This design comes from an exercise in tuning for small area on the open sky130 flow, not from production work.
Only simulation tests tie the RTL to the original design; equivalence was not proved.
Some runs may be left out. An edit can pass the tests and still lose a function that they never use.

==> flow/design.v <==
module  smg_decoder(
        input         [ 3: 0]  hex_in                   ,
        output  reg   [ 6: 0]  hex_out 
);
always  @(*) begin
            case(hex_in)   
                4'h0: hex_out     <=      7'b100_0000;                  
                4'h1: hex_out     <=      7'b111_1001;
                4'h2: hex_out     <=      7'b010_0100;
                4'h3: hex_out     <=      7'b011_0000;
                4'h4: hex_out     <=      7'b001_1001;
                4'h5: hex_out     <=      7'b001_0010;
                4'h6: hex_out     <=      7'b000_0010;
                4'h7: hex_out     <=      7'b111_1000;
                4'h8: hex_out     <=      7'b000_0000;
                4'h9: hex_out     <=      7'b001_0000;
                4'ha: hex_out     <=      7'b000_1000;
                4'hb: hex_out     <=      7'b000_0011;
                4'hc: hex_out     <=      7'b100_0110;
                4'hd: hex_out     <=      7'b010_0001;
                4'he: hex_out     <=      7'b000_0110;
                4'hf: hex_out     <=      7'b000_1110;
                default:
                      hex_out     <=      7'b100_0000;
            endcase
end
endmodule
module  smg(
        input                   clk                     ,
        input                   rst_n                   ,
        input         [ 7: 0]   snake_length            ,
        output  wire  [ 6: 0]   HEX0                    ,
        output  wire  [ 6: 0]   HEX1                    
);
reg     [ 3: 0]                 hex_in0                         ;
reg     [ 3: 0]                 hex_in1                         ;
always  @(posedge clk or negedge rst_n) begin
        if(rst_n == 1'b0)
            {hex_in1,hex_in0}   <=      'd0;
        else 
            {hex_in1,hex_in0}   <=     snake_length;
end
smg_decoder smg_decoder_inst0(
        .hex_in                 (hex_in0                ),
        .hex_out                (HEX0                   )
);
smg_decoder smg_decoder_inst1(
        .hex_in                 (hex_in1                ),
        .hex_out                (HEX1                   )
);
endmodule
module  ir_decode(
        input                   clk                     ,
        input                   rst_n                   ,
        input                   ir_din                  ,
        output  wire  [ 7: 0]   ir_data                 ,
        output  reg             ir_dout_vld 
);
parameter   MIN_9MS     =       19'd406                     ; 
parameter   MAX_9MS     =       19'd619                     ; 
parameter   MIN_4_5MS   =       19'd191                      ; 
parameter   MAX_4_5MS   =       19'd347                     ; 
parameter   MIN_560US   =       19'd25                      ; 
parameter   MAX_560US   =       19'd44                      ; 
parameter   MIN_1690US  =       19'd94                      ; 
parameter   MAX_1690US  =       19'd112                      ; 
parameter   IDLE        =       4'b0001                         ;
parameter   CHECK_T9MS  =       4'b0010                         ;
parameter   CHECK_T4_5MS=       4'b0100                         ;
parameter   DATA_DECODE =       4'b1000                         ;
reg     [31: 0]                 ir_dout                         ; 
reg     [ 3: 0]                 state_c                         ;
reg     [ 3: 0]                 state_n                         ;
reg     [ 3: 0]                 ir_din_r                        ;
wire                            ir_l2h                          ;
wire                            ir_h2l                          ; 
reg     [18: 0]                 cnt_clk                         ; 
wire                            add_cnt_clk                     ;
wire                            end_cnt_clk                     ; 
reg     [31: 0]                 cnt_data                        ;
wire                            add_cnt_data                    ;
wire                            end_cnt_data                    ;
wire                            check_9ms_start                 ;
wire                            check_4_5ms_start               ;
wire                            data_decode_start               ;
wire                            idle_start                      ; 
wire                            check_9ms_ok                    ; 
wire                            check_4_5ms_ok                  ; 
wire                            check_560us_ok                  ; 
wire                            check_1690us_ok                 ; 
assign  ir_data     =       ir_dout[23:16];
always  @(posedge clk or negedge rst_n) begin
        if(rst_n == 1'b0)
            ir_din_r    <=      'd0;
        else
            ir_din_r    <=      {ir_din_r[2:0],ir_din}; 
end
assign  ir_h2l      =       (!ir_din_r[2]) && ir_din_r[3];
assign  ir_l2h      =       ir_din_r[2] && (!ir_din_r[3]);
always @(posedge clk or negedge rst_n)begin
    if(!rst_n)begin
        cnt_clk <= 0;
    end
    else if(add_cnt_clk)begin
        if(end_cnt_clk)
            cnt_clk <= 0;
        else
            cnt_clk <= cnt_clk + 1'b1;
    end
end
assign  add_cnt_clk     =       (state_c != IDLE);  
assign  end_cnt_clk     =       add_cnt_clk && (ir_h2l || ir_l2h);   
assign  check_9ms_ok    =       (state_c == CHECK_T9MS) && (cnt_clk >= MIN_9MS) && (cnt_clk <= MAX_9MS);   
assign  check_4_5ms_ok  =       (state_c == CHECK_T4_5MS) && (cnt_clk >= MIN_4_5MS) && (cnt_clk <= MAX_4_5MS);
assign  check_560us_ok  =       (state_c == DATA_DECODE) && (cnt_clk >= MIN_560US) && (cnt_clk <= MAX_560US);
assign  check_1690us_ok =       (state_c == DATA_DECODE) && (cnt_clk >= MIN_1690US) && (cnt_clk <= MAX_1690US);
always@(posedge clk or negedge rst_n)begin
    if(!rst_n)begin
        state_c <= IDLE;
    end
    else begin
        state_c <= state_n;
    end
end
always@(*)begin
    case(state_c)
        IDLE:begin
            if(check_9ms_start)begin  
                state_n = CHECK_T9MS;
            end
            else begin
                state_n = state_c;
            end
        end
        CHECK_T9MS:begin
            if(check_4_5ms_start)begin   
                state_n = CHECK_T4_5MS;
            end
            else if(ir_l2h && (!check_9ms_ok))begin  
                state_n = IDLE;
            end
            else begin
                state_n = state_c;   
            end
        end
        CHECK_T4_5MS:begin
            if(data_decode_start)begin 
                state_n = DATA_DECODE;
            end
            else if(ir_h2l && (!check_4_5ms_ok))begin
                state_n = IDLE;
            end
            else begin
                state_n = state_c;
            end
        end
        DATA_DECODE:begin
            if(idle_start)begin
                state_n = IDLE;
            end
            else begin
                state_n = state_c;
            end
        end
        default:begin
            state_n = IDLE;
        end
    endcase
end
assign  check_9ms_start         =       (state_c == IDLE) && ir_h2l;
assign  check_4_5ms_start       =       (state_c == CHECK_T9MS) && ir_l2h && check_9ms_ok;
assign  data_decode_start       =       (state_c == CHECK_T4_5MS) && ir_h2l && check_4_5ms_ok;
assign  idle_start              =       (state_c == DATA_DECODE) && ((ir_l2h && !check_560us_ok) || (ir_h2l && !check_560us_ok && !check_1690us_ok) || ir_dout_vld);
always @(posedge clk or negedge rst_n)begin
    if(!rst_n)begin
        cnt_data <= 0;
    end
    else if(add_cnt_data)begin
        if(end_cnt_data)
            cnt_data <= 0;
        else
            cnt_data <= cnt_data + 1;
    end
end
assign add_cnt_data = (state_c == DATA_DECODE) && ir_h2l; 
assign end_cnt_data = ((state_c == DATA_DECODE) && ((ir_l2h && !check_560us_ok) || (ir_h2l && !check_560us_ok && !check_1690us_ok))) || (add_cnt_data && (cnt_data == 32-1));   
always  @(posedge clk or negedge rst_n) begin
        if(rst_n == 1'b0)
            ir_dout_vld     <=      1'b0;
        else if(add_cnt_data && (cnt_data == 32-1))
            ir_dout_vld     <=      1'b1;
        else
            ir_dout_vld     <=      1'b0;
end
always  @(posedge clk or negedge rst_n) begin
        if(rst_n == 1'b0)
            ir_dout     <=      'd0;
        else if(add_cnt_data)
            if(check_560us_ok)
                ir_dout[cnt_data]   <=      1'b0;
            else if(check_1690us_ok)
                ir_dout[cnt_data]   <=      1'b1;
end
endmodule
module  apple_generate(
        input                   clk                     ,
        input                   rst_n                   ,
        input         [ 5: 0]   head_x                  ,
        input         [ 4: 0]   head_y                  ,
        output  reg   [ 5: 0]   apple_x                 ,
        output  reg   [ 4: 0]   apple_y                 ,
        output  reg             body_add_sig 
);
parameter   TIME_5MS        =   312                             ; 
parameter   APPLE_X_MAX     =   38                              ;
parameter   APPLE_Y_MAX     =   28                              ; 
reg     [ 5: 0]                 cnt0                            ;
wire                            add_cnt0                        ;
wire                            end_cnt0                        ;
always @(posedge clk or negedge rst_n)begin
    if(!rst_n)begin
        cnt0 <= 0;
    end
    else if(add_cnt0)begin
        if(end_cnt0)
            cnt0 <= 0;
        else
            cnt0 <= cnt0 + 1'b1;
    end
end
assign add_cnt0     =       1'b1;       
assign end_cnt0     =       add_cnt0 && cnt0== APPLE_X_MAX-1;
reg     [ 4: 0]                 cnt1                            ;
wire                            add_cnt1                        ;
wire                            end_cnt1                        ;
always @(posedge clk or negedge rst_n)begin
    if(!rst_n)begin
        cnt1 <= 0;
    end
    else if(add_cnt1)begin
        if(end_cnt1)
            cnt1 <= 0;
        else
            cnt1 <= cnt1 + 1'b1;
    end
end
assign add_cnt1     =       1'b1;       
assign end_cnt1     =       add_cnt1 && cnt1== APPLE_Y_MAX-1;
reg     [16: 0]                 cnt2                            ;
wire                            add_cnt2                        ;
wire                            end_cnt2                        ;
always @(posedge clk or negedge rst_n)begin
    if(!rst_n)begin
        cnt2 <= 0;
    end
    else if(add_cnt2)begin
        if(end_cnt2)
            cnt2 <= 0;
        else
            cnt2 <= cnt2 + 1'b1;
    end
end
assign add_cnt2     =       1'b1;       
assign end_cnt2     =       add_cnt2 && cnt2== TIME_5MS;
always  @(posedge clk or negedge rst_n)begin
    if(rst_n==1'b0)begin
        apple_x     <=      6'd10; 
        apple_y     <=      5'd13;
    end
    else if(end_cnt2 && apple_x == head_x && apple_y == head_y)begin
        apple_x     <=      cnt0;
        apple_y     <=      cnt1;
    end
end
always  @(posedge clk or negedge rst_n)begin
    if(rst_n==1'b0)begin
        body_add_sig    <=      1'b0;
    end
    else if(end_cnt2 && apple_x == head_x && apple_y == head_y)begin
        body_add_sig    <=      1'b1;
    end
    else begin
        body_add_sig    <=      1'b0;
    end
end
endmodule
module  snake_ctrl(
        input                   clk                     ,
        input                   rst_n                   ,
        input         [ 7: 0]   ir_data                 ,
        input                   ir_dout_vld             ,
        input         [ 9: 0]   pixel_x                 ,
        input         [ 9: 0]   pixel_y                 ,
        input         [ 2: 0]   game_status             ,
        input                   body_add_sig            ,
        output  reg   [ 7: 0]   snake_length            ,
        output  wire  [ 5: 0]   head_x                  ,
        output  wire  [ 4: 0]   head_y                  ,
        output  reg             hit_body                ,
        output  reg             hit_wall                ,
        output  reg   [ 1: 0]   object 
);
parameter   TIME_250MS  =       15_625                          ; 
localparam  PLAY    =           3'b010                          ;
parameter   IDLE        =       3'd0                            ; 
parameter   LETF        =       3'd1                            ;
parameter   RIGHT       =       3'd2                            ;
parameter   UP          =       3'd3                            ;
parameter   DOWN        =       3'd4                            ;
reg     [ 2: 0]                 status_c                        ;
reg     [ 2: 0]                 status_n                        ;
parameter   NONE        =       2'b00                           ;
parameter   HEAD        =       2'b01                           ;
parameter   BODY        =       2'b10                           ; 
wire    [ 5: 0]                 block_x                         ;
wire    [ 5: 0]                 block_y                         ;
reg     [22: 0]                 cnt0                            ;
wire                            add_cnt0                        ;
wire                            end_cnt0                        ;
reg     [ 5: 0]                 body_x[15: 0]                   ;
reg     [ 4: 0]                 body_y[15: 0]                   ;
reg     [15: 0]                 snake_light                     ;
reg     [ 3: 0]                 body_num                        ; 
assign  head_x      =       body_x[0];
assign  head_y      =       body_y[0];
always @(posedge clk or negedge rst_n)begin
    if(!rst_n)begin
        cnt0 <= 0;
    end
    else if(add_cnt0)begin
        if(end_cnt0)
            cnt0 <= 0;
        else
            cnt0 <= cnt0 + 1'b1;
    end
end
assign add_cnt0     =       1'b1;       
assign end_cnt0     =       add_cnt0 && cnt0 == TIME_250MS;
parameter   D_RIGHT     =       3'd0                           ;
parameter   D_LEFT      =       3'd1                           ;
parameter   D_UP        =       3'd2                           ;
parameter   D_DOWN      =       3'd3                           ;
parameter   D_NONE      =       3'd4                           ;
reg     [ 2: 0]                 direct                          ; 
always  @(posedge clk or negedge rst_n)begin
    if(rst_n==1'b0)begin
        direct  <=  D_NONE;
    end
    else if(ir_dout_vld && ir_data == 8'h07)begin
        direct  <=  D_LEFT;
    end
    else if(ir_dout_vld && ir_data == 8'h09)begin
        direct  <=  D_RIGHT;
    end
    else if(ir_dout_vld && ir_data == 8'h05)begin
        direct  <=  D_UP;
    end
    else if(ir_dout_vld && ir_data == 8'h08)begin
        direct  <=  D_DOWN;
    end
    else 
        direct  <=  D_NONE;
end
always@(posedge clk or negedge rst_n)begin
    if(!rst_n)begin
        status_c <= IDLE;
    end
    else begin
        status_c <= status_n;
    end
end
always@(*)begin
    if(game_status == PLAY)
        case(status_c)
            IDLE:begin 
                if(game_status == PLAY)
                    status_n = RIGHT;
                else
                    status_n = status_c;
            end
            RIGHT:begin
                if(direct == D_UP)begin
                    status_n = UP;
                end
                else if(direct == D_DOWN)begin
                    status_n = DOWN;
                end
                else begin
                    status_n = status_c;
                end
            end
            LETF:begin
                if(direct == D_UP)begin
                    status_n = UP;
                end
                else if(direct == D_DOWN)begin
                    status_n = DOWN;
                end
                else begin
                    status_n = status_c;
                end
            end
            UP:begin
                if(direct == D_RIGHT)begin
                    status_n = RIGHT;
                end
                else if(direct == D_LEFT)begin
                    status_n = LETF;
                end
                else begin
                    status_n = status_c;
                end
            end
            DOWN:begin
                if(direct == D_RIGHT)begin
                    status_n = RIGHT;
                end
                else if(direct == D_LEFT)begin
                    status_n = LETF;
                end
                else begin
                    status_n = status_c;
                end
            end
            default:begin
                status_n = IDLE;
            end
        endcase
    else
        status_n    =       IDLE;
end
always  @(posedge clk or negedge rst_n)begin
    if(rst_n==1'b0)begin
        hit_wall    <=      1'b0;
    end
    else if(game_status == PLAY)begin
        case(status_c)
            UP:if(body_y[0] == 5'd0)
                    hit_wall    <=      1'b1;
                else
                    hit_wall    <=      1'b0;
            DOWN:if(body_y[0] == 5'd29)
                    hit_wall    <=      1'b1;
                else
                    hit_wall    <=      1'b0;
            RIGHT:if(body_x[0] == 6'd39)
                    hit_wall    <=      1'b1;
                else
                    hit_wall    <=      1'b0;
            LETF:if(body_x[0] == 6'd0)
                    hit_wall    <=      1'b1;
                else
                    hit_wall    <=      1'b0;
            default:
                hit_wall    <=      1'b0;
        endcase
    end
    else
        hit_wall    <=      1'b0;
end
always  @(posedge clk or negedge rst_n)begin
    if(rst_n==1'b0)begin
        hit_body    <=      1'b0; 
    end
    else if((body_x[0] == body_x[ 1] && body_y[0] == body_y[ 1] && snake_light[ 1] == 1'b1)|
            (body_x[0] == body_x[ 2] && body_y[0] == body_y[ 2] && snake_light[ 2] == 1'b1)|
            (body_x[0] == body_x[ 3] && body_y[0] == body_y[ 3] && snake_light[ 3] == 1'b1)|
            (body_x[0] == body_x[ 4] && body_y[0] == body_y[ 4] && snake_light[ 4] == 1'b1)|
            (body_x[0] == body_x[ 5] && body_y[0] == body_y[ 5] && snake_light[ 5] == 1'b1)|
            (body_x[0] == body_x[ 6] && body_y[0] == body_y[ 6] && snake_light[ 6] == 1'b1)|
            (body_x[0] == body_x[ 7] && body_y[0] == body_y[ 7] && snake_light[ 7] == 1'b1)|
            (body_x[0] == body_x[ 8] && body_y[0] == body_y[ 8] && snake_light[ 8] == 1'b1)|
            (body_x[0] == body_x[ 9] && body_y[0] == body_y[ 9] && snake_light[ 9] == 1'b1)|
            (body_x[0] == body_x[10] && body_y[0] == body_y[10] && snake_light[10] == 1'b1)|
            (body_x[0] == body_x[11] && body_y[0] == body_y[11] && snake_light[11] == 1'b1)|
            (body_x[0] == body_x[12] && body_y[0] == body_y[12] && snake_light[12] == 1'b1)|
            (body_x[0] == body_x[13] && body_y[0] == body_y[13] && snake_light[13] == 1'b1)|
            (body_x[0] == body_x[14] && body_y[0] == body_y[14] && snake_light[14] == 1'b1)|
            (body_x[0] == body_x[15] && body_y[0] == body_y[15] && snake_light[15] == 1'b1)
            )begin
        hit_body    <=      1'b1;
    end
    else
        hit_body    <=      1'b0;
end
always  @(posedge clk or negedge rst_n)begin
    if(rst_n==1'b0)begin
        body_x[0]    <=      'd10;
        body_y[0]    <=      'd5;
    end
    else if(game_status == PLAY)begin
        case(status_c)
            UP:     if(end_cnt0)    
                        body_y[0]   <=  body_y[0] - 1'b1;
            DOWN:   if(end_cnt0)   
                        body_y[0]   <=  body_y[0] + 1'b1;
            RIGHT:  if(end_cnt0)
                        body_x[0]   <=  body_x[0] + 1'b1;
            LETF:   if(end_cnt0)
                        body_x[0]   <=  body_x[0] - 1'b1;            
            default:begin
                body_x[0]    <=      'd10;
                body_y[0]    <=      'd5;
            end
        endcase
    end
    else begin
        body_x[0]    <=      'd10;
        body_y[0]    <=      'd5;
    end
end
always  @(posedge clk or negedge rst_n)begin
    if(rst_n==1'b0)begin
        body_x[ 1]   <=      6'd9;
        body_y[ 1]   <=      5'd5;
        body_x[ 2]   <=      6'd8;
        body_y[ 2]   <=      5'd5;
        body_x[ 3]   <=      6'd0;
        body_y[ 3]   <=      5'd0;
        body_x[ 4]   <=      6'd0;
        body_y[ 4]   <=      5'd0;
        body_x[ 5]   <=      6'd0;
        body_y[ 5]   <=      5'd0;
        body_x[ 6]   <=      6'd0;
        body_y[ 6]   <=      5'd0;
        body_x[ 7]   <=      6'd0;
        body_y[ 7]   <=      5'd0;
        body_x[ 8]   <=      6'd0;
        body_y[ 8]   <=      5'd0;
        body_x[ 9]   <=      6'd0;
        body_y[ 9]   <=      5'd0;
        body_x[10]   <=      6'd0;
        body_y[10]   <=      5'd0;
        body_x[11]   <=      6'd0;
        body_y[11]   <=      5'd0;
        body_x[12]   <=      6'd0;
        body_y[12]   <=      5'd0;
        body_x[13]   <=      6'd0;
        body_y[13]   <=      5'd0;
        body_x[14]   <=      6'd0;
        body_y[14]   <=      5'd0;
        body_x[15]   <=      6'd0;
        body_y[15]   <=      5'd0;
    end
    else if(status_c != IDLE && end_cnt0 && game_status == PLAY)begin
        body_x[ 1]   <=      body_x[ 0];   
        body_y[ 1]   <=      body_y[ 0];
        body_x[ 2]   <=      body_x[ 1];
        body_y[ 2]   <=      body_y[ 1];
        body_x[ 3]   <=      body_x[ 2];
        body_y[ 3]   <=      body_y[ 2];
        body_x[ 4]   <=      body_x[ 3];
        body_y[ 4]   <=      body_y[ 3];
        body_x[ 5]   <=      body_x[ 4];
        body_y[ 5]   <=      body_y[ 4];
        body_x[ 6]   <=      body_x[ 5];
        body_y[ 6]   <=      body_y[ 5];
        body_x[ 7]   <=      body_x[ 6];
        body_y[ 7]   <=      body_y[ 6];
        body_x[ 8]   <=      body_x[ 7];
        body_y[ 8]   <=      body_y[ 7];
        body_x[ 9]   <=      body_x[ 8];
        body_y[ 9]   <=      body_y[ 8];
        body_x[10]   <=      body_x[ 9];
        body_y[10]   <=      body_y[ 9];
        body_x[11]   <=      body_x[10];
        body_y[11]   <=      body_y[10];
        body_x[12]   <=      body_x[11];
        body_y[12]   <=      body_y[11];
        body_x[13]   <=      body_x[12];
        body_y[13]   <=      body_y[12];
        body_x[14]   <=      body_x[13];
        body_y[14]   <=      body_y[13];
        body_x[15]   <=      body_x[14];
        body_y[15]   <=      body_y[14];
    end
    else if(game_status != PLAY)begin
        body_x[ 1]   <=      6'd9;
        body_y[ 1]   <=      5'd5;
        body_x[ 2]   <=      6'd8;
        body_y[ 2]   <=      5'd5;
        body_x[ 3]   <=      6'd0;
        body_y[ 3]   <=      5'd0;
        body_x[ 4]   <=      6'd0;
        body_y[ 4]   <=      5'd0;
        body_x[ 5]   <=      6'd0;
        body_y[ 5]   <=      5'd0;
        body_x[ 6]   <=      6'd0;
        body_y[ 6]   <=      5'd0;
        body_x[ 7]   <=      6'd0;
        body_y[ 7]   <=      5'd0;
        body_x[ 8]   <=      6'd0;
        body_y[ 8]   <=      5'd0;
        body_x[ 9]   <=      6'd0;
        body_y[ 9]   <=      5'd0;
        body_x[10]   <=      6'd0;
        body_y[10]   <=      5'd0;
        body_x[11]   <=      6'd0;
        body_y[11]   <=      5'd0;
        body_x[12]   <=      6'd0;
        body_y[12]   <=      5'd0;
        body_x[13]   <=      6'd0;
        body_y[13]   <=      5'd0;
        body_x[14]   <=      6'd0;
        body_y[14]   <=      5'd0;
        body_x[15]   <=      6'd0;
        body_y[15]   <=      5'd0;
    end
end
always  @(posedge clk or negedge rst_n)begin
    if(rst_n==1'b0)begin
        snake_light             <=  16'h0007;
    end
    else if(body_add_sig && game_status == PLAY)begin
        snake_light[body_num]   <=  1'b1;
    end
    else if(game_status != PLAY)begin
        snake_light <=  16'h0007;
    end
end
always  @(posedge clk or negedge rst_n)begin
    if(rst_n==1'b0)begin
        snake_length    <=      8'd3;
    end
    else
        case(snake_light)
            16'h0007: snake_length    <=      8'h3; 
            16'h000f: snake_length    <=      8'h4;
            16'h001f: snake_length    <=      8'h5;
            16'h003f: snake_length    <=      8'h6;
            16'h007f: snake_length    <=      8'h7;
            16'h00ff: snake_length    <=      8'h8;
            16'h01ff: snake_length    <=      8'h9;
            16'h03ff: snake_length    <=      8'h10;
            16'h07ff: snake_length    <=      8'h11;
            16'h0fff: snake_length    <=      8'h12;
            16'h1fff: snake_length    <=      8'h13;
            16'h3fff: snake_length    <=      8'h14;
            16'h7fff: snake_length    <=      8'h15;
            16'hffff: snake_length    <=      8'h16;
        default:
            snake_length    <=      8'd3;
		  endcase
end
always  @(posedge clk or negedge rst_n)begin
    if(rst_n==1'b0)begin
        body_num    <=      'd3;
    end
    else if(body_add_sig && game_status == PLAY)begin
        body_num    <=      body_num + 1'b1;
    end
    else if(game_status != PLAY)begin
        body_num    <=      'd3;
    end
end
assign  block_x    =       pixel_x[9:4];
assign  block_y    =       pixel_y[9:4];
always  @(posedge clk or negedge rst_n)begin
    if(rst_n==1'b0)begin
        object  <=  NONE;
    end
    else if(block_x == body_x[0] && block_y == body_y[0] && snake_light[0] == 1'b1)begin
        object  <=  HEAD;
    end
    else if((block_x == body_x[ 1] && block_y == body_y[ 1] && snake_light[ 1] == 1'b1)|
            (block_x == body_x[ 2] && block_y == body_y[ 2] && snake_light[ 2] == 1'b1)|
            (block_x == body_x[ 3] && block_y == body_y[ 3] && snake_light[ 3] == 1'b1)|
            (block_x == body_x[ 4] && block_y == body_y[ 4] && snake_light[ 4] == 1'b1)|
            (block_x == body_x[ 5] && block_y == body_y[ 5] && snake_light[ 5] == 1'b1)|
            (block_x == body_x[ 6] && block_y == body_y[ 6] && snake_light[ 6] == 1'b1)|
            (block_x == body_x[ 7] && block_y == body_y[ 7] && snake_light[ 7] == 1'b1)|
            (block_x == body_x[ 8] && block_y == body_y[ 8] && snake_light[ 8] == 1'b1)|
            (block_x == body_x[ 9] && block_y == body_y[ 9] && snake_light[ 9] == 1'b1)|
            (block_x == body_x[10] && block_y == body_y[10] && snake_light[10] == 1'b1)|
            (block_x == body_x[11] && block_y == body_y[11] && snake_light[11] == 1'b1)|
            (block_x == body_x[12] && block_y == body_y[12] && snake_light[12] == 1'b1)|
            (block_x == body_x[13] && block_y == body_y[13] && snake_light[13] == 1'b1)|
            (block_x == body_x[14] && block_y == body_y[14] && snake_light[14] == 1'b1)|
            (block_x == body_x[15] && block_y == body_y[15] && snake_light[15] == 1'b1)
            )begin
        object  <=  BODY;
    end
    else begin
        object  <=  NONE;
    end
end
endmodule
module  vga_play(
        input                   clk                     ,
        input                   rst_n                   ,
        input         [ 1: 0]   object                  ,
        input         [ 5: 0]   apple_x                 ,
        input         [ 4: 0]   apple_y                 ,
        output  reg   [ 9: 0]   pixel_x                 ,
        output  reg   [ 9: 0]   pixel_y                 ,
        output  reg   [ 7: 0]   play_vga_r              ,
        output  reg   [ 7: 0]   play_vga_g              ,
        output  reg   [ 7: 0]   play_vga_b              ,
        output  wire            play_hs                 ,
        output  wire            play_vs 
);
parameter   LinePeriod      =       800                         ;
parameter   H_SyncPulse     =       96                          ;
parameter   H_BackPorch     =       48                          ;
parameter   H_ActivePix     =       640                         ;
parameter   H_FrontPorch    =       16                          ;
parameter   Hde_start       =       H_SyncPulse + H_BackPorch   ; 
parameter   Hde_end         =       Hde_start + H_ActivePix     ; 
parameter   FramePeriod     =       525                         ;
parameter   V_SyncPulse     =       2                           ;
parameter   V_BackPorch     =       33                          ;
parameter   V_ActivePix     =       480                         ;
parameter   V_FrontPorch    =       10                          ;
parameter   Vde_start       =       V_SyncPulse + V_BackPorch   ; 
parameter   Vde_end         =       Vde_start + V_ActivePix     ; 
parameter   Red_Wide        =       16                          ;
parameter   NONE            =       2'b00                       ;
parameter   HEAD            =       2'b01                       ;
parameter   BODY            =       2'b10                       ;
reg                             hsync                           ;
reg                             vsync                           ;
reg     [ 9: 0]                 h_cnt                           ;
wire                            add_h_cnt                       ;
wire                            end_h_cnt                       ;
reg     [ 9: 0]                 v_cnt                           ;
wire                            add_v_cnt                       ; 
wire                            end_v_cnt                       ;
wire                            valid_area                      ; 
reg     [ 3: 0]                 snake_x                         ;
reg     [ 3: 0]                 snake_y                         ; 
wire                            wall_area                       ; 
assign  play_hs      =       hsync;
assign  play_vs      =       vsync;
always @(posedge clk or negedge rst_n)begin
    if(!rst_n)begin
        h_cnt <= 0;
    end
    else if(add_h_cnt)begin
        if(end_h_cnt)
            h_cnt <= 0;
        else
            h_cnt <= h_cnt + 1'b1;
    end
end
assign add_h_cnt     =       1'b1;
assign end_h_cnt     =       add_h_cnt && h_cnt== LinePeriod-1;
always @(posedge clk or negedge rst_n)begin 
    if(!rst_n)begin
        v_cnt <= 0;
    end
    else if(add_v_cnt)begin
        if(end_v_cnt)
            v_cnt <= 0;
        else
            v_cnt <= v_cnt + 1'b1;
    end
end
assign add_v_cnt     =       end_h_cnt;
assign end_v_cnt     =       add_v_cnt && v_cnt== FramePeriod-1;
always @(posedge clk or negedge rst_n)begin
    if(!rst_n)begin
        pixel_x <= 0;
        pixel_y <= 0;
    end
    else if(valid_area)begin
            pixel_x <= h_cnt - Hde_start + 2; 
            pixel_y <= v_cnt - Vde_start; 
    end
    else begin
        pixel_x <= 0;
        pixel_y <= 0;
    end
end
always  @(posedge clk or negedge rst_n)begin
    if(rst_n==1'b0)begin
        hsync   <=      1'b0;
    end
    else if(add_h_cnt && h_cnt == H_SyncPulse-1)begin
        hsync   <=      1'b1;
    end
    else if(end_h_cnt)begin
        hsync   <=      1'b0;
    end
end
always  @(posedge clk or negedge rst_n)begin
    if(rst_n==1'b0)begin
        vsync   <=      1'b0;
    end
    else if(add_v_cnt && v_cnt == V_SyncPulse-1)begin
        vsync   <=      1'b1;
    end
    else if(end_v_cnt)begin
        vsync   <=      1'b0;
    end
end
assign  valid_area        =   (h_cnt >= Hde_start - 1 && h_cnt < Hde_end - 1 && v_cnt >= Vde_start && v_cnt < Vde_end); 
assign  wall_area    =   (h_cnt >= Hde_start -1 && h_cnt < Hde_start - 1 + Red_Wide) || (h_cnt >= Hde_end - 1 - Red_Wide && h_cnt < Hde_end - 1) || (v_cnt >= Vde_start && v_cnt < Vde_start + Red_Wide) || (v_cnt >= Vde_end - Red_Wide && v_cnt < Vde_end);
always  @(posedge clk or negedge rst_n)begin
    if(rst_n==1'b0)begin
        play_vga_r   <=      8'h0;
        play_vga_g   <=      8'h0;
        play_vga_b   <=      8'h0;
    end
    else if(valid_area)begin
        if(wall_area)begin
            play_vga_r   <=      8'hff;
            play_vga_g   <=      8'h00;
            play_vga_b   <=      8'h00;
        end
        else if(pixel_x[9:4] == apple_x && pixel_y[9:4] == apple_y)begin 
            play_vga_r   <=      8'hff;
            play_vga_g   <=      8'hff;
            play_vga_b   <=      8'h00;
        end
        else if(object == NONE)begin
                play_vga_r   <=      8'h00;
                play_vga_g   <=      8'h00;
                play_vga_b   <=      8'h00;
            end
        else if(object == HEAD || object == BODY)begin
            case({snake_x,snake_y})
                8'b0000_0000,8'b0000_1111,8'b1111_0000,8'b1111_1111:begin
                    play_vga_r   <=      8'h00;
                    play_vga_g   <=      8'h00;
                    play_vga_b   <=      8'h00;
                end    
                default:begin
                    if(object == HEAD)begin
                        play_vga_r   <=      8'h00;
                        play_vga_g   <=      8'hff;
                        play_vga_b   <=      8'h00;
                    end
                    else begin
                        play_vga_r   <=      8'h00;
                        play_vga_g   <=      8'hff;
                        play_vga_b   <=      8'hff;
                    end
                end
            endcase
        end
    end
    else begin
        play_vga_r   <=      8'h0;
        play_vga_g   <=      8'h0;
        play_vga_b   <=      8'h0;
    end
end
always  @(posedge clk or negedge rst_n)begin
    if(rst_n==1'b0)begin
        snake_x     <=      'd0;
        snake_y     <=      'd0;
    end
    else if(valid_area)begin
        snake_x     <=      pixel_x[3:0];
        snake_y     <=      pixel_y[3:0];
    end
end
endmodule
module  start_end(
        input                   clk                     ,
        input                   rst_n                   ,
        output  reg   [ 7: 0]   vga_r                   ,
        output  reg   [ 7: 0]   vga_g                   ,
        output  reg   [ 7: 0]   vga_b                   ,
        output  wire            vga_hs                  ,
        output  wire            vga_vs                  ,
        input         [ 7: 0]   rom_data                ,
        output  reg             rom_rd_en 
);
parameter   LinePeriod      =       800                         ;
parameter   H_SyncPulse     =       96                          ;
parameter   H_BackPorch     =       48                          ;
parameter   H_ActivePix     =       640                         ;
parameter   H_FrontPorch    =       16                          ;
parameter   Hde_start       =       H_SyncPulse + H_BackPorch   ; 
parameter   Hde_end         =       Hde_start + H_ActivePix     ; 
parameter   FramePeriod     =       525                         ;
parameter   V_SyncPulse     =       2                           ;
parameter   V_BackPorch     =       33                          ;
parameter   V_ActivePix     =       480                         ;
parameter   V_FrontPorch    =       10                          ;
parameter   Vde_start       =       V_SyncPulse + V_BackPorch   ; 
parameter   Vde_end         =       Vde_start + V_ActivePix     ; 
parameter   Red_Wide        =       20                          ;
parameter   Red_Length      =       30                          ; 
reg                             hsync                           ;
reg                             vsync                           ;
reg     [ 9: 0]                 h_cnt                           ;
wire                            add_h_cnt                       ;
wire                            end_h_cnt                       ;
reg     [ 9: 0]                 v_cnt                           ;
wire                            add_v_cnt                       ; 
wire                            end_v_cnt                       ;
wire							start_area	                    ;
assign  vga_hs      =       hsync;
assign  vga_vs      =       vsync;
always @(posedge clk or negedge rst_n)begin
    if(!rst_n)begin
        h_cnt <= 0;
    end
    else if(add_h_cnt)begin
        if(end_h_cnt)
            h_cnt <= 0;
        else
            h_cnt <= h_cnt + 1'b1;
    end
end
assign add_h_cnt     =       1'b1;
assign end_h_cnt     =       add_h_cnt && h_cnt== LinePeriod-1;
always @(posedge clk or negedge rst_n)begin 
    if(!rst_n)begin
        v_cnt <= 0;
    end
    else if(add_v_cnt)begin
        if(end_v_cnt)
            v_cnt <= 0;
        else
            v_cnt <= v_cnt + 1'b1;
    end
end
assign add_v_cnt     =       end_h_cnt;
assign end_v_cnt     =       add_v_cnt && v_cnt== FramePeriod-1;
always  @(posedge clk or negedge rst_n)begin
    if(rst_n==1'b0)begin
        hsync   <=      1'b0;
    end
    else if(add_h_cnt && h_cnt == H_SyncPulse-1)begin
        hsync   <=      1'b1;
    end
    else if(end_h_cnt)begin
        hsync   <=      1'b0;
    end
end
always  @(posedge clk or negedge rst_n)begin
    if(rst_n==1'b0)begin
        vsync   <=      1'b0;
    end
    else if(add_v_cnt && v_cnt == V_SyncPulse-1)begin
        vsync   <=      1'b1;
    end
    else if(end_v_cnt)begin
        vsync   <=      1'b0;
    end
end
assign  start_area        =   (h_cnt >= Hde_start - 2 + 220 && h_cnt < Hde_start - 2 + 420 && v_cnt >= Vde_start + 140 && v_cnt < Vde_start + 340); 
always  @(posedge clk or negedge rst_n)begin
    if(rst_n==1'b0)begin
        vga_r   <=      8'h0;
        vga_g   <=      8'h0;
        vga_b   <=      8'h0;
    end
    else if(rom_rd_en)begin
        vga_r   <=      {rom_data[7:5],5'h0};
        vga_g   <=      {rom_data[4:2],5'h0};
        vga_b   <=      {rom_data[1:0],6'h0};
    end
    else begin
        vga_r   <=      8'h0;
        vga_g   <=      8'h0;
        vga_b   <=      8'h0;
    end
end
always  @(posedge clk or negedge rst_n)begin
    if(rst_n==1'b0)begin
        rom_rd_en   <=      1'b0;
    end
    else if(start_area)begin
        rom_rd_en   <=      1'b1;
    end
    else begin
        rom_rd_en   <=      1'b0;
    end
end
endmodule
module  rom_start(
        input         [ 4: 0]   row                     ,
        input         [ 4: 0]   col                     ,
        input                   clock                   ,
        output  reg   [ 7: 0]   q
);
always  @(posedge clock) begin
    case({row,col})
        10'd0: q <= 8'hFE;
        10'd1: q <= 8'hFF;
        10'd2: q <= 8'hFF;
        10'd3: q <= 8'hFF;
        10'd4: q <= 8'hFF;
        10'd5: q <= 8'hFF;
        10'd6: q <= 8'hFF;
        10'd7: q <= 8'hFF;
        10'd8: q <= 8'hFF;
        10'd9: q <= 8'hFF;
        10'd10: q <= 8'hFF;
        10'd11: q <= 8'hFF;
        10'd12: q <= 8'hFF;
        10'd13: q <= 8'hFF;
        10'd14: q <= 8'hFF;
        10'd15: q <= 8'hFF;
        10'd16: q <= 8'hFF;
        10'd17: q <= 8'hFF;
        10'd18: q <= 8'hFF;
        10'd19: q <= 8'hFF;
        10'd20: q <= 8'hFF;
        10'd21: q <= 8'hFF;
        10'd22: q <= 8'hFF;
        10'd23: q <= 8'hFF;
        10'd24: q <= 8'hF4;
        10'd32: q <= 8'hFF;
        10'd33: q <= 8'hFF;
        10'd34: q <= 8'hFF;
        10'd35: q <= 8'hFF;
        10'd36: q <= 8'hFF;
        10'd37: q <= 8'hFF;
        10'd38: q <= 8'hFF;
        10'd39: q <= 8'hFF;
        10'd40: q <= 8'hFF;
        10'd41: q <= 8'hFF;
        10'd42: q <= 8'hFF;
        10'd43: q <= 8'hFF;
        10'd44: q <= 8'hFF;
        10'd45: q <= 8'hFF;
        10'd46: q <= 8'hFF;
        10'd47: q <= 8'hFF;
        10'd48: q <= 8'hFF;
        10'd49: q <= 8'hFF;
        10'd50: q <= 8'hFF;
        10'd51: q <= 8'hFF;
        10'd52: q <= 8'hFF;
        10'd53: q <= 8'hFF;
        10'd54: q <= 8'hFF;
        10'd55: q <= 8'hFF;
        10'd56: q <= 8'hFE;
        10'd64: q <= 8'hFF;
        10'd65: q <= 8'hFF;
        10'd66: q <= 8'hFF;
        10'd67: q <= 8'hFF;
        10'd68: q <= 8'hFF;
        10'd69: q <= 8'hFF;
        10'd70: q <= 8'hFF;
        10'd71: q <= 8'h1D;
        10'd72: q <= 8'h1E;
        10'd73: q <= 8'h1E;
        10'd74: q <= 8'h1D;
        10'd75: q <= 8'h00;
        10'd76: q <= 8'h00;
        10'd77: q <= 8'hFF;
        10'd78: q <= 8'hFF;
        10'd79: q <= 8'hFF;
        10'd80: q <= 8'hFF;
        10'd81: q <= 8'hFF;
        10'd82: q <= 8'hFF;
        10'd83: q <= 8'hFF;
        10'd84: q <= 8'hFF;
        10'd85: q <= 8'hFF;
        10'd86: q <= 8'hFF;
        10'd87: q <= 8'hFF;
        10'd88: q <= 8'hFE;
        10'd96: q <= 8'hFF;
        10'd97: q <= 8'hFF;
        10'd98: q <= 8'hFF;
        10'd99: q <= 8'hFF;
        10'd100: q <= 8'hFF;
        10'd101: q <= 8'hFF;
        10'd102: q <= 8'h3D;
        10'd103: q <= 8'h10;
        10'd104: q <= 8'h20;
        10'd105: q <= 8'h1E;
        10'd106: q <= 8'h1D;
        10'd107: q <= 8'h1D;
        10'd108: q <= 8'h1C;
        10'd109: q <= 8'h0C;
        10'd110: q <= 8'h00;
        10'd111: q <= 8'hFF;
        10'd112: q <= 8'hFF;
        10'd113: q <= 8'hFF;
        10'd114: q <= 8'hFF;
        10'd115: q <= 8'hFF;
        10'd116: q <= 8'hFF;
        10'd117: q <= 8'hFF;
        10'd118: q <= 8'hFF;
        10'd119: q <= 8'hFF;
        10'd120: q <= 8'hFE;
        10'd128: q <= 8'hFF;
        10'd129: q <= 8'hFF;
        10'd130: q <= 8'hFF;
        10'd131: q <= 8'h44;
        10'd132: q <= 8'h44;
        10'd133: q <= 8'h20;
        10'd134: q <= 8'h20;
        10'd135: q <= 8'h00;
        10'd136: q <= 8'h1E;
        10'd137: q <= 8'h1D;
        10'd138: q <= 8'h1D;
        10'd139: q <= 8'h1D;
        10'd140: q <= 8'h00;
        10'd141: q <= 8'h00;
        10'd142: q <= 8'h48;
        10'd143: q <= 8'hFF;
        10'd144: q <= 8'hFF;
        10'd145: q <= 8'hFF;
        10'd146: q <= 8'hFF;
        10'd147: q <= 8'hFF;
        10'd148: q <= 8'hFF;
        10'd149: q <= 8'hFF;
        10'd150: q <= 8'hFF;
        10'd151: q <= 8'hFF;
        10'd152: q <= 8'hFE;
        10'd160: q <= 8'hFF;
        10'd161: q <= 8'hFF;
        10'd162: q <= 8'hFF;
        10'd163: q <= 8'hD1;
        10'd164: q <= 8'h44;
        10'd165: q <= 8'h44;
        10'd166: q <= 8'h20;
        10'd167: q <= 8'h00;
        10'd168: q <= 8'h00;
        10'd169: q <= 8'h00;
        10'd170: q <= 8'h00;
        10'd171: q <= 8'h00;
        10'd172: q <= 8'h00;
        10'd173: q <= 8'h00;
        10'd174: q <= 8'h00;
        10'd175: q <= 8'h00;
        10'd176: q <= 8'hFF;
        10'd177: q <= 8'hFF;
        10'd178: q <= 8'hFE;
        10'd179: q <= 8'hFE;
        10'd180: q <= 8'hFE;
        10'd181: q <= 8'hFE;
        10'd182: q <= 8'hFE;
        10'd183: q <= 8'hFE;
        10'd184: q <= 8'hFD;
        10'd192: q <= 8'hFE;
        10'd193: q <= 8'hFF;
        10'd194: q <= 8'hFF;
        10'd195: q <= 8'hFF;
        10'd196: q <= 8'h40;
        10'd197: q <= 8'h44;
        10'd198: q <= 8'h20;
        10'd199: q <= 8'h00;
        10'd200: q <= 8'h3D;
        10'd201: q <= 8'h1C;
        10'd202: q <= 8'h00;
        10'd203: q <= 8'h00;
        10'd204: q <= 8'h00;
        10'd205: q <= 8'h00;
        10'd206: q <= 8'h00;
        10'd207: q <= 8'hFF;
        10'd208: q <= 8'hFE;
        10'd209: q <= 8'hFE;
        10'd210: q <= 8'hFE;
        10'd211: q <= 8'hFD;
        10'd212: q <= 8'hFE;
        10'd213: q <= 8'hFE;
        10'd214: q <= 8'hFE;
        10'd215: q <= 8'hFE;
        10'd216: q <= 8'hFD;
        10'd224: q <= 8'hFE;
        10'd225: q <= 8'hFF;
        10'd226: q <= 8'hFF;
        10'd227: q <= 8'hFE;
        10'd228: q <= 8'h40;
        10'd229: q <= 8'h20;
        10'd230: q <= 8'h08;
        10'd231: q <= 8'h3D;
        10'd232: q <= 8'h1C;
        10'd233: q <= 8'h1C;
        10'd234: q <= 8'h3D;
        10'd235: q <= 8'h00;
        10'd236: q <= 8'h00;
        10'd237: q <= 8'h00;
        10'd238: q <= 8'h00;
        10'd239: q <= 8'hF4;
        10'd240: q <= 8'hF4;
        10'd241: q <= 8'hF0;
        10'd242: q <= 8'hF4;
        10'd243: q <= 8'hF0;
        10'd244: q <= 8'hF4;
        10'd245: q <= 8'hFD;
        10'd246: q <= 8'hFD;
        10'd247: q <= 8'hFE;
        10'd248: q <= 8'hFD;
        10'd256: q <= 8'hFE;
        10'd257: q <= 8'hFE;
        10'd258: q <= 8'hFE;
        10'd259: q <= 8'hFE;
        10'd260: q <= 8'hFE;
        10'd261: q <= 8'h5C;
        10'd262: q <= 8'h1C;
        10'd263: q <= 8'h1C;
        10'd264: q <= 8'h1C;
        10'd265: q <= 8'h1C;
        10'd266: q <= 8'h1C;
        10'd267: q <= 8'h1C;
        10'd268: q <= 8'h18;
        10'd269: q <= 8'h14;
        10'd270: q <= 8'h14;
        10'd271: q <= 8'hF4;
        10'd272: q <= 8'hF4;
        10'd273: q <= 8'hF0;
        10'd274: q <= 8'hF4;
        10'd275: q <= 8'hD9;
        10'd276: q <= 8'hF4;
        10'd277: q <= 8'hF4;
        10'd278: q <= 8'hF4;
        10'd279: q <= 8'hF4;
        10'd280: q <= 8'hF8;
        10'd288: q <= 8'hFD;
        10'd289: q <= 8'hFE;
        10'd290: q <= 8'hFE;
        10'd291: q <= 8'hFE;
        10'd292: q <= 8'hFD;
        10'd293: q <= 8'h7C;
        10'd294: q <= 8'h1C;
        10'd295: q <= 8'h1C;
        10'd296: q <= 8'h1C;
        10'd297: q <= 8'h1C;
        10'd298: q <= 8'h18;
        10'd299: q <= 8'h18;
        10'd300: q <= 8'h18;
        10'd301: q <= 8'h18;
        10'd302: q <= 8'hD4;
        10'd303: q <= 8'hF0;
        10'd304: q <= 8'hF4;
        10'd305: q <= 8'hF4;
        10'd306: q <= 8'hF4;
        10'd307: q <= 8'hFF;
        10'd308: q <= 8'hF4;
        10'd309: q <= 8'hF4;
        10'd310: q <= 8'hF4;
        10'd311: q <= 8'hF4;
        10'd312: q <= 8'hF4;
        10'd320: q <= 8'hFD;
        10'd321: q <= 8'hFD;
        10'd322: q <= 8'hFD;
        10'd323: q <= 8'hFD;
        10'd324: q <= 8'hFC;
        10'd325: q <= 8'hFC;
        10'd326: q <= 8'h14;
        10'd327: q <= 8'h1C;
        10'd328: q <= 8'h18;
        10'd329: q <= 8'h18;
        10'd330: q <= 8'h18;
        10'd331: q <= 8'h18;
        10'd332: q <= 8'h1C;
        10'd333: q <= 8'hBC;
        10'd334: q <= 8'hF4;
        10'd335: q <= 8'hFF;
        10'd336: q <= 8'hDA;
        10'd337: q <= 8'hDE;
        10'd338: q <= 8'hFF;
        10'd339: q <= 8'hFF;
        10'd340: q <= 8'hFF;
        10'd341: q <= 8'hDA;
        10'd342: q <= 8'hFF;
        10'd343: q <= 8'hF4;
        10'd344: q <= 8'hF4;
        10'd352: q <= 8'hFD;
        10'd353: q <= 8'hFD;
        10'd354: q <= 8'hFC;
        10'd355: q <= 8'hF8;
        10'd356: q <= 8'hFC;
        10'd357: q <= 8'hFF;
        10'd358: q <= 8'hF8;
        10'd359: q <= 8'h58;
        10'd360: q <= 8'h1D;
        10'd361: q <= 8'h1C;
        10'd362: q <= 8'h1C;
        10'd363: q <= 8'h1C;
        10'd364: q <= 8'hF8;
        10'd365: q <= 8'hF4;
        10'd366: q <= 8'hF4;
        10'd367: q <= 8'hFF;
        10'd368: q <= 8'hFF;
        10'd369: q <= 8'hFF;
        10'd370: q <= 8'hFF;
        10'd371: q <= 8'hFF;
        10'd372: q <= 8'hFF;
        10'd373: q <= 8'hFF;
        10'd374: q <= 8'hF4;
        10'd375: q <= 8'hF4;
        10'd376: q <= 8'hF4;
        10'd384: q <= 8'hFC;
        10'd385: q <= 8'hFC;
        10'd386: q <= 8'hFC;
        10'd387: q <= 8'hF8;
        10'd388: q <= 8'hF8;
        10'd389: q <= 8'hFF;
        10'd390: q <= 8'hF8;
        10'd391: q <= 8'hFD;
        10'd392: q <= 8'hFD;
        10'd393: q <= 8'hFD;
        10'd394: q <= 8'h18;
        10'd395: q <= 8'hFF;
        10'd396: q <= 8'hFF;
        10'd397: q <= 8'hF4;
        10'd398: q <= 8'hFF;
        10'd399: q <= 8'hFF;
        10'd400: q <= 8'hFF;
        10'd401: q <= 8'hFF;
        10'd402: q <= 8'hFF;
        10'd403: q <= 8'hFF;
        10'd404: q <= 8'hFF;
        10'd405: q <= 8'hFF;
        10'd406: q <= 8'hD5;
        10'd407: q <= 8'hF4;
        10'd408: q <= 8'hF4;
        10'd416: q <= 8'hFC;
        10'd417: q <= 8'hF8;
        10'd418: q <= 8'hFC;
        10'd419: q <= 8'hFF;
        10'd420: q <= 8'hFD;
        10'd421: q <= 8'hFF;
        10'd422: q <= 8'hF8;
        10'd423: q <= 8'hFF;
        10'd424: q <= 8'hFE;
        10'd425: q <= 8'h34;
        10'd426: q <= 8'hC4;
        10'd427: q <= 8'hF8;
        10'd428: q <= 8'hFF;
        10'd429: q <= 8'hFF;
        10'd430: q <= 8'hFF;
        10'd431: q <= 8'hFF;
        10'd432: q <= 8'hFF;
        10'd433: q <= 8'hFF;
        10'd434: q <= 8'hFF;
        10'd435: q <= 8'h6D;
        10'd436: q <= 8'hFF;
        10'd437: q <= 8'hFF;
        10'd438: q <= 8'hFF;
        10'd439: q <= 8'hD5;
        10'd440: q <= 8'hF4;
        10'd448: q <= 8'hF8;
        10'd449: q <= 8'hF8;
        10'd450: q <= 8'hF8;
        10'd451: q <= 8'hFC;
        10'd452: q <= 8'hF8;
        10'd453: q <= 8'hFC;
        10'd454: q <= 8'hFF;
        10'd455: q <= 8'hDB;
        10'd456: q <= 8'hDA;
        10'd457: q <= 8'h9E;
        10'd458: q <= 8'hFA;
        10'd459: q <= 8'hFF;
        10'd460: q <= 8'hFF;
        10'd461: q <= 8'hFF;
        10'd462: q <= 8'h6D;
        10'd463: q <= 8'hFF;
        10'd464: q <= 8'h6D;
        10'd465: q <= 8'hDF;
        10'd466: q <= 8'hFF;
        10'd467: q <= 8'hFF;
        10'd468: q <= 8'hFF;
        10'd469: q <= 8'hF4;
        10'd470: q <= 8'hF4;
        10'd471: q <= 8'hF4;
        10'd472: q <= 8'hF8;
        10'd480: q <= 8'hF8;
        10'd481: q <= 8'hF8;
        10'd482: q <= 8'hF8;
        10'd483: q <= 8'hFC;
        10'd484: q <= 8'hFC;
        10'd485: q <= 8'hFD;
        10'd486: q <= 8'hFF;
        10'd487: q <= 8'hFF;
        10'd488: q <= 8'hFF;
        10'd489: q <= 8'h18;
        10'd490: q <= 8'hFF;
        10'd491: q <= 8'hFF;
        10'd492: q <= 8'hFF;
        10'd493: q <= 8'h6D;
        10'd494: q <= 8'hFF;
        10'd495: q <= 8'hFF;
        10'd496: q <= 8'hFF;
        10'd497: q <= 8'hFF;
        10'd498: q <= 8'hFF;
        10'd499: q <= 8'hFF;
        10'd500: q <= 8'hD9;
        10'd501: q <= 8'hF5;
        10'd502: q <= 8'hF4;
        10'd503: q <= 8'hF4;
        10'd504: q <= 8'hF8;
        10'd512: q <= 8'hFC;
        10'd513: q <= 8'hFC;
        10'd514: q <= 8'hFC;
        10'd515: q <= 8'hF8;
        10'd516: q <= 8'hF8;
        10'd517: q <= 8'hFE;
        10'd518: q <= 8'hFF;
        10'd519: q <= 8'hFF;
        10'd520: q <= 8'hFE;
        10'd521: q <= 8'h1C;
        10'd522: q <= 8'hFF;
        10'd523: q <= 8'hFF;
        10'd524: q <= 8'hFF;
        10'd525: q <= 8'hDA;
        10'd526: q <= 8'hFF;
        10'd527: q <= 8'hFF;
        10'd528: q <= 8'hFF;
        10'd529: q <= 8'hFF;
        10'd530: q <= 8'hDF;
        10'd531: q <= 8'hFF;
        10'd532: q <= 8'hF4;
        10'd533: q <= 8'hF4;
        10'd534: q <= 8'hF4;
        10'd535: q <= 8'hF8;
        10'd536: q <= 8'hF8;
        10'd544: q <= 8'hFC;
        10'd545: q <= 8'hFC;
        10'd546: q <= 8'hFC;
        10'd547: q <= 8'hF8;
        10'd548: q <= 8'hFC;
        10'd549: q <= 8'hFD;
        10'd550: q <= 8'hFF;
        10'd551: q <= 8'hFF;
        10'd552: q <= 8'hDE;
        10'd553: q <= 8'hBF;
        10'd554: q <= 8'hCD;
        10'd555: q <= 8'hF4;
        10'd556: q <= 8'hFF;
        10'd557: q <= 8'hFF;
        10'd558: q <= 8'hFF;
        10'd559: q <= 8'hFF;
        10'd560: q <= 8'hDA;
        10'd561: q <= 8'hDA;
        10'd562: q <= 8'hF0;
        10'd563: q <= 8'hF4;
        10'd564: q <= 8'hD5;
        10'd565: q <= 8'hF8;
        10'd566: q <= 8'hFC;
        10'd567: q <= 8'hF4;
        10'd568: q <= 8'hF8;
        10'd576: q <= 8'hFC;
        10'd577: q <= 8'hFC;
        10'd578: q <= 8'hF8;
        10'd579: q <= 8'hF8;
        10'd580: q <= 8'hF8;
        10'd581: q <= 8'hFD;
        10'd582: q <= 8'hFD;
        10'd583: q <= 8'hFD;
        10'd584: q <= 8'hFD;
        10'd585: q <= 8'h18;
        10'd586: q <= 8'h18;
        10'd587: q <= 8'hF4;
        10'd588: q <= 8'hFF;
        10'd589: q <= 8'hD5;
        10'd590: q <= 8'hDA;
        10'd591: q <= 8'hFF;
        10'd592: q <= 8'hF8;
        10'd593: q <= 8'hFC;
        10'd594: q <= 8'hF4;
        10'd595: q <= 8'hF0;
        10'd596: q <= 8'hF0;
        10'd597: q <= 8'hF0;
        10'd598: q <= 8'hF0;
        10'd599: q <= 8'hF4;
        10'd600: q <= 8'hF4;
        10'd608: q <= 8'hF8;
        10'd609: q <= 8'hF8;
        10'd610: q <= 8'hF8;
        10'd611: q <= 8'hF8;
        10'd612: q <= 8'hF8;
        10'd613: q <= 8'hF8;
        10'd614: q <= 8'hFC;
        10'd615: q <= 8'hFC;
        10'd616: q <= 8'hFC;
        10'd617: q <= 8'h18;
        10'd618: q <= 8'h18;
        10'd619: q <= 8'hD6;
        10'd620: q <= 8'hF4;
        10'd621: q <= 8'hF4;
        10'd622: q <= 8'hF4;
        10'd623: q <= 8'hF4;
        10'd624: q <= 8'hFC;
        10'd625: q <= 8'hFC;
        10'd626: q <= 8'hFC;
        10'd627: q <= 8'hF4;
        10'd628: q <= 8'hF0;
        10'd629: q <= 8'hF0;
        10'd630: q <= 8'hF4;
        10'd631: q <= 8'hF0;
        10'd632: q <= 8'hF4;
        10'd640: q <= 8'hF8;
        10'd641: q <= 8'hF4;
        10'd642: q <= 8'hF8;
        10'd643: q <= 8'hF8;
        10'd644: q <= 8'hF8;
        10'd645: q <= 8'hF4;
        10'd646: q <= 8'hFC;
        10'd647: q <= 8'hFC;
        10'd648: q <= 8'hFC;
        10'd649: q <= 8'h18;
        10'd650: q <= 8'h18;
        10'd651: q <= 8'h1C;
        10'd652: q <= 8'h74;
        10'd653: q <= 8'hE0;
        10'd654: q <= 8'h3C;
        10'd655: q <= 8'hE0;
        10'd656: q <= 8'hF4;
        10'd657: q <= 8'hFC;
        10'd658: q <= 8'hF4;
        10'd659: q <= 8'hF4;
        10'd660: q <= 8'hF4;
        10'd661: q <= 8'hF4;
        10'd662: q <= 8'hFC;
        10'd663: q <= 8'hFC;
        10'd664: q <= 8'hF4;
        10'd672: q <= 8'hF4;
        10'd673: q <= 8'hF8;
        10'd674: q <= 8'hF8;
        10'd675: q <= 8'hF8;
        10'd676: q <= 8'hF8;
        10'd677: q <= 8'hF8;
        10'd678: q <= 8'hFC;
        10'd679: q <= 8'hFC;
        10'd680: q <= 8'hFC;
        10'd681: q <= 8'hFC;
        10'd682: q <= 8'h18;
        10'd683: q <= 8'h3C;
        10'd684: q <= 8'hBC;
        10'd685: q <= 8'hBC;
        10'd686: q <= 8'h1C;
        10'd687: q <= 8'h1C;
        10'd688: q <= 8'h1C;
        10'd689: q <= 8'h18;
        10'd690: q <= 8'hE4;
        10'd691: q <= 8'h1C;
        10'd692: q <= 8'h3C;
        10'd693: q <= 8'h9D;
        10'd694: q <= 8'h9D;
        10'd695: q <= 8'hFC;
        10'd696: q <= 8'hFC;
        10'd704: q <= 8'hF8;
        10'd705: q <= 8'hF8;
        10'd706: q <= 8'hF8;
        10'd707: q <= 8'hF8;
        10'd708: q <= 8'hF4;
        10'd709: q <= 8'hFC;
        10'd710: q <= 8'hFC;
        10'd711: q <= 8'hFC;
        10'd712: q <= 8'hFC;
        10'd713: q <= 8'hFC;
        10'd714: q <= 8'hFC;
        10'd715: q <= 8'h58;
        10'd716: q <= 8'hDC;
        10'd717: q <= 8'hDC;
        10'd718: q <= 8'hB8;
        10'd719: q <= 8'hFC;
        10'd720: q <= 8'hBC;
        10'd721: q <= 8'hFC;
        10'd722: q <= 8'h9C;
        10'd723: q <= 8'hFC;
        10'd724: q <= 8'hFC;
        10'd725: q <= 8'hF4;
        10'd726: q <= 8'hFC;
        10'd727: q <= 8'hFC;
        10'd728: q <= 8'hF8;
        10'd736: q <= 8'hF8;
        10'd737: q <= 8'hF8;
        10'd738: q <= 8'hF8;
        10'd739: q <= 8'hF4;
        10'd740: q <= 8'hF4;
        10'd741: q <= 8'hFC;
        10'd742: q <= 8'hFC;
        10'd743: q <= 8'hFC;
        10'd744: q <= 8'hFC;
        10'd745: q <= 8'hF8;
        10'd746: q <= 8'hF4;
        10'd747: q <= 8'hF8;
        10'd748: q <= 8'hF8;
        10'd749: q <= 8'hF8;
        10'd750: q <= 8'hF8;
        10'd751: q <= 8'hFC;
        10'd752: q <= 8'hFC;
        10'd753: q <= 8'hFC;
        10'd754: q <= 8'hFC;
        10'd755: q <= 8'hFC;
        10'd756: q <= 8'hFC;
        10'd757: q <= 8'hFC;
        10'd758: q <= 8'hF8;
        10'd759: q <= 8'hF8;
        10'd760: q <= 8'hF8;
        10'd768: q <= 8'hF8;
        10'd769: q <= 8'hF8;
        10'd770: q <= 8'hF8;
        10'd771: q <= 8'hF4;
        10'd772: q <= 8'hF4;
        10'd773: q <= 8'hFC;
        10'd774: q <= 8'hFC;
        10'd775: q <= 8'hFC;
        10'd776: q <= 8'hFC;
        10'd777: q <= 8'hF8;
        10'd778: q <= 8'hF4;
        10'd779: q <= 8'hF4;
        10'd780: q <= 8'hF4;
        10'd781: q <= 8'hF4;
        10'd782: q <= 8'hF4;
        10'd783: q <= 8'hFC;
        10'd784: q <= 8'hFC;
        10'd785: q <= 8'hFC;
        10'd786: q <= 8'hFC;
        10'd787: q <= 8'hFC;
        10'd788: q <= 8'hFC;
        10'd789: q <= 8'hF4;
        10'd790: q <= 8'hF4;
        10'd791: q <= 8'hF4;
        10'd792: q <= 8'hF8;
        default: q <= 8'h00;
    endcase
end
endmodule
module  rom_end(
        input         [ 4: 0]   row                     ,
        input         [ 4: 0]   col                     ,
        input                   clock                   ,
        output  reg   [ 7: 0]   q
);
always  @(posedge clock) begin
    case({row,col})
        10'd0: q <= 8'hFF;
        10'd1: q <= 8'hFF;
        10'd2: q <= 8'hFF;
        10'd3: q <= 8'hFF;
        10'd4: q <= 8'hFF;
        10'd5: q <= 8'hFF;
        10'd6: q <= 8'hFF;
        10'd7: q <= 8'hFF;
        10'd8: q <= 8'hFF;
        10'd9: q <= 8'hFF;
        10'd10: q <= 8'hFF;
        10'd11: q <= 8'hFF;
        10'd12: q <= 8'hFF;
        10'd13: q <= 8'hFF;
        10'd14: q <= 8'hFF;
        10'd15: q <= 8'hFF;
        10'd16: q <= 8'hFF;
        10'd17: q <= 8'hFF;
        10'd18: q <= 8'hFF;
        10'd19: q <= 8'hFF;
        10'd20: q <= 8'hFF;
        10'd21: q <= 8'hFF;
        10'd22: q <= 8'hFF;
        10'd23: q <= 8'hFF;
        10'd24: q <= 8'hFF;
        10'd32: q <= 8'hFF;
        10'd33: q <= 8'hFF;
        10'd34: q <= 8'hFF;
        10'd35: q <= 8'hFF;
        10'd36: q <= 8'hFF;
        10'd37: q <= 8'hFF;
        10'd38: q <= 8'hFF;
        10'd39: q <= 8'hFF;
        10'd40: q <= 8'hFF;
        10'd41: q <= 8'hFF;
        10'd42: q <= 8'hFF;
        10'd43: q <= 8'hFF;
        10'd44: q <= 8'hFB;
        10'd45: q <= 8'hFF;
        10'd46: q <= 8'hFF;
        10'd47: q <= 8'hFF;
        10'd48: q <= 8'hFF;
        10'd49: q <= 8'hFF;
        10'd50: q <= 8'hFF;
        10'd51: q <= 8'hFF;
        10'd52: q <= 8'hFF;
        10'd53: q <= 8'hFF;
        10'd54: q <= 8'hFF;
        10'd55: q <= 8'hFF;
        10'd56: q <= 8'hFF;
        10'd64: q <= 8'hFF;
        10'd65: q <= 8'hFF;
        10'd66: q <= 8'hFF;
        10'd67: q <= 8'hFF;
        10'd68: q <= 8'hFF;
        10'd69: q <= 8'hFF;
        10'd70: q <= 8'hFF;
        10'd71: q <= 8'hFF;
        10'd72: q <= 8'hFF;
        10'd73: q <= 8'hFF;
        10'd74: q <= 8'hFF;
        10'd75: q <= 8'hFF;
        10'd76: q <= 8'hFA;
        10'd77: q <= 8'hFF;
        10'd78: q <= 8'hFF;
        10'd79: q <= 8'hFF;
        10'd80: q <= 8'hFF;
        10'd81: q <= 8'hFF;
        10'd82: q <= 8'hFF;
        10'd83: q <= 8'hFF;
        10'd84: q <= 8'hFF;
        10'd85: q <= 8'hFF;
        10'd86: q <= 8'hFF;
        10'd87: q <= 8'hFF;
        10'd88: q <= 8'hFF;
        10'd96: q <= 8'hFF;
        10'd97: q <= 8'hFF;
        10'd98: q <= 8'hFF;
        10'd99: q <= 8'hFF;
        10'd100: q <= 8'hFF;
        10'd101: q <= 8'hFF;
        10'd102: q <= 8'hFF;
        10'd103: q <= 8'hFF;
        10'd104: q <= 8'hFF;
        10'd105: q <= 8'hFF;
        10'd106: q <= 8'hFF;
        10'd107: q <= 8'hFB;
        10'd108: q <= 8'hF6;
        10'd109: q <= 8'hFB;
        10'd110: q <= 8'hFB;
        10'd111: q <= 8'hFF;
        10'd112: q <= 8'hFF;
        10'd113: q <= 8'hFF;
        10'd114: q <= 8'hFF;
        10'd115: q <= 8'hFF;
        10'd116: q <= 8'hFF;
        10'd117: q <= 8'hFF;
        10'd118: q <= 8'hFF;
        10'd119: q <= 8'hFF;
        10'd120: q <= 8'hFF;
        10'd128: q <= 8'hFF;
        10'd129: q <= 8'hFF;
        10'd130: q <= 8'hFF;
        10'd131: q <= 8'hFF;
        10'd132: q <= 8'hFF;
        10'd133: q <= 8'hFF;
        10'd134: q <= 8'hFF;
        10'd135: q <= 8'hFF;
        10'd136: q <= 8'hFF;
        10'd137: q <= 8'hFB;
        10'd138: q <= 8'hFA;
        10'd139: q <= 8'hFA;
        10'd140: q <= 8'hFA;
        10'd141: q <= 8'hFA;
        10'd142: q <= 8'hFA;
        10'd143: q <= 8'hFB;
        10'd144: q <= 8'hFF;
        10'd145: q <= 8'hFF;
        10'd146: q <= 8'hFF;
        10'd147: q <= 8'hFF;
        10'd148: q <= 8'hFF;
        10'd149: q <= 8'hFF;
        10'd150: q <= 8'hFF;
        10'd151: q <= 8'hFF;
        10'd152: q <= 8'hFF;
        10'd160: q <= 8'hFF;
        10'd161: q <= 8'hFF;
        10'd162: q <= 8'hFF;
        10'd163: q <= 8'hFF;
        10'd164: q <= 8'hFF;
        10'd165: q <= 8'hFF;
        10'd166: q <= 8'hFF;
        10'd167: q <= 8'hFA;
        10'd168: q <= 8'hFA;
        10'd169: q <= 8'hF6;
        10'd170: q <= 8'hF6;
        10'd171: q <= 8'hF6;
        10'd172: q <= 8'hFA;
        10'd173: q <= 8'hFB;
        10'd174: q <= 8'hF6;
        10'd175: q <= 8'hFA;
        10'd176: q <= 8'hFB;
        10'd177: q <= 8'hFF;
        10'd178: q <= 8'hFF;
        10'd179: q <= 8'hFF;
        10'd180: q <= 8'hFF;
        10'd181: q <= 8'hFF;
        10'd182: q <= 8'hFF;
        10'd183: q <= 8'hFF;
        10'd184: q <= 8'hFF;
        10'd192: q <= 8'hFF;
        10'd193: q <= 8'hFF;
        10'd194: q <= 8'hFF;
        10'd195: q <= 8'hFF;
        10'd196: q <= 8'hFF;
        10'd197: q <= 8'hFB;
        10'd198: q <= 8'hF6;
        10'd199: q <= 8'hFB;
        10'd200: q <= 8'hFB;
        10'd201: q <= 8'hE8;
        10'd202: q <= 8'hF6;
        10'd203: q <= 8'hE8;
        10'd204: q <= 8'hF1;
        10'd205: q <= 8'hF5;
        10'd206: q <= 8'hFA;
        10'd207: q <= 8'hED;
        10'd208: q <= 8'hFB;
        10'd209: q <= 8'hF6;
        10'd210: q <= 8'hFF;
        10'd211: q <= 8'hFF;
        10'd212: q <= 8'hFF;
        10'd213: q <= 8'hFF;
        10'd214: q <= 8'hFF;
        10'd215: q <= 8'hFF;
        10'd216: q <= 8'hFF;
        10'd224: q <= 8'hFF;
        10'd225: q <= 8'hFF;
        10'd226: q <= 8'hFF;
        10'd227: q <= 8'hFF;
        10'd228: q <= 8'hFF;
        10'd229: q <= 8'hFF;
        10'd230: q <= 8'hFA;
        10'd231: q <= 8'hA8;
        10'd232: q <= 8'h40;
        10'd233: q <= 8'h80;
        10'd234: q <= 8'hC0;
        10'd235: q <= 8'hE8;
        10'd236: q <= 8'h60;
        10'd237: q <= 8'hE4;
        10'd238: q <= 8'hC0;
        10'd239: q <= 8'h60;
        10'd240: q <= 8'h60;
        10'd241: q <= 8'hCC;
        10'd242: q <= 8'hFA;
        10'd243: q <= 8'hFF;
        10'd244: q <= 8'hFF;
        10'd245: q <= 8'hFF;
        10'd246: q <= 8'hFF;
        10'd247: q <= 8'hFF;
        10'd248: q <= 8'hFF;
        10'd256: q <= 8'hFF;
        10'd257: q <= 8'h60;
        10'd258: q <= 8'h20;
        10'd259: q <= 8'h89;
        10'd260: q <= 8'h89;
        10'd261: q <= 8'h40;
        10'd262: q <= 8'h20;
        10'd263: q <= 8'h40;
        10'd264: q <= 8'h40;
        10'd265: q <= 8'h40;
        10'd266: q <= 8'h20;
        10'd267: q <= 8'h60;
        10'd268: q <= 8'h60;
        10'd269: q <= 8'h60;
        10'd270: q <= 8'h40;
        10'd271: q <= 8'h40;
        10'd272: q <= 8'h40;
        10'd273: q <= 8'h20;
        10'd274: q <= 8'h20;
        10'd275: q <= 8'h20;
        10'd276: q <= 8'h89;
        10'd277: q <= 8'h88;
        10'd278: q <= 8'h20;
        10'd279: q <= 8'h60;
        10'd280: q <= 8'hFF;
        10'd288: q <= 8'h68;
        10'd289: q <= 8'h20;
        10'd290: q <= 8'h40;
        10'd291: q <= 8'h20;
        10'd292: q <= 8'h20;
        10'd293: q <= 8'h40;
        10'd294: q <= 8'h40;
        10'd295: q <= 8'h60;
        10'd296: q <= 8'h40;
        10'd297: q <= 8'h60;
        10'd298: q <= 8'h64;
        10'd299: q <= 8'h60;
        10'd300: q <= 8'h64;
        10'd301: q <= 8'h64;
        10'd302: q <= 8'h64;
        10'd303: q <= 8'h64;
        10'd304: q <= 8'h40;
        10'd305: q <= 8'h60;
        10'd306: q <= 8'h40;
        10'd307: q <= 8'h20;
        10'd308: q <= 8'h20;
        10'd309: q <= 8'h40;
        10'd310: q <= 8'h40;
        10'd311: q <= 8'h20;
        10'd312: q <= 8'hD6;
        10'd320: q <= 8'h64;
        10'd321: q <= 8'h20;
        10'd322: q <= 8'h20;
        10'd323: q <= 8'h40;
        10'd324: q <= 8'hF9;
        10'd325: q <= 8'h40;
        10'd326: q <= 8'hF9;
        10'd327: q <= 8'h40;
        10'd328: q <= 8'hF5;
        10'd329: q <= 8'h40;
        10'd330: q <= 8'hD1;
        10'd331: q <= 8'h40;
        10'd332: q <= 8'h40;
        10'd333: q <= 8'h40;
        10'd334: q <= 8'h64;
        10'd335: q <= 8'h44;
        10'd336: q <= 8'hF9;
        10'd337: q <= 8'h40;
        10'd338: q <= 8'h40;
        10'd339: q <= 8'hF9;
        10'd340: q <= 8'h20;
        10'd341: q <= 8'h20;
        10'd342: q <= 8'h40;
        10'd343: q <= 8'h20;
        10'd344: q <= 8'hA8;
        10'd352: q <= 8'h84;
        10'd353: q <= 8'h00;
        10'd354: q <= 8'h40;
        10'd355: q <= 8'h20;
        10'd356: q <= 8'h88;
        10'd357: q <= 8'h20;
        10'd358: q <= 8'h88;
        10'd359: q <= 8'h40;
        10'd360: q <= 8'h84;
        10'd361: q <= 8'h40;
        10'd362: q <= 8'h84;
        10'd363: q <= 8'h40;
        10'd364: q <= 8'h40;
        10'd365: q <= 8'h40;
        10'd366: q <= 8'h40;
        10'd367: q <= 8'hA8;
        10'd368: q <= 8'hCD;
        10'd369: q <= 8'h40;
        10'd370: q <= 8'h20;
        10'd371: q <= 8'hA8;
        10'd372: q <= 8'h20;
        10'd373: q <= 8'h20;
        10'd374: q <= 8'h20;
        10'd375: q <= 8'h20;
        10'd376: q <= 8'hE8;
        10'd384: q <= 8'hFF;
        10'd385: q <= 8'h60;
        10'd386: q <= 8'h20;
        10'd387: q <= 8'h20;
        10'd388: q <= 8'h84;
        10'd389: q <= 8'hAD;
        10'd390: q <= 8'hD1;
        10'd391: q <= 8'h20;
        10'd392: q <= 8'h20;
        10'd393: q <= 8'h40;
        10'd394: q <= 8'h40;
        10'd395: q <= 8'h64;
        10'd396: q <= 8'h64;
        10'd397: q <= 8'h40;
        10'd398: q <= 8'h40;
        10'd399: q <= 8'h40;
        10'd400: q <= 8'h40;
        10'd401: q <= 8'h20;
        10'd402: q <= 8'h20;
        10'd403: q <= 8'h88;
        10'd404: q <= 8'h20;
        10'd405: q <= 8'h20;
        10'd406: q <= 8'h20;
        10'd407: q <= 8'h60;
        10'd408: q <= 8'hFF;
        10'd416: q <= 8'hFF;
        10'd417: q <= 8'h69;
        10'd418: q <= 8'h20;
        10'd419: q <= 8'h20;
        10'd420: q <= 8'h20;
        10'd421: q <= 8'h20;
        10'd422: q <= 8'h20;
        10'd423: q <= 8'h40;
        10'd424: q <= 8'h40;
        10'd425: q <= 8'h40;
        10'd426: q <= 8'h40;
        10'd427: q <= 8'h60;
        10'd428: q <= 8'h60;
        10'd429: q <= 8'h60;
        10'd430: q <= 8'h60;
        10'd431: q <= 8'h60;
        10'd432: q <= 8'h40;
        10'd433: q <= 8'h40;
        10'd434: q <= 8'h20;
        10'd435: q <= 8'h20;
        10'd436: q <= 8'h20;
        10'd437: q <= 8'h20;
        10'd438: q <= 8'h20;
        10'd439: q <= 8'hFF;
        10'd440: q <= 8'hFF;
        10'd448: q <= 8'hFF;
        10'd449: q <= 8'hFF;
        10'd450: q <= 8'h60;
        10'd451: q <= 8'hB2;
        10'd452: q <= 8'hFF;
        10'd453: q <= 8'hFA;
        10'd454: q <= 8'hED;
        10'd455: q <= 8'hF1;
        10'd456: q <= 8'hED;
        10'd457: q <= 8'h60;
        10'd458: q <= 8'h60;
        10'd459: q <= 8'h84;
        10'd460: q <= 8'h64;
        10'd461: q <= 8'h60;
        10'd462: q <= 8'h60;
        10'd463: q <= 8'h60;
        10'd464: q <= 8'hED;
        10'd465: q <= 8'hF1;
        10'd466: q <= 8'hC8;
        10'd467: q <= 8'hFF;
        10'd468: q <= 8'hFF;
        10'd469: q <= 8'h8D;
        10'd470: q <= 8'hA4;
        10'd471: q <= 8'hFF;
        10'd472: q <= 8'hFF;
        10'd480: q <= 8'hFF;
        10'd481: q <= 8'hFF;
        10'd482: q <= 8'hFF;
        10'd483: q <= 8'hFF;
        10'd484: q <= 8'hFF;
        10'd485: q <= 8'hFF;
        10'd486: q <= 8'hFA;
        10'd487: q <= 8'h84;
        10'd488: q <= 8'h80;
        10'd489: q <= 8'hE8;
        10'd490: q <= 8'hED;
        10'd491: q <= 8'h80;
        10'd492: q <= 8'hF5;
        10'd493: q <= 8'hC8;
        10'd494: q <= 8'hE9;
        10'd495: q <= 8'hE4;
        10'd496: q <= 8'h80;
        10'd497: q <= 8'hCD;
        10'd498: q <= 8'hFF;
        10'd499: q <= 8'hFB;
        10'd500: q <= 8'hFF;
        10'd501: q <= 8'hFF;
        10'd502: q <= 8'hFF;
        10'd503: q <= 8'hFF;
        10'd504: q <= 8'hFF;
        10'd512: q <= 8'hFF;
        10'd513: q <= 8'hFF;
        10'd514: q <= 8'hFF;
        10'd515: q <= 8'hFF;
        10'd516: q <= 8'hFF;
        10'd517: q <= 8'hFF;
        10'd518: q <= 8'hFF;
        10'd519: q <= 8'hFB;
        10'd520: q <= 8'hA8;
        10'd521: q <= 8'hE8;
        10'd522: q <= 8'hF6;
        10'd523: q <= 8'hFB;
        10'd524: q <= 8'hC8;
        10'd525: q <= 8'hFB;
        10'd526: q <= 8'hFA;
        10'd527: q <= 8'hC8;
        10'd528: q <= 8'hC8;
        10'd529: q <= 8'hFF;
        10'd530: q <= 8'hFF;
        10'd531: q <= 8'hFF;
        10'd532: q <= 8'hFF;
        10'd533: q <= 8'hFF;
        10'd534: q <= 8'hFF;
        10'd535: q <= 8'hFF;
        10'd536: q <= 8'hFF;
        10'd544: q <= 8'hFF;
        10'd545: q <= 8'hFF;
        10'd546: q <= 8'hFF;
        10'd547: q <= 8'hFF;
        10'd548: q <= 8'hFF;
        10'd549: q <= 8'hFF;
        10'd550: q <= 8'hFF;
        10'd551: q <= 8'hFA;
        10'd552: q <= 8'hFA;
        10'd553: q <= 8'hFB;
        10'd554: q <= 8'hFA;
        10'd555: q <= 8'hFB;
        10'd556: q <= 8'hFB;
        10'd557: q <= 8'hFB;
        10'd558: q <= 8'hFB;
        10'd559: q <= 8'hFF;
        10'd560: q <= 8'hFA;
        10'd561: q <= 8'hFF;
        10'd562: q <= 8'hFB;
        10'd563: q <= 8'hFB;
        10'd564: q <= 8'hFF;
        10'd565: q <= 8'hFF;
        10'd566: q <= 8'hFF;
        10'd567: q <= 8'hFF;
        10'd568: q <= 8'hFF;
        10'd576: q <= 8'hFF;
        10'd577: q <= 8'hFF;
        10'd578: q <= 8'hFF;
        10'd579: q <= 8'hFF;
        10'd580: q <= 8'hFF;
        10'd581: q <= 8'hFF;
        10'd582: q <= 8'hFF;
        10'd583: q <= 8'hFF;
        10'd584: q <= 8'hFF;
        10'd585: q <= 8'hFB;
        10'd586: q <= 8'hFA;
        10'd587: q <= 8'hFB;
        10'd588: q <= 8'hFF;
        10'd589: q <= 8'hFB;
        10'd590: q <= 8'hFA;
        10'd591: q <= 8'hFF;
        10'd592: q <= 8'hFF;
        10'd593: q <= 8'hFF;
        10'd594: q <= 8'hFF;
        10'd595: q <= 8'hFF;
        10'd596: q <= 8'hFF;
        10'd597: q <= 8'hFF;
        10'd598: q <= 8'hFF;
        10'd599: q <= 8'hFF;
        10'd600: q <= 8'hFF;
        10'd608: q <= 8'hFF;
        10'd609: q <= 8'hFF;
        10'd610: q <= 8'hFF;
        10'd611: q <= 8'hFF;
        10'd612: q <= 8'hFF;
        10'd613: q <= 8'hFF;
        10'd614: q <= 8'hFF;
        10'd615: q <= 8'hFF;
        10'd616: q <= 8'hFF;
        10'd617: q <= 8'hFF;
        10'd618: q <= 8'hFB;
        10'd619: q <= 8'hFB;
        10'd620: q <= 8'hFF;
        10'd621: q <= 8'hFF;
        10'd622: q <= 8'hFF;
        10'd623: q <= 8'hFF;
        10'd624: q <= 8'hFF;
        10'd625: q <= 8'hFF;
        10'd626: q <= 8'hFF;
        10'd627: q <= 8'hFF;
        10'd628: q <= 8'hFF;
        10'd629: q <= 8'hFF;
        10'd630: q <= 8'hFF;
        10'd631: q <= 8'hFF;
        10'd632: q <= 8'hFF;
        10'd640: q <= 8'hFF;
        10'd641: q <= 8'hFF;
        10'd642: q <= 8'hFF;
        10'd643: q <= 8'hFF;
        10'd644: q <= 8'hFF;
        10'd645: q <= 8'hFF;
        10'd646: q <= 8'hFF;
        10'd647: q <= 8'hFF;
        10'd648: q <= 8'hFF;
        10'd649: q <= 8'hFF;
        10'd650: q <= 8'hFF;
        10'd651: q <= 8'hFB;
        10'd652: q <= 8'hFF;
        10'd653: q <= 8'hFB;
        10'd654: q <= 8'hFF;
        10'd655: q <= 8'hFF;
        10'd656: q <= 8'hFF;
        10'd657: q <= 8'hFF;
        10'd658: q <= 8'hFF;
        10'd659: q <= 8'hFF;
        10'd660: q <= 8'hFF;
        10'd661: q <= 8'hFF;
        10'd662: q <= 8'hFF;
        10'd663: q <= 8'hFF;
        10'd664: q <= 8'hFF;
        10'd672: q <= 8'hFF;
        10'd673: q <= 8'hFF;
        10'd674: q <= 8'hFF;
        10'd675: q <= 8'hFF;
        10'd676: q <= 8'hFF;
        10'd677: q <= 8'hFF;
        10'd678: q <= 8'hFF;
        10'd679: q <= 8'hFF;
        10'd680: q <= 8'hFF;
        10'd681: q <= 8'hFF;
        10'd682: q <= 8'hFF;
        10'd683: q <= 8'hFF;
        10'd684: q <= 8'hFF;
        10'd685: q <= 8'hFF;
        10'd686: q <= 8'hFF;
        10'd687: q <= 8'hFF;
        10'd688: q <= 8'hFF;
        10'd689: q <= 8'hFF;
        10'd690: q <= 8'hFF;
        10'd691: q <= 8'hFF;
        10'd692: q <= 8'hFF;
        10'd693: q <= 8'hFF;
        10'd694: q <= 8'hFF;
        10'd695: q <= 8'hFF;
        10'd696: q <= 8'hFF;
        10'd704: q <= 8'hFF;
        10'd705: q <= 8'hFF;
        10'd706: q <= 8'hFF;
        10'd707: q <= 8'hFF;
        10'd708: q <= 8'hFF;
        10'd709: q <= 8'hFF;
        10'd710: q <= 8'hFF;
        10'd711: q <= 8'hFF;
        10'd712: q <= 8'hFF;
        10'd713: q <= 8'hFF;
        10'd714: q <= 8'hFF;
        10'd715: q <= 8'hFF;
        10'd716: q <= 8'hFF;
        10'd717: q <= 8'hFF;
        10'd718: q <= 8'hFF;
        10'd719: q <= 8'hFF;
        10'd720: q <= 8'hFF;
        10'd721: q <= 8'hFF;
        10'd722: q <= 8'hFF;
        10'd723: q <= 8'hFF;
        10'd724: q <= 8'hFF;
        10'd725: q <= 8'hFF;
        10'd726: q <= 8'hFF;
        10'd727: q <= 8'hFF;
        10'd728: q <= 8'hFF;
        10'd736: q <= 8'hFF;
        10'd737: q <= 8'hFF;
        10'd738: q <= 8'hFF;
        10'd739: q <= 8'hFF;
        10'd740: q <= 8'hFF;
        10'd741: q <= 8'hFF;
        10'd742: q <= 8'hFF;
        10'd743: q <= 8'hFF;
        10'd744: q <= 8'hFF;
        10'd745: q <= 8'hFF;
        10'd746: q <= 8'hFF;
        10'd747: q <= 8'hFF;
        10'd748: q <= 8'hFF;
        10'd749: q <= 8'hFF;
        10'd750: q <= 8'hFF;
        10'd751: q <= 8'hFF;
        10'd752: q <= 8'hFF;
        10'd753: q <= 8'hFF;
        10'd754: q <= 8'hFF;
        10'd755: q <= 8'hFF;
        10'd756: q <= 8'hFF;
        10'd757: q <= 8'hFF;
        10'd758: q <= 8'hFF;
        10'd759: q <= 8'hFF;
        10'd760: q <= 8'hFF;
        10'd768: q <= 8'hFF;
        10'd769: q <= 8'hFF;
        10'd770: q <= 8'hFF;
        10'd771: q <= 8'hFF;
        10'd772: q <= 8'hFF;
        10'd773: q <= 8'hFF;
        10'd774: q <= 8'hFF;
        10'd775: q <= 8'hFF;
        10'd776: q <= 8'hFF;
        10'd777: q <= 8'hFF;
        10'd778: q <= 8'hFF;
        10'd779: q <= 8'hFF;
        10'd780: q <= 8'hFF;
        10'd781: q <= 8'hFF;
        10'd782: q <= 8'hFF;
        10'd783: q <= 8'hFF;
        10'd784: q <= 8'hFF;
        10'd785: q <= 8'hFF;
        10'd786: q <= 8'hFF;
        10'd787: q <= 8'hFF;
        10'd788: q <= 8'hFF;
        10'd789: q <= 8'hFF;
        10'd790: q <= 8'hFF;
        10'd791: q <= 8'hFF;
        10'd792: q <= 8'hFF;
        default: q <= 8'h00;
    endcase
end
endmodule
module  rom_start_ctrl(
        input                   clk                     ,
        input                   rst_n                   ,
        input                   start_rd_en             ,
        output  wire  [ 7: 0]   start_data 
);
localparam  IMG_SIZE    =       200                             ;
reg     [ 7: 0]                 rom_col                         ;
reg     [ 7: 0]                 rom_row                         ;
wire                            add_rom_addr                    ;
wire                            end_rom_col                     ;
wire                            end_rom_row                     ;
always @(posedge clk or negedge rst_n)begin
    if(!rst_n)begin
        rom_col <= 0;
    end
    else if(add_rom_addr)begin
        if(end_rom_col)
            rom_col <= 0;
        else
            rom_col <= rom_col + 1'b1;
    end
end
always @(posedge clk or negedge rst_n)begin
    if(!rst_n)begin
        rom_row <= 0;
    end
    else if(end_rom_col)begin
        if(end_rom_row)
            rom_row <= 0;
        else
            rom_row <= rom_row + 1'b1;
    end
end
assign add_rom_addr      =       start_rd_en;
assign end_rom_col       =       add_rom_addr && rom_col== IMG_SIZE-1;
assign end_rom_row       =       end_rom_col && rom_row== IMG_SIZE-1;
rom_start rom_start_inst(
        .row                    (rom_row[7:3]           ),
        .col                    (rom_col[7:3]           ),
        .clock                  (clk                    ),
        .q                      (start_data               )
);
endmodule
module  rom_end_ctrl(
        input                   clk                     ,
        input                   rst_n                   ,
        input                   end_rd_en               ,
        output  wire  [ 7: 0]   end_data 
);
localparam  IMG_SIZE    =       200                             ;
reg     [ 7: 0]                 rom_col                         ;
reg     [ 7: 0]                 rom_row                         ;
wire                            add_rom_addr                    ;
wire                            end_rom_col                     ;
wire                            end_rom_row                     ;
always @(posedge clk or negedge rst_n)begin
    if(!rst_n)begin
        rom_col <= 0;
    end
    else if(add_rom_addr)begin
        if(end_rom_col)
            rom_col <= 0;
        else
            rom_col <= rom_col + 1'b1;
    end
end
always @(posedge clk or negedge rst_n)begin
    if(!rst_n)begin
        rom_row <= 0;
    end
    else if(end_rom_col)begin
        if(end_rom_row)
            rom_row <= 0;
        else
            rom_row <= rom_row + 1'b1;
    end
end
assign add_rom_addr      =       end_rd_en;
assign end_rom_col       =       add_rom_addr && rom_col== IMG_SIZE-1;
assign end_rom_row       =       end_rom_col && rom_row== IMG_SIZE-1;
rom_end rom_end_inst(
        .row                    (rom_row[7:3]           ),
        .col                    (rom_col[7:3]           ),
        .clock                  (clk                    ),
        .q                      (end_data               )
);
endmodule
module  game_ctrl(
        input                   clk                     ,
        input                   rst_n                   ,
        input         [ 7: 0]   ir_data                 ,
        input                   ir_dout_vld             ,
        input                   hit_wall                ,
        input                   hit_body                ,
        input         [ 7: 0]   play_vga_r              ,
        input         [ 7: 0]   play_vga_g              ,
        input         [ 7: 0]   play_vga_b              ,
        input                   play_hs                 ,
        input                   play_vs                 ,
        output  wire  [ 2: 0]   game_status             ,
        output  reg   [ 7: 0]   vga_r                   ,
        output  reg   [ 7: 0]   vga_g                   ,
        output  reg   [ 7: 0]   vga_b                   ,
        output  reg             vga_hs                  ,
        output  reg             vga_vs                
);
localparam  START   =           3'b001                          ;
localparam  PLAY    =           3'b010                          ;
localparam  END     =           3'b100                          ;
reg     [ 2: 0]                 status_c                        ;
reg     [ 2: 0]                 status_n                        ; 
wire    [ 7: 0]                 start_vga_r                     ; 
wire    [ 7: 0]                 start_vga_g                     ;
wire    [ 7: 0]                 start_vga_b                     ;
wire                            start_hs                        ;
wire                            start_vs                        ;
wire    [ 7: 0]                 end_vga_r                       ;
wire    [ 7: 0]                 end_vga_g                       ;
wire    [ 7: 0]                 end_vga_b                       ;
wire                            end_hs                          ;
wire                            end_vs                          ;
wire    [ 7: 0]                 start_data                      ;
wire                            start_rd_en                     ;
wire    [ 7: 0]                 end_data                        ;
wire                            end_rd_en                       ; 
assign	game_status		=		status_c;
always@(posedge clk or negedge rst_n)begin
    if(!rst_n)begin
        status_c <= START;
    end
    else begin
        status_c <= status_n;
    end
end
always@(*)begin
    case(status_c)
        START:begin
            if(ir_dout_vld && ir_data == 8'h12)begin
                status_n = PLAY;
            end
            else begin
                status_n = status_c;
            end
        end
        PLAY:begin
            if(hit_body||hit_wall)begin
                status_n = END;
            end
            else begin
                status_n = status_c;
            end
        end
        END:begin
            if(ir_dout_vld && ir_data == 8'h12)begin
                status_n = START;
            end
            else begin
                status_n = status_c;
            end
        end
        default:begin
            status_n = START;
        end
    endcase
end
always  @(posedge clk or negedge rst_n)begin
    if(!rst_n)begin
        vga_r        <=     8'h0;
        vga_g        <=     8'h0;
        vga_b        <=     8'h0;
        vga_hs       <=     1'b0;
        vga_vs       <=     1'b0;
    end
    else 
        case(status_c)
            START:begin
                vga_r        <=     start_vga_r; 
                vga_g        <=     start_vga_g; 
                vga_b        <=     start_vga_b; 
                vga_hs       <=     start_hs; 
                vga_vs       <=     start_vs; 
            end
            PLAY:begin
                vga_r        <=     play_vga_r; 
                vga_g        <=     play_vga_g; 
                vga_b        <=     play_vga_b; 
                vga_hs       <=     play_hs; 
                vga_vs       <=     play_vs; 
            end
            END:begin
                vga_r        <=     end_vga_r; 
                vga_g        <=     end_vga_g; 
                vga_b        <=     end_vga_b; 
                vga_hs       <=     end_hs; 
                vga_vs       <=     end_vs; 
            end
            default:begin
                vga_r        <=     start_vga_r; 
                vga_g        <=     start_vga_g; 
                vga_b        <=     start_vga_b; 
                vga_hs       <=     start_hs; 
                vga_vs       <=     start_vs; 
            end
        endcase
end
start_end   start_inst(
        .clk                    (clk                    ),
        .rst_n                  (rst_n                  ),
        .vga_r                  (start_vga_r            ),
        .vga_g                  (start_vga_g            ),
        .vga_b                  (start_vga_b            ),
        .vga_hs                 (start_hs               ),
        .vga_vs                 (start_vs               ),
        .rom_data               (start_data             ),
        .rom_rd_en              (start_rd_en            )
);
rom_start_ctrl  rom_start_ctrl_inst(
        .clk                    (clk                    ),
        .rst_n                  (rst_n                  ),
        .start_rd_en            (start_rd_en            ),
        .start_data             (start_data             )
);
start_end   end_inst(
        .clk                    (clk                    ),
        .rst_n                  (rst_n                  ),
        .vga_r                  (end_vga_r              ),
        .vga_g                  (end_vga_g              ),
        .vga_b                  (end_vga_b              ),
        .vga_hs                 (end_hs                 ),
        .vga_vs                 (end_vs                 ),
        .rom_data               (end_data               ),
        .rom_rd_en              (end_rd_en              )
);
rom_end_ctrl    rom_end_ctrl_inst(
        .clk                    (clk                    ),
        .rst_n                  (rst_n                  ),
        .end_rd_en              (end_rd_en              ),
        .end_data               (end_data               )
);
endmodule
module  Greedy_snake(
        input                   clk                     , 
        input                   rst_n                   , 
        input                   IRDA_RXD                ,
        output  wire            VGA_SYNC_N              ,
        output  wire            VGA_BLANK_N             ,
        output  wire            VGA_HS                  ,
        output  wire            VGA_VS                  ,
        output  wire  [ 7: 0]   VGA_R                   ,
        output  wire  [ 7: 0]   VGA_G                   ,
        output  wire  [ 7: 0]   VGA_B                   ,
        output  wire  [ 6: 0]   HEX0                    ,
        output  wire  [ 6: 0]   HEX1                    
);
wire                            clk_25m                         ;
wire                            rom_rd_en                       ;
wire    [ 7: 0]                 rom_data                        ; 
wire                            hit_wall                        ;
wire                            hit_body                        ;
wire    [ 7: 0]                 play_vga_r                      ;
wire    [ 7: 0]                 play_vga_g                      ;
wire    [ 7: 0]                 play_vga_b                      ;
wire                            play_hs                         ;
wire                            play_vs                         ;
wire    [ 1: 0]                 object                          ;
wire    [ 5: 0]                 apple_x                         ;
wire    [ 4: 0]                 apple_y                         ;
wire    [ 9: 0]                 pixel_x                         ;
wire    [ 9: 0]                 pixel_y                         ;
wire    [ 5: 0]                 head_x                          ;
wire    [ 4: 0]                 head_y                          ; 
wire    [ 2: 0]                 game_status                     ; 
wire                            body_add_sig                    ;
wire    [ 7: 0]                 ir_data                         ;
wire                            ir_dout_vld                     ;
wire    [ 7: 0]                 snake_length                    ; 
assign  clk_25m     =       clk;
assign  VGA_BLANK_N =       VGA_HS && VGA_VS;
assign  VGA_SYNC_N  =       1'b0;
game_ctrl   game_ctrl_inst(
        .clk                    (clk_25m                ),
        .rst_n                  (rst_n                  ),
        .ir_data                (ir_data                ),
        .ir_dout_vld            (ir_dout_vld            ),
        .hit_wall               (hit_wall               ),
        .hit_body               (hit_body               ),
        .game_status            (game_status            ),
        .play_vga_r             (play_vga_r             ),
        .play_vga_g             (play_vga_g             ),
        .play_vga_b             (play_vga_b             ),
        .play_hs                (play_hs                ),
        .play_vs                (play_vs                ),
        .vga_r                  (VGA_R                  ),
        .vga_g                  (VGA_G                  ),
        .vga_b                  (VGA_B                  ),
        .vga_hs                 (VGA_HS                 ),
        .vga_vs                 (VGA_VS                 )
);
vga_play    vga_play_inst(
        .clk                    (clk_25m                ),
        .rst_n                  (rst_n                  ),
        .object                 (object                 ),
        .apple_x                (apple_x                ),
        .apple_y                (apple_y                ),
        .pixel_x                (pixel_x                ),
        .pixel_y                (pixel_y                ),
        .play_vga_r             (play_vga_r             ),
        .play_vga_g             (play_vga_g             ),
        .play_vga_b             (play_vga_b             ),
        .play_hs                (play_hs                ),
        .play_vs                (play_vs                )
);
ir_decode   ir_decode_inst(
        .clk                    (clk_25m                ),
        .rst_n                  (rst_n                  ),
        .ir_din                 (IRDA_RXD               ),
        .ir_data                (ir_data                ),
        .ir_dout_vld            (ir_dout_vld            )
);
snake_ctrl  snake_ctrl_inst(
        .clk                    (clk_25m                ),
        .rst_n                  (rst_n                  ),
        .ir_data                (ir_data                ),
        .ir_dout_vld            (ir_dout_vld            ),
        .pixel_x                (pixel_x                ),
        .pixel_y                (pixel_y                ),
        .game_status            (game_status            ),
        .body_add_sig           (body_add_sig           ),
        .snake_length           (snake_length           ),
        .head_x                 (head_x                 ),
        .head_y                 (head_y                 ),
        .hit_body               (hit_body               ),
        .hit_wall               (hit_wall               ),
        .object                 (object                 )
);
apple_generate  apple_generate_inst(
        .clk                    (clk_25m                ),
        .rst_n                  (rst_n                  ),
        .head_x                 (head_x                 ),
        .head_y                 (head_y                 ),
        .apple_x                (apple_x                ),
        .apple_y                (apple_y                ),
        .body_add_sig           (body_add_sig           )
);
smg smg_inst(
        .clk                    (clk_25m                ),
        .rst_n                  (rst_n                  ),
        .snake_length           (snake_length           ),
        .HEX0                   (HEX0                   ),
        .HEX1                   (HEX1                   )
);
endmodule
==> flow/run.sh <==
#!/bin/bash
# synth_recipe.tcl (not shown) runs the flow's synth.tcl, then flattens the netlist and writes it again
# the make line also repeats each setting of config.mk as NAME=value (left out here)
make -C /OpenROAD-flow-scripts/flow DESIGN_CONFIG=/design/flow/config.mk WORK_HOME=/design/flow/orfs CLKGATE_MAP_FILE= SYNTH_SCRIPT=/design/flow/synth_recipe.tcl finish
==> flow/config.mk <==
export PLATFORM = sky130hd
export DESIGN_NAME = Greedy_snake
export DESIGN_NICKNAME = Greedy_snake
export VERILOG_FILES = /design/flow/design.v
export SDC_FILE = /design/flow/constraint.sdc
export NUM_CORES = 4
export LEC_CHECK = 0
export CAP_MARGIN = 20
export CORE_MARGIN = 2
export CORE_UTILIZATION = 40
export SLEW_MARGIN = 20
export SYNTH_MEMORY_MAX_BITS = 16384
==> flow/constraint.sdc <==
create_clock -name core_clock -period 40.0 [get_ports {clk}]
set_input_delay 8.0000 -clock core_clock [delete_from_list [all_inputs] [get_ports {clk}]]
set_output_delay 8.0000 -clock core_clock [all_outputs]
set_load 0.01 [all_outputs]
Figure 1. Met1 routing (run 1).
Supply wires on this layer in grey.
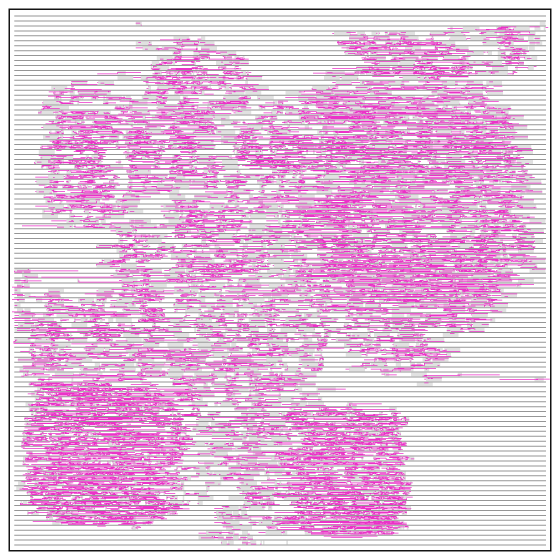
3,538 nets have wire on it. The layer carries 45.0 mm of wire.

Figure 2. M2 wires (run 1).
The bar under the picture is 100 um long.
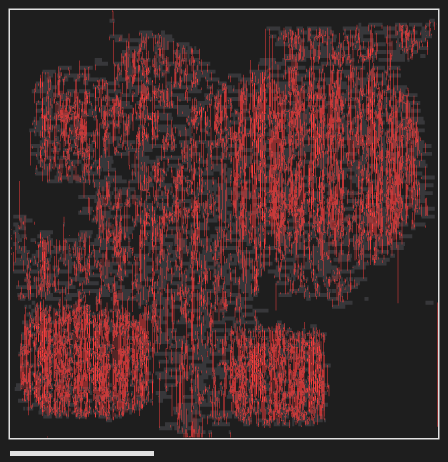
The longest straight run is 103 um. The layer carries 44.2 mm of wire. The layer holds 45% of the routed length. 2,980 nets have wire on it. The wires run mostly vertical.

==> results.sh, run 1 <==
export IMPL_status="timing/DRC/antenna clean"
export IMPL_tns_ns=0
export IMPL_antenna_left=0
export IMPL_cts_buffers=58
export IMPL_fin_hold_ws_ns=0.346
export IMPL_port_buffers=40
export IMPL_post_cts_setup_buffer_count=0
export IMPL_clock_fmax_ghz=0.0942
export IMPL_start_util_pct=40.4
export IMPL_die_w_um=297
export IMPL_cts_resized=0
export IMPL_placed_area_um2=35400
export IMPL_grt_ovfl_total=0
export IMPL_htree_levels=2
export IMPL_grt_busiest_layer="met2"
export IMPL_cts_buffer_depth=3
export IMPL_grt_pass1_vias=27908
export IMPL_crit_path_end_kind="output pin"
export IMPL_synth_yosys_seq_area_share_pct=38.2
export IMPL_gp_congestion=0.974
export IMPL_grt_max_degree=162
export IMPL_synthesis_area_um2=34400
export IMPL_required_ns=32.00
export IMPL_dpl_hpwl_um=64500
export IMPL_avgSynthCellArea_um2=8.85
export IMPL_vias_per_cell=5.91
export IMPL_antenna_cells=0
export IMPL_skew_ns=0.0301
export IMPL_cp_arrival_ns=2.62
export IMPL_finalInstanceArea_um2=37600
export IMPL_finalHoldViolCount=0
export IMPL_cts_sinks=526
export IMPL_yosys_register_bits=526
export IMPL_worst_setup_path_start_kind="flip-flop"
export IMPL_grtUsageMet2_pct=33.9
export IMPL_postLayoutCoreUtil_pct=44.1
export IMPL_core_area_um2=85100
export IMPL_rows=107
export IMPL_clk_pin_slew_ns=0.06
export IMPL_fin_ws_ns=29.38
export IMPL_syn_instance_count=3885
export IMPL_die_h_um=297
export IMPL_drt_wirelength_per_cell_um=20.2
export IMPL_cts_root_buf="clkbuf_16"
export IMPL_worst_slew_pin_slew_ns=1.13
export IMPL_synth_edff_count=0
export IMPL_grt_pass1_wl_um=159000
export IMPL_use_met3_pct=3.56
export IMPL_holdCritPathClass="flip-flop to flip-flop"
export IMPL_synthFlopType="dfrtp_1"
export IMPL_relSlewSlack_pct=24.6
export IMPL_drc_errors=0
export IMPL_drv_cap=0
export IMPL_synth_cell_types=94
export IMPL_rsz0062_at_grt="no"
export IMPL_detail_route_first_pass_iterations=6
export IMPL_met1_usage_pct=30.9
export IMPL_reg2reg_slack_ns=35.15
export IMPL_syn_to_final_growth_pct=9.38
export IMPL_drive_above_1_share_pct=7.23
export IMPL_tritoncts="done"
export IMPL_setup_viol=0
export IMPL_grtUsageTotal_pct=21.8
export IMPL_period_share_pct=26.5
export IMPL_crit_fanout=5
export IMPL_fp_dieArea_um2=88300
Figure 3. Signal wires on met3 (run 1).
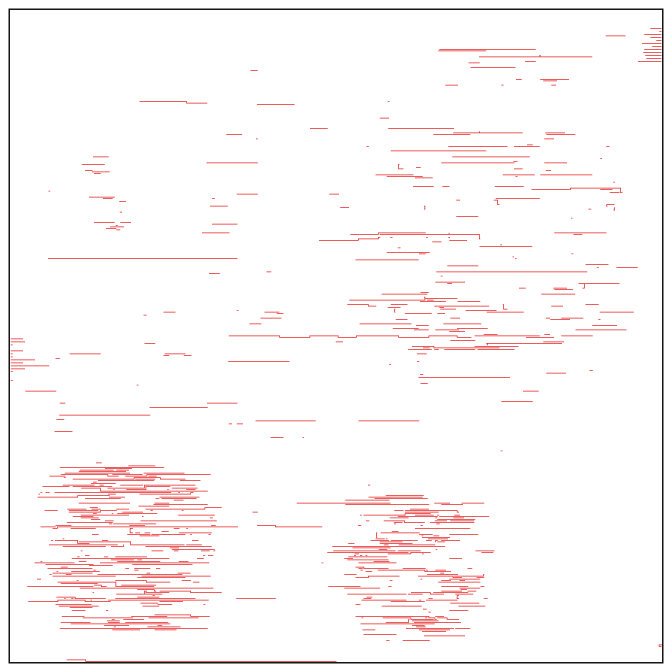
The longest straight run is 114 um. The layer carries 7,050 um of wire.

==> run 1: flip-flops by register name, indices dropped and copies added (netlist names), 10 cells and up, named ones only <==
name	cells
snake_ctrl_inst.body_x	96
snake_ctrl_inst.body_y	80
ir_decode_inst.cnt_data	32
snake_ctrl_inst.cnt0	23
ir_decode_inst.cnt_clk	19
apple_generate_inst.cnt2	17
snake_ctrl_inst.snake_light	16
game_ctrl_inst.end_inst.h_cnt	10
game_ctrl_inst.end_inst.v_cnt	10
game_ctrl_inst.start_inst.h_cnt	10
game_ctrl_inst.start_inst.v_cnt	10
vga_play_inst.h_cnt	10
vga_play_inst.pixel_x	10
vga_play_inst.pixel_y	10
vga_play_inst.v_cnt	10
==> run 1: layout make-up <==
type                       instances  area [um^2]  share of cell area [%]
sequential                       526        13100                    34.9
clock inverter                    31          552                    1.47
tap                             1144         1430                    3.81
clock buffer                      78         1650                    4.38
timing repair buffer              96          838                    2.23
inverter                          99          372                   0.989
multi-input combinational       2944        19600                    52.2
==> run 1: layer usage <==
layer,share of wire (%),wire (um),vias up
met5,0,0,-
met1,45,45000,14165
met2,45,44200,1112
met4,2.9,2910,0
li1,-,-,13568
met3,7.1,7050,228
==> run 1: cells in the mapped netlist, types with 42 or more instances <==
cell type  number  area (um^2)
buf_1          51          191
nand2_1       283         1060
a22o_1        167         1460
nand4_1       128          801
nor2_1        362         1360
nor3_1         97          485
a21oi_1       215         1080
ha_1           80         1000
xnor2_1       376         3290
nor4_1         52          325
xor2_1        165         1450
inv_1          94          353
a31oi_1        42          263
clkbuf_1      226          848
nand3_1       125          626
dfrtp_1       484        12100
o21ai_0       181          906
==> run 1: path summary, 6_finish.rpt <==
check | startpoint | endpoint | cells after the start
worst max-delay path | smg_inst.hex_in0[1]$_DFF_PN0_ | HEX0[0] | 6
worst min-delay path | snake_ctrl_inst.snake_length[3]$_DFF_PN0_ | smg_inst.hex_in0[3]$_DFF_PN0_ | 0
worst max register to register | game_ctrl_inst.rom_start_ctrl_inst.rom_col[3]$_DFFE_PN0P_ | flip-flop | 10
worst min register to register | snake_ctrl_inst.snake_length[3]$_DFF_PN0_ | smg_inst.hex_in0[3]$_DFF_PN0_ | 0
max in group asynchronous | rst_n | game_ctrl_inst.rom_start_ctrl_inst.rom_col[5]$_DFFE_PN0P_ | 3
min in group asynchronous | rst_n | snake_ctrl_inst.body_y[11][0]$_DFFE_PN0P_ | 1
==> run 1: worst max-delay path, stage by stage (launching register included) <==
cell             delay (ns)
dfrtp_1                0.42
inv_1                  0.13
ha_1                   0.25
nor2b_1                0.08
or3b_2                 0.47
o21ai_0                0.09
clkdlybuf4s50_1        0.56
==> run 1: layout by cell type (no fill, tap or decap), types with 24 or more instances in the layout <==
cell type	n
buf_4	55
a22o_1	167
mux2_2	28
inv_1	94
a31oi_1	42
and3_1	40
xnor2_1	376
a21oi_1	214
clkbuf_16	58
and2_1	34
ha_1	80
clkdlybuf4s50_1	39
nor4_1	50
o31ai_1	32
nand2b_1	33
o22ai_1	24
nand4_1	128
nor2b_1	40
dfrtp_1	476
dfstp_2	26
nand3_1	125
o211ai_1	34
nand2_1	283
xor2_1	165
nor3_1	96
o21ai_0	181
a211oi_1	30
nor2_1	359
==> run 1: logic make-up (layout without fill, tap and decap cells) <==
family | Yosys count | after routing | synth area share (%)
AND/OR/NAND/NOR | 1328 | 1328 | 19.5
AO/OA/AOI/OAI | 933 | 933 | 18.6
XOR/XNOR | 541 | 541 | 13.8
flip-flops | 526 | 526 | 38.2
buffers and inverters | 417 | 304 | 4.88
adder cells (fa/ha/maj) | 82 | 82 | 3.03
multiplexers | 56 | 56 | 1.95
other | 2 | 4 | 0.0219
==> run 1: per-stage QoR <==
| step | cells |
|---|---|
| 6_report | 4918 |
| 5_1_grt | 4918 |
| 4_1_cts | 4918 |
| 3_5_place_dp | 4809 |
| 3_3_place_gp | 4809 |
| 2_1_floorplan | 3887 |
Figure 4. Metal 4 (run 1).
Supply wires on this layer in grey.
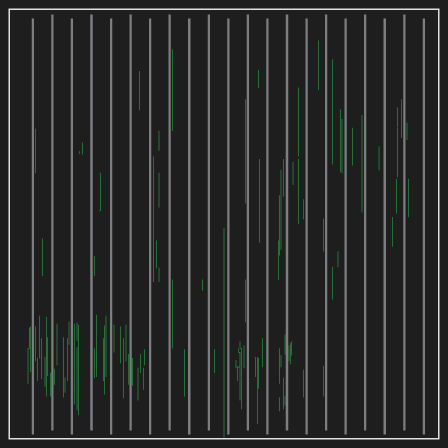

--- run 2 (changed files replaced; the others as in run 1) ---
==> flow/design.v <==
module  rom_start(
        input         [ 4: 0]   row                     ,
        input         [ 4: 0]   col                     ,
        output  reg   [ 7: 0]   q
);
always @(*) begin
    case({row,col})
        10'd0: q = 8'hFE;
        10'd1: q = 8'hFF;
        10'd2: q = 8'hFF;
        10'd3: q = 8'hFF;
        10'd4: q = 8'hFF;
        10'd5: q = 8'hFF;
        10'd6: q = 8'hFF;
        10'd7: q = 8'hFF;
        10'd8: q = 8'hFF;
        10'd9: q = 8'hFF;
        10'd10: q = 8'hFF;
        10'd11: q = 8'hFF;
        10'd12: q = 8'hFF;
        10'd13: q = 8'hFF;
        10'd14: q = 8'hFF;
        10'd15: q = 8'hFF;
        10'd16: q = 8'hFF;
        10'd17: q = 8'hFF;
        10'd18: q = 8'hFF;
        10'd19: q = 8'hFF;
        10'd20: q = 8'hFF;
        10'd21: q = 8'hFF;
        10'd22: q = 8'hFF;
        10'd23: q = 8'hFF;
        10'd24: q = 8'hF4;
        10'd32: q = 8'hFF;
        10'd33: q = 8'hFF;
        10'd34: q = 8'hFF;
        10'd35: q = 8'hFF;
        10'd36: q = 8'hFF;
        10'd37: q = 8'hFF;
        10'd38: q = 8'hFF;
        10'd39: q = 8'hFF;
        10'd40: q = 8'hFF;
        10'd41: q = 8'hFF;
        10'd42: q = 8'hFF;
        10'd43: q = 8'hFF;
        10'd44: q = 8'hFF;
        10'd45: q = 8'hFF;
        10'd46: q = 8'hFF;
        10'd47: q = 8'hFF;
        10'd48: q = 8'hFF;
        10'd49: q = 8'hFF;
        10'd50: q = 8'hFF;
        10'd51: q = 8'hFF;
        10'd52: q = 8'hFF;
        10'd53: q = 8'hFF;
        10'd54: q = 8'hFF;
        10'd55: q = 8'hFF;
        10'd56: q = 8'hFE;
        10'd64: q = 8'hFF;
        10'd65: q = 8'hFF;
        10'd66: q = 8'hFF;
        10'd67: q = 8'hFF;
        10'd68: q = 8'hFF;
        10'd69: q = 8'hFF;
        10'd70: q = 8'hFF;
        10'd71: q = 8'h1D;
        10'd72: q = 8'h1E;
        10'd73: q = 8'h1E;
        10'd74: q = 8'h1D;
        10'd75: q = 8'h00;
        10'd76: q = 8'h00;
        10'd77: q = 8'hFF;
        10'd78: q = 8'hFF;
        10'd79: q = 8'hFF;
        10'd80: q = 8'hFF;
        10'd81: q = 8'hFF;
        10'd82: q = 8'hFF;
        10'd83: q = 8'hFF;
        10'd84: q = 8'hFF;
        10'd85: q = 8'hFF;
        10'd86: q = 8'hFF;
        10'd87: q = 8'hFF;
        10'd88: q = 8'hFE;
        10'd96: q = 8'hFF;
        10'd97: q = 8'hFF;
        10'd98: q = 8'hFF;
        10'd99: q = 8'hFF;
        10'd100: q = 8'hFF;
        10'd101: q = 8'hFF;
        10'd102: q = 8'h3D;
        10'd103: q = 8'h10;
        10'd104: q = 8'h20;
        10'd105: q = 8'h1E;
        10'd106: q = 8'h1D;
        10'd107: q = 8'h1D;
        10'd108: q = 8'h1C;
        10'd109: q = 8'h0C;
        10'd110: q = 8'h00;
        10'd111: q = 8'hFF;
        10'd112: q = 8'hFF;
        10'd113: q = 8'hFF;
        10'd114: q = 8'hFF;
        10'd115: q = 8'hFF;
        10'd116: q = 8'hFF;
        10'd117: q = 8'hFF;
        10'd118: q = 8'hFF;
        10'd119: q = 8'hFF;
        10'd120: q = 8'hFE;
        10'd128: q = 8'hFF;
        10'd129: q = 8'hFF;
        10'd130: q = 8'hFF;
        10'd131: q = 8'h44;
        10'd132: q = 8'h44;
        10'd133: q = 8'h20;
        10'd134: q = 8'h20;
        10'd135: q = 8'h00;
        10'd136: q = 8'h1E;
        10'd137: q = 8'h1D;
        10'd138: q = 8'h1D;
        10'd139: q = 8'h1D;
        10'd140: q = 8'h00;
        10'd141: q = 8'h00;
        10'd142: q = 8'h48;
        10'd143: q = 8'hFF;
        10'd144: q = 8'hFF;
        10'd145: q = 8'hFF;
        10'd146: q = 8'hFF;
        10'd147: q = 8'hFF;
        10'd148: q = 8'hFF;
        10'd149: q = 8'hFF;
        10'd150: q = 8'hFF;
        10'd151: q = 8'hFF;
        10'd152: q = 8'hFE;
        10'd160: q = 8'hFF;
        10'd161: q = 8'hFF;
        10'd162: q = 8'hFF;
        10'd163: q = 8'hD1;
        10'd164: q = 8'h44;
        10'd165: q = 8'h44;
        10'd166: q = 8'h20;
        10'd167: q = 8'h00;
        10'd168: q = 8'h00;
        10'd169: q = 8'h00;
        10'd170: q = 8'h00;
        10'd171: q = 8'h00;
        10'd172: q = 8'h00;
        10'd173: q = 8'h00;
        10'd174: q = 8'h00;
        10'd175: q = 8'h00;
        10'd176: q = 8'hFF;
        10'd177: q = 8'hFF;
        10'd178: q = 8'hFE;
        10'd179: q = 8'hFE;
        10'd180: q = 8'hFE;
        10'd181: q = 8'hFE;
        10'd182: q = 8'hFE;
        10'd183: q = 8'hFE;
        10'd184: q = 8'hFD;
        10'd192: q = 8'hFE;
        10'd193: q = 8'hFF;
        10'd194: q = 8'hFF;
        10'd195: q = 8'hFF;
        10'd196: q = 8'h40;
        10'd197: q = 8'h44;
        10'd198: q = 8'h20;
        10'd199: q = 8'h00;
        10'd200: q = 8'h3D;
        10'd201: q = 8'h1C;
        10'd202: q = 8'h00;
        10'd203: q = 8'h00;
        10'd204: q = 8'h00;
        10'd205: q = 8'h00;
        10'd206: q = 8'h00;
        10'd207: q = 8'hFF;
        10'd208: q = 8'hFE;
        10'd209: q = 8'hFE;
        10'd210: q = 8'hFE;
        10'd211: q = 8'hFD;
        10'd212: q = 8'hFE;
        10'd213: q = 8'hFE;
        10'd214: q = 8'hFE;
        10'd215: q = 8'hFE;
        10'd216: q = 8'hFD;
        10'd224: q = 8'hFE;
        10'd225: q = 8'hFF;
        10'd226: q = 8'hFF;
        10'd227: q = 8'hFE;
        10'd228: q = 8'h40;
        10'd229: q = 8'h20;
        10'd230: q = 8'h08;
        10'd231: q = 8'h3D;
        10'd232: q = 8'h1C;
        10'd233: q = 8'h1C;
        10'd234: q = 8'h3D;
        10'd235: q = 8'h00;
        10'd236: q = 8'h00;
        10'd237: q = 8'h00;
        10'd238: q = 8'h00;
        10'd239: q = 8'hF4;
        10'd240: q = 8'hF4;
        10'd241: q = 8'hF0;
        10'd242: q = 8'hF4;
        10'd243: q = 8'hF0;
        10'd244: q = 8'hF4;
        10'd245: q = 8'hFD;
        10'd246: q = 8'hFD;
        10'd247: q = 8'hFE;
        10'd248: q = 8'hFD;
        10'd256: q = 8'hFE;
        10'd257: q = 8'hFE;
        10'd258: q = 8'hFE;
        10'd259: q = 8'hFE;
        10'd260: q = 8'hFE;
        10'd261: q = 8'h5C;
        10'd262: q = 8'h1C;
        10'd263: q = 8'h1C;
        10'd264: q = 8'h1C;
        10'd265: q = 8'h1C;
        10'd266: q = 8'h1C;
        10'd267: q = 8'h1C;
        10'd268: q = 8'h18;
        10'd269: q = 8'h14;
        10'd270: q = 8'h14;
        10'd271: q = 8'hF4;
        10'd272: q = 8'hF4;
        10'd273: q = 8'hF0;
        10'd274: q = 8'hF4;
        10'd275: q = 8'hD9;
        10'd276: q = 8'hF4;
        10'd277: q = 8'hF4;
        10'd278: q = 8'hF4;
        10'd279: q = 8'hF4;
        10'd280: q = 8'hF8;
        10'd288: q = 8'hFD;
        10'd289: q = 8'hFE;
        10'd290: q = 8'hFE;
        10'd291: q = 8'hFE;
        10'd292: q = 8'hFD;
        10'd293: q = 8'h7C;
        10'd294: q = 8'h1C;
        10'd295: q = 8'h1C;
        10'd296: q = 8'h1C;
        10'd297: q = 8'h1C;
        10'd298: q = 8'h18;
        10'd299: q = 8'h18;
        10'd300: q = 8'h18;
        10'd301: q = 8'h18;
        10'd302: q = 8'hD4;
        10'd303: q = 8'hF0;
        10'd304: q = 8'hF4;
        10'd305: q = 8'hF4;
        10'd306: q = 8'hF4;
        10'd307: q = 8'hFF;
        10'd308: q = 8'hF4;
        10'd309: q = 8'hF4;
        10'd310: q = 8'hF4;
        10'd311: q = 8'hF4;
        10'd312: q = 8'hF4;
        10'd320: q = 8'hFD;
        10'd321: q = 8'hFD;
        10'd322: q = 8'hFD;
        10'd323: q = 8'hFD;
        10'd324: q = 8'hFC;
        10'd325: q = 8'hFC;
        10'd326: q = 8'h14;
        10'd327: q = 8'h1C;
        10'd328: q = 8'h18;
        10'd329: q = 8'h18;
        10'd330: q = 8'h18;
        10'd331: q = 8'h18;
        10'd332: q = 8'h1C;
        10'd333: q = 8'hBC;
        10'd334: q = 8'hF4;
        10'd335: q = 8'hFF;
        10'd336: q = 8'hDA;
        10'd337: q = 8'hDE;
        10'd338: q = 8'hFF;
        10'd339: q = 8'hFF;
        10'd340: q = 8'hFF;
        10'd341: q = 8'hDA;
        10'd342: q = 8'hFF;
        10'd343: q = 8'hF4;
        10'd344: q = 8'hF4;
        10'd352: q = 8'hFD;
        10'd353: q = 8'hFD;
        10'd354: q = 8'hFC;
        10'd355: q = 8'hF8;
        10'd356: q = 8'hFC;
        10'd357: q = 8'hFF;
        10'd358: q = 8'hF8;
        10'd359: q = 8'h58;
        10'd360: q = 8'h1D;
        10'd361: q = 8'h1C;
        10'd362: q = 8'h1C;
        10'd363: q = 8'h1C;
        10'd364: q = 8'hF8;
        10'd365: q = 8'hF4;
        10'd366: q = 8'hF4;
        10'd367: q = 8'hFF;
        10'd368: q = 8'hFF;
        10'd369: q = 8'hFF;
        10'd370: q = 8'hFF;
        10'd371: q = 8'hFF;
        10'd372: q = 8'hFF;
        10'd373: q = 8'hFF;
        10'd374: q = 8'hF4;
        10'd375: q = 8'hF4;
        10'd376: q = 8'hF4;
        10'd384: q = 8'hFC;
        10'd385: q = 8'hFC;
        10'd386: q = 8'hFC;
        10'd387: q = 8'hF8;
        10'd388: q = 8'hF8;
        10'd389: q = 8'hFF;
        10'd390: q = 8'hF8;
        10'd391: q = 8'hFD;
        10'd392: q = 8'hFD;
        10'd393: q = 8'hFD;
        10'd394: q = 8'h18;
        10'd395: q = 8'hFF;
        10'd396: q = 8'hFF;
        10'd397: q = 8'hF4;
        10'd398: q = 8'hFF;
        10'd399: q = 8'hFF;
        10'd400: q = 8'hFF;
        10'd401: q = 8'hFF;
        10'd402: q = 8'hFF;
        10'd403: q = 8'hFF;
        10'd404: q = 8'hFF;
        10'd405: q = 8'hFF;
        10'd406: q = 8'hD5;
        10'd407: q = 8'hF4;
        10'd408: q = 8'hF4;
        10'd416: q = 8'hFC;
        10'd417: q = 8'hF8;
        10'd418: q = 8'hFC;
        10'd419: q = 8'hFF;
        10'd420: q = 8'hFD;
        10'd421: q = 8'hFF;
        10'd422: q = 8'hF8;
        10'd423: q = 8'hFF;
        10'd424: q = 8'hFE;
        10'd425: q = 8'h34;
        10'd426: q = 8'hC4;
        10'd427: q = 8'hF8;
        10'd428: q = 8'hFF;
        10'd429: q = 8'hFF;
        10'd430: q = 8'hFF;
        10'd431: q = 8'hFF;
        10'd432: q = 8'hFF;
        10'd433: q = 8'hFF;
        10'd434: q = 8'hFF;
        10'd435: q = 8'h6D;
        10'd436: q = 8'hFF;
        10'd437: q = 8'hFF;
        10'd438: q = 8'hFF;
        10'd439: q = 8'hD5;
        10'd440: q = 8'hF4;
        10'd448: q = 8'hF8;
        10'd449: q = 8'hF8;
        10'd450: q = 8'hF8;
        10'd451: q = 8'hFC;
        10'd452: q = 8'hF8;
        10'd453: q = 8'hFC;
        10'd454: q = 8'hFF;
        10'd455: q = 8'hDB;
        10'd456: q = 8'hDA;
        10'd457: q = 8'h9E;
        10'd458: q = 8'hFA;
        10'd459: q = 8'hFF;
        10'd460: q = 8'hFF;
        10'd461: q = 8'hFF;
        10'd462: q = 8'h6D;
        10'd463: q = 8'hFF;
        10'd464: q = 8'h6D;
        10'd465: q = 8'hDF;
        10'd466: q = 8'hFF;
        10'd467: q = 8'hFF;
        10'd468: q = 8'hFF;
        10'd469: q = 8'hF4;
        10'd470: q = 8'hF4;
        10'd471: q = 8'hF4;
        10'd472: q = 8'hF8;
        10'd480: q = 8'hF8;
        10'd481: q = 8'hF8;
        10'd482: q = 8'hF8;
        10'd483: q = 8'hFC;
        10'd484: q = 8'hFC;
        10'd485: q = 8'hFD;
        10'd486: q = 8'hFF;
        10'd487: q = 8'hFF;
        10'd488: q = 8'hFF;
        10'd489: q = 8'h18;
        10'd490: q = 8'hFF;
        10'd491: q = 8'hFF;
        10'd492: q = 8'hFF;
        10'd493: q = 8'h6D;
        10'd494: q = 8'hFF;
        10'd495: q = 8'hFF;
        10'd496: q = 8'hFF;
        10'd497: q = 8'hFF;
        10'd498: q = 8'hFF;
        10'd499: q = 8'hFF;
        10'd500: q = 8'hD9;
        10'd501: q = 8'hF5;
        10'd502: q = 8'hF4;
        10'd503: q = 8'hF4;
        10'd504: q = 8'hF8;
        10'd512: q = 8'hFC;
        10'd513: q = 8'hFC;
        10'd514: q = 8'hFC;
        10'd515: q = 8'hF8;
        10'd516: q = 8'hF8;
        10'd517: q = 8'hFE;
        10'd518: q = 8'hFF;
        10'd519: q = 8'hFF;
        10'd520: q = 8'hFE;
        10'd521: q = 8'h1C;
        10'd522: q = 8'hFF;
        10'd523: q = 8'hFF;
        10'd524: q = 8'hFF;
        10'd525: q = 8'hDA;
        10'd526: q = 8'hFF;
        10'd527: q = 8'hFF;
        10'd528: q = 8'hFF;
        10'd529: q = 8'hFF;
        10'd530: q = 8'hDF;
        10'd531: q = 8'hFF;
        10'd532: q = 8'hF4;
        10'd533: q = 8'hF4;
        10'd534: q = 8'hF4;
        10'd535: q = 8'hF8;
        10'd536: q = 8'hF8;
        10'd544: q = 8'hFC;
        10'd545: q = 8'hFC;
        10'd546: q = 8'hFC;
        10'd547: q = 8'hF8;
        10'd548: q = 8'hFC;
        10'd549: q = 8'hFD;
        10'd550: q = 8'hFF;
        10'd551: q = 8'hFF;
        10'd552: q = 8'hDE;
        10'd553: q = 8'hBF;
        10'd554: q = 8'hCD;
        10'd555: q = 8'hF4;
        10'd556: q = 8'hFF;
        10'd557: q = 8'hFF;
        10'd558: q = 8'hFF;
        10'd559: q = 8'hFF;
        10'd560: q = 8'hDA;
        10'd561: q = 8'hDA;
        10'd562: q = 8'hF0;
        10'd563: q = 8'hF4;
        10'd564: q = 8'hD5;
        10'd565: q = 8'hF8;
        10'd566: q = 8'hFC;
        10'd567: q = 8'hF4;
        10'd568: q = 8'hF8;
        10'd576: q = 8'hFC;
        10'd577: q = 8'hFC;
        10'd578: q = 8'hF8;
        10'd579: q = 8'hF8;
        10'd580: q = 8'hF8;
        10'd581: q = 8'hFD;
        10'd582: q = 8'hFD;
        10'd583: q = 8'hFD;
        10'd584: q = 8'hFD;
        10'd585: q = 8'h18;
        10'd586: q = 8'h18;
        10'd587: q = 8'hF4;
        10'd588: q = 8'hFF;
        10'd589: q = 8'hD5;
        10'd590: q = 8'hDA;
        10'd591: q = 8'hFF;
        10'd592: q = 8'hF8;
        10'd593: q = 8'hFC;
        10'd594: q = 8'hF4;
        10'd595: q = 8'hF0;
        10'd596: q = 8'hF0;
        10'd597: q = 8'hF0;
        10'd598: q = 8'hF0;
        10'd599: q = 8'hF4;
        10'd600: q = 8'hF4;
        10'd608: q = 8'hF8;
        10'd609: q = 8'hF8;
        10'd610: q = 8'hF8;
        10'd611: q = 8'hF8;
        10'd612: q = 8'hF8;
        10'd613: q = 8'hF8;
        10'd614: q = 8'hFC;
        10'd615: q = 8'hFC;
        10'd616: q = 8'hFC;
        10'd617: q = 8'h18;
        10'd618: q = 8'h18;
        10'd619: q = 8'hD6;
        10'd620: q = 8'hF4;
        10'd621: q = 8'hF4;
        10'd622: q = 8'hF4;
        10'd623: q = 8'hF4;
        10'd624: q = 8'hFC;
        10'd625: q = 8'hFC;
        10'd626: q = 8'hFC;
        10'd627: q = 8'hF4;
        10'd628: q = 8'hF0;
        10'd629: q = 8'hF0;
        10'd630: q = 8'hF4;
        10'd631: q = 8'hF0;
        10'd632: q = 8'hF4;
        10'd640: q = 8'hF8;
        10'd641: q = 8'hF4;
        10'd642: q = 8'hF8;
        10'd643: q = 8'hF8;
        10'd644: q = 8'hF8;
        10'd645: q = 8'hF4;
        10'd646: q = 8'hFC;
        10'd647: q = 8'hFC;
        10'd648: q = 8'hFC;
        10'd649: q = 8'h18;
        10'd650: q = 8'h18;
        10'd651: q = 8'h1C;
        10'd652: q = 8'h74;
        10'd653: q = 8'hE0;
        10'd654: q = 8'h3C;
        10'd655: q = 8'hE0;
        10'd656: q = 8'hF4;
        10'd657: q = 8'hFC;
        10'd658: q = 8'hF4;
        10'd659: q = 8'hF4;
        10'd660: q = 8'hF4;
        10'd661: q = 8'hF4;
        10'd662: q = 8'hFC;
        10'd663: q = 8'hFC;
        10'd664: q = 8'hF4;
        10'd672: q = 8'hF4;
        10'd673: q = 8'hF8;
        10'd674: q = 8'hF8;
        10'd675: q = 8'hF8;
        10'd676: q = 8'hF8;
        10'd677: q = 8'hF8;
        10'd678: q = 8'hFC;
        10'd679: q = 8'hFC;
        10'd680: q = 8'hFC;
        10'd681: q = 8'hFC;
        10'd682: q = 8'h18;
        10'd683: q = 8'h3C;
        10'd684: q = 8'hBC;
        10'd685: q = 8'hBC;
        10'd686: q = 8'h1C;
        10'd687: q = 8'h1C;
        10'd688: q = 8'h1C;
        10'd689: q = 8'h18;
        10'd690: q = 8'hE4;
        10'd691: q = 8'h1C;
        10'd692: q = 8'h3C;
        10'd693: q = 8'h9D;
        10'd694: q = 8'h9D;
        10'd695: q = 8'hFC;
        10'd696: q = 8'hFC;
        10'd704: q = 8'hF8;
        10'd705: q = 8'hF8;
        10'd706: q = 8'hF8;
        10'd707: q = 8'hF8;
        10'd708: q = 8'hF4;
        10'd709: q = 8'hFC;
        10'd710: q = 8'hFC;
        10'd711: q = 8'hFC;
        10'd712: q = 8'hFC;
        10'd713: q = 8'hFC;
        10'd714: q = 8'hFC;
        10'd715: q = 8'h58;
        10'd716: q = 8'hDC;
        10'd717: q = 8'hDC;
        10'd718: q = 8'hB8;
        10'd719: q = 8'hFC;
        10'd720: q = 8'hBC;
        10'd721: q = 8'hFC;
        10'd722: q = 8'h9C;
        10'd723: q = 8'hFC;
        10'd724: q = 8'hFC;
        10'd725: q = 8'hF4;
        10'd726: q = 8'hFC;
        10'd727: q = 8'hFC;
        10'd728: q = 8'hF8;
        10'd736: q = 8'hF8;
        10'd737: q = 8'hF8;
        10'd738: q = 8'hF8;
        10'd739: q = 8'hF4;
        10'd740: q = 8'hF4;
        10'd741: q = 8'hFC;
        10'd742: q = 8'hFC;
        10'd743: q = 8'hFC;
        10'd744: q = 8'hFC;
        10'd745: q = 8'hF8;
        10'd746: q = 8'hF4;
        10'd747: q = 8'hF8;
        10'd748: q = 8'hF8;
        10'd749: q = 8'hF8;
        10'd750: q = 8'hF8;
        10'd751: q = 8'hFC;
        10'd752: q = 8'hFC;
        10'd753: q = 8'hFC;
        10'd754: q = 8'hFC;
        10'd755: q = 8'hFC;
        10'd756: q = 8'hFC;
        10'd757: q = 8'hFC;
        10'd758: q = 8'hF8;
        10'd759: q = 8'hF8;
        10'd760: q = 8'hF8;
        10'd768: q = 8'hF8;
        10'd769: q = 8'hF8;
        10'd770: q = 8'hF8;
        10'd771: q = 8'hF4;
        10'd772: q = 8'hF4;
        10'd773: q = 8'hFC;
        10'd774: q = 8'hFC;
        10'd775: q = 8'hFC;
        10'd776: q = 8'hFC;
        10'd777: q = 8'hF8;
        10'd778: q = 8'hF4;
        10'd779: q = 8'hF4;
        10'd780: q = 8'hF4;
        10'd781: q = 8'hF4;
        10'd782: q = 8'hF4;
        10'd783: q = 8'hFC;
        10'd784: q = 8'hFC;
        10'd785: q = 8'hFC;
        10'd786: q = 8'hFC;
        10'd787: q = 8'hFC;
        10'd788: q = 8'hFC;
        10'd789: q = 8'hF4;
        10'd790: q = 8'hF4;
        10'd791: q = 8'hF4;
        10'd792: q = 8'hF8;
        default: q = 8'h00;
    endcase
end
endmodule
module  rom_end(
        input         [ 4: 0]   row                     ,
        input         [ 4: 0]   col                     ,
        output  reg   [ 7: 0]   q
);
always @(*) begin
    case({row,col})
        10'd0: q = 8'hFF;
        10'd1: q = 8'hFF;
        10'd2: q = 8'hFF;
        10'd3: q = 8'hFF;
        10'd4: q = 8'hFF;
        10'd5: q = 8'hFF;
        10'd6: q = 8'hFF;
        10'd7: q = 8'hFF;
        10'd8: q = 8'hFF;
        10'd9: q = 8'hFF;
        10'd10: q = 8'hFF;
        10'd11: q = 8'hFF;
        10'd12: q = 8'hFF;
        10'd13: q = 8'hFF;
        10'd14: q = 8'hFF;
        10'd15: q = 8'hFF;
        10'd16: q = 8'hFF;
        10'd17: q = 8'hFF;
        10'd18: q = 8'hFF;
        10'd19: q = 8'hFF;
        10'd20: q = 8'hFF;
        10'd21: q = 8'hFF;
        10'd22: q = 8'hFF;
        10'd23: q = 8'hFF;
        10'd24: q = 8'hFF;
        10'd32: q = 8'hFF;
        10'd33: q = 8'hFF;
        10'd34: q = 8'hFF;
        10'd35: q = 8'hFF;
        10'd36: q = 8'hFF;
        10'd37: q = 8'hFF;
        10'd38: q = 8'hFF;
        10'd39: q = 8'hFF;
        10'd40: q = 8'hFF;
        10'd41: q = 8'hFF;
        10'd42: q = 8'hFF;
        10'd43: q = 8'hFF;
        10'd44: q = 8'hFB;
        10'd45: q = 8'hFF;
        10'd46: q = 8'hFF;
        10'd47: q = 8'hFF;
        10'd48: q = 8'hFF;
        10'd49: q = 8'hFF;
        10'd50: q = 8'hFF;
        10'd51: q = 8'hFF;
        10'd52: q = 8'hFF;
        10'd53: q = 8'hFF;
        10'd54: q = 8'hFF;
        10'd55: q = 8'hFF;
        10'd56: q = 8'hFF;
        10'd64: q = 8'hFF;
        10'd65: q = 8'hFF;
        10'd66: q = 8'hFF;
        10'd67: q = 8'hFF;
        10'd68: q = 8'hFF;
        10'd69: q = 8'hFF;
        10'd70: q = 8'hFF;
        10'd71: q = 8'hFF;
        10'd72: q = 8'hFF;
        10'd73: q = 8'hFF;
        10'd74: q = 8'hFF;
        10'd75: q = 8'hFF;
        10'd76: q = 8'hFA;
        10'd77: q = 8'hFF;
        10'd78: q = 8'hFF;
        10'd79: q = 8'hFF;
        10'd80: q = 8'hFF;
        10'd81: q = 8'hFF;
        10'd82: q = 8'hFF;
        10'd83: q = 8'hFF;
        10'd84: q = 8'hFF;
        10'd85: q = 8'hFF;
        10'd86: q = 8'hFF;
        10'd87: q = 8'hFF;
        10'd88: q = 8'hFF;
        10'd96: q = 8'hFF;
        10'd97: q = 8'hFF;
        10'd98: q = 8'hFF;
        10'd99: q = 8'hFF;
        10'd100: q = 8'hFF;
        10'd101: q = 8'hFF;
        10'd102: q = 8'hFF;
        10'd103: q = 8'hFF;
        10'd104: q = 8'hFF;
        10'd105: q = 8'hFF;
        10'd106: q = 8'hFF;
        10'd107: q = 8'hFB;
        10'd108: q = 8'hF6;
        10'd109: q = 8'hFB;
        10'd110: q = 8'hFB;
        10'd111: q = 8'hFF;
        10'd112: q = 8'hFF;
        10'd113: q = 8'hFF;
        10'd114: q = 8'hFF;
        10'd115: q = 8'hFF;
        10'd116: q = 8'hFF;
        10'd117: q = 8'hFF;
        10'd118: q = 8'hFF;
        10'd119: q = 8'hFF;
        10'd120: q = 8'hFF;
        10'd128: q = 8'hFF;
        10'd129: q = 8'hFF;
        10'd130: q = 8'hFF;
        10'd131: q = 8'hFF;
        10'd132: q = 8'hFF;
        10'd133: q = 8'hFF;
        10'd134: q = 8'hFF;
        10'd135: q = 8'hFF;
        10'd136: q = 8'hFF;
        10'd137: q = 8'hFB;
        10'd138: q = 8'hFA;
        10'd139: q = 8'hFA;
        10'd140: q = 8'hFA;
        10'd141: q = 8'hFA;
        10'd142: q = 8'hFA;
        10'd143: q = 8'hFB;
        10'd144: q = 8'hFF;
        10'd145: q = 8'hFF;
        10'd146: q = 8'hFF;
        10'd147: q = 8'hFF;
        10'd148: q = 8'hFF;
        10'd149: q = 8'hFF;
        10'd150: q = 8'hFF;
        10'd151: q = 8'hFF;
        10'd152: q = 8'hFF;
        10'd160: q = 8'hFF;
        10'd161: q = 8'hFF;
        10'd162: q = 8'hFF;
        10'd163: q = 8'hFF;
        10'd164: q = 8'hFF;
        10'd165: q = 8'hFF;
        10'd166: q = 8'hFF;
        10'd167: q = 8'hFA;
        10'd168: q = 8'hFA;
        10'd169: q = 8'hF6;
        10'd170: q = 8'hF6;
        10'd171: q = 8'hF6;
        10'd172: q = 8'hFA;
        10'd173: q = 8'hFB;
        10'd174: q = 8'hF6;
        10'd175: q = 8'hFA;
        10'd176: q = 8'hFB;
        10'd177: q = 8'hFF;
        10'd178: q = 8'hFF;
        10'd179: q = 8'hFF;
        10'd180: q = 8'hFF;
        10'd181: q = 8'hFF;
        10'd182: q = 8'hFF;
        10'd183: q = 8'hFF;
        10'd184: q = 8'hFF;
        10'd192: q = 8'hFF;
        10'd193: q = 8'hFF;
        10'd194: q = 8'hFF;
        10'd195: q = 8'hFF;
        10'd196: q = 8'hFF;
        10'd197: q = 8'hFB;
        10'd198: q = 8'hF6;
        10'd199: q = 8'hFB;
        10'd200: q = 8'hFB;
        10'd201: q = 8'hE8;
        10'd202: q = 8'hF6;
        10'd203: q = 8'hE8;
        10'd204: q = 8'hF1;
        10'd205: q = 8'hF5;
        10'd206: q = 8'hFA;
        10'd207: q = 8'hED;
        10'd208: q = 8'hFB;
        10'd209: q = 8'hF6;
        10'd210: q = 8'hFF;
        10'd211: q = 8'hFF;
        10'd212: q = 8'hFF;
        10'd213: q = 8'hFF;
        10'd214: q = 8'hFF;
        10'd215: q = 8'hFF;
        10'd216: q = 8'hFF;
        10'd224: q = 8'hFF;
        10'd225: q = 8'hFF;
        10'd226: q = 8'hFF;
        10'd227: q = 8'hFF;
        10'd228: q = 8'hFF;
        10'd229: q = 8'hFF;
        10'd230: q = 8'hFA;
        10'd231: q = 8'hA8;
        10'd232: q = 8'h40;
        10'd233: q = 8'h80;
        10'd234: q = 8'hC0;
        10'd235: q = 8'hE8;
        10'd236: q = 8'h60;
        10'd237: q = 8'hE4;
        10'd238: q = 8'hC0;
        10'd239: q = 8'h60;
        10'd240: q = 8'h60;
        10'd241: q = 8'hCC;
        10'd242: q = 8'hFA;
        10'd243: q = 8'hFF;
        10'd244: q = 8'hFF;
        10'd245: q = 8'hFF;
        10'd246: q = 8'hFF;
        10'd247: q = 8'hFF;
        10'd248: q = 8'hFF;
        10'd256: q = 8'hFF;
        10'd257: q = 8'h60;
        10'd258: q = 8'h20;
        10'd259: q = 8'h89;
        10'd260: q = 8'h89;
        10'd261: q = 8'h40;
        10'd262: q = 8'h20;
        10'd263: q = 8'h40;
        10'd264: q = 8'h40;
        10'd265: q = 8'h40;
        10'd266: q = 8'h20;
        10'd267: q = 8'h60;
        10'd268: q = 8'h60;
        10'd269: q = 8'h60;
        10'd270: q = 8'h40;
        10'd271: q = 8'h40;
        10'd272: q = 8'h40;
        10'd273: q = 8'h20;
        10'd274: q = 8'h20;
        10'd275: q = 8'h20;
        10'd276: q = 8'h89;
        10'd277: q = 8'h88;
        10'd278: q = 8'h20;
        10'd279: q = 8'h60;
        10'd280: q = 8'hFF;
        10'd288: q = 8'h68;
        10'd289: q = 8'h20;
        10'd290: q = 8'h40;
        10'd291: q = 8'h20;
        10'd292: q = 8'h20;
        10'd293: q = 8'h40;
        10'd294: q = 8'h40;
        10'd295: q = 8'h60;
        10'd296: q = 8'h40;
        10'd297: q = 8'h60;
        10'd298: q = 8'h64;
        10'd299: q = 8'h60;
        10'd300: q = 8'h64;
        10'd301: q = 8'h64;
        10'd302: q = 8'h64;
        10'd303: q = 8'h64;
        10'd304: q = 8'h40;
        10'd305: q = 8'h60;
        10'd306: q = 8'h40;
        10'd307: q = 8'h20;
        10'd308: q = 8'h20;
        10'd309: q = 8'h40;
        10'd310: q = 8'h40;
        10'd311: q = 8'h20;
        10'd312: q = 8'hD6;
        10'd320: q = 8'h64;
        10'd321: q = 8'h20;
        10'd322: q = 8'h20;
        10'd323: q = 8'h40;
        10'd324: q = 8'hF9;
        10'd325: q = 8'h40;
        10'd326: q = 8'hF9;
        10'd327: q = 8'h40;
        10'd328: q = 8'hF5;
        10'd329: q = 8'h40;
        10'd330: q = 8'hD1;
        10'd331: q = 8'h40;
        10'd332: q = 8'h40;
        10'd333: q = 8'h40;
        10'd334: q = 8'h64;
        10'd335: q = 8'h44;
        10'd336: q = 8'hF9;
        10'd337: q = 8'h40;
        10'd338: q = 8'h40;
        10'd339: q = 8'hF9;
        10'd340: q = 8'h20;
        10'd341: q = 8'h20;
        10'd342: q = 8'h40;
        10'd343: q = 8'h20;
        10'd344: q = 8'hA8;
        10'd352: q = 8'h84;
        10'd353: q = 8'h00;
        10'd354: q = 8'h40;
        10'd355: q = 8'h20;
        10'd356: q = 8'h88;
        10'd357: q = 8'h20;
        10'd358: q = 8'h88;
        10'd359: q = 8'h40;
        10'd360: q = 8'h84;
        10'd361: q = 8'h40;
        10'd362: q = 8'h84;
        10'd363: q = 8'h40;
        10'd364: q = 8'h40;
        10'd365: q = 8'h40;
        10'd366: q = 8'h40;
        10'd367: q = 8'hA8;
        10'd368: q = 8'hCD;
        10'd369: q = 8'h40;
        10'd370: q = 8'h20;
        10'd371: q = 8'hA8;
        10'd372: q = 8'h20;
        10'd373: q = 8'h20;
        10'd374: q = 8'h20;
        10'd375: q = 8'h20;
        10'd376: q = 8'hE8;
        10'd384: q = 8'hFF;
        10'd385: q = 8'h60;
        10'd386: q = 8'h20;
        10'd387: q = 8'h20;
        10'd388: q = 8'h84;
        10'd389: q = 8'hAD;
        10'd390: q = 8'hD1;
        10'd391: q = 8'h20;
        10'd392: q = 8'h20;
        10'd393: q = 8'h40;
        10'd394: q = 8'h40;
        10'd395: q = 8'h64;
        10'd396: q = 8'h64;
        10'd397: q = 8'h40;
        10'd398: q = 8'h40;
        10'd399: q = 8'h40;
        10'd400: q = 8'h40;
        10'd401: q = 8'h20;
        10'd402: q = 8'h20;
        10'd403: q = 8'h88;
        10'd404: q = 8'h20;
        10'd405: q = 8'h20;
        10'd406: q = 8'h20;
        10'd407: q = 8'h60;
        10'd408: q = 8'hFF;
        10'd416: q = 8'hFF;
        10'd417: q = 8'h69;
        10'd418: q = 8'h20;
        10'd419: q = 8'h20;
        10'd420: q = 8'h20;
        10'd421: q = 8'h20;
        10'd422: q = 8'h20;
        10'd423: q = 8'h40;
        10'd424: q = 8'h40;
        10'd425: q = 8'h40;
        10'd426: q = 8'h40;
        10'd427: q = 8'h60;
        10'd428: q = 8'h60;
        10'd429: q = 8'h60;
        10'd430: q = 8'h60;
        10'd431: q = 8'h60;
        10'd432: q = 8'h40;
        10'd433: q = 8'h40;
        10'd434: q = 8'h20;
        10'd435: q = 8'h20;
        10'd436: q = 8'h20;
        10'd437: q = 8'h20;
        10'd438: q = 8'h20;
        10'd439: q = 8'hFF;
        10'd440: q = 8'hFF;
        10'd448: q = 8'hFF;
        10'd449: q = 8'hFF;
        10'd450: q = 8'h60;
        10'd451: q = 8'hB2;
        10'd452: q = 8'hFF;
        10'd453: q = 8'hFA;
        10'd454: q = 8'hED;
        10'd455: q = 8'hF1;
        10'd456: q = 8'hED;
        10'd457: q = 8'h60;
        10'd458: q = 8'h60;
        10'd459: q = 8'h84;
        10'd460: q = 8'h64;
        10'd461: q = 8'h60;
        10'd462: q = 8'h60;
        10'd463: q = 8'h60;
        10'd464: q = 8'hED;
        10'd465: q = 8'hF1;
        10'd466: q = 8'hC8;
        10'd467: q = 8'hFF;
        10'd468: q = 8'hFF;
        10'd469: q = 8'h8D;
        10'd470: q = 8'hA4;
        10'd471: q = 8'hFF;
        10'd472: q = 8'hFF;
        10'd480: q = 8'hFF;
        10'd481: q = 8'hFF;
        10'd482: q = 8'hFF;
        10'd483: q = 8'hFF;
        10'd484: q = 8'hFF;
        10'd485: q = 8'hFF;
        10'd486: q = 8'hFA;
        10'd487: q = 8'h84;
        10'd488: q = 8'h80;
        10'd489: q = 8'hE8;
        10'd490: q = 8'hED;
        10'd491: q = 8'h80;
        10'd492: q = 8'hF5;
        10'd493: q = 8'hC8;
        10'd494: q = 8'hE9;
        10'd495: q = 8'hE4;
        10'd496: q = 8'h80;
        10'd497: q = 8'hCD;
        10'd498: q = 8'hFF;
        10'd499: q = 8'hFB;
        10'd500: q = 8'hFF;
        10'd501: q = 8'hFF;
        10'd502: q = 8'hFF;
        10'd503: q = 8'hFF;
        10'd504: q = 8'hFF;
        10'd512: q = 8'hFF;
        10'd513: q = 8'hFF;
        10'd514: q = 8'hFF;
        10'd515: q = 8'hFF;
        10'd516: q = 8'hFF;
        10'd517: q = 8'hFF;
        10'd518: q = 8'hFF;
        10'd519: q = 8'hFB;
        10'd520: q = 8'hA8;
        10'd521: q = 8'hE8;
        10'd522: q = 8'hF6;
        10'd523: q = 8'hFB;
        10'd524: q = 8'hC8;
        10'd525: q = 8'hFB;
        10'd526: q = 8'hFA;
        10'd527: q = 8'hC8;
        10'd528: q = 8'hC8;
        10'd529: q = 8'hFF;
        10'd530: q = 8'hFF;
        10'd531: q = 8'hFF;
        10'd532: q = 8'hFF;
        10'd533: q = 8'hFF;
        10'd534: q = 8'hFF;
        10'd535: q = 8'hFF;
        10'd536: q = 8'hFF;
        10'd544: q = 8'hFF;
        10'd545: q = 8'hFF;
        10'd546: q = 8'hFF;
        10'd547: q = 8'hFF;
        10'd548: q = 8'hFF;
        10'd549: q = 8'hFF;
        10'd550: q = 8'hFF;
        10'd551: q = 8'hFA;
        10'd552: q = 8'hFA;
        10'd553: q = 8'hFB;
        10'd554: q = 8'hFA;
        10'd555: q = 8'hFB;
        10'd556: q = 8'hFB;
        10'd557: q = 8'hFB;
        10'd558: q = 8'hFB;
        10'd559: q = 8'hFF;
        10'd560: q = 8'hFA;
        10'd561: q = 8'hFF;
        10'd562: q = 8'hFB;
        10'd563: q = 8'hFB;
        10'd564: q = 8'hFF;
        10'd565: q = 8'hFF;
        10'd566: q = 8'hFF;
        10'd567: q = 8'hFF;
        10'd568: q = 8'hFF;
        10'd576: q = 8'hFF;
        10'd577: q = 8'hFF;
        10'd578: q = 8'hFF;
        10'd579: q = 8'hFF;
        10'd580: q = 8'hFF;
        10'd581: q = 8'hFF;
        10'd582: q = 8'hFF;
        10'd583: q = 8'hFF;
        10'd584: q = 8'hFF;
        10'd585: q = 8'hFB;
        10'd586: q = 8'hFA;
        10'd587: q = 8'hFB;
        10'd588: q = 8'hFF;
        10'd589: q = 8'hFB;
        10'd590: q = 8'hFA;
        10'd591: q = 8'hFF;
        10'd592: q = 8'hFF;
        10'd593: q = 8'hFF;
        10'd594: q = 8'hFF;
        10'd595: q = 8'hFF;
        10'd596: q = 8'hFF;
        10'd597: q = 8'hFF;
        10'd598: q = 8'hFF;
        10'd599: q = 8'hFF;
        10'd600: q = 8'hFF;
        10'd608: q = 8'hFF;
        10'd609: q = 8'hFF;
        10'd610: q = 8'hFF;
        10'd611: q = 8'hFF;
        10'd612: q = 8'hFF;
        10'd613: q = 8'hFF;
        10'd614: q = 8'hFF;
        10'd615: q = 8'hFF;
        10'd616: q = 8'hFF;
        10'd617: q = 8'hFF;
        10'd618: q = 8'hFB;
        10'd619: q = 8'hFB;
        10'd620: q = 8'hFF;
        10'd621: q = 8'hFF;
        10'd622: q = 8'hFF;
        10'd623: q = 8'hFF;
        10'd624: q = 8'hFF;
        10'd625: q = 8'hFF;
        10'd626: q = 8'hFF;
        10'd627: q = 8'hFF;
        10'd628: q = 8'hFF;
        10'd629: q = 8'hFF;
        10'd630: q = 8'hFF;
        10'd631: q = 8'hFF;
        10'd632: q = 8'hFF;
        10'd640: q = 8'hFF;
        10'd641: q = 8'hFF;
        10'd642: q = 8'hFF;
        10'd643: q = 8'hFF;
        10'd644: q = 8'hFF;
        10'd645: q = 8'hFF;
        10'd646: q = 8'hFF;
        10'd647: q = 8'hFF;
        10'd648: q = 8'hFF;
        10'd649: q = 8'hFF;
        10'd650: q = 8'hFF;
        10'd651: q = 8'hFB;
        10'd652: q = 8'hFF;
        10'd653: q = 8'hFB;
        10'd654: q = 8'hFF;
        10'd655: q = 8'hFF;
        10'd656: q = 8'hFF;
        10'd657: q = 8'hFF;
        10'd658: q = 8'hFF;
        10'd659: q = 8'hFF;
        10'd660: q = 8'hFF;
        10'd661: q = 8'hFF;
        10'd662: q = 8'hFF;
        10'd663: q = 8'hFF;
        10'd664: q = 8'hFF;
        10'd672: q = 8'hFF;
        10'd673: q = 8'hFF;
        10'd674: q = 8'hFF;
        10'd675: q = 8'hFF;
        10'd676: q = 8'hFF;
        10'd677: q = 8'hFF;
        10'd678: q = 8'hFF;
        10'd679: q = 8'hFF;
        10'd680: q = 8'hFF;
        10'd681: q = 8'hFF;
        10'd682: q = 8'hFF;
        10'd683: q = 8'hFF;
        10'd684: q = 8'hFF;
        10'd685: q = 8'hFF;
        10'd686: q = 8'hFF;
        10'd687: q = 8'hFF;
        10'd688: q = 8'hFF;
        10'd689: q = 8'hFF;
        10'd690: q = 8'hFF;
        10'd691: q = 8'hFF;
        10'd692: q = 8'hFF;
        10'd693: q = 8'hFF;
        10'd694: q = 8'hFF;
        10'd695: q = 8'hFF;
        10'd696: q = 8'hFF;
        10'd704: q = 8'hFF;
        10'd705: q = 8'hFF;
        10'd706: q = 8'hFF;
        10'd707: q = 8'hFF;
        10'd708: q = 8'hFF;
        10'd709: q = 8'hFF;
        10'd710: q = 8'hFF;
        10'd711: q = 8'hFF;
        10'd712: q = 8'hFF;
        10'd713: q = 8'hFF;
        10'd714: q = 8'hFF;
        10'd715: q = 8'hFF;
        10'd716: q = 8'hFF;
        10'd717: q = 8'hFF;
        10'd718: q = 8'hFF;
        10'd719: q = 8'hFF;
        10'd720: q = 8'hFF;
        10'd721: q = 8'hFF;
        10'd722: q = 8'hFF;
        10'd723: q = 8'hFF;
        10'd724: q = 8'hFF;
        10'd725: q = 8'hFF;
        10'd726: q = 8'hFF;
        10'd727: q = 8'hFF;
        10'd728: q = 8'hFF;
        10'd736: q = 8'hFF;
        10'd737: q = 8'hFF;
        10'd738: q = 8'hFF;
        10'd739: q = 8'hFF;
        10'd740: q = 8'hFF;
        10'd741: q = 8'hFF;
        10'd742: q = 8'hFF;
        10'd743: q = 8'hFF;
        10'd744: q = 8'hFF;
        10'd745: q = 8'hFF;
        10'd746: q = 8'hFF;
        10'd747: q = 8'hFF;
        10'd748: q = 8'hFF;
        10'd749: q = 8'hFF;
        10'd750: q = 8'hFF;
        10'd751: q = 8'hFF;
        10'd752: q = 8'hFF;
        10'd753: q = 8'hFF;
        10'd754: q = 8'hFF;
        10'd755: q = 8'hFF;
        10'd756: q = 8'hFF;
        10'd757: q = 8'hFF;
        10'd758: q = 8'hFF;
        10'd759: q = 8'hFF;
        10'd760: q = 8'hFF;
        10'd768: q = 8'hFF;
        10'd769: q = 8'hFF;
        10'd770: q = 8'hFF;
        10'd771: q = 8'hFF;
        10'd772: q = 8'hFF;
        10'd773: q = 8'hFF;
        10'd774: q = 8'hFF;
        10'd775: q = 8'hFF;
        10'd776: q = 8'hFF;
        10'd777: q = 8'hFF;
        10'd778: q = 8'hFF;
        10'd779: q = 8'hFF;
        10'd780: q = 8'hFF;
        10'd781: q = 8'hFF;
        10'd782: q = 8'hFF;
        10'd783: q = 8'hFF;
        10'd784: q = 8'hFF;
        10'd785: q = 8'hFF;
        10'd786: q = 8'hFF;
        10'd787: q = 8'hFF;
        10'd788: q = 8'hFF;
        10'd789: q = 8'hFF;
        10'd790: q = 8'hFF;
        10'd791: q = 8'hFF;
        10'd792: q = 8'hFF;
        default: q = 8'h00;
    endcase
end
endmodule
module  Greedy_snake(
        input                   clk                     ,
        input                   rst_n                   ,
        input                   IRDA_RXD                ,
        output  wire            VGA_SYNC_N              ,
        output  wire            VGA_BLANK_N             ,
        output  wire            VGA_HS                  ,
        output  wire            VGA_VS                  ,
        output  wire  [ 7: 0]   VGA_R                   ,
        output  wire  [ 7: 0]   VGA_G                   ,
        output  wire  [ 7: 0]   VGA_B                   ,
        output  wire  [ 6: 0]   HEX0                    ,
        output  wire  [ 6: 0]   HEX1
);
reg     [ 9: 0]     h_cnt;
reg     [ 9: 0]     v_cnt;
wire                end_h = (h_cnt == 10'd799);
wire                end_v = (v_cnt == 10'd524);
always @(posedge clk or negedge rst_n) begin
    if (!rst_n)
        h_cnt <= 10'd0;
    else if (end_h)
        h_cnt <= 10'd0;
    else
        h_cnt <= h_cnt + 1'b1;
end
always @(posedge clk or negedge rst_n) begin
    if (!rst_n)
        v_cnt <= 10'd0;
    else if (end_h) begin
        if (end_v)
            v_cnt <= 10'd0;
        else
            v_cnt <= v_cnt + 1'b1;
    end
end
localparam  IR_IDLE = 2'd0, IR_C9 = 2'd1, IR_C45 = 2'd2, IR_DATA = 2'd3;
reg     [ 3: 0]     ir_din_r;
reg     [ 1: 0]     ir_st;
reg     [18: 0]     cnt_clk;
reg     [ 4: 0]     cnt_data;
reg     [ 7: 0]     ir_data;
reg                 ir_vld;
wire    ir_h2l  = !ir_din_r[2] &&  ir_din_r[3];
wire    ir_l2h  =  ir_din_r[2] && !ir_din_r[3];
wire    ir_edge = ir_din_r[2] ^ ir_din_r[3];
wire    ok_9ms    = (cnt_clk >= 19'd406) && (cnt_clk <= 19'd619);
wire    ok_4_5ms  = (cnt_clk >= 19'd191) && (cnt_clk <= 19'd347);
wire    ok_560us  = (cnt_clk >= 19'd25)  && (cnt_clk <= 19'd44);
wire    ok_1690us = (cnt_clk >= 19'd94)  && (cnt_clk <= 19'd112);
wire    in_data   = (ir_st == IR_DATA);
wire    add_data  = in_data && ir_h2l;
wire    bad_data  = in_data && ((ir_l2h && !ok_560us) || (ir_h2l && !ok_560us && !ok_1690us));
wire    last_bit  = add_data && (cnt_data == 5'd31);
always @(posedge clk or negedge rst_n) begin
    if (!rst_n)
        ir_din_r <= 4'd0;
    else
        ir_din_r <= {ir_din_r[2:0], IRDA_RXD};
end
always @(posedge clk or negedge rst_n) begin
    if (!rst_n)
        cnt_clk <= 19'd0;
    else if (ir_st != IR_IDLE) begin
        if (ir_edge)
            cnt_clk <= 19'd0;
        else
            cnt_clk <= cnt_clk + 1'b1;
    end
end
always @(posedge clk or negedge rst_n) begin
    if (!rst_n)
        ir_st <= IR_IDLE;
    else case (ir_st)
        IR_IDLE: if (ir_h2l) ir_st <= IR_C9;
        IR_C9:   if (ir_l2h) ir_st <= ok_9ms ? IR_C45 : IR_IDLE;
        IR_C45:  if (ir_h2l) ir_st <= ok_4_5ms ? IR_DATA : IR_IDLE;
        IR_DATA: if (bad_data || ir_vld) ir_st <= IR_IDLE;
    endcase
end
always @(posedge clk or negedge rst_n) begin
    if (!rst_n)
        cnt_data <= 5'd0;
    else if (add_data) begin
        if (bad_data)
            cnt_data <= 5'd0;
        else
            cnt_data <= cnt_data + 1'b1;
    end
end
always @(posedge clk or negedge rst_n) begin
    if (!rst_n)
        ir_vld <= 1'b0;
    else
        ir_vld <= last_bit;
end
always @(posedge clk or negedge rst_n) begin
    if (!rst_n)
        ir_data <= 8'd0;
    else if (add_data && cnt_data[4:3] == 2'b10 && (ok_560us || ok_1690us))
        ir_data[cnt_data[2:0]] <= !ok_560us;
end
localparam  G_START = 2'd0, G_PLAY = 2'd1, G_END = 2'd2;
reg     [ 1: 0]     game_st;
reg                 hit_wall;
reg                 hit_body;
wire                play = (game_st == G_PLAY);
wire                cmd_go = ir_vld && (ir_data == 8'h12);
always @(posedge clk or negedge rst_n) begin
    if (!rst_n)
        game_st <= G_START;
    else case (game_st)
        G_PLAY:  if (hit_body || hit_wall) game_st <= G_END;
        G_END:   if (cmd_go) game_st <= G_START;
        default: if (cmd_go) game_st <= G_PLAY;
    endcase
end
reg     [13: 0]     move_cnt;
wire                move_tick = (move_cnt == 14'd15625);
always @(posedge clk or negedge rst_n) begin
    if (!rst_n)
        move_cnt <= 14'd0;
    else if (move_tick)
        move_cnt <= 14'd0;
    else
        move_cnt <= move_cnt + 1'b1;
end
localparam  D_RIGHT = 3'd0, D_LEFT = 3'd1, D_UP = 3'd2, D_DOWN = 3'd3, D_NONE = 3'd4;
reg     [ 2: 0]     direct;
always @(posedge clk or negedge rst_n) begin
    if (!rst_n)
        direct <= D_NONE;
    else if (ir_vld && ir_data == 8'h07)
        direct <= D_LEFT;
    else if (ir_vld && ir_data == 8'h09)
        direct <= D_RIGHT;
    else if (ir_vld && ir_data == 8'h05)
        direct <= D_UP;
    else if (ir_vld && ir_data == 8'h08)
        direct <= D_DOWN;
    else
        direct <= D_NONE;
end
localparam  S_IDLE = 3'd0, S_LEFT = 3'd1, S_RIGHT = 3'd2, S_UP = 3'd3, S_DOWN = 3'd4;
reg     [ 2: 0]     sdir;
always @(posedge clk or negedge rst_n) begin
    if (!rst_n)
        sdir <= S_IDLE;
    else if (!play)
        sdir <= S_IDLE;
    else case (sdir)
        S_IDLE:         sdir <= S_RIGHT;
        S_LEFT, S_RIGHT: begin
            if (direct == D_UP)         sdir <= S_UP;
            else if (direct == D_DOWN)  sdir <= S_DOWN;
        end
        S_UP, S_DOWN: begin
            if (direct == D_RIGHT)      sdir <= S_RIGHT;
            else if (direct == D_LEFT)  sdir <= S_LEFT;
        end
        default:        sdir <= S_IDLE;
    endcase
end
reg     [ 5: 0]     body_x [0:15];
reg     [ 4: 0]     body_y [0:15];
wire    [ 5: 0]     head_x = body_x[0];
wire    [ 4: 0]     head_y = body_y[0];
wire                shift  = play && (sdir != S_IDLE) && move_tick;
reg     [ 3: 0]     grow;
reg                 body_add_sig;
wire    [15: 0]     light;
genvar gi;
generate
    for (gi = 0; gi < 16; gi = gi + 1) begin : g_light
        if (gi < 3)
            assign light[gi] = 1'b1;
        else
            assign light[gi] = (grow >= gi - 1);
    end
endgenerate
always @(posedge clk or negedge rst_n) begin
    if (!rst_n)
        grow <= 4'd1;
    else if (!play)
        grow <= 4'd1;
    else if (body_add_sig && grow != 4'd14)
        grow <= grow + 1'b1;
end
always @(posedge clk or negedge rst_n) begin
    if (!rst_n) begin
        body_x[0] <= 6'd10;
        body_y[0] <= 5'd5;
    end
    else if (play && sdir != S_IDLE) begin
        if (move_tick) case (sdir)
            S_UP:    body_y[0] <= body_y[0] - 1'b1;
            S_DOWN:  body_y[0] <= body_y[0] + 1'b1;
            S_RIGHT: body_x[0] <= body_x[0] + 1'b1;
            default: body_x[0] <= body_x[0] - 1'b1;
        endcase
    end
    else begin
        body_x[0] <= 6'd10;
        body_y[0] <= 5'd5;
    end
end
integer k;
always @(posedge clk) begin
    if (!play) begin
        body_x[1] <= 6'd9;
        body_y[1] <= 5'd5;
        body_x[2] <= 6'd8;
        body_y[2] <= 5'd5;
        for (k = 3; k < 16; k = k + 1) begin
            body_x[k] <= 6'd0;
            body_y[k] <= 5'd0;
        end
    end
    else if (shift) begin
        for (k = 1; k < 16; k = k + 1) begin
            body_x[k] <= body_x[k-1];
            body_y[k] <= body_y[k-1];
        end
    end
end
always @(posedge clk or negedge rst_n) begin
    if (!rst_n)
        hit_wall <= 1'b0;
    else
        hit_wall <= play && ((sdir == S_UP    && head_y == 5'd0)  ||
                             (sdir == S_DOWN  && head_y == 5'd29) ||
                             (sdir == S_RIGHT && head_x == 6'd39) ||
                             (sdir == S_LEFT  && head_x == 6'd0));
end
reg     [15: 1]     hit_k;
always @(*) begin
    for (k = 1; k < 16; k = k + 1)
        hit_k[k] = (head_x == body_x[k]) && (head_y == body_y[k]) && light[k];
end
always @(posedge clk or negedge rst_n) begin
    if (!rst_n)
        hit_body <= 1'b0;
    else
        hit_body <= |hit_k;
end
reg     [ 5: 0]     rnd_x;
reg     [ 4: 0]     rnd_y;
reg     [ 8: 0]     eat_cnt;
reg     [ 5: 0]     apple_x;
reg     [ 4: 0]     apple_y;
wire                eat_tick = (eat_cnt == 9'd312);
wire                eat = eat_tick && (apple_x == head_x) && (apple_y == head_y);
always @(posedge clk or negedge rst_n) begin
    if (!rst_n) begin
        rnd_x   <= 6'd0;
        rnd_y   <= 5'd0;
        eat_cnt <= 9'd0;
    end
    else begin
        rnd_x   <= (rnd_x == 6'd37)    ? 6'd0 : rnd_x + 1'b1;
        rnd_y   <= (rnd_y == 5'd27)    ? 5'd0 : rnd_y + 1'b1;
        eat_cnt <= eat_tick            ? 9'd0 : eat_cnt + 1'b1;
    end
end
always @(posedge clk or negedge rst_n) begin
    if (!rst_n) begin
        apple_x      <= 6'd10;
        apple_y      <= 5'd13;
        body_add_sig <= 1'b0;
    end
    else begin
        body_add_sig <= eat;
        if (eat) begin
            apple_x <= rnd_x;
            apple_y <= rnd_y;
        end
    end
end
wire    [ 9: 0]     pix_x = h_cnt - 10'd143;
wire    [ 9: 0]     pix_y = v_cnt - 10'd35;
wire    [ 5: 0]     blk_x = pix_x[9:4];
wire    [ 5: 0]     blk_y = pix_y[9:4];
localparam  O_NONE = 2'd0, O_HEAD = 2'd1, O_BODY = 2'd2;
reg     [ 1: 0]     object;
reg     [15: 1]     on_k;
always @(*) begin
    for (k = 1; k < 16; k = k + 1)
        on_k[k] = (blk_x == body_x[k]) && (blk_y == {1'b0, body_y[k]}) && light[k];
end
always @(posedge clk or negedge rst_n) begin
    if (!rst_n)
        object <= O_NONE;
    else if (blk_x == head_x && blk_y == {1'b0, head_y})
        object <= O_HEAD;
    else if (|on_k)
        object <= O_BODY;
    else
        object <= O_NONE;
end
wire    valid = (h_cnt >= 10'd143) && (h_cnt < 10'd783) && (v_cnt >= 10'd35) && (v_cnt < 10'd515);
wire    wall  = (h_cnt < 10'd159) || (h_cnt >= 10'd767) || (v_cnt < 10'd51) || (v_cnt >= 10'd499);
wire    apple_here = (blk_x == apple_x) && (blk_y == {1'b0, apple_y});
wire    [ 3: 0] cy = pix_y[3:0];
wire    corner = (h_cnt[3:0] == 4'd0 || h_cnt[3:0] == 4'd15) && (cy == 4'd0 || cy == 4'd15);
reg                 play_r, play_g, play_b;
always @(posedge clk or negedge rst_n) begin
    if (!rst_n) begin
        play_r <= 1'b0;
        play_g <= 1'b0;
        play_b <= 1'b0;
    end
    else begin
        play_r <= valid && (wall || apple_here);
        play_g <= valid && !wall && (apple_here || (object != O_NONE && !corner));
        play_b <= valid && !wall && !apple_here && object == O_BODY && !corner;
    end
end
wire    img_area = (h_cnt >= 10'd364) && (h_cnt < 10'd564) && (v_cnt >= 10'd175) && (v_cnt < 10'd375);
wire    [ 9: 0]     img_col = (h_cnt == 10'd364) ? 10'd0 : h_cnt - 10'd365;
wire    [ 9: 0]     img_row = v_cnt - 10'd175;
wire    [ 7: 0]     start_q;
wire    [ 7: 0]     end_q;
rom_start rom_start_inst(
        .row                    (img_row[7:3]           ),
        .col                    (img_col[7:3]           ),
        .q                      (start_q                )
);
rom_end rom_end_inst(
        .row                    (img_row[7:3]           ),
        .col                    (img_col[7:3]           ),
        .q                      (end_q                  )
);
wire    [ 7: 0]     img_q = !img_area ? 8'h00 : (game_st == G_END) ? end_q : start_q;
reg     [ 2: 0]     out_r_hi;
reg     [ 2: 0]     out_g_hi;
reg     [ 1: 0]     out_b_hi;
reg                 out_r_lo, out_g_lo, out_b_lo;
reg                 out_hs, out_vs;
reg     [ 3: 0]     len_d;
reg     [ 3: 0]     len_code;
always @(posedge clk or negedge rst_n) begin
    if (!rst_n) begin
        out_r_hi <= 3'd0;
        out_g_hi <= 3'd0;
        out_b_hi <= 2'd0;
        out_r_lo <= 1'b0;
        out_g_lo <= 1'b0;
        out_b_lo <= 1'b0;
        out_hs   <= 1'b0;
        out_vs   <= 1'b0;
    end
    else begin
        out_r_hi <= play ? {3{play_r}} : img_q[7:5];
        out_g_hi <= play ? {3{play_g}} : img_q[4:2];
        out_b_hi <= play ? {2{play_b}} : img_q[1:0];
        out_r_lo <= play && play_r;
        out_g_lo <= play && play_g;
        out_b_lo <= play && play_b;
        out_hs   <= (h_cnt >= 10'd96);
        out_vs   <= (v_cnt >= 10'd2);
    end
end
always @(posedge clk or negedge rst_n) begin
    if (!rst_n) begin
        len_d    <= 4'd1;
        len_code <= 4'd0;
    end
    else begin
        len_d    <= grow;
        len_code <= len_d;
    end
end
reg     [ 6: 0]     hex_units;
always @(*) begin
    case (len_code)
        4'd0, 4'd8:  hex_units = 7'b100_0000;    
        4'd9:        hex_units = 7'b111_1001;    
        4'd10:       hex_units = 7'b010_0100;    
        4'd1, 4'd11: hex_units = 7'b011_0000;    
        4'd2, 4'd12: hex_units = 7'b001_1001;    
        4'd3, 4'd13: hex_units = 7'b001_0010;    
        4'd4, 4'd14: hex_units = 7'b000_0010;    
        4'd5:        hex_units = 7'b111_1000;    
        4'd6:        hex_units = 7'b000_0000;    
        4'd7:        hex_units = 7'b001_0000;    
        default:     hex_units = 7'b100_0000;
    endcase
end
assign  HEX0        = hex_units;
assign  HEX1        = len_code[3] ? 7'b111_1001 : 7'b100_0000;
assign  VGA_R       = {out_r_hi, {5{out_r_lo}}};
assign  VGA_G       = {out_g_hi, {5{out_g_lo}}};
assign  VGA_B       = {out_b_hi, {6{out_b_lo}}};
assign  VGA_HS      = out_hs;
assign  VGA_VS      = out_vs;
assign  VGA_BLANK_N = out_hs && out_vs;
assign  VGA_SYNC_N  = 1'b0;
endmodule
Figure 5. Metal 4 (run 2).
Supply wires on this layer in grey.
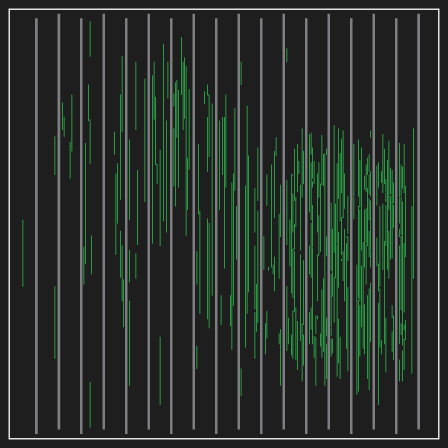
The layer holds 7.5% of the routed length. 172 nets have wire on it. The longest straight run is 140 um.

Figure 6. Met1 routing (run 2).
Supply wires on this layer in grey.
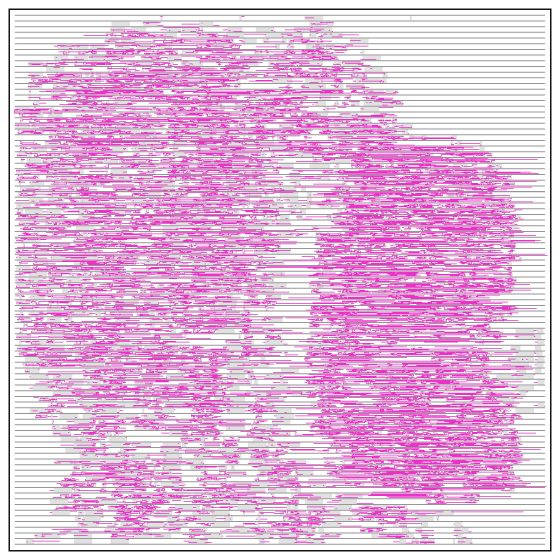
The layer carries 44.7 mm of wire. The longest straight run is 68.1 um. The layer holds 38% of the routed length. 3,015 nets have wire on it. The wires run mostly horizontal.

==> run 2 against run 1 <==
Still clean. Via count fell by 9.1%. Fmax rose by 2.8%. Critical path depth did not move. Die area fell by 24%. Sequential share of layout area fell by 9.5 points. Critical endpoint is now HEX0[3]. Largest cell class unchanged. Highest routed layer is now met5.
==> results.sh, run 2 <==
export IMPL_status="timing/DRC/antenna clean"
export IMPL_synth_top_cell_by_area="dfrtp_1"
export IMPL_synth_edff_count=0
export IMPL_yosys_area_share_simple_pct=24.5
export IMPL_syn_to_final_growth_pct=9.79
export IMPL_finalHoldViolCount=0
export IMPL_drt_wirelength_per_cell_um=28.6
export IMPL_synthFlopType="dfxtp_1"
export IMPL_start_util_pct=40.3
export IMPL_cp_arrival_ns=2.33
export IMPL_cts_buffer_depth=3
export IMPL_detail_route_first_pass_iterations=8
export IMPL_synthesis_area_um2=25800
export IMPL_crit_fanout=4
export IMPL_clock_fmax_ghz=0.0968
export IMPL_skew_ns=0.0276
export IMPL_drc_errors=0
export IMPL_tns_ns=0
export IMPL_synth_xor_area_share_pct=17.4
export IMPL_grt_pass1_vias=24954
export IMPL_synth_cell_types=113
export IMPL_required_ns=32.00
export IMPL_worst_setup_path_start_kind="flip-flop"
export IMPL_top_regs="body_x x96, body_y x80, cnt_clk x19"
export IMPL_period_share_pct=25.8
export IMPL_grt_max_degree=170
export IMPL_layout_common_cells="nand2_1, nand3_1, nor2_1"
export IMPL_synth_mux_area_share_pct=0.794
export IMPL_largest_register="body_x"
export IMPL_die_w_um=258
export IMPL_synth_compound_area_share_pct=20.4
export IMPL_antenna_left=0
export IMPL_drv_cap=0
export IMPL_final_common_cell="nand2_1"
export IMPL_die_h_um=258
export IMPL_vias_per_cell=6.48
export IMPL_rows=93
export IMPL_cts_root_buf="clkbuf_16"
Figure 7. Congestion heat map (run 2).
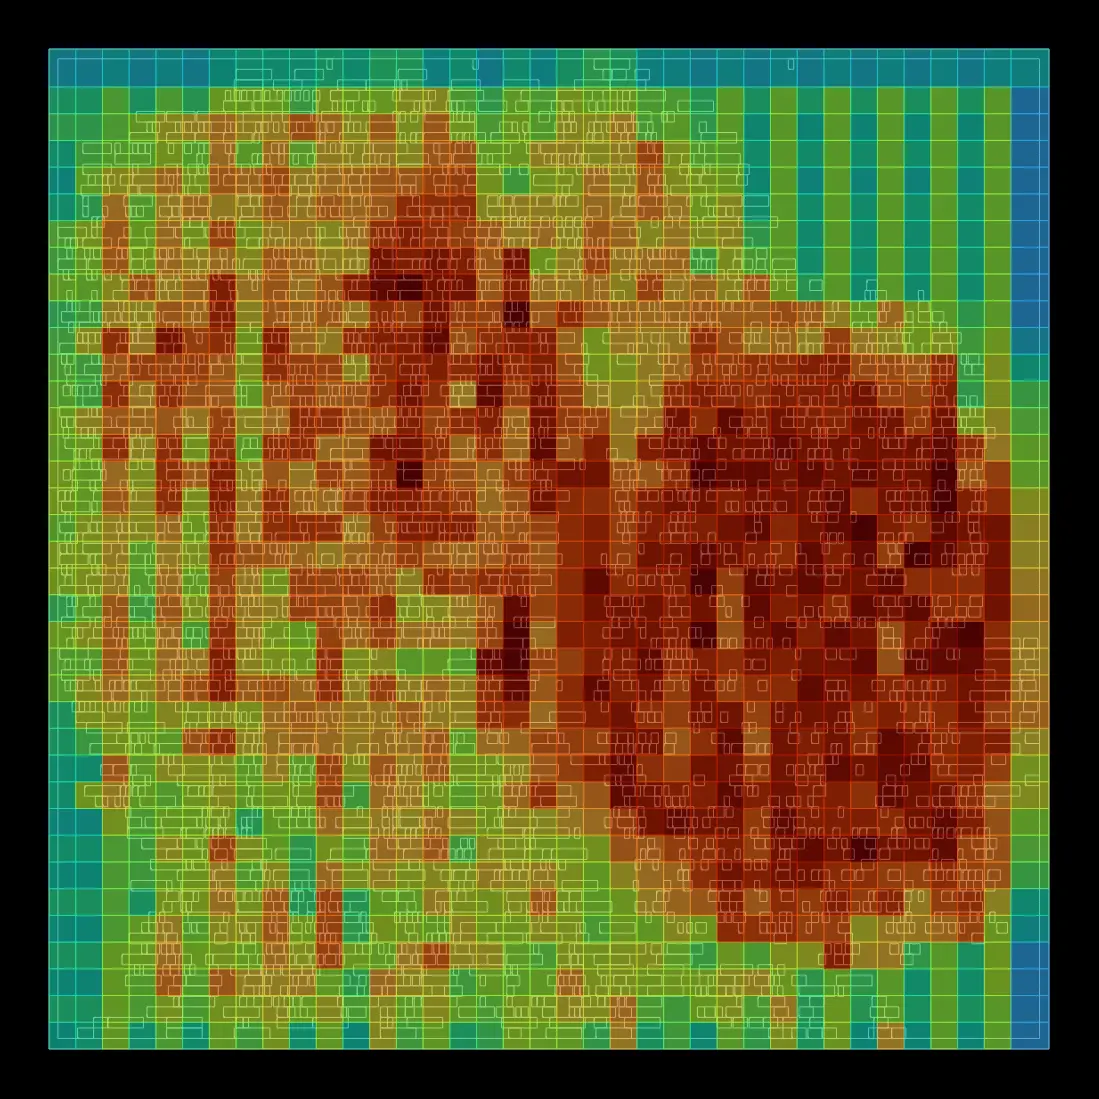
met2 usage: 52.1%
GR peak layer: met2
fin util: 44.3%
Total GRT Usage: 34.3%

==> run 2: critical path: stages (launching register included) <==
cell and delay, ns:
dfrtp_1 0.41, inv_1 0.11, ha_1 0.23, mux2i_1 0.09
o21ai_0 0.24, a31o_2 0.15, clkdlybuf4s50_1 0.52
==> run 2: per-stage QoR <==
stage / cell area [um^2] / hold WS [ns] / util, % / cells
2_1_floorplan: 25900 / 0.331 / - / 3291
3_3_place_gp: 27000 / 0.342 / 42.0 / 4003
3_5_place_dp: 27000 / 0.340 / 42.1 / 4004
4_1_cts: 28300 / 0.354 / 44.2 / 4074
5_1_grt: 28400 / 0.358 / 44.3 / 4075
6_report: 28400 / 0.350 / 44.3 / 4078
==> run 2: worst paths after layout <==
check,slack (ns),cells past startpoint,to,start
worst max register to register,33.81,15,out_b_hi[0]$_DFF_PN0_,h_cnt[0]$_DFF_PN0_
min in group asynchronous,7.54,1,ir_din_r[0]$_DFF_PN0_,rst_n
worst min-delay path,0.35,0,ir_din_r[1]$_DFF_PN0_,ir_din_r[0]$_DFF_PN0_
worst max-delay path,29.67,6,HEX0[3],len_code[1]$_DFF_PN0_
max in group asynchronous,31.11,2,h_cnt[0]$_DFF_PN0_,rst_n
worst min register to register,0.35,0,ir_din_r[1]$_DFF_PN0_,ir_din_r[0]$_DFF_PN0_
==> run 2: logic make-up (layout without fill, tap and decap cells) <==
family                     Yosys count  count (layout)
adders and majority gates           57              57
AOI/OAI and AO/OA                  756             756
xor gates and xnor gates           436             436
buffers and inverters              362             290
DFF                                321             321
and+or+nand+nor                   1337            1337
muxes                               18              18
other                                2               8
==> run 2: cell type report <==
| class | count | area (um^2) | share of cell area (%) |
|---|---|---|---|
| multi-input combinational | 2608 | 17200 | 60.7 |
| clock buffer | 60 | 1260 | 4.45 |
| inverter | 77 | 289 | 1.02 |
| clock inverter | 10 | 121 | 0.428 |
| sequential | 321 | 7220 | 25.4 |
| timing repair buffer | 143 | 1180 | 4.18 |
| tap | 855 | 1070 | 3.77 |
| antenna | 4 | 10.0 | 0.0353 |
==> run 2: per-layer routing <==
layer | track usage (%) | up-vias | share of wire, % | routed length, um
met1 | 42.6 | 12554 | 38 | 44700
met3 | 10.3 | 545 | 11 | 13000
met5 | 0 | - | 0.027 | 32
li1 | - | 11602 | - | -
met4 | 21.4 | 6 | 7.5 | 8770
met2 | 52.1 | 1725 | 43 | 50300
Figure 8. Signal wires on met3 (run 2).
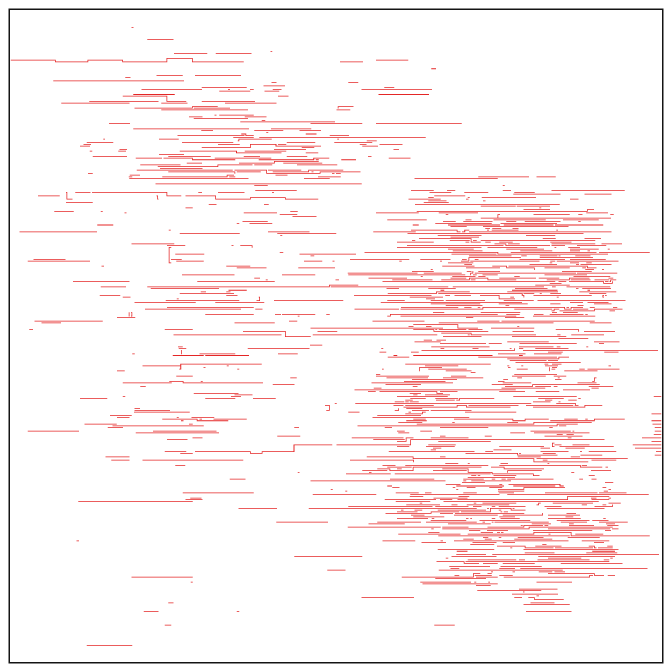

--- run 3: outline of the changes from run 2 ---
flow/design.v: 1670 -> 1735 lines; modules unchanged: 0
  rom_start: edited, 636 -> 661 lines
  rom_end: edited, 636 -> 661 lines
  Greedy_snake: edited, 398 -> 413 lines
==> module Greedy_snake as of run 3 <==
module  Greedy_snake(
        input                   clk                     ,
        input                   rst_n                   ,
        input                   IRDA_RXD                ,
        output  wire            VGA_SYNC_N              ,
        output  wire            VGA_BLANK_N             ,
        output  wire            VGA_HS                  ,
        output  wire            VGA_VS                  ,
        output  wire  [ 7: 0]   VGA_R                   ,
        output  wire  [ 7: 0]   VGA_G                   ,
        output  wire  [ 7: 0]   VGA_B                   ,
        output  wire  [ 6: 0]   HEX0                    ,
        output  wire  [ 6: 0]   HEX1
);
reg     [ 9: 0]     hc;
reg     [ 9: 0]     vc;
wire                end_h = (hc == 10'd800);
wire                end_v = (vc == 10'd537);
always @(posedge clk or negedge rst_n) begin
    if (!rst_n)
        hc <= 10'd1;
    else if (end_h)
        hc <= 10'd1;
    else
        hc <= hc + 1'b1;
end
always @(posedge clk or negedge rst_n) begin
    if (!rst_n)
        vc <= 10'd13;
    else if (end_h) begin
        if (end_v)
            vc <= 10'd13;
        else
            vc <= vc + 1'b1;
    end
end
localparam  IR_IDLE = 2'd0, IR_C9 = 2'd1, IR_C45 = 2'd2, IR_DATA = 2'd3;
reg     [ 3: 0]     ir_din_r;
reg     [ 1: 0]     ir_st;
reg     [18: 0]     cnt_clk;
reg     [ 4: 0]     cnt_data;
reg     [ 7: 0]     ir_data;
reg                 ir_vld;
wire    ir_h2l  = !ir_din_r[2] &&  ir_din_r[3];
wire    ir_l2h  =  ir_din_r[2] && !ir_din_r[3];
wire    ir_edge = ir_din_r[2] ^ ir_din_r[3];
wire    ok_9ms    = (cnt_clk >= 19'd406) && (cnt_clk <= 19'd619);
wire    ok_4_5ms  = (cnt_clk >= 19'd191) && (cnt_clk <= 19'd347);
wire    ok_560us  = (cnt_clk >= 19'd25)  && (cnt_clk <= 19'd44);
wire    ok_1690us = (cnt_clk >= 19'd94)  && (cnt_clk <= 19'd112);
wire    in_data   = (ir_st == IR_DATA);
wire    add_data  = in_data && ir_h2l;
wire    bad_data  = in_data && ((ir_l2h && !ok_560us) || (ir_h2l && !ok_560us && !ok_1690us));
wire    last_bit  = add_data && (cnt_data == 5'd31);
always @(posedge clk or negedge rst_n) begin
    if (!rst_n)
        ir_din_r <= 4'd0;
    else
        ir_din_r <= {ir_din_r[2:0], IRDA_RXD};
end
always @(posedge clk or negedge rst_n) begin
    if (!rst_n)
        cnt_clk <= 19'd0;
    else if (ir_st != IR_IDLE) begin
        if (ir_edge)
            cnt_clk <= 19'd0;
        else
            cnt_clk <= cnt_clk + 1'b1;
    end
end
always @(posedge clk or negedge rst_n) begin
    if (!rst_n)
        ir_st <= IR_IDLE;
    else case (ir_st)
        IR_IDLE: if (ir_h2l) ir_st <= IR_C9;
        IR_C9:   if (ir_l2h) ir_st <= ok_9ms ? IR_C45 : IR_IDLE;
        IR_C45:  if (ir_h2l) ir_st <= ok_4_5ms ? IR_DATA : IR_IDLE;
        IR_DATA: if (bad_data || ir_vld) ir_st <= IR_IDLE;
    endcase
end
always @(posedge clk or negedge rst_n) begin
    if (!rst_n)
        cnt_data <= 5'd0;
    else if (add_data) begin
        if (bad_data)
            cnt_data <= 5'd0;
        else
            cnt_data <= cnt_data + 1'b1;
    end
end
always @(posedge clk or negedge rst_n) begin
    if (!rst_n)
        ir_vld <= 1'b0;
    else
        ir_vld <= last_bit;
end
always @(posedge clk) begin
    if (add_data && cnt_data[4:3] == 2'b10 && (ok_560us || ok_1690us))
        ir_data[cnt_data[2:0]] <= !ok_560us;
end
localparam  G_START = 2'd0, G_PLAY = 2'd1, G_END = 2'd2;
reg     [ 1: 0]     game_st;
reg                 hit_wall;
reg                 hit_body;
wire                play = (game_st == G_PLAY);
wire                cmd_go = ir_vld && (ir_data == 8'h12);
always @(posedge clk or negedge rst_n) begin
    if (!rst_n)
        game_st <= G_START;
    else case (game_st)
        G_PLAY:  if (hit_body || hit_wall) game_st <= G_END;
        G_END:   if (cmd_go) game_st <= G_START;
        default: if (cmd_go) game_st <= G_PLAY;
    endcase
end
reg     [13: 0]     move_cnt;
wire                move_tick = (move_cnt == 14'd15625);
always @(posedge clk or negedge rst_n) begin
    if (!rst_n)
        move_cnt <= 14'd0;
    else if (move_tick)
        move_cnt <= 14'd0;
    else
        move_cnt <= move_cnt + 1'b1;
end
localparam  D_RIGHT = 3'd0, D_LEFT = 3'd1, D_UP = 3'd2, D_DOWN = 3'd3, D_NONE = 3'd4;
reg     [ 2: 0]     direct;
always @(posedge clk) begin
    if (ir_vld && ir_data == 8'h07)
        direct <= D_LEFT;
    else if (ir_vld && ir_data == 8'h09)
        direct <= D_RIGHT;
    else if (ir_vld && ir_data == 8'h05)
        direct <= D_UP;
    else if (ir_vld && ir_data == 8'h08)
        direct <= D_DOWN;
    else
        direct <= D_NONE;
end
localparam  S_IDLE = 3'd0, S_LEFT = 3'd1, S_RIGHT = 3'd2, S_UP = 3'd3, S_DOWN = 3'd4;
reg     [ 2: 0]     sdir;
always @(posedge clk) begin
    if (!play)
        sdir <= S_IDLE;
    else case (sdir)
        S_IDLE:         sdir <= S_RIGHT;
        S_LEFT, S_RIGHT: begin
            if (direct == D_UP)         sdir <= S_UP;
            else if (direct == D_DOWN)  sdir <= S_DOWN;
        end
        S_UP, S_DOWN: begin
            if (direct == D_RIGHT)      sdir <= S_RIGHT;
            else if (direct == D_LEFT)  sdir <= S_LEFT;
        end
        default:        sdir <= S_IDLE;
    endcase
end
localparam  [ 5: 0] HOME_X = 6'd19;      
localparam  [ 4: 0] HOME_Y = 5'd8;       
reg     [ 5: 0]     head_x;
reg     [ 4: 0]     head_y;
always @(posedge clk) begin
    if (play && sdir != S_IDLE) begin
        if (move_tick) case (sdir)
            S_UP:    head_y <= head_y - 1'b1;
            S_DOWN:  head_y <= head_y + 1'b1;
            S_RIGHT: head_x <= head_x + 1'b1;
            default: head_x <= head_x - 1'b1;
        endcase
    end
    else begin
        head_x <= HOME_X;
        head_y <= HOME_Y;
    end
end
wire                shift    = play && (sdir != S_IDLE) && move_tick;
wire                body_en  = shift || !play;
reg     [ 1: 0]     dcode [1:15];
reg     [ 3: 0]     moves;           
integer k;
always @(posedge clk) begin
    if (body_en) begin
        if (!play)
            dcode[1] <= 2'b00;
        else case (sdir)
            S_RIGHT: dcode[1] <= 2'b00;
            S_LEFT:  dcode[1] <= 2'b01;
            S_DOWN:  dcode[1] <= 2'b10;
            default: dcode[1] <= 2'b11;      
        endcase
        for (k = 2; k < 16; k = k + 1)
            dcode[k] <= dcode[k-1];
    end
end
always @(posedge clk) begin
    if (!play)
        moves <= 4'd0;
    else if (shift && moves != 4'd13)
        moves <= moves + 1'b1;
end
wire    signed [ 4: 0]  sx [0:15];
wire    signed [ 4: 0]  sy [0:15];
assign sx[0] = 5'sd0;
assign sy[0] = 5'sd0;
function [4:0] unit_step(input [4:0] a, input en, input up);
    integer i;
    reg t;
    begin
        t = en;
        for (i = 0; i < 5; i = i + 1) begin
            unit_step[i] = a[i] ^ t;
            t = t && (up ? a[i] : !a[i]);
        end
    end
endfunction
genvar gi;
generate
    for (gi = 1; gi < 16; gi = gi + 1) begin : g_off
        localparam integer W = (gi < 2) ? 2 : (gi < 4) ? 3 : (gi < 8) ? 4 : 5;
        wire [ 4: 0] nx = unit_step(sx[gi-1], !dcode[gi][1], dcode[gi][0]);
        wire [ 4: 0] ny = unit_step(sy[gi-1],  dcode[gi][1], dcode[gi][0]);
        assign sx[gi] = {{(6-W){nx[W-1]}}, nx[W-2:0]};
        assign sy[gi] = {{(6-W){ny[W-1]}}, ny[W-2:0]};
    end
endgenerate
wire    [15: 0]     origin;
generate
    for (gi = 0; gi < 16; gi = gi + 1) begin : g_origin
        if (gi < 3)
            assign origin[gi] = 1'b0;
        else
            assign origin[gi] = (moves <= gi - 3);
    end
endgenerate
reg     [ 3: 0]     grow;
reg                 body_add_sig;
wire    [15: 0]     light;
generate
    for (gi = 0; gi < 16; gi = gi + 1) begin : g_light
        if (gi < 3)
            assign light[gi] = 1'b1;
        else
            assign light[gi] = (grow >= gi - 1);
    end
endgenerate
always @(posedge clk or negedge rst_n) begin
    if (!rst_n)
        grow <= 4'd1;
    else if (!play)
        grow <= 4'd1;
    else if (body_add_sig && grow != 4'd14)
        grow <= grow + 1'b1;
end
always @(posedge clk) begin
    hit_wall <= play && ((sdir == S_UP    && head_y == 5'd3)  ||      
                             (sdir == S_DOWN  && head_y == 5'd0)  ||      
                             (sdir == S_RIGHT && head_x == 6'd48) ||      
                             (sdir == S_LEFT  && head_x == 6'd9));        
end
wire                head_origin = (head_x == 6'd9) && (head_y == 5'd3);
reg     [15: 1]     hit_k;
always @(*) begin
    for (k = 1; k < 16; k = k + 1)
        hit_k[k] = light[k] && (origin[k] ? head_origin : (sx[k] == 5'sd0 && sy[k] == 5'sd0));
end
always @(posedge clk) begin
    hit_body <= |hit_k;
end
reg     [ 5: 0]     rnd_x;       
reg     [ 4: 0]     rnd_y;       
reg     [ 8: 0]     eat_cnt;
reg     [ 5: 0]     apple_x;
reg     [ 4: 0]     apple_y;
wire                eat_tick = (eat_cnt == 9'd312);
wire                eat = eat_tick && (apple_x == head_x) && (apple_y == head_y);
always @(posedge clk or negedge rst_n) begin
    if (!rst_n) begin
        rnd_x   <= 6'd9;
        rnd_y   <= 5'd3;
        eat_cnt <= 9'd0;
    end
    else begin
        rnd_x   <= (rnd_x == 6'd46)    ? 6'd9 : rnd_x + 1'b1;
        rnd_y   <= (rnd_y == 5'd30)    ? 5'd3 : rnd_y + 1'b1;
        eat_cnt <= eat_tick            ? 9'd0 : eat_cnt + 1'b1;
    end
end
always @(posedge clk) begin
    body_add_sig <= eat;
end
always @(posedge clk or negedge rst_n) begin
    if (!rst_n) begin
        apple_x      <= 6'd19;       
        apple_y      <= 5'd16;
    end
    else begin
        if (eat) begin
            apple_x <= rnd_x;
            apple_y <= rnd_y;
        end
    end
end
wire    [ 5: 0]     blk_x = hc[9:4];
wire    [ 4: 0]     blk_y = vc[8:4];
localparam  O_NONE = 2'd0, O_HEAD = 2'd1, O_BODY = 2'd2;
wire    [ 5: 0]     rel_x = blk_x - head_x;
wire    [ 4: 0]     rel_y = blk_y - head_y;
reg     [ 1: 0]     object;
reg     [15: 1]     on_k;
always @(*) begin
    for (k = 1; k < 16; k = k + 1)
        on_k[k] = light[k] && !origin[k] &&
                  (rel_x == {sx[k][4], sx[k]}) && (rel_y == sy[k]);
end
always @(posedge clk) begin
    if (rel_x == 6'd0 && rel_y == 5'd0)
        object <= O_HEAD;
    else if (|on_k)
        object <= O_BODY;
    else
        object <= O_NONE;
end
wire    valid = (hc >= 10'd144) && (hc < 10'd784) && (vc >= 10'd48) && (vc < 10'd528);
wire    wall  = (hc < 10'd160) || (hc >= 10'd768) || (vc < 10'd64) || (vc >= 10'd512);
wire    apple_here = (blk_x == apple_x) && (blk_y == apple_y);
wire    corner = (hc[3:1] == 3'd0) && (vc[3:0] == 4'd0 || vc[3:0] == 4'd15);
reg                 play_r, play_g, play_b;
always @(posedge clk) begin
    play_r <= valid && (wall || apple_here);
    play_g <= valid && !wall && (apple_here || (object != O_NONE && !corner));
    play_b <= valid && !wall && !apple_here && object == O_BODY && !corner;
end
wire    img_area = (hc >= 10'd365) && (hc < 10'd565) && (vc >= 10'd188) && (vc < 10'd388);
wire    [ 4: 0]     img_col = hc[7:3] + (hc[2:1] == 2'b11);
wire    [ 4: 0]     img_row = vc[7:3] + vc[2];
wire    [ 7: 0]     start_q;
wire    [ 7: 0]     end_q;
rom_start rom_start_inst(
        .row                    (img_row                ),
        .col                    (img_col                ),
        .q                      (start_q                )
);
rom_end rom_end_inst(
        .row                    (img_row                ),
        .col                    (img_col                ),
        .q                      (end_q                  )
);
wire    [ 7: 0]     img_q = !img_area ? 8'h00 : (game_st == G_END) ? end_q : start_q;
reg     [ 2: 0]     out_r_hi;
reg     [ 2: 0]     out_g_hi;
reg     [ 1: 0]     out_b_hi;
reg                 out_r_lo, out_g_lo, out_b_lo;
reg                 out_hs, out_vs;
reg     [ 3: 0]     len_d;
reg     [ 3: 0]     len_code;
always @(posedge clk or negedge rst_n) begin
    if (!rst_n) begin
        out_r_hi <= 3'd0;
        out_g_hi <= 3'd0;
        out_b_hi <= 2'd0;
        out_r_lo <= 1'b0;
        out_g_lo <= 1'b0;
        out_b_lo <= 1'b0;
        out_hs   <= 1'b0;
        out_vs   <= 1'b0;
    end
    else begin
        out_r_hi <= play ? {3{play_r}} : img_q[7:5];
        out_g_hi <= play ? {3{play_g}} : img_q[4:2];
        out_b_hi <= play ? {2{play_b}} : img_q[1:0];
        out_r_lo <= play && play_r;
        out_g_lo <= play && play_g;
        out_b_lo <= play && play_b;
        out_hs   <= (hc >= 10'd97);
        out_vs   <= (vc >= 10'd15);
    end
end
always @(posedge clk or negedge rst_n) begin
    if (!rst_n) begin
        len_d    <= 4'd1;
        len_code <= 4'd0;
    end
    else begin
        len_d    <= grow;
        len_code <= len_d;
    end
end
reg     [ 6: 0]     hex_units;
always @(*) begin
    case (len_code)
        4'd0, 4'd8:  hex_units = 7'b100_0000;    
        4'd9:        hex_units = 7'b111_1001;    
        4'd10:       hex_units = 7'b010_0100;    
        4'd1, 4'd11: hex_units = 7'b011_0000;    
        4'd2, 4'd12: hex_units = 7'b001_1001;    
        4'd3, 4'd13: hex_units = 7'b001_0010;    
        4'd4, 4'd14: hex_units = 7'b000_0010;    
        4'd5:        hex_units = 7'b111_1000;    
        4'd6:        hex_units = 7'b000_0000;    
        4'd7:        hex_units = 7'b001_0000;    
        default:     hex_units = 7'b100_0000;
    endcase
end
assign  HEX0        = hex_units;
assign  HEX1        = len_code[3] ? 7'b111_1001 : 7'b100_0000;
assign  VGA_R       = {out_r_hi, {5{out_r_lo}}};
assign  VGA_G       = {out_g_hi, {5{out_g_lo}}};
assign  VGA_B       = {out_b_hi, {6{out_b_lo}}};
assign  VGA_HS      = out_hs;
assign  VGA_VS      = out_vs;
assign  VGA_BLANK_N = out_hs && out_vs;
assign  VGA_SYNC_N  = 1'b0;
endmodule
==> flow/flow/run.sh (new file) <==
#!/bin/bash
# Own layout flow: the standard flow (standard.sh), with
#  - clock tree synthesis without dummy loads, with larger sink clusters;
#  - the smallest buffer on the ports.
# Each ORFS step writes its full log under orfs/logs/; make's own output goes
# to make_synth.log and make_finish.log here.
set -euo pipefail
W=$PWD
rm -rf "$W/scripts_mod"
cp -r "$FLOW_HOME/scripts" "$W/scripts_mod"
cp "$W/flow/abc_area.script" "$W/scripts_mod/abc_area.script"
export SCRIPTS_DIR="$W/scripts_mod"
export CTS_ARGS="-sink_clustering_enable -repair_clock_nets -dont_use_dummy_load -sink_clustering_size 16 -sink_clustering_max_diameter 60 -buf_list {sky130_fd_sc_hd__clkbuf_8 sky130_fd_sc_hd__clkbuf_16}"
export BUFFER_PORTS_ARGS="-inputs -outputs -buffer_cell sky130_fd_sc_hd__buf_1"
bash standard.sh synth > "$W/make_synth.log" 2>&1
bash standard.sh > "$W/make_finish.log" 2>&1
==> flow/flow/abc_area.script (new file) <==
strash
&get -n
&deepsyn -T 120
&put
dch -f
map -a
topo
==> flow/standard.sh (new file) <==
#!/bin/bash
# synth_recipe.tcl (not shown) runs the flow's synth.tcl, then flattens the netlist and writes it again
# the make line also repeats each setting of config.mk as NAME=value (left out here)
make -C /OpenROAD-flow-scripts/flow DESIGN_CONFIG=/design/flow/config.mk WORK_HOME=/design/flow/orfs CLKGATE_MAP_FILE= SYNTH_SCRIPT=/design/flow/synth_recipe.tcl "${@:-finish}"
--- a/flow/config.mk
+++ b/flow/config.mk
@@ -6,7 +6,9 @@
 export NUM_CORES = 4
 export LEC_CHECK = 0
+export ABC_AREA = 1
 export CAP_MARGIN = 20
 export CORE_MARGIN = 2
 export CORE_UTILIZATION = 40
+export GPL_TIMING_DRIVEN = 0
 export SLEW_MARGIN = 20
 export SYNTH_MEMORY_MAX_BITS = 16384
removed: flow/run.sh
Figure 9. Signal wires on met3 (run 3).
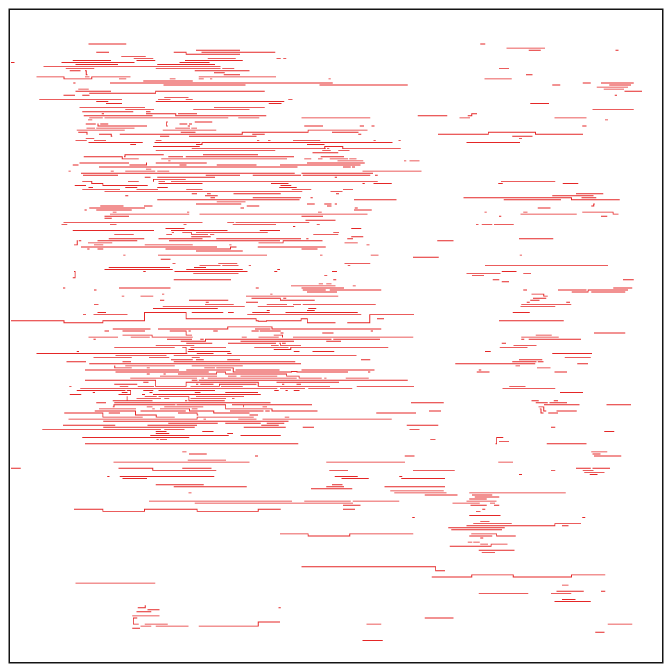
drt total wl: 85,900 um
Vias: 20,947
grt met3 use: 9.19%

Figure 10. Met1 routing (run 3).
Supply wires on this layer in grey.
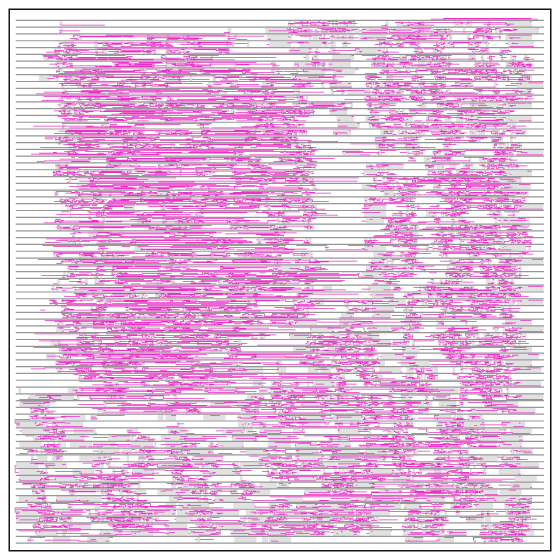
GRT met1 Usage: 44.0%

==> run 3 against run 2 <==
Still clean on timing, DRC and antenna. Cell area shrank 31%. Routed wire length shrank 26%. Utilization is essentially flat. Critical endpoint is now HEX0[4].
==> results.sh, run 3 <==
export IMPL_drc_errors=0
export IMPL_cts_buffers=17
export IMPL_io_pins=45
export IMPL_drt_wirelength_per_cell_um=25.3
export IMPL_cts_root_buf="clkbuf_16"
export IMPL_period_share_pct=24.9
export IMPL_vias_per_cell=6.16
export IMPL_fin_ws_ns=30.04
export IMPL_crit_path_end_kind="output pin"
export IMPL_clock_fmax_ghz=0.100
export IMPL_skew_ns=0.0246
export IMPL_syn_to_final_growth_pct=8.81
export IMPL_path_delay_family="flip-flops"
export IMPL_grt_pass1_vias=20144
export IMPL_relSlewSlack_pct=12.8
export IMPL_cts_resized=0
export IMPL_top_regs="dcode x30, cnt_clk x19, move_cnt x14"
export IMPL_synth_cell_types=52
export IMPL_fp_dieArea_um2=46800
export IMPL_status="timing/DRC/antenna clean"
export IMPL_yosys_register_bits=190
export IMPL_grt_pass1_wl_um=127000
export IMPL_cp_num_buf_inv=2
export IMPL_required_ns=32.00
export IMPL_dpl_hpwl_um=66100
export IMPL_seq_area_um2=4820
export IMPL_fin_nets=2903
export IMPL_drtIter0Drc=2328
export IMPL_rows=77
export IMPL_post_cts_setup_buffer_count=0
export IMPL_htree_levels=4
export IMPL_grt_max_degree=36
export IMPL_whs_path_depth=0
export IMPL_period_needed_ns=9.96
export IMPL_min_delay_start="len_d[2]$_DFF_PN0_"
export IMPL_start_util_pct=40.7
export IMPL_crit_type="flip-flop to output pin"
export IMPL_gp_congestion=1.09
export IMPL_synth_top_area_share_pct=15.1
export IMPL_crit_fanout=9
export IMPL_tritoncts="done"
export IMPL_drv_cap=0
export IMPL_insertion_delay_ns=0.49
export IMPL_async_flop_share_pct=64.7
export IMPL_r2r_start="dcode[1][1]$_SDFFCE_PN0P_"
export IMPL_grtUsageTotal_pct=36.6
export IMPL_synth_edff_count=38
export IMPL_slew_violations=0
export IMPL_antenna_found_initial=1
export IMPL_synth_most_common_cell="nor2_1"
export IMPL_antenna_cells=0
export IMPL_die_w_um=216
export IMPL_port_buffers=40
export IMPL_postCtsHoldBufs=0
export IMPL_cpPeakStageDelay_ns=0.50
export IMPL_cp_arrival_ns=1.96
export IMPL_synth_top_cell_by_area="dfrtp_1"
export IMPL_rsz0062_at_grt="no"
export IMPL_yosys_warnings=4
export IMPL_placed_area_um2=19200
export IMPL_r2r_end="object[1]$_SDFF_PP0_"
export IMPL_cp_depth=6
export IMPL_hold_end="len_code[2]$_DFF_PN0_"
export IMPL_largest_register="dcode"
export IMPL_cp_cell_sequence="clkinv_1 > nor2_1 > nor2_1 > a211oi_1 > a21oi_1 > buf_1"
export IMPL_die_h_um=216
export IMPL_multi_input_area_um2=11500
export IMPL_finalHoldViolCount=0
export IMPL_slowest_stage="dfrtp_1"
export IMPL_rr_worst_depth=45
export IMPL_nFillCells=4668
export IMPL_finalInstanceArea_um2=19600
export IMPL_syn_instance_count=2735
export IMPL_layout_common_cells="nor2_1, clkinv_1, nand2_1"
export IMPL_clk_pin_slew_ns=0.07
export IMPL_antenna_left=0
export IMPL_setup_viol=0
export IMPL_crit_top_cell="nor2_1"
export IMPL_detail_route_first_pass_iterations=9
export IMPL_tns_ns=0
export IMPL_drive_above_1_share_pct=4.60
export IMPL_cts_buffer_depth=2
export IMPL_avgSynthCellArea_um2=6.59
export IMPL_core_area_um2=44300
export IMPL_holdCritPathClass="flip-flop to flip-flop"
export IMPL_synthesis_area_um2=18000
export IMPL_synth_yosys_seq_area_share_pct=26.7
export IMPL_cts_sinks=190
export IMPL_reg2reg_slack_ns=31.31
export IMPL_synth_area_leaders="dfrtp_1, nor2_1, clkinv_1, nand2_1, edfxtp_1"
export IMPL_largest_reg_flops=30
export IMPL_netlist_top_cells_count="nor2_1, clkinv_1, nand2_1"
export IMPL_grt_ovfl_total=0
export IMPL_worst_setup_path_start_kind="flip-flop"
export IMPL_final_common_cell="nor2_1"
export IMPL_post_place_ws_ns=30.56
export IMPL_synthFlopType="dfrtp_1"
export IMPL_worst_slew_pin_slew_ns=1.30
Figure 11. M2 wires (run 3).
The bar under the picture is 50 um long.
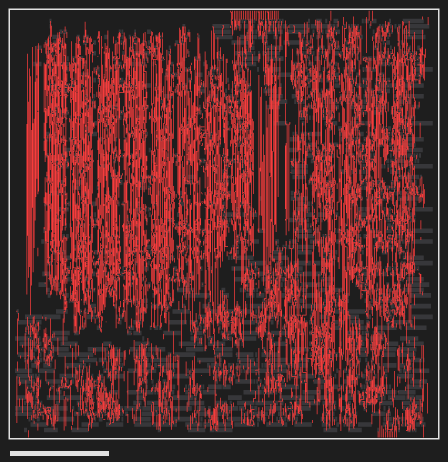
met2 usage: 57.6%

==> run 3: logic make-up (layout without fill, tap and decap cells) <==
logic type	after synthesis	after routing	synth area share, %
compound gates	676	676	22.7
xor+xnor	118	118	5.73
simple gates	1197	1197	28.2
flops	190	190	26.7
buf+inv	460	530	10.1
other cells	2	4	0.0416
fa+ha+maj	91	91	6.48
mux	1	1	0.0624
==> run 3: area by class of cell <==
| class | count | share of cell area, % |
|---|---|---|
| buffer | 24 | 0.918 |
| multi-input combinational | 2087 | 58.5 |
| inverter | 436 | 8.35 |
| clock buffer | 17 | 2.17 |
| timing repair buffer | 53 | 1.77 |
| sequential | 190 | 24.6 |
| tap | 592 | 3.78 |
==> run 3: how the worst max path moves through the flow <==
stage                                      from                     to  slack, ns
final                     len_code[3]$_DFF_PN0_                HEX0[4]      30.04
after global routing      len_code[3]$_DFF_PN0_                HEX0[4]      29.88
after CTS                 len_code[3]$_DFF_PN0_                HEX0[4]      30.00
after detailed placement  len_code[3]$_DFF_PN0_                HEX0[4]      30.56
after global placement                    rst_n  out_g_hi[0]$_DFF_PN0_      25.23
after floorplan           len_code[3]$_DFF_PN0_                HEX0[4]      30.86
==> run 3: metal layers <==
layer | global-route usage (%) | wire, um | vias up
met2 | 57.6 | 37800 | 1199
met3 | 9.19 | 8180 | 377
li1 | - | - | 9561
met5 | 0 | 13 | -
met4 | 25.1 | 6820 | 2
met1 | 44.0 | 33000 | 9808
==> run 3: metrics by stage <==
stage | hold slack, ns | utilization (%) | instances
3_5_place_dp | 0.337 | 43.3 | 3381
2_1_floorplan | 0.331 | - | 2737
6_report | 0.351 | 44.3 | 3399
4_1_cts | 0.354 | 44.2 | 3398
5_1_grt | 0.356 | 44.3 | 3399
3_3_place_gp | 0.334 | 42.7 | 3369
Figure 12. Metal 4 (run 3).
Supply wires on this layer in grey.
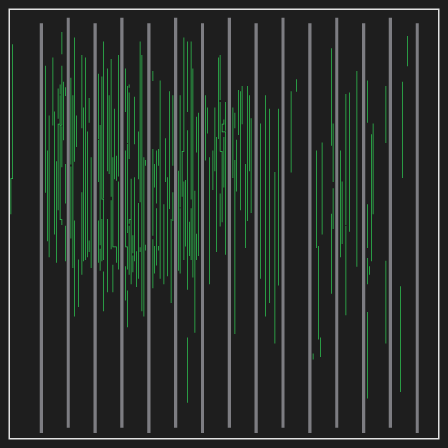

==> run 3 -> run 4 <==
--- a/flow/flow/run.sh
+++ b/flow/flow/run.sh
@@ -10,7 +10,7 @@
 cp -r "$FLOW_HOME/scripts" "$W/scripts_mod"
 cp "$W/flow/abc_area.script" "$W/scripts_mod/abc_area.script"
 export SCRIPTS_DIR="$W/scripts_mod"
-export CTS_ARGS="-sink_clustering_enable -repair_clock_nets -dont_use_dummy_load -sink_clustering_size 16 -sink_clustering_max_diameter 60 -buf_list {sky130_fd_sc_hd__clkbuf_8 sky130_fd_sc_hd__clkbuf_16}"
+export CTS_ARGS="-sink_clustering_enable -repair_clock_nets -dont_use_dummy_load -sink_clustering_size 12 -sink_clustering_max_diameter 50 -buf_list {sky130_fd_sc_hd__clkbuf_4 sky130_fd_sc_hd__clkbuf_8}"
 export BUFFER_PORTS_ARGS="-inputs -outputs -buffer_cell sky130_fd_sc_hd__buf_1"
 bash standard.sh synth > "$W/make_synth.log" 2>&1
 bash standard.sh > "$W/make_finish.log" 2>&1
Figure 13. Metal 4 (run 4).
Supply wires on this layer in grey.
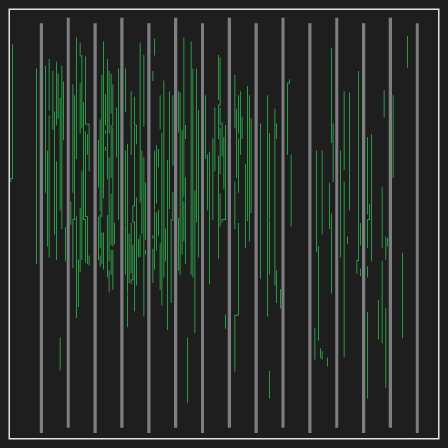
The layer carries 6,960 um of wire. The layer holds 8.1% of the routed length.

Figure 14. Signal wires on met3 (run 4).
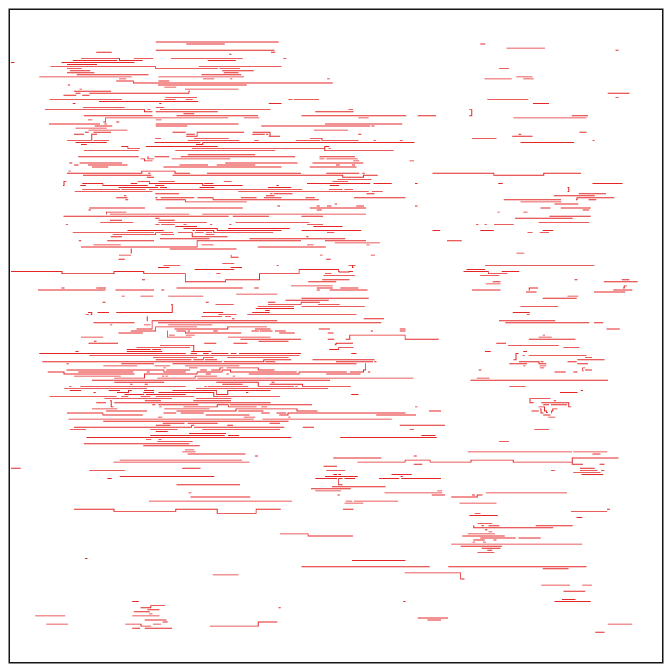
381 nets have wire on it. The layer carries 8,270 um of wire.

Figure 15. Congestion heat map (run 4).
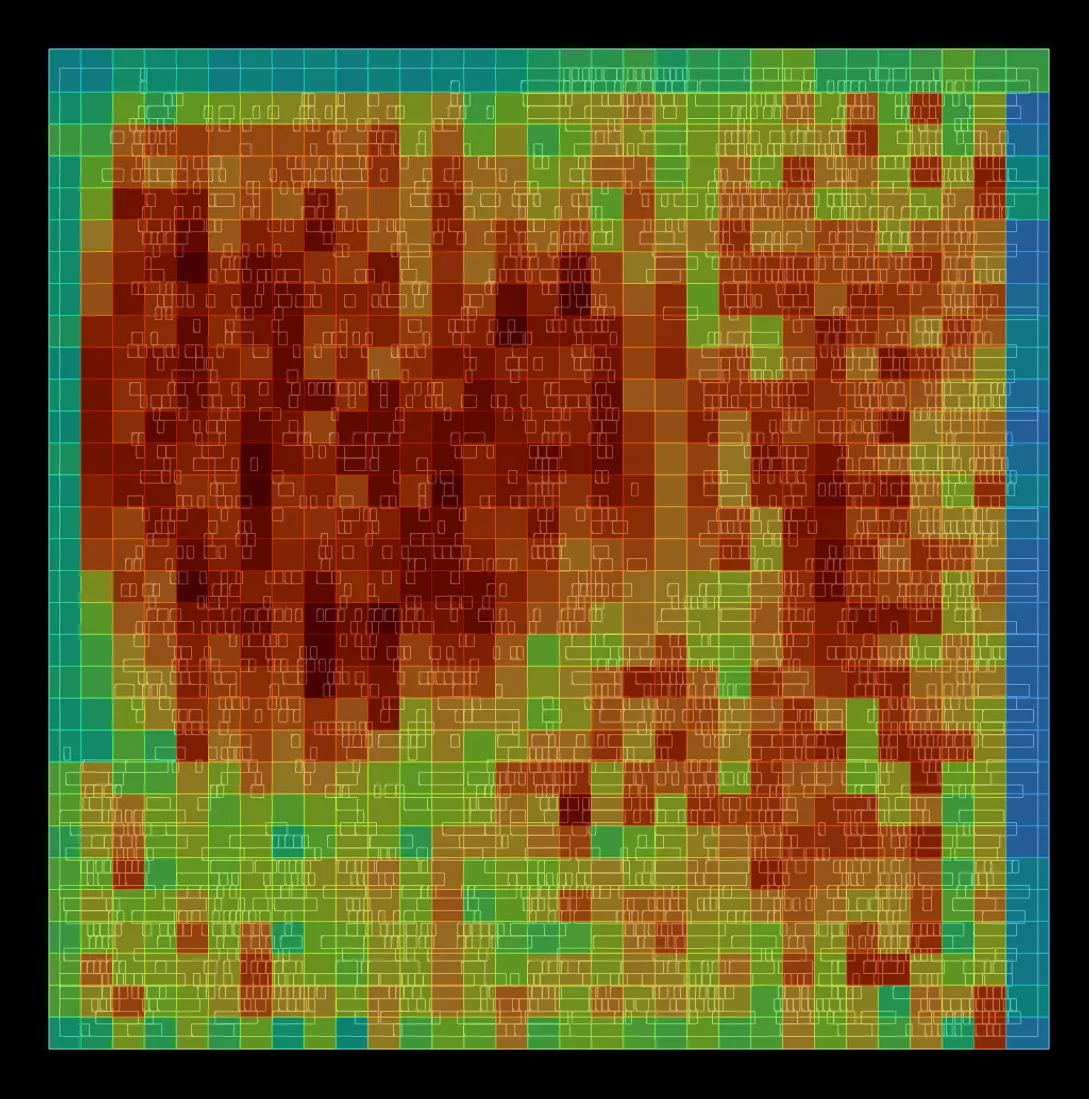
met2 usage: 57.0%
routed length per instance: 25.3 um

==> run 4 against run 3 <==
Sequential share of layout area increased by 0.25 points. Hold slack improved by 0.0060 ns. Die area unchanged. Via count increased by 0.16%. Sequential cell count unchanged. Still clean on timing, DRC and antenna. Utilization decreased by 0.44 points. Fmax decreased by 0.75%.
==> results.sh, run 4 <==
export IMPL_yosys_warnings=4
export IMPL_grt_ovfl_total=0
export IMPL_gp_congestion=1.09
export IMPL_cts_root_buf="clkbuf_8"
export IMPL_rsz0062_at_grt="no"
export IMPL_vias_per_cell=6.17
export IMPL_clock_fmax_ghz=0.0996
export IMPL_worst_setup_path_start_kind="flip-flop"
export IMPL_avgSynthCellArea_um2=6.59
export IMPL_die_w_um=216
export IMPL_cts_sinks=190
export IMPL_insertion_delay_ns=0.56
export IMPL_crit_fanout=9
export IMPL_port_buffers=40
export IMPL_start_util_pct=40.7
export IMPL_synth_yosys_seq_area_share_pct=26.7
export IMPL_antenna_found_initial=2
export IMPL_tritoncts="done"
export IMPL_async_flop_share_pct=64.7
export IMPL_fp_dieArea_um2=46800
export IMPL_holdCritPathClass="flip-flop to flip-flop"
export IMPL_grt_pass1_wl_um=126000
export IMPL_post_cts_setup_buffer_count=0
export IMPL_die_h_um=216
export IMPL_multi_input_area_um2=11500
export IMPL_top_regs="dcode x30, cnt_clk x19, move_cnt x14"
export IMPL_synthFlopType="dfrtp_1"
export IMPL_grt_pass1_vias=20089
export IMPL_nFillCells=4692
export IMPL_layout_common_cells="nor2_1, clkinv_1, nand2_1"
export IMPL_slowest_stage="dfrtp_1"
export IMPL_grt_max_degree=36
export IMPL_stdcell_count=3399
export IMPL_final_common_cell="nor2_1"
export IMPL_crit_top_cell="nor2_1"
export IMPL_cts_buffers=17
export IMPL_rows=77
export IMPL_drive_above_1_share_pct=4.56
export IMPL_largest_reg_flops=30
export IMPL_synth_most_common_cell="nor2_1"
export IMPL_synth_top_cell_by_area="dfrtp_1"
export IMPL_setup_viol=0
export IMPL_num_vias=20980
export IMPL_largest_register="dcode"
export IMPL_synthesis_area_um2=18000
export IMPL_fin_nets=2902
export IMPL_crit_path_end_kind="output pin"
export IMPL_core_area_um2=44300
export IMPL_cp_arrival_ns=2.04
export IMPL_finalHoldViolCount=0
export IMPL_cpPeakStageDelay_ns=0.51
export IMPL_required_ns=32.00
export IMPL_synth_cell_types=52
export IMPL_yosys_register_bits=190
export IMPL_dpl_hpwl_um=66100
export IMPL_period_needed_ns=10.04
export IMPL_antenna_left=0
export IMPL_drc_errors=0
export IMPL_grtUsageTotal_pct=36.5
export IMPL_postCtsHoldBufs=0
export IMPL_synth_area_leaders="dfrtp_1, nor2_1, clkinv_1, nand2_1, edfxtp_1"
export IMPL_syn_instance_count=2735
export IMPL_dp_cells=3381
export IMPL_synth_top_area_share_pct=15.1
export IMPL_worst_slew_pin_slew_ns=1.23
export IMPL_htree_levels=4
export IMPL_io_pins=45
export IMPL_syn_to_final_growth_pct=7.72
export IMPL_tns_ns=0
export IMPL_drtIter0Drc=2437
export IMPL_seq_area_um2=4820
export IMPL_routed_wl_um=85900
export IMPL_synth_edff_count=38
export IMPL_netlist_top_cells_count="nor2_1, clkinv_1, nand2_1"
export IMPL_relSlewSlack_pct=17.8
export IMPL_drv_cap=0
export IMPL_status="timing/DRC/antenna clean"
export IMPL_detail_route_first_pass_iterations=8
export IMPL_skew_ns=0.0380
export IMPL_cts_buffer_depth=2
export IMPL_cts_resized=0
export IMPL_period_share_pct=25.1
export IMPL_slew_violations=0
export IMPL_clk_pin_slew_ns=0.10
export IMPL_crit_type="flip-flop to output pin"
export IMPL_cp_cell_sequence="clkinv_1 > nor2_1 > nor2_1 > a211oi_1 > a21oi_1 > buf_1"
[run 4: path summary, 6_finish.rpt]
| check | from | end | slack, ns | cells after the start |
|---|---|---|---|---|
| worst max register to register | dcode[1][1]$_SDFFCE_PN0P_ | object[1]$_SDFF_PP0_ | 31.31 | 45 |
| worst max-delay path | len_code[3]$_DFF_PN0_ | HEX0[4] | 29.96 | 6 |
| min in group asynchronous | rst_n | cnt_clk[16]$_DFFE_PN0N_ | 7.40 | 1 |
| worst min-delay path | ir_din_r[1]$_DFF_PN0_ | ir_din_r[2]$_DFF_PN0_ | 0.36 | 0 |
| max in group asynchronous | rst_n | grow[0]$_DFFE_PN1P_ | 31.70 | 3 |
| worst min register to register | ir_din_r[1]$_DFF_PN0_ | ir_din_r[2]$_DFF_PN0_ | 0.36 | 0 |
[run 4: per-layer routing]
layer / track usage [%] / share of wire, %
met5: 0 / 0.015
met4: 26.2 / 8.1
met3: 9.15 / 9.6
met2: 57.0 / 44
met1: 43.7 / 38
[run 4: cell families after synthesis]
family / count (synthesis) / synth area share [%]
other: 2 / 0.0416
multiplexers: 1 / 0.0624
adder cells (fa/ha/maj): 91 / 6.48
XOR/XNOR: 118 / 5.73
buffers and inverters: 460 / 10.1
AND/OR/NAND/NOR: 1197 / 28.2
AO/OA/AOI/OAI: 676 / 22.7
flip-flops: 190 / 26.7
[run 4: layout make-up]
| class | count | share of cell area, % |
|---|---|---|
| well taps | 592 | 3.81 |
| inverters | 436 | 8.44 |
| diodes | 1 | 0.0129 |
| repair buffers | 52 | 1.75 |
| multi-input cells | 2087 | 59.1 |
| clock buffers | 17 | 1.20 |
| flip-flops and latches | 190 | 24.8 |
| plain buffers | 24 | 0.928 |
[run 4: worst max-delay path: cells and delay by family, from the launching register on]
kind,cells,cell delay (ns)
buffers and inverters,2,0.34
and+or+nand+nor,2,0.37
AOI/OAI and AO/OA,2,0.28
DFF,1,0.51
[run 4: metrics by stage]
step	hold slack, ns	setup slack [ns]	cell area (um^2)	utilization (%)
2_1_floorplan	0.331	30.86	18000	-
3_3_place_gp	0.334	25.23	18900	42.7
3_5_place_dp	0.337	30.56	19200	43.3
4_1_cts	0.360	29.91	19400	43.8
5_1_grt	0.364	29.79	19400	43.8
6_report	0.357	29.96	19400	43.8
Figure 16. M2 wires (run 4).
The bar under the picture is 50 um long.
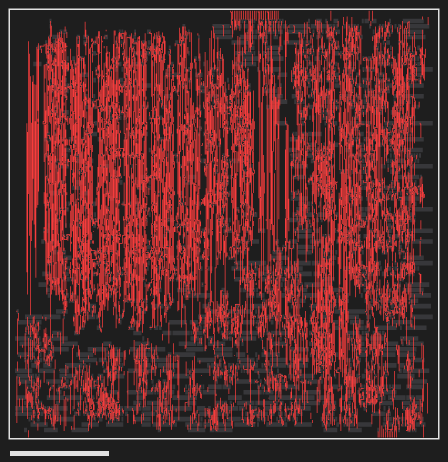

## Run 5: large edit since run 4, in outline
flow/design.v: 1735 -> 1638 lines; modules unchanged: 0
  img_rom: new, 1234 lines
  Greedy_snake: edited, 413 -> 404 lines
  removed: rom_start, rom_end
==> module Greedy_snake as of run 5 <==
module  Greedy_snake(
        input                   clk                     ,
        input                   rst_n                   ,
        input                   IRDA_RXD                ,
        output  wire            VGA_SYNC_N              ,
        output  wire            VGA_BLANK_N             ,
        output  wire            VGA_HS                  ,
        output  wire            VGA_VS                  ,
        output  wire  [ 7: 0]   VGA_R                   ,
        output  wire  [ 7: 0]   VGA_G                   ,
        output  wire  [ 7: 0]   VGA_B                   ,
        output  wire  [ 6: 0]   HEX0                    ,
        output  wire  [ 6: 0]   HEX1
);
reg     [ 9: 0]     hc;
reg     [ 9: 0]     vc;
wire                end_h = (hc == 10'd800);
wire                end_v = (vc == 10'd537);
always @(posedge clk or negedge rst_n) begin
    if (!rst_n)
        hc <= 10'd1;
    else if (end_h)
        hc <= 10'd1;
    else
        hc <= hc + 1'b1;
end
always @(posedge clk or negedge rst_n) begin
    if (!rst_n)
        vc <= 10'd13;
    else if (end_h) begin
        if (end_v)
            vc <= 10'd13;
        else
            vc <= vc + 1'b1;
    end
end
localparam  IR_IDLE = 2'd0, IR_C9 = 2'd1, IR_C45 = 2'd2, IR_DATA = 2'd3;
reg     [ 3: 0]     ir_din_r;
reg     [ 1: 0]     ir_st;
reg     [18: 0]     cnt_clk;
reg     [ 4: 0]     cnt_data;
reg     [ 7: 0]     ir_data;
reg                 ir_vld;
wire    ir_h2l  = !ir_din_r[2] &&  ir_din_r[3];
wire    ir_l2h  =  ir_din_r[2] && !ir_din_r[3];
wire    ir_edge = ir_din_r[2] ^ ir_din_r[3];
wire    ok_9ms    = (cnt_clk >= 19'd406) && (cnt_clk <= 19'd619);
wire    ok_4_5ms  = (cnt_clk >= 19'd191) && (cnt_clk <= 19'd347);
wire    ok_560us  = (cnt_clk >= 19'd25)  && (cnt_clk <= 19'd44);
wire    ok_1690us = (cnt_clk >= 19'd94)  && (cnt_clk <= 19'd112);
wire    in_data   = (ir_st == IR_DATA);
wire    add_data  = in_data && ir_h2l;
wire    bad_data  = in_data && ((ir_l2h && !ok_560us) || (ir_h2l && !ok_560us && !ok_1690us));
wire    last_bit  = add_data && (cnt_data == 5'd31);
always @(posedge clk or negedge rst_n) begin
    if (!rst_n)
        ir_din_r <= 4'd0;
    else
        ir_din_r <= {ir_din_r[2:0], IRDA_RXD};
end
always @(posedge clk or negedge rst_n) begin
    if (!rst_n)
        cnt_clk <= 19'd0;
    else if (ir_st != IR_IDLE) begin
        if (ir_edge)
            cnt_clk <= 19'd0;
        else
            cnt_clk <= cnt_clk + 1'b1;
    end
end
always @(posedge clk or negedge rst_n) begin
    if (!rst_n)
        ir_st <= IR_IDLE;
    else case (ir_st)
        IR_IDLE: if (ir_h2l) ir_st <= IR_C9;
        IR_C9:   if (ir_l2h) ir_st <= ok_9ms ? IR_C45 : IR_IDLE;
        IR_C45:  if (ir_h2l) ir_st <= ok_4_5ms ? IR_DATA : IR_IDLE;
        IR_DATA: if (bad_data || ir_vld) ir_st <= IR_IDLE;
    endcase
end
always @(posedge clk or negedge rst_n) begin
    if (!rst_n)
        cnt_data <= 5'd0;
    else if (add_data) begin
        if (bad_data)
            cnt_data <= 5'd0;
        else
            cnt_data <= cnt_data + 1'b1;
    end
end
always @(posedge clk or negedge rst_n) begin
    if (!rst_n)
        ir_vld <= 1'b0;
    else
        ir_vld <= last_bit;
end
always @(posedge clk) begin
    if (add_data && cnt_data[4:3] == 2'b10 && (ok_560us || ok_1690us))
        ir_data[cnt_data[2:0]] <= !ok_560us;
end
localparam  G_START = 2'd0, G_PLAY = 2'd1, G_END = 2'd2;
reg     [ 1: 0]     game_st;
reg                 hit_wall;
reg                 hit_body;
wire                play = (game_st == G_PLAY);
wire                cmd_go = ir_vld && (ir_data == 8'h12);
always @(posedge clk or negedge rst_n) begin
    if (!rst_n)
        game_st <= G_START;
    else case (game_st)
        G_PLAY:  if (hit_body || hit_wall) game_st <= G_END;
        G_END:   if (cmd_go) game_st <= G_START;
        default: if (cmd_go) game_st <= G_PLAY;
    endcase
end
reg     [13: 0]     move_cnt;
wire                move_tick = (move_cnt == 14'd12053);
always @(posedge clk or negedge rst_n) begin
    if (!rst_n)
        move_cnt <= 14'd0;
    else if (move_tick)
        move_cnt <= 14'd0;
    else
        move_cnt <= {move_cnt[12:0], ~(move_cnt[13] ^ move_cnt[12] ^ move_cnt[11] ^ move_cnt[1])};
end
localparam  D_RIGHT = 3'd0, D_LEFT = 3'd1, D_UP = 3'd2, D_DOWN = 3'd3, D_NONE = 3'd4;
reg     [ 2: 0]     direct;
always @(posedge clk) begin
    if (ir_vld && ir_data == 8'h07)
        direct <= D_LEFT;
    else if (ir_vld && ir_data == 8'h09)
        direct <= D_RIGHT;
    else if (ir_vld && ir_data == 8'h05)
        direct <= D_UP;
    else if (ir_vld && ir_data == 8'h08)
        direct <= D_DOWN;
    else
        direct <= D_NONE;
end
localparam  S_IDLE = 3'd0, S_LEFT = 3'd1, S_RIGHT = 3'd2, S_UP = 3'd3, S_DOWN = 3'd4;
reg     [ 2: 0]     sdir;
always @(posedge clk) begin
    if (!play)
        sdir <= S_IDLE;
    else case (sdir)
        S_IDLE:         sdir <= S_RIGHT;
        S_LEFT, S_RIGHT: begin
            if (direct == D_UP)         sdir <= S_UP;
            else if (direct == D_DOWN)  sdir <= S_DOWN;
        end
        S_UP, S_DOWN: begin
            if (direct == D_RIGHT)      sdir <= S_RIGHT;
            else if (direct == D_LEFT)  sdir <= S_LEFT;
        end
        default:        sdir <= S_IDLE;
    endcase
end
localparam  [ 5: 0] HOME_X = 6'd19;      
localparam  [ 4: 0] HOME_Y = 5'd8;       
reg     [ 5: 0]     head_x;
reg     [ 4: 0]     head_y;
always @(posedge clk) begin
    if (play && sdir != S_IDLE) begin
        if (move_tick) case (sdir)
            S_UP:    head_y <= head_y - 1'b1;
            S_DOWN:  head_y <= head_y + 1'b1;
            S_RIGHT: head_x <= head_x + 1'b1;
            default: head_x <= head_x - 1'b1;
        endcase
    end
    else begin
        head_x <= HOME_X;
        head_y <= HOME_Y;
    end
end
wire                shift    = play && (sdir != S_IDLE) && move_tick;
wire                body_en  = shift || !play;
reg     [ 1: 0]     dcode [1:15];
reg     [ 3: 0]     moves;           
integer k;
always @(posedge clk) begin
    if (body_en) begin
        if (!play)
            dcode[1] <= 2'b00;
        else case (sdir)
            S_RIGHT: dcode[1] <= 2'b00;
            S_LEFT:  dcode[1] <= 2'b01;
            S_DOWN:  dcode[1] <= 2'b10;
            default: dcode[1] <= 2'b11;      
        endcase
        for (k = 2; k < 16; k = k + 1)
            dcode[k] <= dcode[k-1];
    end
end
always @(posedge clk) begin
    if (!play)
        moves <= 4'd0;
    else if (shift && moves != 4'd13)
        moves <= moves + 1'b1;
end
wire    signed [ 4: 0]  sx [0:15];
wire    signed [ 4: 0]  sy [0:15];
assign sx[0] = 5'sd0;
assign sy[0] = 5'sd0;
function [4:0] unit_step(input [4:0] a, input en, input up);
    integer i;
    reg t;
    begin
        t = en;
        for (i = 0; i < 5; i = i + 1) begin
            unit_step[i] = a[i] ^ t;
            t = t && (up ? a[i] : !a[i]);
        end
    end
endfunction
genvar gi;
generate
    for (gi = 1; gi < 16; gi = gi + 1) begin : g_off
        localparam integer W = (gi < 2) ? 2 : (gi < 4) ? 3 : (gi < 8) ? 4 : 5;
        wire [ 4: 0] nx = unit_step(sx[gi-1], !dcode[gi][1], dcode[gi][0]);
        wire [ 4: 0] ny = unit_step(sy[gi-1],  dcode[gi][1], dcode[gi][0]);
        assign sx[gi] = {{(6-W){nx[W-1]}}, nx[W-2:0]};
        assign sy[gi] = {{(6-W){ny[W-1]}}, ny[W-2:0]};
    end
endgenerate
wire    [15: 0]     origin;
generate
    for (gi = 0; gi < 16; gi = gi + 1) begin : g_origin
        if (gi < 3)
            assign origin[gi] = 1'b0;
        else
            assign origin[gi] = (moves <= gi - 3);
    end
endgenerate
reg     [ 3: 0]     grow;
reg                 body_add_sig;
wire    [15: 0]     light;
generate
    for (gi = 0; gi < 16; gi = gi + 1) begin : g_light
        if (gi < 3)
            assign light[gi] = 1'b1;
        else
            assign light[gi] = (grow >= gi - 1);
    end
endgenerate
always @(posedge clk or negedge rst_n) begin
    if (!rst_n)
        grow <= 4'd1;
    else if (!play)
        grow <= 4'd1;
    else if (body_add_sig && grow != 4'd14)
        grow <= grow + 1'b1;
end
always @(posedge clk) begin
    hit_wall <= play && ((sdir == S_UP    && head_y == 5'd3)  ||      
                             (sdir == S_DOWN  && head_y == 5'd0)  ||      
                             (sdir == S_RIGHT && head_x == 6'd48) ||      
                             (sdir == S_LEFT  && head_x == 6'd9));        
end
wire                head_origin = (head_x == 6'd9) && (head_y == 5'd3);
reg     [15: 1]     hit_k;
always @(*) begin
    for (k = 1; k < 16; k = k + 1)
        hit_k[k] = light[k] && (origin[k] ? head_origin : (sx[k] == 5'sd0 && sy[k] == 5'sd0));
end
always @(posedge clk) begin
    hit_body <= |hit_k;
end
reg     [ 5: 0]     rnd_x;       
reg     [ 4: 0]     rnd_y;       
reg     [ 8: 0]     eat_cnt;
reg     [ 5: 0]     apple_x;
reg     [ 4: 0]     apple_y;
wire                eat_tick = (eat_cnt == 9'd333);
wire                eat = eat_tick && (apple_x == head_x) && (apple_y == head_y);
always @(posedge clk or negedge rst_n) begin
    if (!rst_n) begin
        rnd_x   <= 6'd9;
        rnd_y   <= 5'd3;
        eat_cnt <= 9'd0;
    end
    else begin
        rnd_x   <= (rnd_x == 6'd46)    ? 6'd9 : rnd_x + 1'b1;
        rnd_y   <= (rnd_y == 5'd30)    ? 5'd3 : rnd_y + 1'b1;
        eat_cnt <= eat_tick            ? 9'd0 : {eat_cnt[7:0], ~(eat_cnt[8] ^ eat_cnt[4])};
    end
end
always @(posedge clk) begin
    body_add_sig <= eat;
end
always @(posedge clk or negedge rst_n) begin
    if (!rst_n) begin
        apple_x      <= 6'd19;       
        apple_y      <= 5'd16;
    end
    else begin
        if (eat) begin
            apple_x <= rnd_x;
            apple_y <= rnd_y;
        end
    end
end
wire    [ 5: 0]     blk_x = hc[9:4];
wire    [ 4: 0]     blk_y = vc[8:4];
localparam  O_NONE = 2'd0, O_HEAD = 2'd1, O_BODY = 2'd2;
wire    [ 5: 0]     rel_x = blk_x - head_x;
wire    [ 4: 0]     rel_y = blk_y - head_y;
reg     [ 1: 0]     object;
reg     [15: 1]     on_k;
always @(*) begin
    for (k = 1; k < 16; k = k + 1)
        on_k[k] = light[k] && !origin[k] &&
                  (rel_x == {sx[k][4], sx[k]}) && (rel_y == sy[k]);
end
always @(posedge clk) begin
    if (rel_x == 6'd0 && rel_y == 5'd0)
        object <= O_HEAD;
    else if (|on_k)
        object <= O_BODY;
    else
        object <= O_NONE;
end
wire    valid = (hc >= 10'd144) && (hc < 10'd784) && (vc >= 10'd48) && (vc < 10'd528);
wire    wall  = (hc < 10'd160) || (hc >= 10'd768) || (vc < 10'd64) || (vc >= 10'd512);
wire    apple_here = (blk_x == apple_x) && (blk_y == apple_y);
wire    corner = (hc[3:1] == 3'd0) && (vc[3:0] == 4'd0 || vc[3:0] == 4'd15);
reg                 play_r, play_g, play_b;
always @(posedge clk) begin
    play_r <= valid && (wall || apple_here);
    play_g <= valid && !wall && (apple_here || (object != O_NONE && !corner));
    play_b <= valid && !wall && !apple_here && object == O_BODY && !corner;
end
wire    [ 7: 0]     img_q;       
img_rom img_rom_inst(
        .hc                     (hc                     ),
        .vc                     (vc                     ),
        .is_end                 (game_st == G_END       ),
        .img_q                  (img_q                  )
);
reg     [ 2: 0]     out_r_hi;
reg     [ 2: 0]     out_g_hi;
reg     [ 1: 0]     out_b_hi;
reg                 out_r_lo, out_g_lo, out_b_lo;
reg                 out_hs, out_vs;
reg     [ 3: 0]     len_d;
reg     [ 3: 0]     len_code;
always @(posedge clk or negedge rst_n) begin
    if (!rst_n) begin
        out_r_hi <= 3'd0;
        out_g_hi <= 3'd0;
        out_b_hi <= 2'd0;
        out_r_lo <= 1'b0;
        out_g_lo <= 1'b0;
        out_b_lo <= 1'b0;
        out_hs   <= 1'b0;
        out_vs   <= 1'b0;
    end
    else begin
        out_r_hi <= play ? {3{play_r}} : img_q[7:5];
        out_g_hi <= play ? {3{play_g}} : img_q[4:2];
        out_b_hi <= play ? {2{play_b}} : img_q[1:0];
        out_r_lo <= play && play_r;
        out_g_lo <= play && play_g;
        out_b_lo <= play && play_b;
        out_hs   <= (hc >= 10'd97);
        out_vs   <= (vc >= 10'd15);
    end
end
always @(posedge clk or negedge rst_n) begin
    if (!rst_n) begin
        len_d    <= 4'd1;
        len_code <= 4'd0;
    end
    else begin
        len_d    <= grow;
        len_code <= len_d;
    end
end
reg     [ 6: 0]     hex_units;
always @(*) begin
    case (len_code)
        4'd0, 4'd8:  hex_units = 7'b100_0000;    
        4'd9:        hex_units = 7'b111_1001;    
        4'd10:       hex_units = 7'b010_0100;    
        4'd1, 4'd11: hex_units = 7'b011_0000;    
        4'd2, 4'd12: hex_units = 7'b001_1001;    
        4'd3, 4'd13: hex_units = 7'b001_0010;    
        4'd4, 4'd14: hex_units = 7'b000_0010;    
        4'd5:        hex_units = 7'b111_1000;    
        4'd6:        hex_units = 7'b000_0000;    
        4'd7:        hex_units = 7'b001_0000;    
        default:     hex_units = 7'b100_0000;
    endcase
end
assign  HEX0        = hex_units;
assign  HEX1        = len_code[3] ? 7'b111_1001 : 7'b100_0000;
assign  VGA_R       = {out_r_hi, {5{out_r_lo}}};
assign  VGA_G       = {out_g_hi, {5{out_g_lo}}};
assign  VGA_B       = {out_b_hi, {6{out_b_lo}}};
assign  VGA_HS      = out_hs;
assign  VGA_VS      = out_vs;
assign  VGA_BLANK_N = out_hs && out_vs;
assign  VGA_SYNC_N  = 1'b0;
endmodule
==> flow/flow/abc_area.script (replaced) <==
strash
&get -n
&deepsyn -T 300
&dch -f
&nf -p -R 1000 -F 16 -A 8 -C 32
&put
topo
--- a/flow/config.mk
+++ b/flow/config.mk
@@ -7,8 +7,8 @@
 export LEC_CHECK = 0
 export ABC_AREA = 1
-export CAP_MARGIN = 20
+export CAP_MARGIN = 10
 export CORE_MARGIN = 2
 export CORE_UTILIZATION = 40
 export GPL_TIMING_DRIVEN = 0
-export SLEW_MARGIN = 20
+export SLEW_MARGIN = 10
 export SYNTH_MEMORY_MAX_BITS = 16384
Figure 17. M2 wires (run 5).
The bar under the picture is 50 um long.
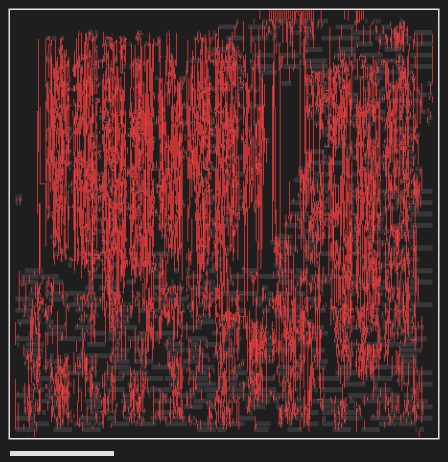
The layer holds 45% of the routed length. The wires run mostly vertical. 1,836 nets have wire on it. The layer carries 29.9 mm of wire.

Figure 18. Signal wires on met3 (run 5).
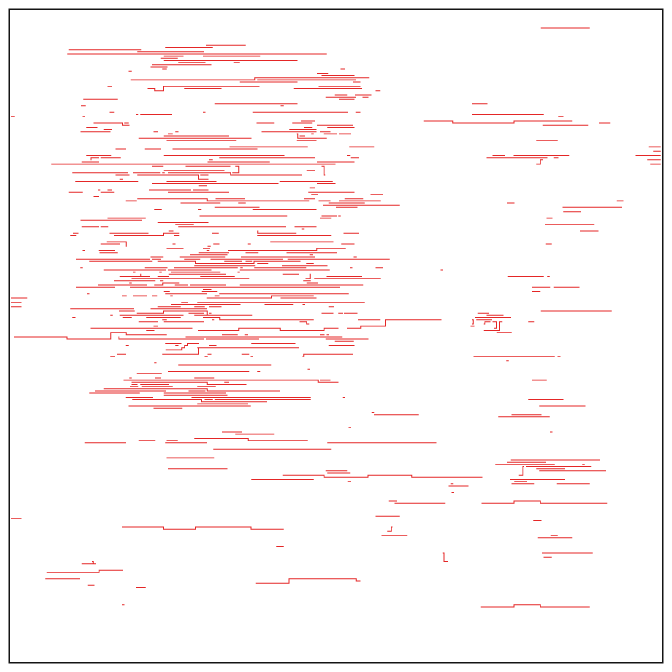
244 nets have wire on it. The layer carries 5,060 um of wire. The longest straight run is 89.2 um.

Figure 19. Met1 routing (run 5).
Supply wires on this layer in grey.
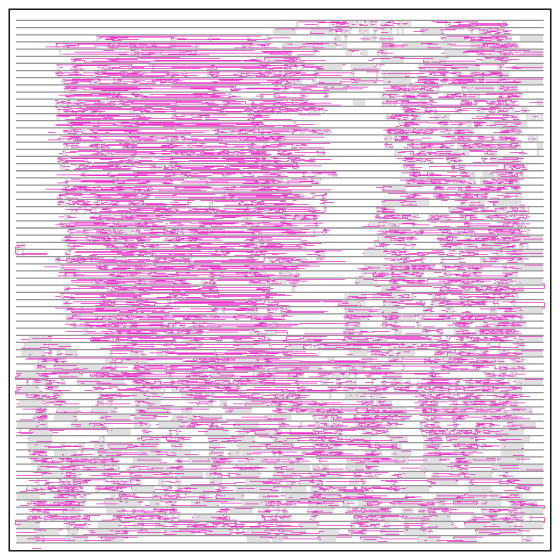
2,066 nets have wire on it. The wires run mostly horizontal. The longest straight run is 63.0 um. The layer holds 42% of the routed length.

==> run 5 against run 4 <==
First-iteration DRC count decreased by 18%. Final cell count fell by 22%. Worst setup slack better by 0.064 ns. Clock skew down 0.010 ns. Via count fell by 20%. Count of clock-buffer cells in the layout did not move. Area after synthesis shrank 10%. Fmax up 0.64%. Critical path depth fell by 2. Register-to-register slack got worse by 0.62 ns. Critical endpoint is now HEX0[6]. Cell area decreased by 10%.
==> results.sh, run 5 <==
export IMPL_clk_pin_slew_ns=0.08
export IMPL_min_delay_start="len_d[1]$_DFF_PN0_"
export IMPL_routed_wl_um=66800
export IMPL_port_buffers=40
export IMPL_synth_top_family_by_area="simple AND/OR/NAND/NOR gates"
export IMPL_cp_arrival_ns=1.97
export IMPL_syn_to_final_growth_pct=7.68
export IMPL_cpPeakStageDelay_ns=0.49
export IMPL_finalInstanceArea_um2=17400
export IMPL_tns_ns=0
export IMPL_synth_yosys_seq_area_share_pct=29.7
export IMPL_dp_cells=2620
export IMPL_drc_errors=0
export IMPL_period_needed_ns=9.97
export IMPL_largest_register="dcode"
export IMPL_synth_fa_ha_area_share_pct=6.58
export IMPL_stdcell_count=2638
export IMPL_post_cts_setup_buffer_count=0
export IMPL_syn_instance_count=2043
export IMPL_io_pins=45
export IMPL_yosys_register_bits=190
export IMPL_yosys_area_share_simple_pct=25.2
export IMPL_critPathLaunch="len_code[1]$_DFF_PN0_"
export IMPL_synth_top_cell_by_area="dfrtp_1"
export IMPL_fp_dieArea_um2=42100
export IMPL_crit_path_end_kind="output pin"
export IMPL_die_h_um=205
export IMPL_drv_cap=0
export IMPL_layout_common_cells="nand2_1, nor2_1, a21oi_1"
export IMPL_drtIter0Drc=1991
export IMPL_synth_area_leaders="dfrtp_1, edfxtp_1, ha_1, nand2_1, a21oi_1"
export IMPL_skew_ns=0.0277
export IMPL_dpl_hpwl_um=50400
export IMPL_cts_root_buf="clkbuf_8"
export IMPL_grt_pass1_wl_um=101000
export IMPL_fin_nets=2199
export IMPL_synth_compound_area_share_pct=23.5
export IMPL_grtUsageTotal_pct=32.2
export IMPL_worst_slew_pin_slew_ns=1.34
export IMPL_drive_above_1_share_pct=3.50
export IMPL_netlist_top_cells_count="nand2_1, nor2_1, a21oi_1"
export IMPL_postCtsHoldBufs=0
export IMPL_synth_cell_types=75
export IMPL_required_ns=32.00
export IMPL_largest_reg_flops=30
export IMPL_vias_per_cell=6.32
export IMPL_crit_type="flip-flop to output pin"
export IMPL_htree_levels=4
export IMPL_setup_viol=0
export IMPL_start_util_pct=40.7
export IMPL_die_w_um=205
export IMPL_yosys_warnings=2
export IMPL_avgSynthCellArea_um2=7.93
export IMPL_synth_mux_area_share_pct=2.36
export IMPL_synth_edff_count=38
export IMPL_relSlewSlack_pct=10.9
export IMPL_cts_buffer_depth=2
export IMPL_placed_area_um2=17200
export IMPL_slew_violations=0
export IMPL_whs_path_depth=0
export IMPL_drt_wirelength_per_cell_um=25.3
export IMPL_synth_top_area_share_pct=16.8
export IMPL_slowest_stage="mux4_2"
export IMPL_num_vias=16681
export IMPL_gp_congestion=1.05
export IMPL_rows=73
export IMPL_synth_xor_area_share_pct=9.30
export IMPL_cts_buffers=17
export IMPL_grt_ovfl_total=0
export IMPL_clock_fmax_ghz=0.100
export IMPL_r2r_start="dcode[1][1]$_SDFFCE_PN0P_"
export IMPL_rr_worst_depth=23
export IMPL_antenna_found_initial=1
export IMPL_status="timing/DRC/antenna clean"
export IMPL_antenna_left=0
export IMPL_reg2reg_slack_ns=30.69
export IMPL_grt_max_degree=38
export IMPL_cp_cell_sequence="clkinv_1 > ha_1 > mux4_2 > buf_1"
export IMPL_detail_route_first_pass_iterations=8
export IMPL_nFillCells=4096
export IMPL_cts_sinks=190
export IMPL_grt_pass1_vias=16089
export IMPL_tritoncts="done"
export IMPL_top_regs="dcode x30, cnt_clk x19, move_cnt x14"
export IMPL_synth_most_common_cell="nand2_1"
export IMPL_insertion_delay_ns=0.54
export IMPL_synthesis_area_um2=16200
export IMPL_core_area_um2=39800
export IMPL_crit_fanout=5
export IMPL_async_flop_share_pct=64.7
-- run 5: changes by cell type after synthesis, sizes merged, moves of 35 or more --
cell	before	now
xnor2	35	90
nand2b	0	45
nand2	388	245
a21oi	213	176
nor2b	0	40
nor2	471	215
o21ai	195	136
nand3	132	73
nor3	100	65
clkinv	436	84
-- run 5: worst paths after layout --
check | end
worst max-delay path | HEX0[6]
worst min-delay path | len_code[1]$_DFF_PN0_
worst max register to register | object[1]$_SDFF_PP0_
worst min register to register | len_code[1]$_DFF_PN0_
max in group asynchronous | grow[0]$_DFFE_PN1P_
min in group asynchronous | cnt_clk[4]$_DFFE_PN0N_
-- run 5: metrics by stage --
stage	utilization, %	setup slack [ns]	hold WS, ns
2_1_floorplan	-	30.79	0.331
3_3_place_gp	42.7	25.26	0.333
3_5_place_dp	43.2	30.62	0.337
4_1_cts	43.8	29.99	0.356
5_1_grt	43.8	29.78	0.372
6_report	43.8	30.03	0.353
-- run 5: logic make-up after synthesis --
kind of cell,Yosys count
XOR/XNOR,172
buffers and inverters,117
multiplexers,35
AO/OA/AOI/OAI,594
other,2
AND/OR/NAND/NOR,850
flip-flops,190
adder cells (fa/ha/maj),83
-- run 5: worst max-delay path, delay by kind of cell, from the launching register on --
family | cells | cell delay, ns
fa+ha+maj | 1 | 0.27
mux | 1 | 0.49
flops | 1 | 0.39
buf+inv | 2 | 0.29
-- run 5: metal layers --
layer,global-route usage [%],vias up,wire (um)
li1,-,7667,-
met1,40.8,8043,27900
met2,50.7,746,29900
met3,6.67,225,5060
met4,18.5,0,4020
met5,0,-,0
-- run 5: cell type report --
| class | count | area (um^2) | area share [%] |
|---|---|---|---|
| repair buffers | 50 | 313 | 1.79 |
| multi-input cells | 1738 | 10900 | 62.4 |
| well taps | 525 | 657 | 3.76 |
| clock buffers | 17 | 234 | 1.34 |
| plain buffers | 33 | 214 | 1.23 |
| diodes | 1 | 2.50 | 0.0143 |
| flip-flops and latches | 190 | 4820 | 27.6 |
| inverters | 84 | 315 | 1.81 |
Figure 20. Congestion heat map (run 5).
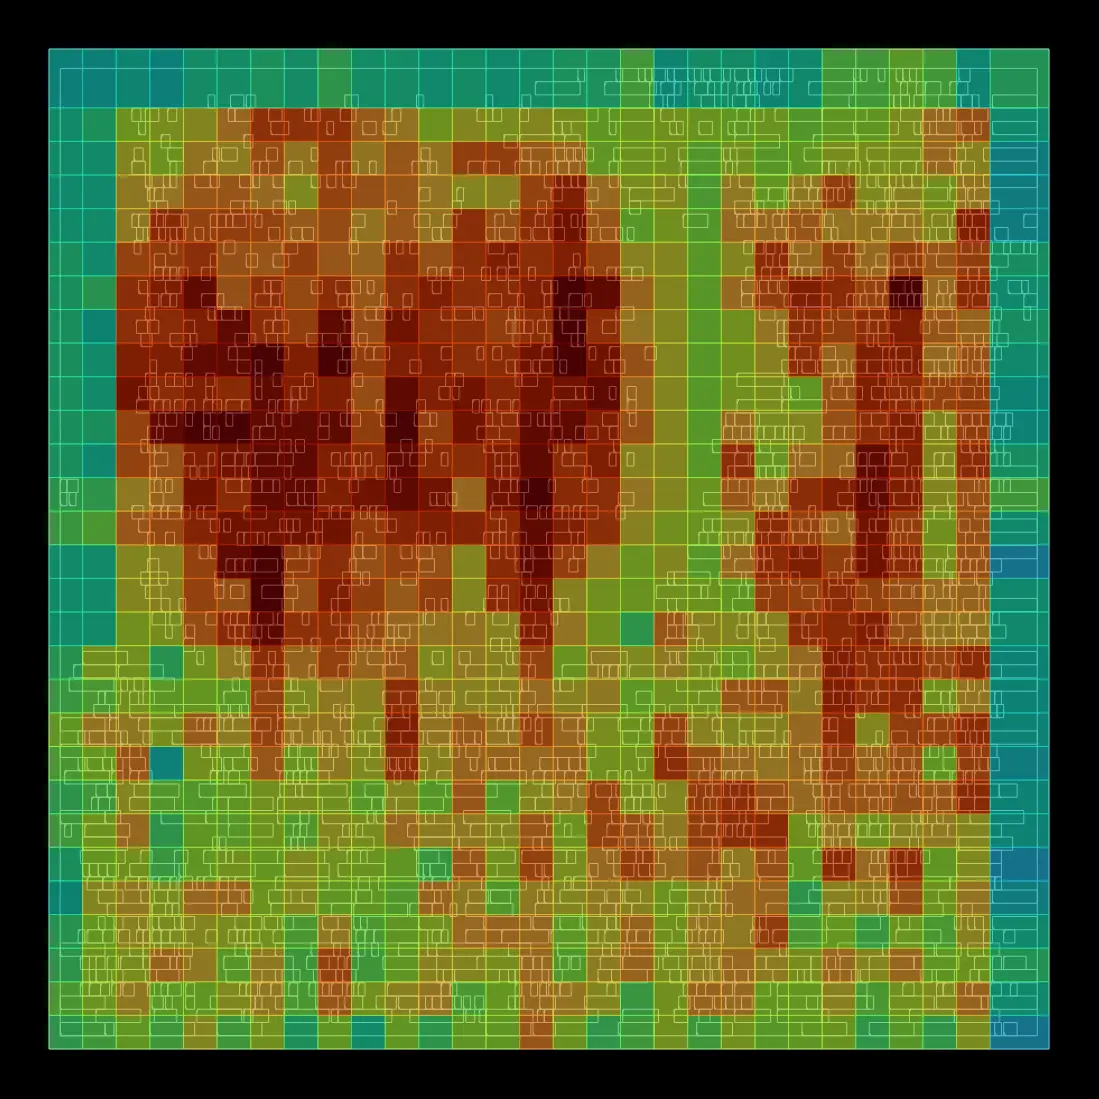

==> run 5 -> run 6 <==
--- a/flow/config.mk
+++ b/flow/config.mk
@@ -6,9 +6,9 @@
 export NUM_CORES = 4
 export LEC_CHECK = 0
 export ABC_AREA = 1
-export CAP_MARGIN = 10
+export CAP_MARGIN = 20
 export CORE_MARGIN = 2
 export CORE_UTILIZATION = 40
 export GPL_TIMING_DRIVEN = 0
-export SLEW_MARGIN = 10
+export SLEW_MARGIN = 20
 export SYNTH_MEMORY_MAX_BITS = 16384
Figure 21. Congestion heat map (run 6).
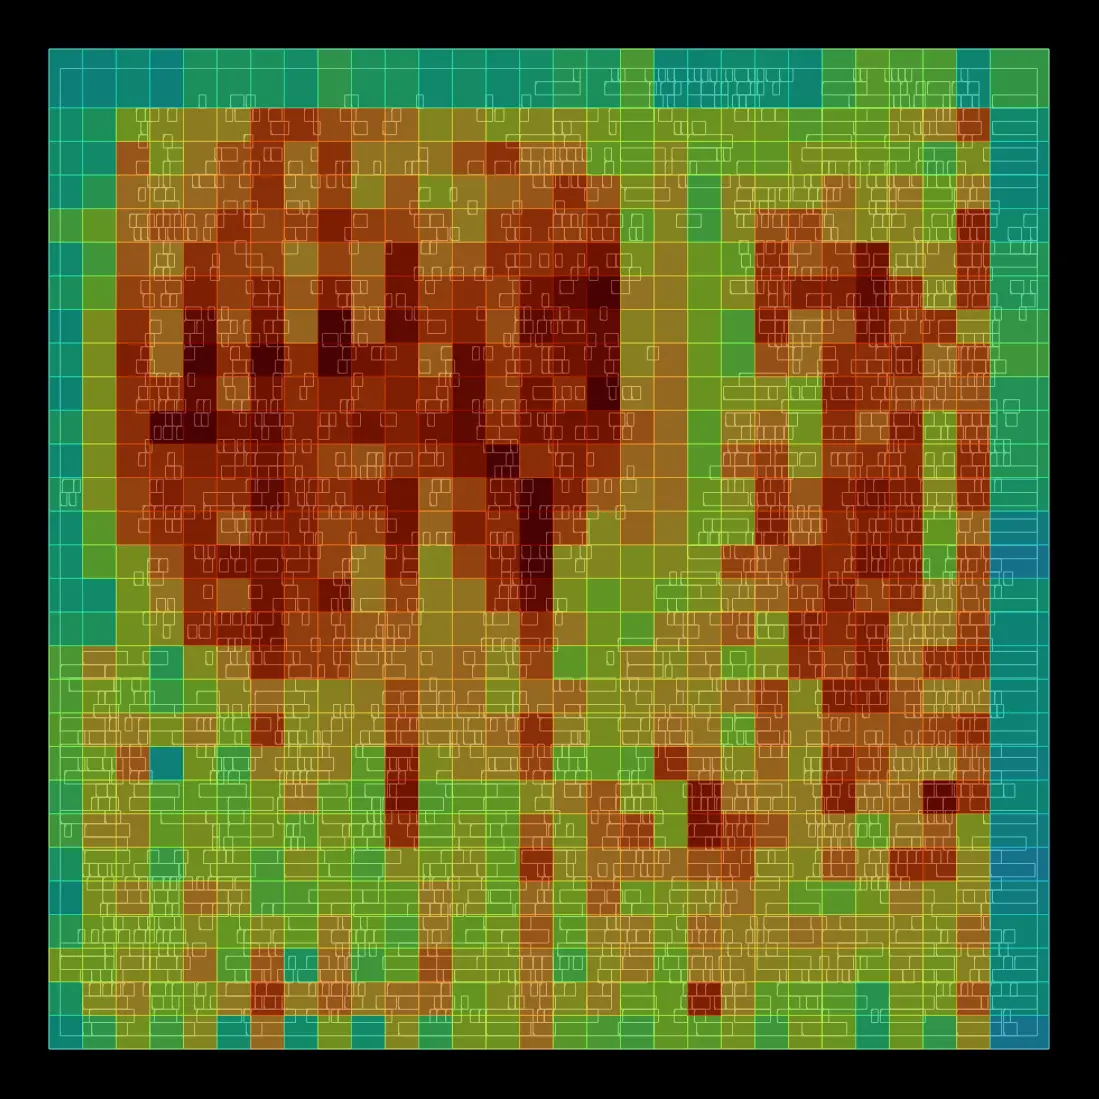
met2 usage: 51.7%
routed length per instance: 25.5 um

Figure 22. M2 wires (run 6).
The bar under the picture is 50 um long.
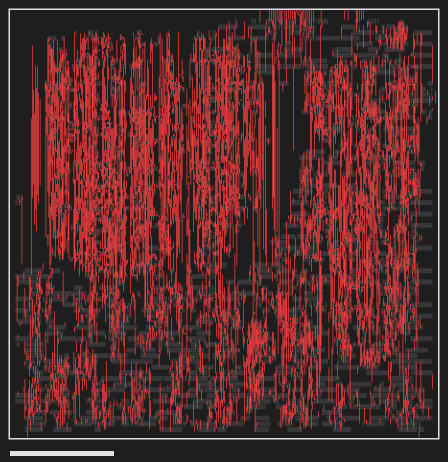
The wires run mostly vertical. The layer holds 45% of the routed length.

Figure 23. Signal wires on met3 (run 6).
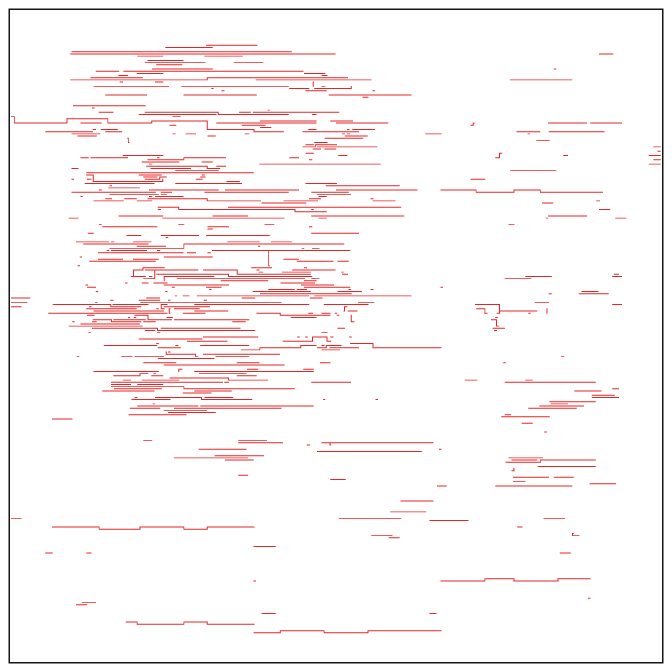
The layer carries 5,130 um of wire. The longest straight run is 83.3 um. The wires run mostly horizontal.

==> run 6 against run 5 <==
Critical endpoint unchanged. Highest routed layer unchanged. Non-clock buffer count is the same. Still clean. Hold slack gained 0.0011 ns.
==> results.sh, run 6 <==
export IMPL_fin_hold_ws_ns=0.354
export IMPL_top_regs="dcode x30, cnt_clk x19, move_cnt x14"
export IMPL_drtIter0Drc=1856
export IMPL_synth_area_leaders="dfrtp_1, edfxtp_1, ha_1, nand2_1, a21oi_1"
export IMPL_relSlewSlack_pct=19.8
export IMPL_rsz0062_at_grt="no"
export IMPL_postLayoutCoreUtil_pct=43.9
export IMPL_synthFlopType="dfrtp_1"
export IMPL_start_util_pct=40.7
export IMPL_dpl_hpwl_um=50500
export IMPL_layout_common_cells="nand2_1, nor2_1, a21oi_1"
export IMPL_detail_route_first_pass_iterations=7
export IMPL_io_pins=45
export IMPL_antenna_left=0
export IMPL_worst_slew_pin_slew_ns=1.20
export IMPL_yosys_warnings=2
export IMPL_syn_instance_count=2043
export IMPL_synth_top_area_share_pct=16.8
export IMPL_multi_input_area_um2=10900
export IMPL_seq_area_um2=4820
export IMPL_dr_wl_met3_um=5130
export IMPL_tns_ns=0
export IMPL_status="timing/DRC/antenna clean"
export IMPL_cts_resized=0
export IMPL_finalInstanceArea_um2=17500
export IMPL_placed_area_um2=17300
export IMPL_avgSynthCellArea_um2=7.93
export IMPL_wl_met1_um=28100
export IMPL_crit_fanout=5
export IMPL_cp_arrival_ns=1.99
export IMPL_die_h_um=205
export IMPL_cts_root_buf="clkbuf_8"
export IMPL_grt_pass1_wl_um=101000
export IMPL_period_needed_ns=9.99
export IMPL_gp_congestion=1.05
export IMPL_port_buffers=40
export IMPL_die_w_um=205
export IMPL_finalHoldViolCount=0
export IMPL_rows=73
export IMPL_antenna_found_initial=0
export IMPL_synthesis_area_um2=16200
export IMPL_top_layer="met4"
export IMPL_synth_most_common_cell="nand2_1"
export IMPL_tritoncts="done"
export IMPL_postCtsHoldBufs=0
export IMPL_htree_levels=4
export IMPL_clock_fmax_ghz=0.100
export IMPL_yosys_register_bits=190
export IMPL_async_flop_share_pct=64.7
export IMPL_holdCritPathClass="flip-flop to flip-flop"
export IMPL_drive_above_1_share_pct=3.84
export IMPL_final_common_cell="nand2_1"
export IMPL_post_cts_setup_buffer_count=0
export IMPL_clk_pin_slew_ns=0.08
export IMPL_routed_wl_um=67300
export IMPL_synth_edff_count=38
export IMPL_synth_top_cell_by_area="dfrtp_1"
export IMPL_netlist_top_cells_count="nand2_1, nor2_1, a21oi_1"
export IMPL_vias_per_cell=6.39
export IMPL_synth_yosys_seq_area_share_pct=29.7
export IMPL_wl_met2_um=30200
export IMPL_setup_viol=0
export IMPL_synth_cell_types=75
export IMPL_slew_violations=0
export IMPL_cts_buffer_depth=2
export IMPL_period_share_pct=25.0
export IMPL_syn_to_final_growth_pct=8.01
export IMPL_required_ns=32.00
export IMPL_cts_sinks=190
export IMPL_grt_max_degree=30
export IMPL_skew_ns=0.0303
export IMPL_largest_reg_flops=30
export IMPL_num_vias=16857
export IMPL_drv_cap=0
export IMPL_fp_dieArea_um2=42100
export IMPL_largest_register="dcode"
export IMPL_grt_ovfl_total=0
export IMPL_grt_pass1_vias=16098
export IMPL_fin_nets=2199
export IMPL_insertion_delay_ns=0.55
export IMPL_nFillCells=4085
export IMPL_drc_errors=0
export IMPL_core_area_um2=39800
export IMPL_crit_type="flip-flop to output pin"
export IMPL_grtUsageTotal_pct=32.5
export IMPL_crit_path_end_kind="output pin"
export IMPL_cts_buffers=17
## run 6: cell counts after synthesis
No cell type changed its count.
## run 6: worst max-delay path: stages, from the launching register on
cell	delay (ns)
dfrtp_1	0.42
clkinv_1	0.12
ha_1	0.27
mux4_2	0.49
buf_1	0.15
## run 6: layout make-up
cell class	count	share of cell area, %
diodes	1	0.0143
plain buffers	33	1.22
clock buffers	17	1.34
inverters	84	1.80
multi-input cells	1738	62.4
flip-flops and latches	190	27.6
well taps	525	3.75
repair buffers	50	1.91
## run 6: metal layers
metal / vias up / GRT usage (%)
li1: 7682 / -
met1: 8152 / 41.2
met2: 794 / 51.7
met3: 229 / 6.75
met4: 0 / 17.9
met5: - / 0
## run 6: per-stage QoR
step                      cells  setup slack (ns)
after floorplan            2045             30.79
after global placement     2610             25.26
after detailed placement   2620             30.60
after CTS                  2637             29.95
after global routing       2637             29.91
final                      2638             30.01
## run 6: final timing paths
path / cells after the start / slack (ns) / endpoint / start
worst max-delay path: 4 / 30.01 / HEX0[6] / len_code[0]$_DFF_PN0_
worst min-delay path: 0 / 0.35 / len_code[2]$_DFF_PN0_ / len_d[2]$_DFF_PN0_
worst max register to register: 23 / 30.69 / object[1]$_SDFF_PP0_ / dcode[1][1]$_SDFFCE_PN0P_
worst min register to register: 0 / 0.35 / len_code[2]$_DFF_PN0_ / len_d[2]$_DFF_PN0_
max in group asynchronous: 4 / 31.44 / grow[0]$_DFFE_PN1P_ / rst_n
min in group asynchronous: 1 / 7.48 / cnt_clk[13]$_DFFE_PN0N_ / rst_n
## run 6: cell families after synthesis
kind of cell               synth area share (%)
AOI/OAI and AO/OA                          23.5
other                                    0.0463
muxes                                      2.36
adders and majority gates                  6.58
xor gates and xnor gates                   9.30
and+or+nand+nor                            25.2
buffers and inverters                      3.27
DFF                                        29.7
Figure 24. Metal 4 (run 6).
Supply wires on this layer in grey.
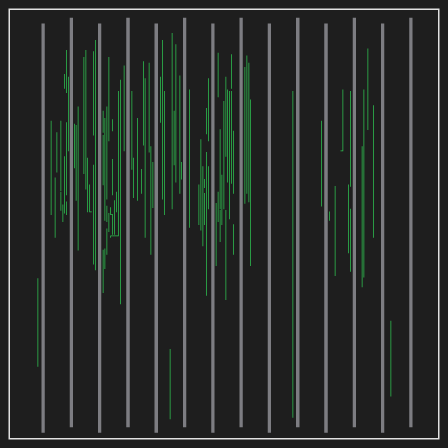

==> run 6 -> run 7 <==
--- a/flow/design.v
+++ b/flow/design.v
@@ -1358,18 +1358,22 @@
         move_cnt <= {move_cnt[12:0], ~(move_cnt[13] ^ move_cnt[12] ^ move_cnt[11] ^ move_cnt[1])};
 end
 localparam  D_RIGHT = 3'd0, D_LEFT = 3'd1, D_UP = 3'd2, D_DOWN = 3'd3, D_NONE = 3'd4;
-reg     [ 2: 0]     direct;
+reg                 ir_vld_d;
 always @(posedge clk) begin
-    if (ir_vld && ir_data == 8'h07)
-        direct <= D_LEFT;
-    else if (ir_vld && ir_data == 8'h09)
-        direct <= D_RIGHT;
-    else if (ir_vld && ir_data == 8'h05)
-        direct <= D_UP;
-    else if (ir_vld && ir_data == 8'h08)
-        direct <= D_DOWN;
+    ir_vld_d <= ir_vld;
+end
+reg     [ 2: 0]     direct;
+always @(*) begin
+    if (ir_vld_d && ir_data == 8'h07)
+        direct = D_LEFT;
+    else if (ir_vld_d && ir_data == 8'h09)
+        direct = D_RIGHT;
+    else if (ir_vld_d && ir_data == 8'h05)
+        direct = D_UP;
+    else if (ir_vld_d && ir_data == 8'h08)
+        direct = D_DOWN;
     else
-        direct <= D_NONE;
+        direct = D_NONE;
 end
 localparam  S_IDLE = 3'd0, S_LEFT = 3'd1, S_RIGHT = 3'd2, S_UP = 3'd3, S_DOWN = 3'd4;
 reg     [ 2: 0]     sdir;
==> flow/flow/abc_area.script (replaced) <==
strash
&get -n
&deepsyn -T 600
&dch -f
&nf -p -R 1000 -F 16 -A 8 -C 32
&put
topo
--- a/flow/config.mk
+++ b/flow/config.mk
@@ -6,9 +6,9 @@
 export NUM_CORES = 4
 export LEC_CHECK = 0
 export ABC_AREA = 1
-export CAP_MARGIN = 20
+export CAP_MARGIN = 10
 export CORE_MARGIN = 2
-export CORE_UTILIZATION = 40
+export CORE_UTILIZATION = 50
 export GPL_TIMING_DRIVEN = 0
-export SLEW_MARGIN = 20
+export SLEW_MARGIN = 10
 export SYNTH_MEMORY_MAX_BITS = 16384
Figure 25. Metal 4 (run 7).
Supply wires on this layer in grey.
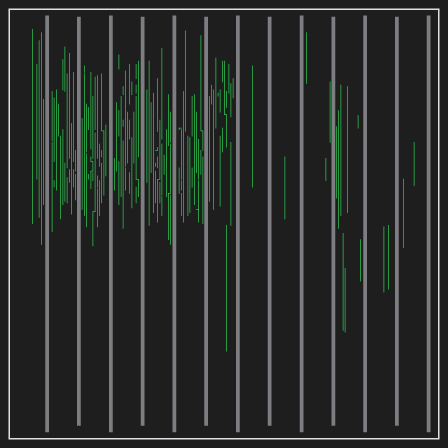
The layer holds 5.9% of the routed length. The longest straight run is 90.4 um. The wires run mostly vertical.

Figure 26. Met1 routing (run 7).
Supply wires on this layer in grey.
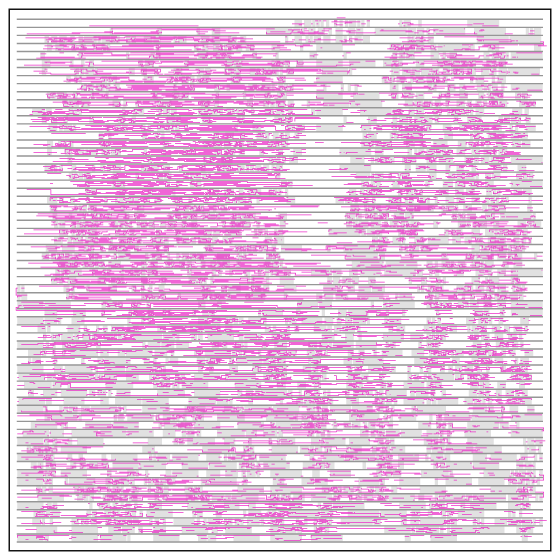
drt total wl: 60,100 um
GRT met1 Usage: 44.5%
Vias: 16,937

Figure 27. M2 wires (run 7).
The bar under the picture is 50 um long.
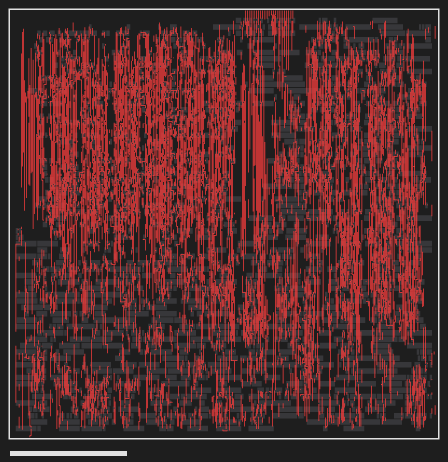
met2 usage: 57.1%

==> run 7 against run 6 <==
Still clean. Fmax is 1.5% higher. Area after synthesis is 1.5% lower. Critical endpoint unchanged. Via count is 0.47% higher.
==> results.sh, run 7 <==
export IMPL_finalHoldViolCount=0
export IMPL_synth_yosys_seq_area_share_pct=29.9
export IMPL_grt_pass1_wl_um=92500
export IMPL_detail_route_first_pass_iterations=9
export IMPL_postCtsHoldBufs=0
export IMPL_cp_arrival_ns=1.84
export IMPL_status="timing/DRC/antenna clean"
export IMPL_vias_per_cell=6.74
export IMPL_reg2reg_slack_ns=31.06
export IMPL_start_util_pct=50.7
export IMPL_cts_resized=0
export IMPL_die_h_um=183
export IMPL_synth_xor_area_share_pct=9.00
export IMPL_synth_area_leaders="dfrtp_1, edfxtp_1, ha_1, a21oi_1, nand2_1"
export IMPL_fin_ws_ns=30.16
export IMPL_antenna_left=0
export IMPL_antenna_found_initial=2
export IMPL_synthesis_area_um2=16000
export IMPL_yosys_register_bits=188
export IMPL_r2r_end="out_b_hi[1]$_DFF_PN0_"
export IMPL_synth_most_common_cell="nand2_1"
export IMPL_fin_hold_ws_ns=0.350
export IMPL_netlist_top_cells_count="nand2_1, nor2_1, a21oi_1"
export IMPL_synthFlopType="dfrtp_1"
export IMPL_cts_root_buf="clkbuf_8"
export IMPL_nFillCells=3043
export IMPL_period_needed_ns=9.84
export IMPL_postLayoutCoreUtil_pct=54.3
export IMPL_holdCritPathClass="flip-flop to flip-flop"
export IMPL_insertion_delay_ns=0.48
export IMPL_drive_above_1_share_pct=3.70
export IMPL_synth_top_family_by_area="simple AND/OR/NAND/NOR gates"
export IMPL_grtUsageTotal_pct=36.1
export IMPL_critPathLaunch="len_code[1]$_DFF_PN0_"
export IMPL_cts_buffers=17
export IMPL_slew_violations=0
export IMPL_largest_reg_flops=30
export IMPL_hold_end="ir_din_r[2]$_DFF_PN0_"
export IMPL_post_place_ws_ns=30.64
export IMPL_yosys_area_share_simple_pct=25.2
export IMPL_largest_register="dcode"
export IMPL_grt_max_degree=43
export IMPL_io_pins=45
export IMPL_worst_slew_pin_slew_ns=1.39
export IMPL_dpl_hpwl_um=44100
export IMPL_tritoncts="done"
export IMPL_yosys_warnings=2
export IMPL_required_ns=32.00
export IMPL_drtIter0Drc=2239
export IMPL_skew_ns=0.0332
-- run 7: cell count changes in the layout (fill, tap and decap cells not counted), sizes merged, moves of 7 or more --
cell	previous run	this run
nand2	245	234
xor2	82	64
o22ai	16	25
nor3	65	76
mux2	15	8
or2	15	5
xnor2	90	100
nor2	215	225
o21ai	136	160
a211oi	19	11
-- run 7: per-layer routing --
metal	up-vias	wire length (um)	share of wire [%]	track usage, %
met5	-	42	0.070	0.444
met4	2	3530	5.9	18.1
met3	311	6450	11	11.3
met2	1009	26600	44	57.1
met1	7985	23500	39	44.5
li1	7630	-	-	-
-- run 7: worst max path at each step --
stage                     slack (ns)            endpoint
after global placement         25.49  out_r_lo$_DFF_PN0_
after floorplan                30.79             HEX0[6]
final                          30.16             HEX0[6]
after detailed placement       30.64             HEX0[6]
after CTS                      30.11             HEX0[6]
after global routing           29.99             HEX0[5]
-- run 7: cell families (layout without fill, tap and decap cells) --
family,Yosys count,in the layout
AND/OR/NAND/NOR,842,842
AO/OA/AOI/OAI,613,613
flip-flops,188,188
XOR/XNOR,164,164
buffers and inverters,117,188
adder cells (fa/ha/maj),84,84
multiplexers,24,24
other,2,7
-- run 7: final cells by class --
type                    count  area share [%]
flip-flops and latches    188            27.9
multi-input cells        1731            62.5
inverters                  84            1.84
clock buffers              17            1.37
repair buffers             54            2.07
well taps                 402            2.94
plain buffers              33            1.25
diodes                      3          0.0439
-- run 7: worst max-delay path, stage by stage (launching register included) --
cell and delay (ns):
dfrtp_1 0.43, clkinv_1 0.08, ha_1 0.19, clkinv_1 0.10
o21ai_0 0.17, a21oi_1 0.06, a211oi_1 0.17, buf_1 0.17
Figure 28. Congestion heat map (run 7).
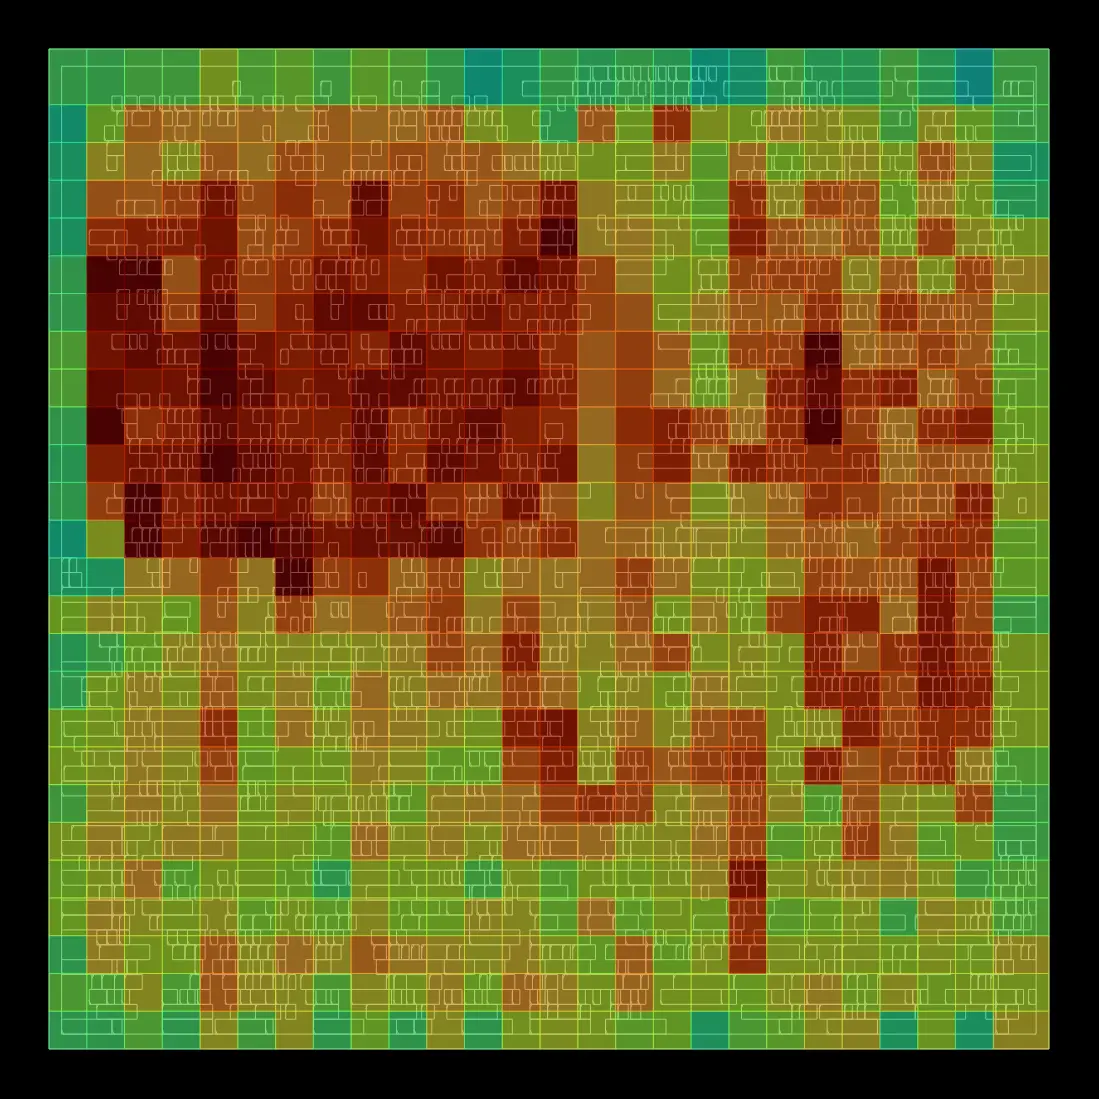

==> run 8: too many edits to list; what changed since run 7 <==
flow/design.v: 1642 -> 1537 lines; modules unchanged: 1
  img_rom: edited, 1234 -> 1129 lines
==> flow/flow/abc_area.script (replaced) <==
strash
&get -n
&deepsyn -T 900
&dch -f
&nf -p -R 1000 -F 16 -A 8 -C 32
&put
topo
Figure 29. Congestion heat map (run 8).
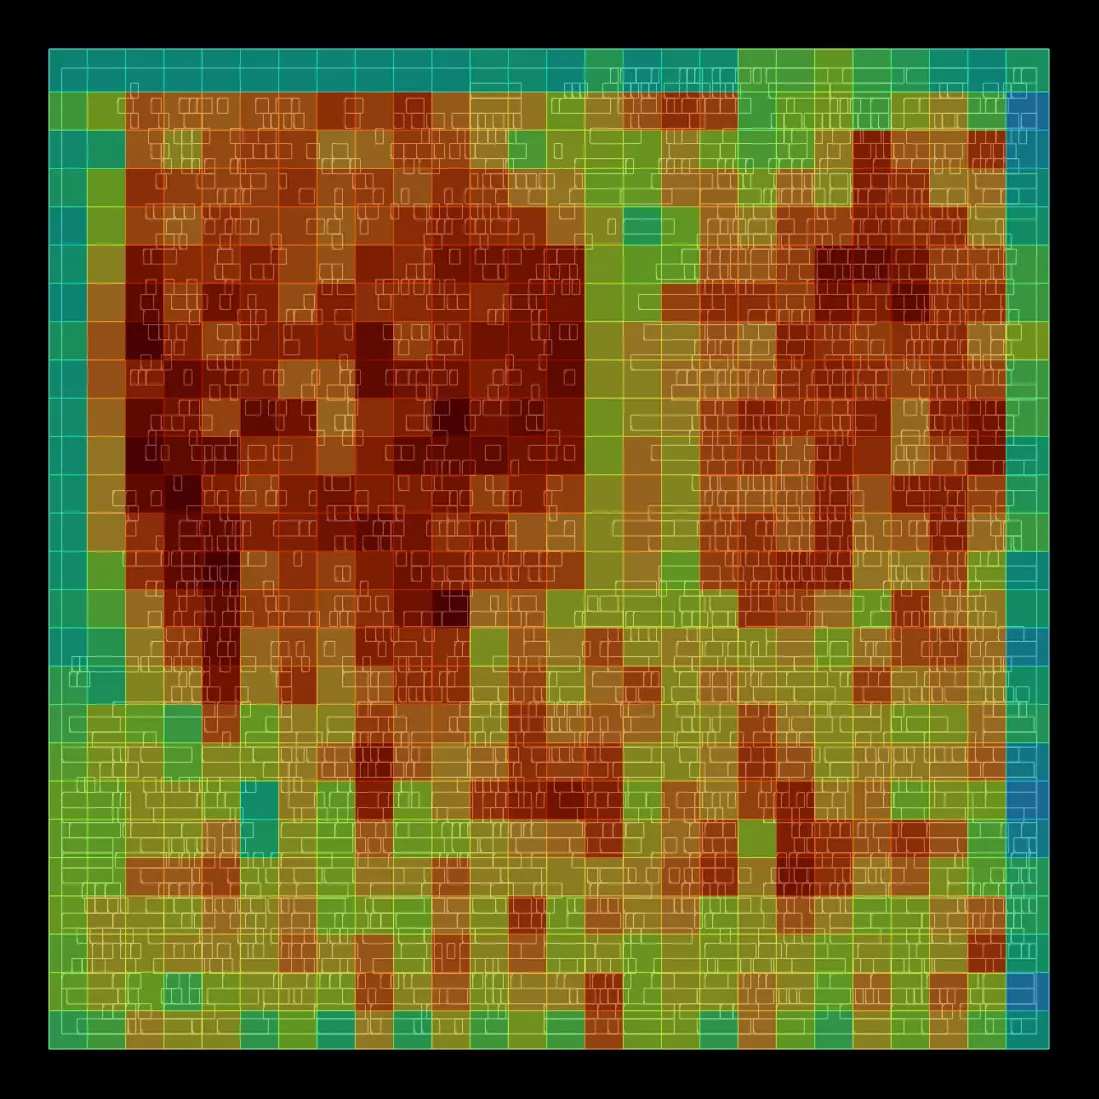
fin util: 54.1%
met2 usage: 58.7%

Figure 30. M2 wires (run 8).
The bar under the picture is 50 um long.
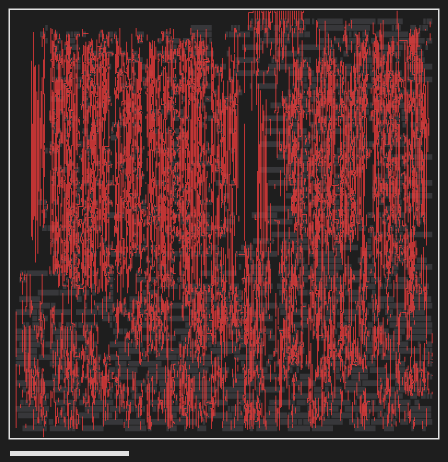
Vias: 16,469
drt total wl: 59,700 um

==> run 8 against run 7 <==
Routed wire length is 0.65% lower. Critical path depth grew 23. Non-clock buffer count is 5 lower. Utilization fell by 0.22 points. Area after synthesis fell by 2.7%. Fmax shrank 14%. First-iteration DRC count down 20%. Count of clock-buffer cells in the layout unchanged. Sequential cell count did not move. Die area fell by 2.6%. Critical path type is now flip-flop to flip-flop. Critical endpoint is now out_g_hi[2]$_DFF_PN0_. Largest cell class unchanged.
==> results.sh, run 8 <==
export IMPL_die_h_um=180
export IMPL_drtIter0Drc=1800
export IMPL_grt_busiest_layer="met2"
export IMPL_slowest_stage="a21oi_1"
export IMPL_start_util_pct=50.8
export IMPL_synth_area_leaders="dfrtp_1, edfxtp_1, ha_1, a21oi_1, nand2_1"
export IMPL_yosys_register_bits=188
export IMPL_top_layer="met4"
export IMPL_wl_met1_um=23000
export IMPL_slew_violations=0
export IMPL_use_met3_pct=8.81
export IMPL_grtUsageTotal_pct=36.3
export IMPL_antenna_cells=0
export IMPL_drive_above_1_share_pct=3.51
export IMPL_met1_usage_pct=44.8
export IMPL_finalHoldViolCount=0
export IMPL_synth_yosys_seq_area_share_pct=30.8
export IMPL_yosys_area_share_simple_pct=25.1
export IMPL_status="timing/DRC/antenna clean"
export IMPL_dpl_hpwl_um=44000
export IMPL_grt_max_degree=37
export IMPL_largest_register="dcode"
export IMPL_synthesis_area_um2=15500
export IMPL_antenna_left=0
export IMPL_antenna_found_initial=0
export IMPL_insertion_delay_ns=0.49
export IMPL_postCtsHoldBufs=0
export IMPL_post_place_ws_ns=29.41
export IMPL_synthFlopType="dfrtp_1"
export IMPL_vias_per_cell=6.81
export IMPL_nFillCells=2875
export IMPL_fin_ws_ns=28.58
export IMPL_cpPeakStageDelay_ns=1.16
export IMPL_yosys_warnings=2
export IMPL_synth_top_family_by_area="simple AND/OR/NAND/NOR gates"
export IMPL_required_ns=40.34
Figure 31. Met1 routing (run 8).
Supply wires on this layer in grey.
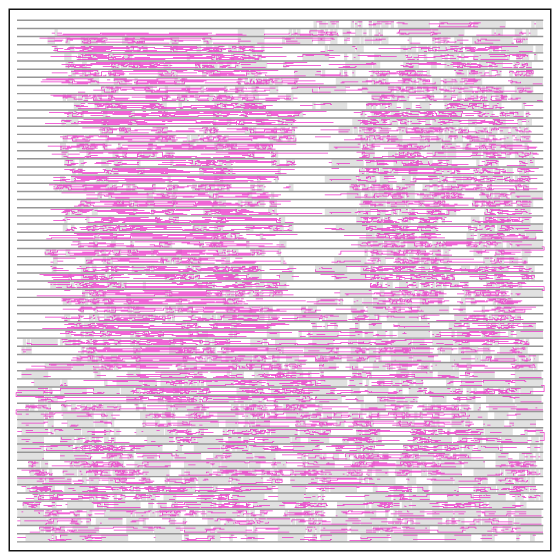
The layer carries 23.0 mm of wire. 1,964 nets have wire on it. The wires run mostly horizontal. The layer holds 38% of the routed length. The longest straight run is 68.1 um.

run 8: cell count changes after synthesis, sizes merged, moves of 6 or more:
cell,before,now
o2111ai,13,7
mux2i,16,8
nor3,76,83
o21ai,160,129
nand2,234,217
xnor2,100,76
nor2,225,211
mux2,8,16
and2,31,22
run 8: cell type report:
cell class	instances	share of cell area (%)
tap	396	2.99
buffer	33	1.29
inverter	89	2.02
clock buffer	17	1.41
multi-input combinational	1648	61.8
timing repair buffer	49	1.64
sequential	188	28.9
run 8: stage by stage:
stage                     cell area, um^2  hold WS (ns)  util (%)
final                               16600         0.359      54.1
after global routing                16600         0.362      54.1
after CTS                           16600         0.361      54.1
after detailed placement            16300         0.337      53.3
after global placement              16200         0.333      52.9
after floorplan                     15500         0.331         -
run 8: logic make-up (layout without fill, tap and decap cells):
kind of cell / after synthesis / after routing
XOR/XNOR: 144 / 144
other: 2 / 4
adder cells (fa/ha/maj): 82 / 82
buffers and inverters: 122 / 188
AND/OR/NAND/NOR: 810 / 810
AO/OA/AOI/OAI: 584 / 584
flip-flops: 188 / 188
multiplexers: 24 / 24
run 8: worst paths after layout:
check / end / startpoint / slack (ns) / cells past startpoint
setup / recovery: out_g_hi[2]$_DFF_PN0_ / hc[5]$_DFF_PN0_ / 28.58 / 30
hold / removal: len_code[2]$_DFF_PN0_ / len_d[2]$_DFF_PN0_ / 0.36 / 0
setup reg to reg: out_g_hi[2]$_DFF_PN0_ / hc[5]$_DFF_PN0_ / 28.58 / 30
hold reg to reg: len_code[2]$_DFF_PN0_ / len_d[2]$_DFF_PN0_ / 0.36 / 0
max in group asynchronous: vc[2]$_DFFE_PN1N_ / rst_n / 31.47 / 3
min in group asynchronous: apple_y[0]$_DFFE_PN0P_ / rst_n / 7.56 / 1

==> afterwards: timing with drivers on the ports <==
In the flow no input, the clock included, has a driving cell. The finished layouts below were timed again as built, in two steps.
Step 1 sets driving cells, clkbuf_16 on the clock port and buf_2 on the other inputs (assumed; they add their load-dependent delay and slew).
Step 2 times the ports against the registers' clock, not the clock port: input delays grow and output delays shrink by t, the midpoint of the rising clock arrivals with the driver on.
Three values: no drivers, after step 1, after step 2; two values: the first two.
run	t (ns)	slack for setup (ns)	worst slew at a driven data input, ns	pins driven straight from the clock port
run 1	0.671	29.382 / 29.324 / 29.749	0.08	1
run 2	0.635	29.671 / 29.605 / 30.239	0.04	1
run 3	0.527	30.039 / 29.984 / 30.511	0.03	1
run 4	0.596	29.965 / 29.905 / 30.501	0.03	1
run 5	0.579	30.028 / 29.979 / 30.557	0.03	1
run 6	0.593	30.014 / 29.960 / 30.552	0.03	1
run 7	0.519	30.163 / 30.110 / 30.629	0.03	1
run 8	0.519	28.577 / 28.577 / 28.577	0.03	1
After both steps setup and hold are still met in every run listed. The worst setup slack also covers recovery checks on asynchronous resets.
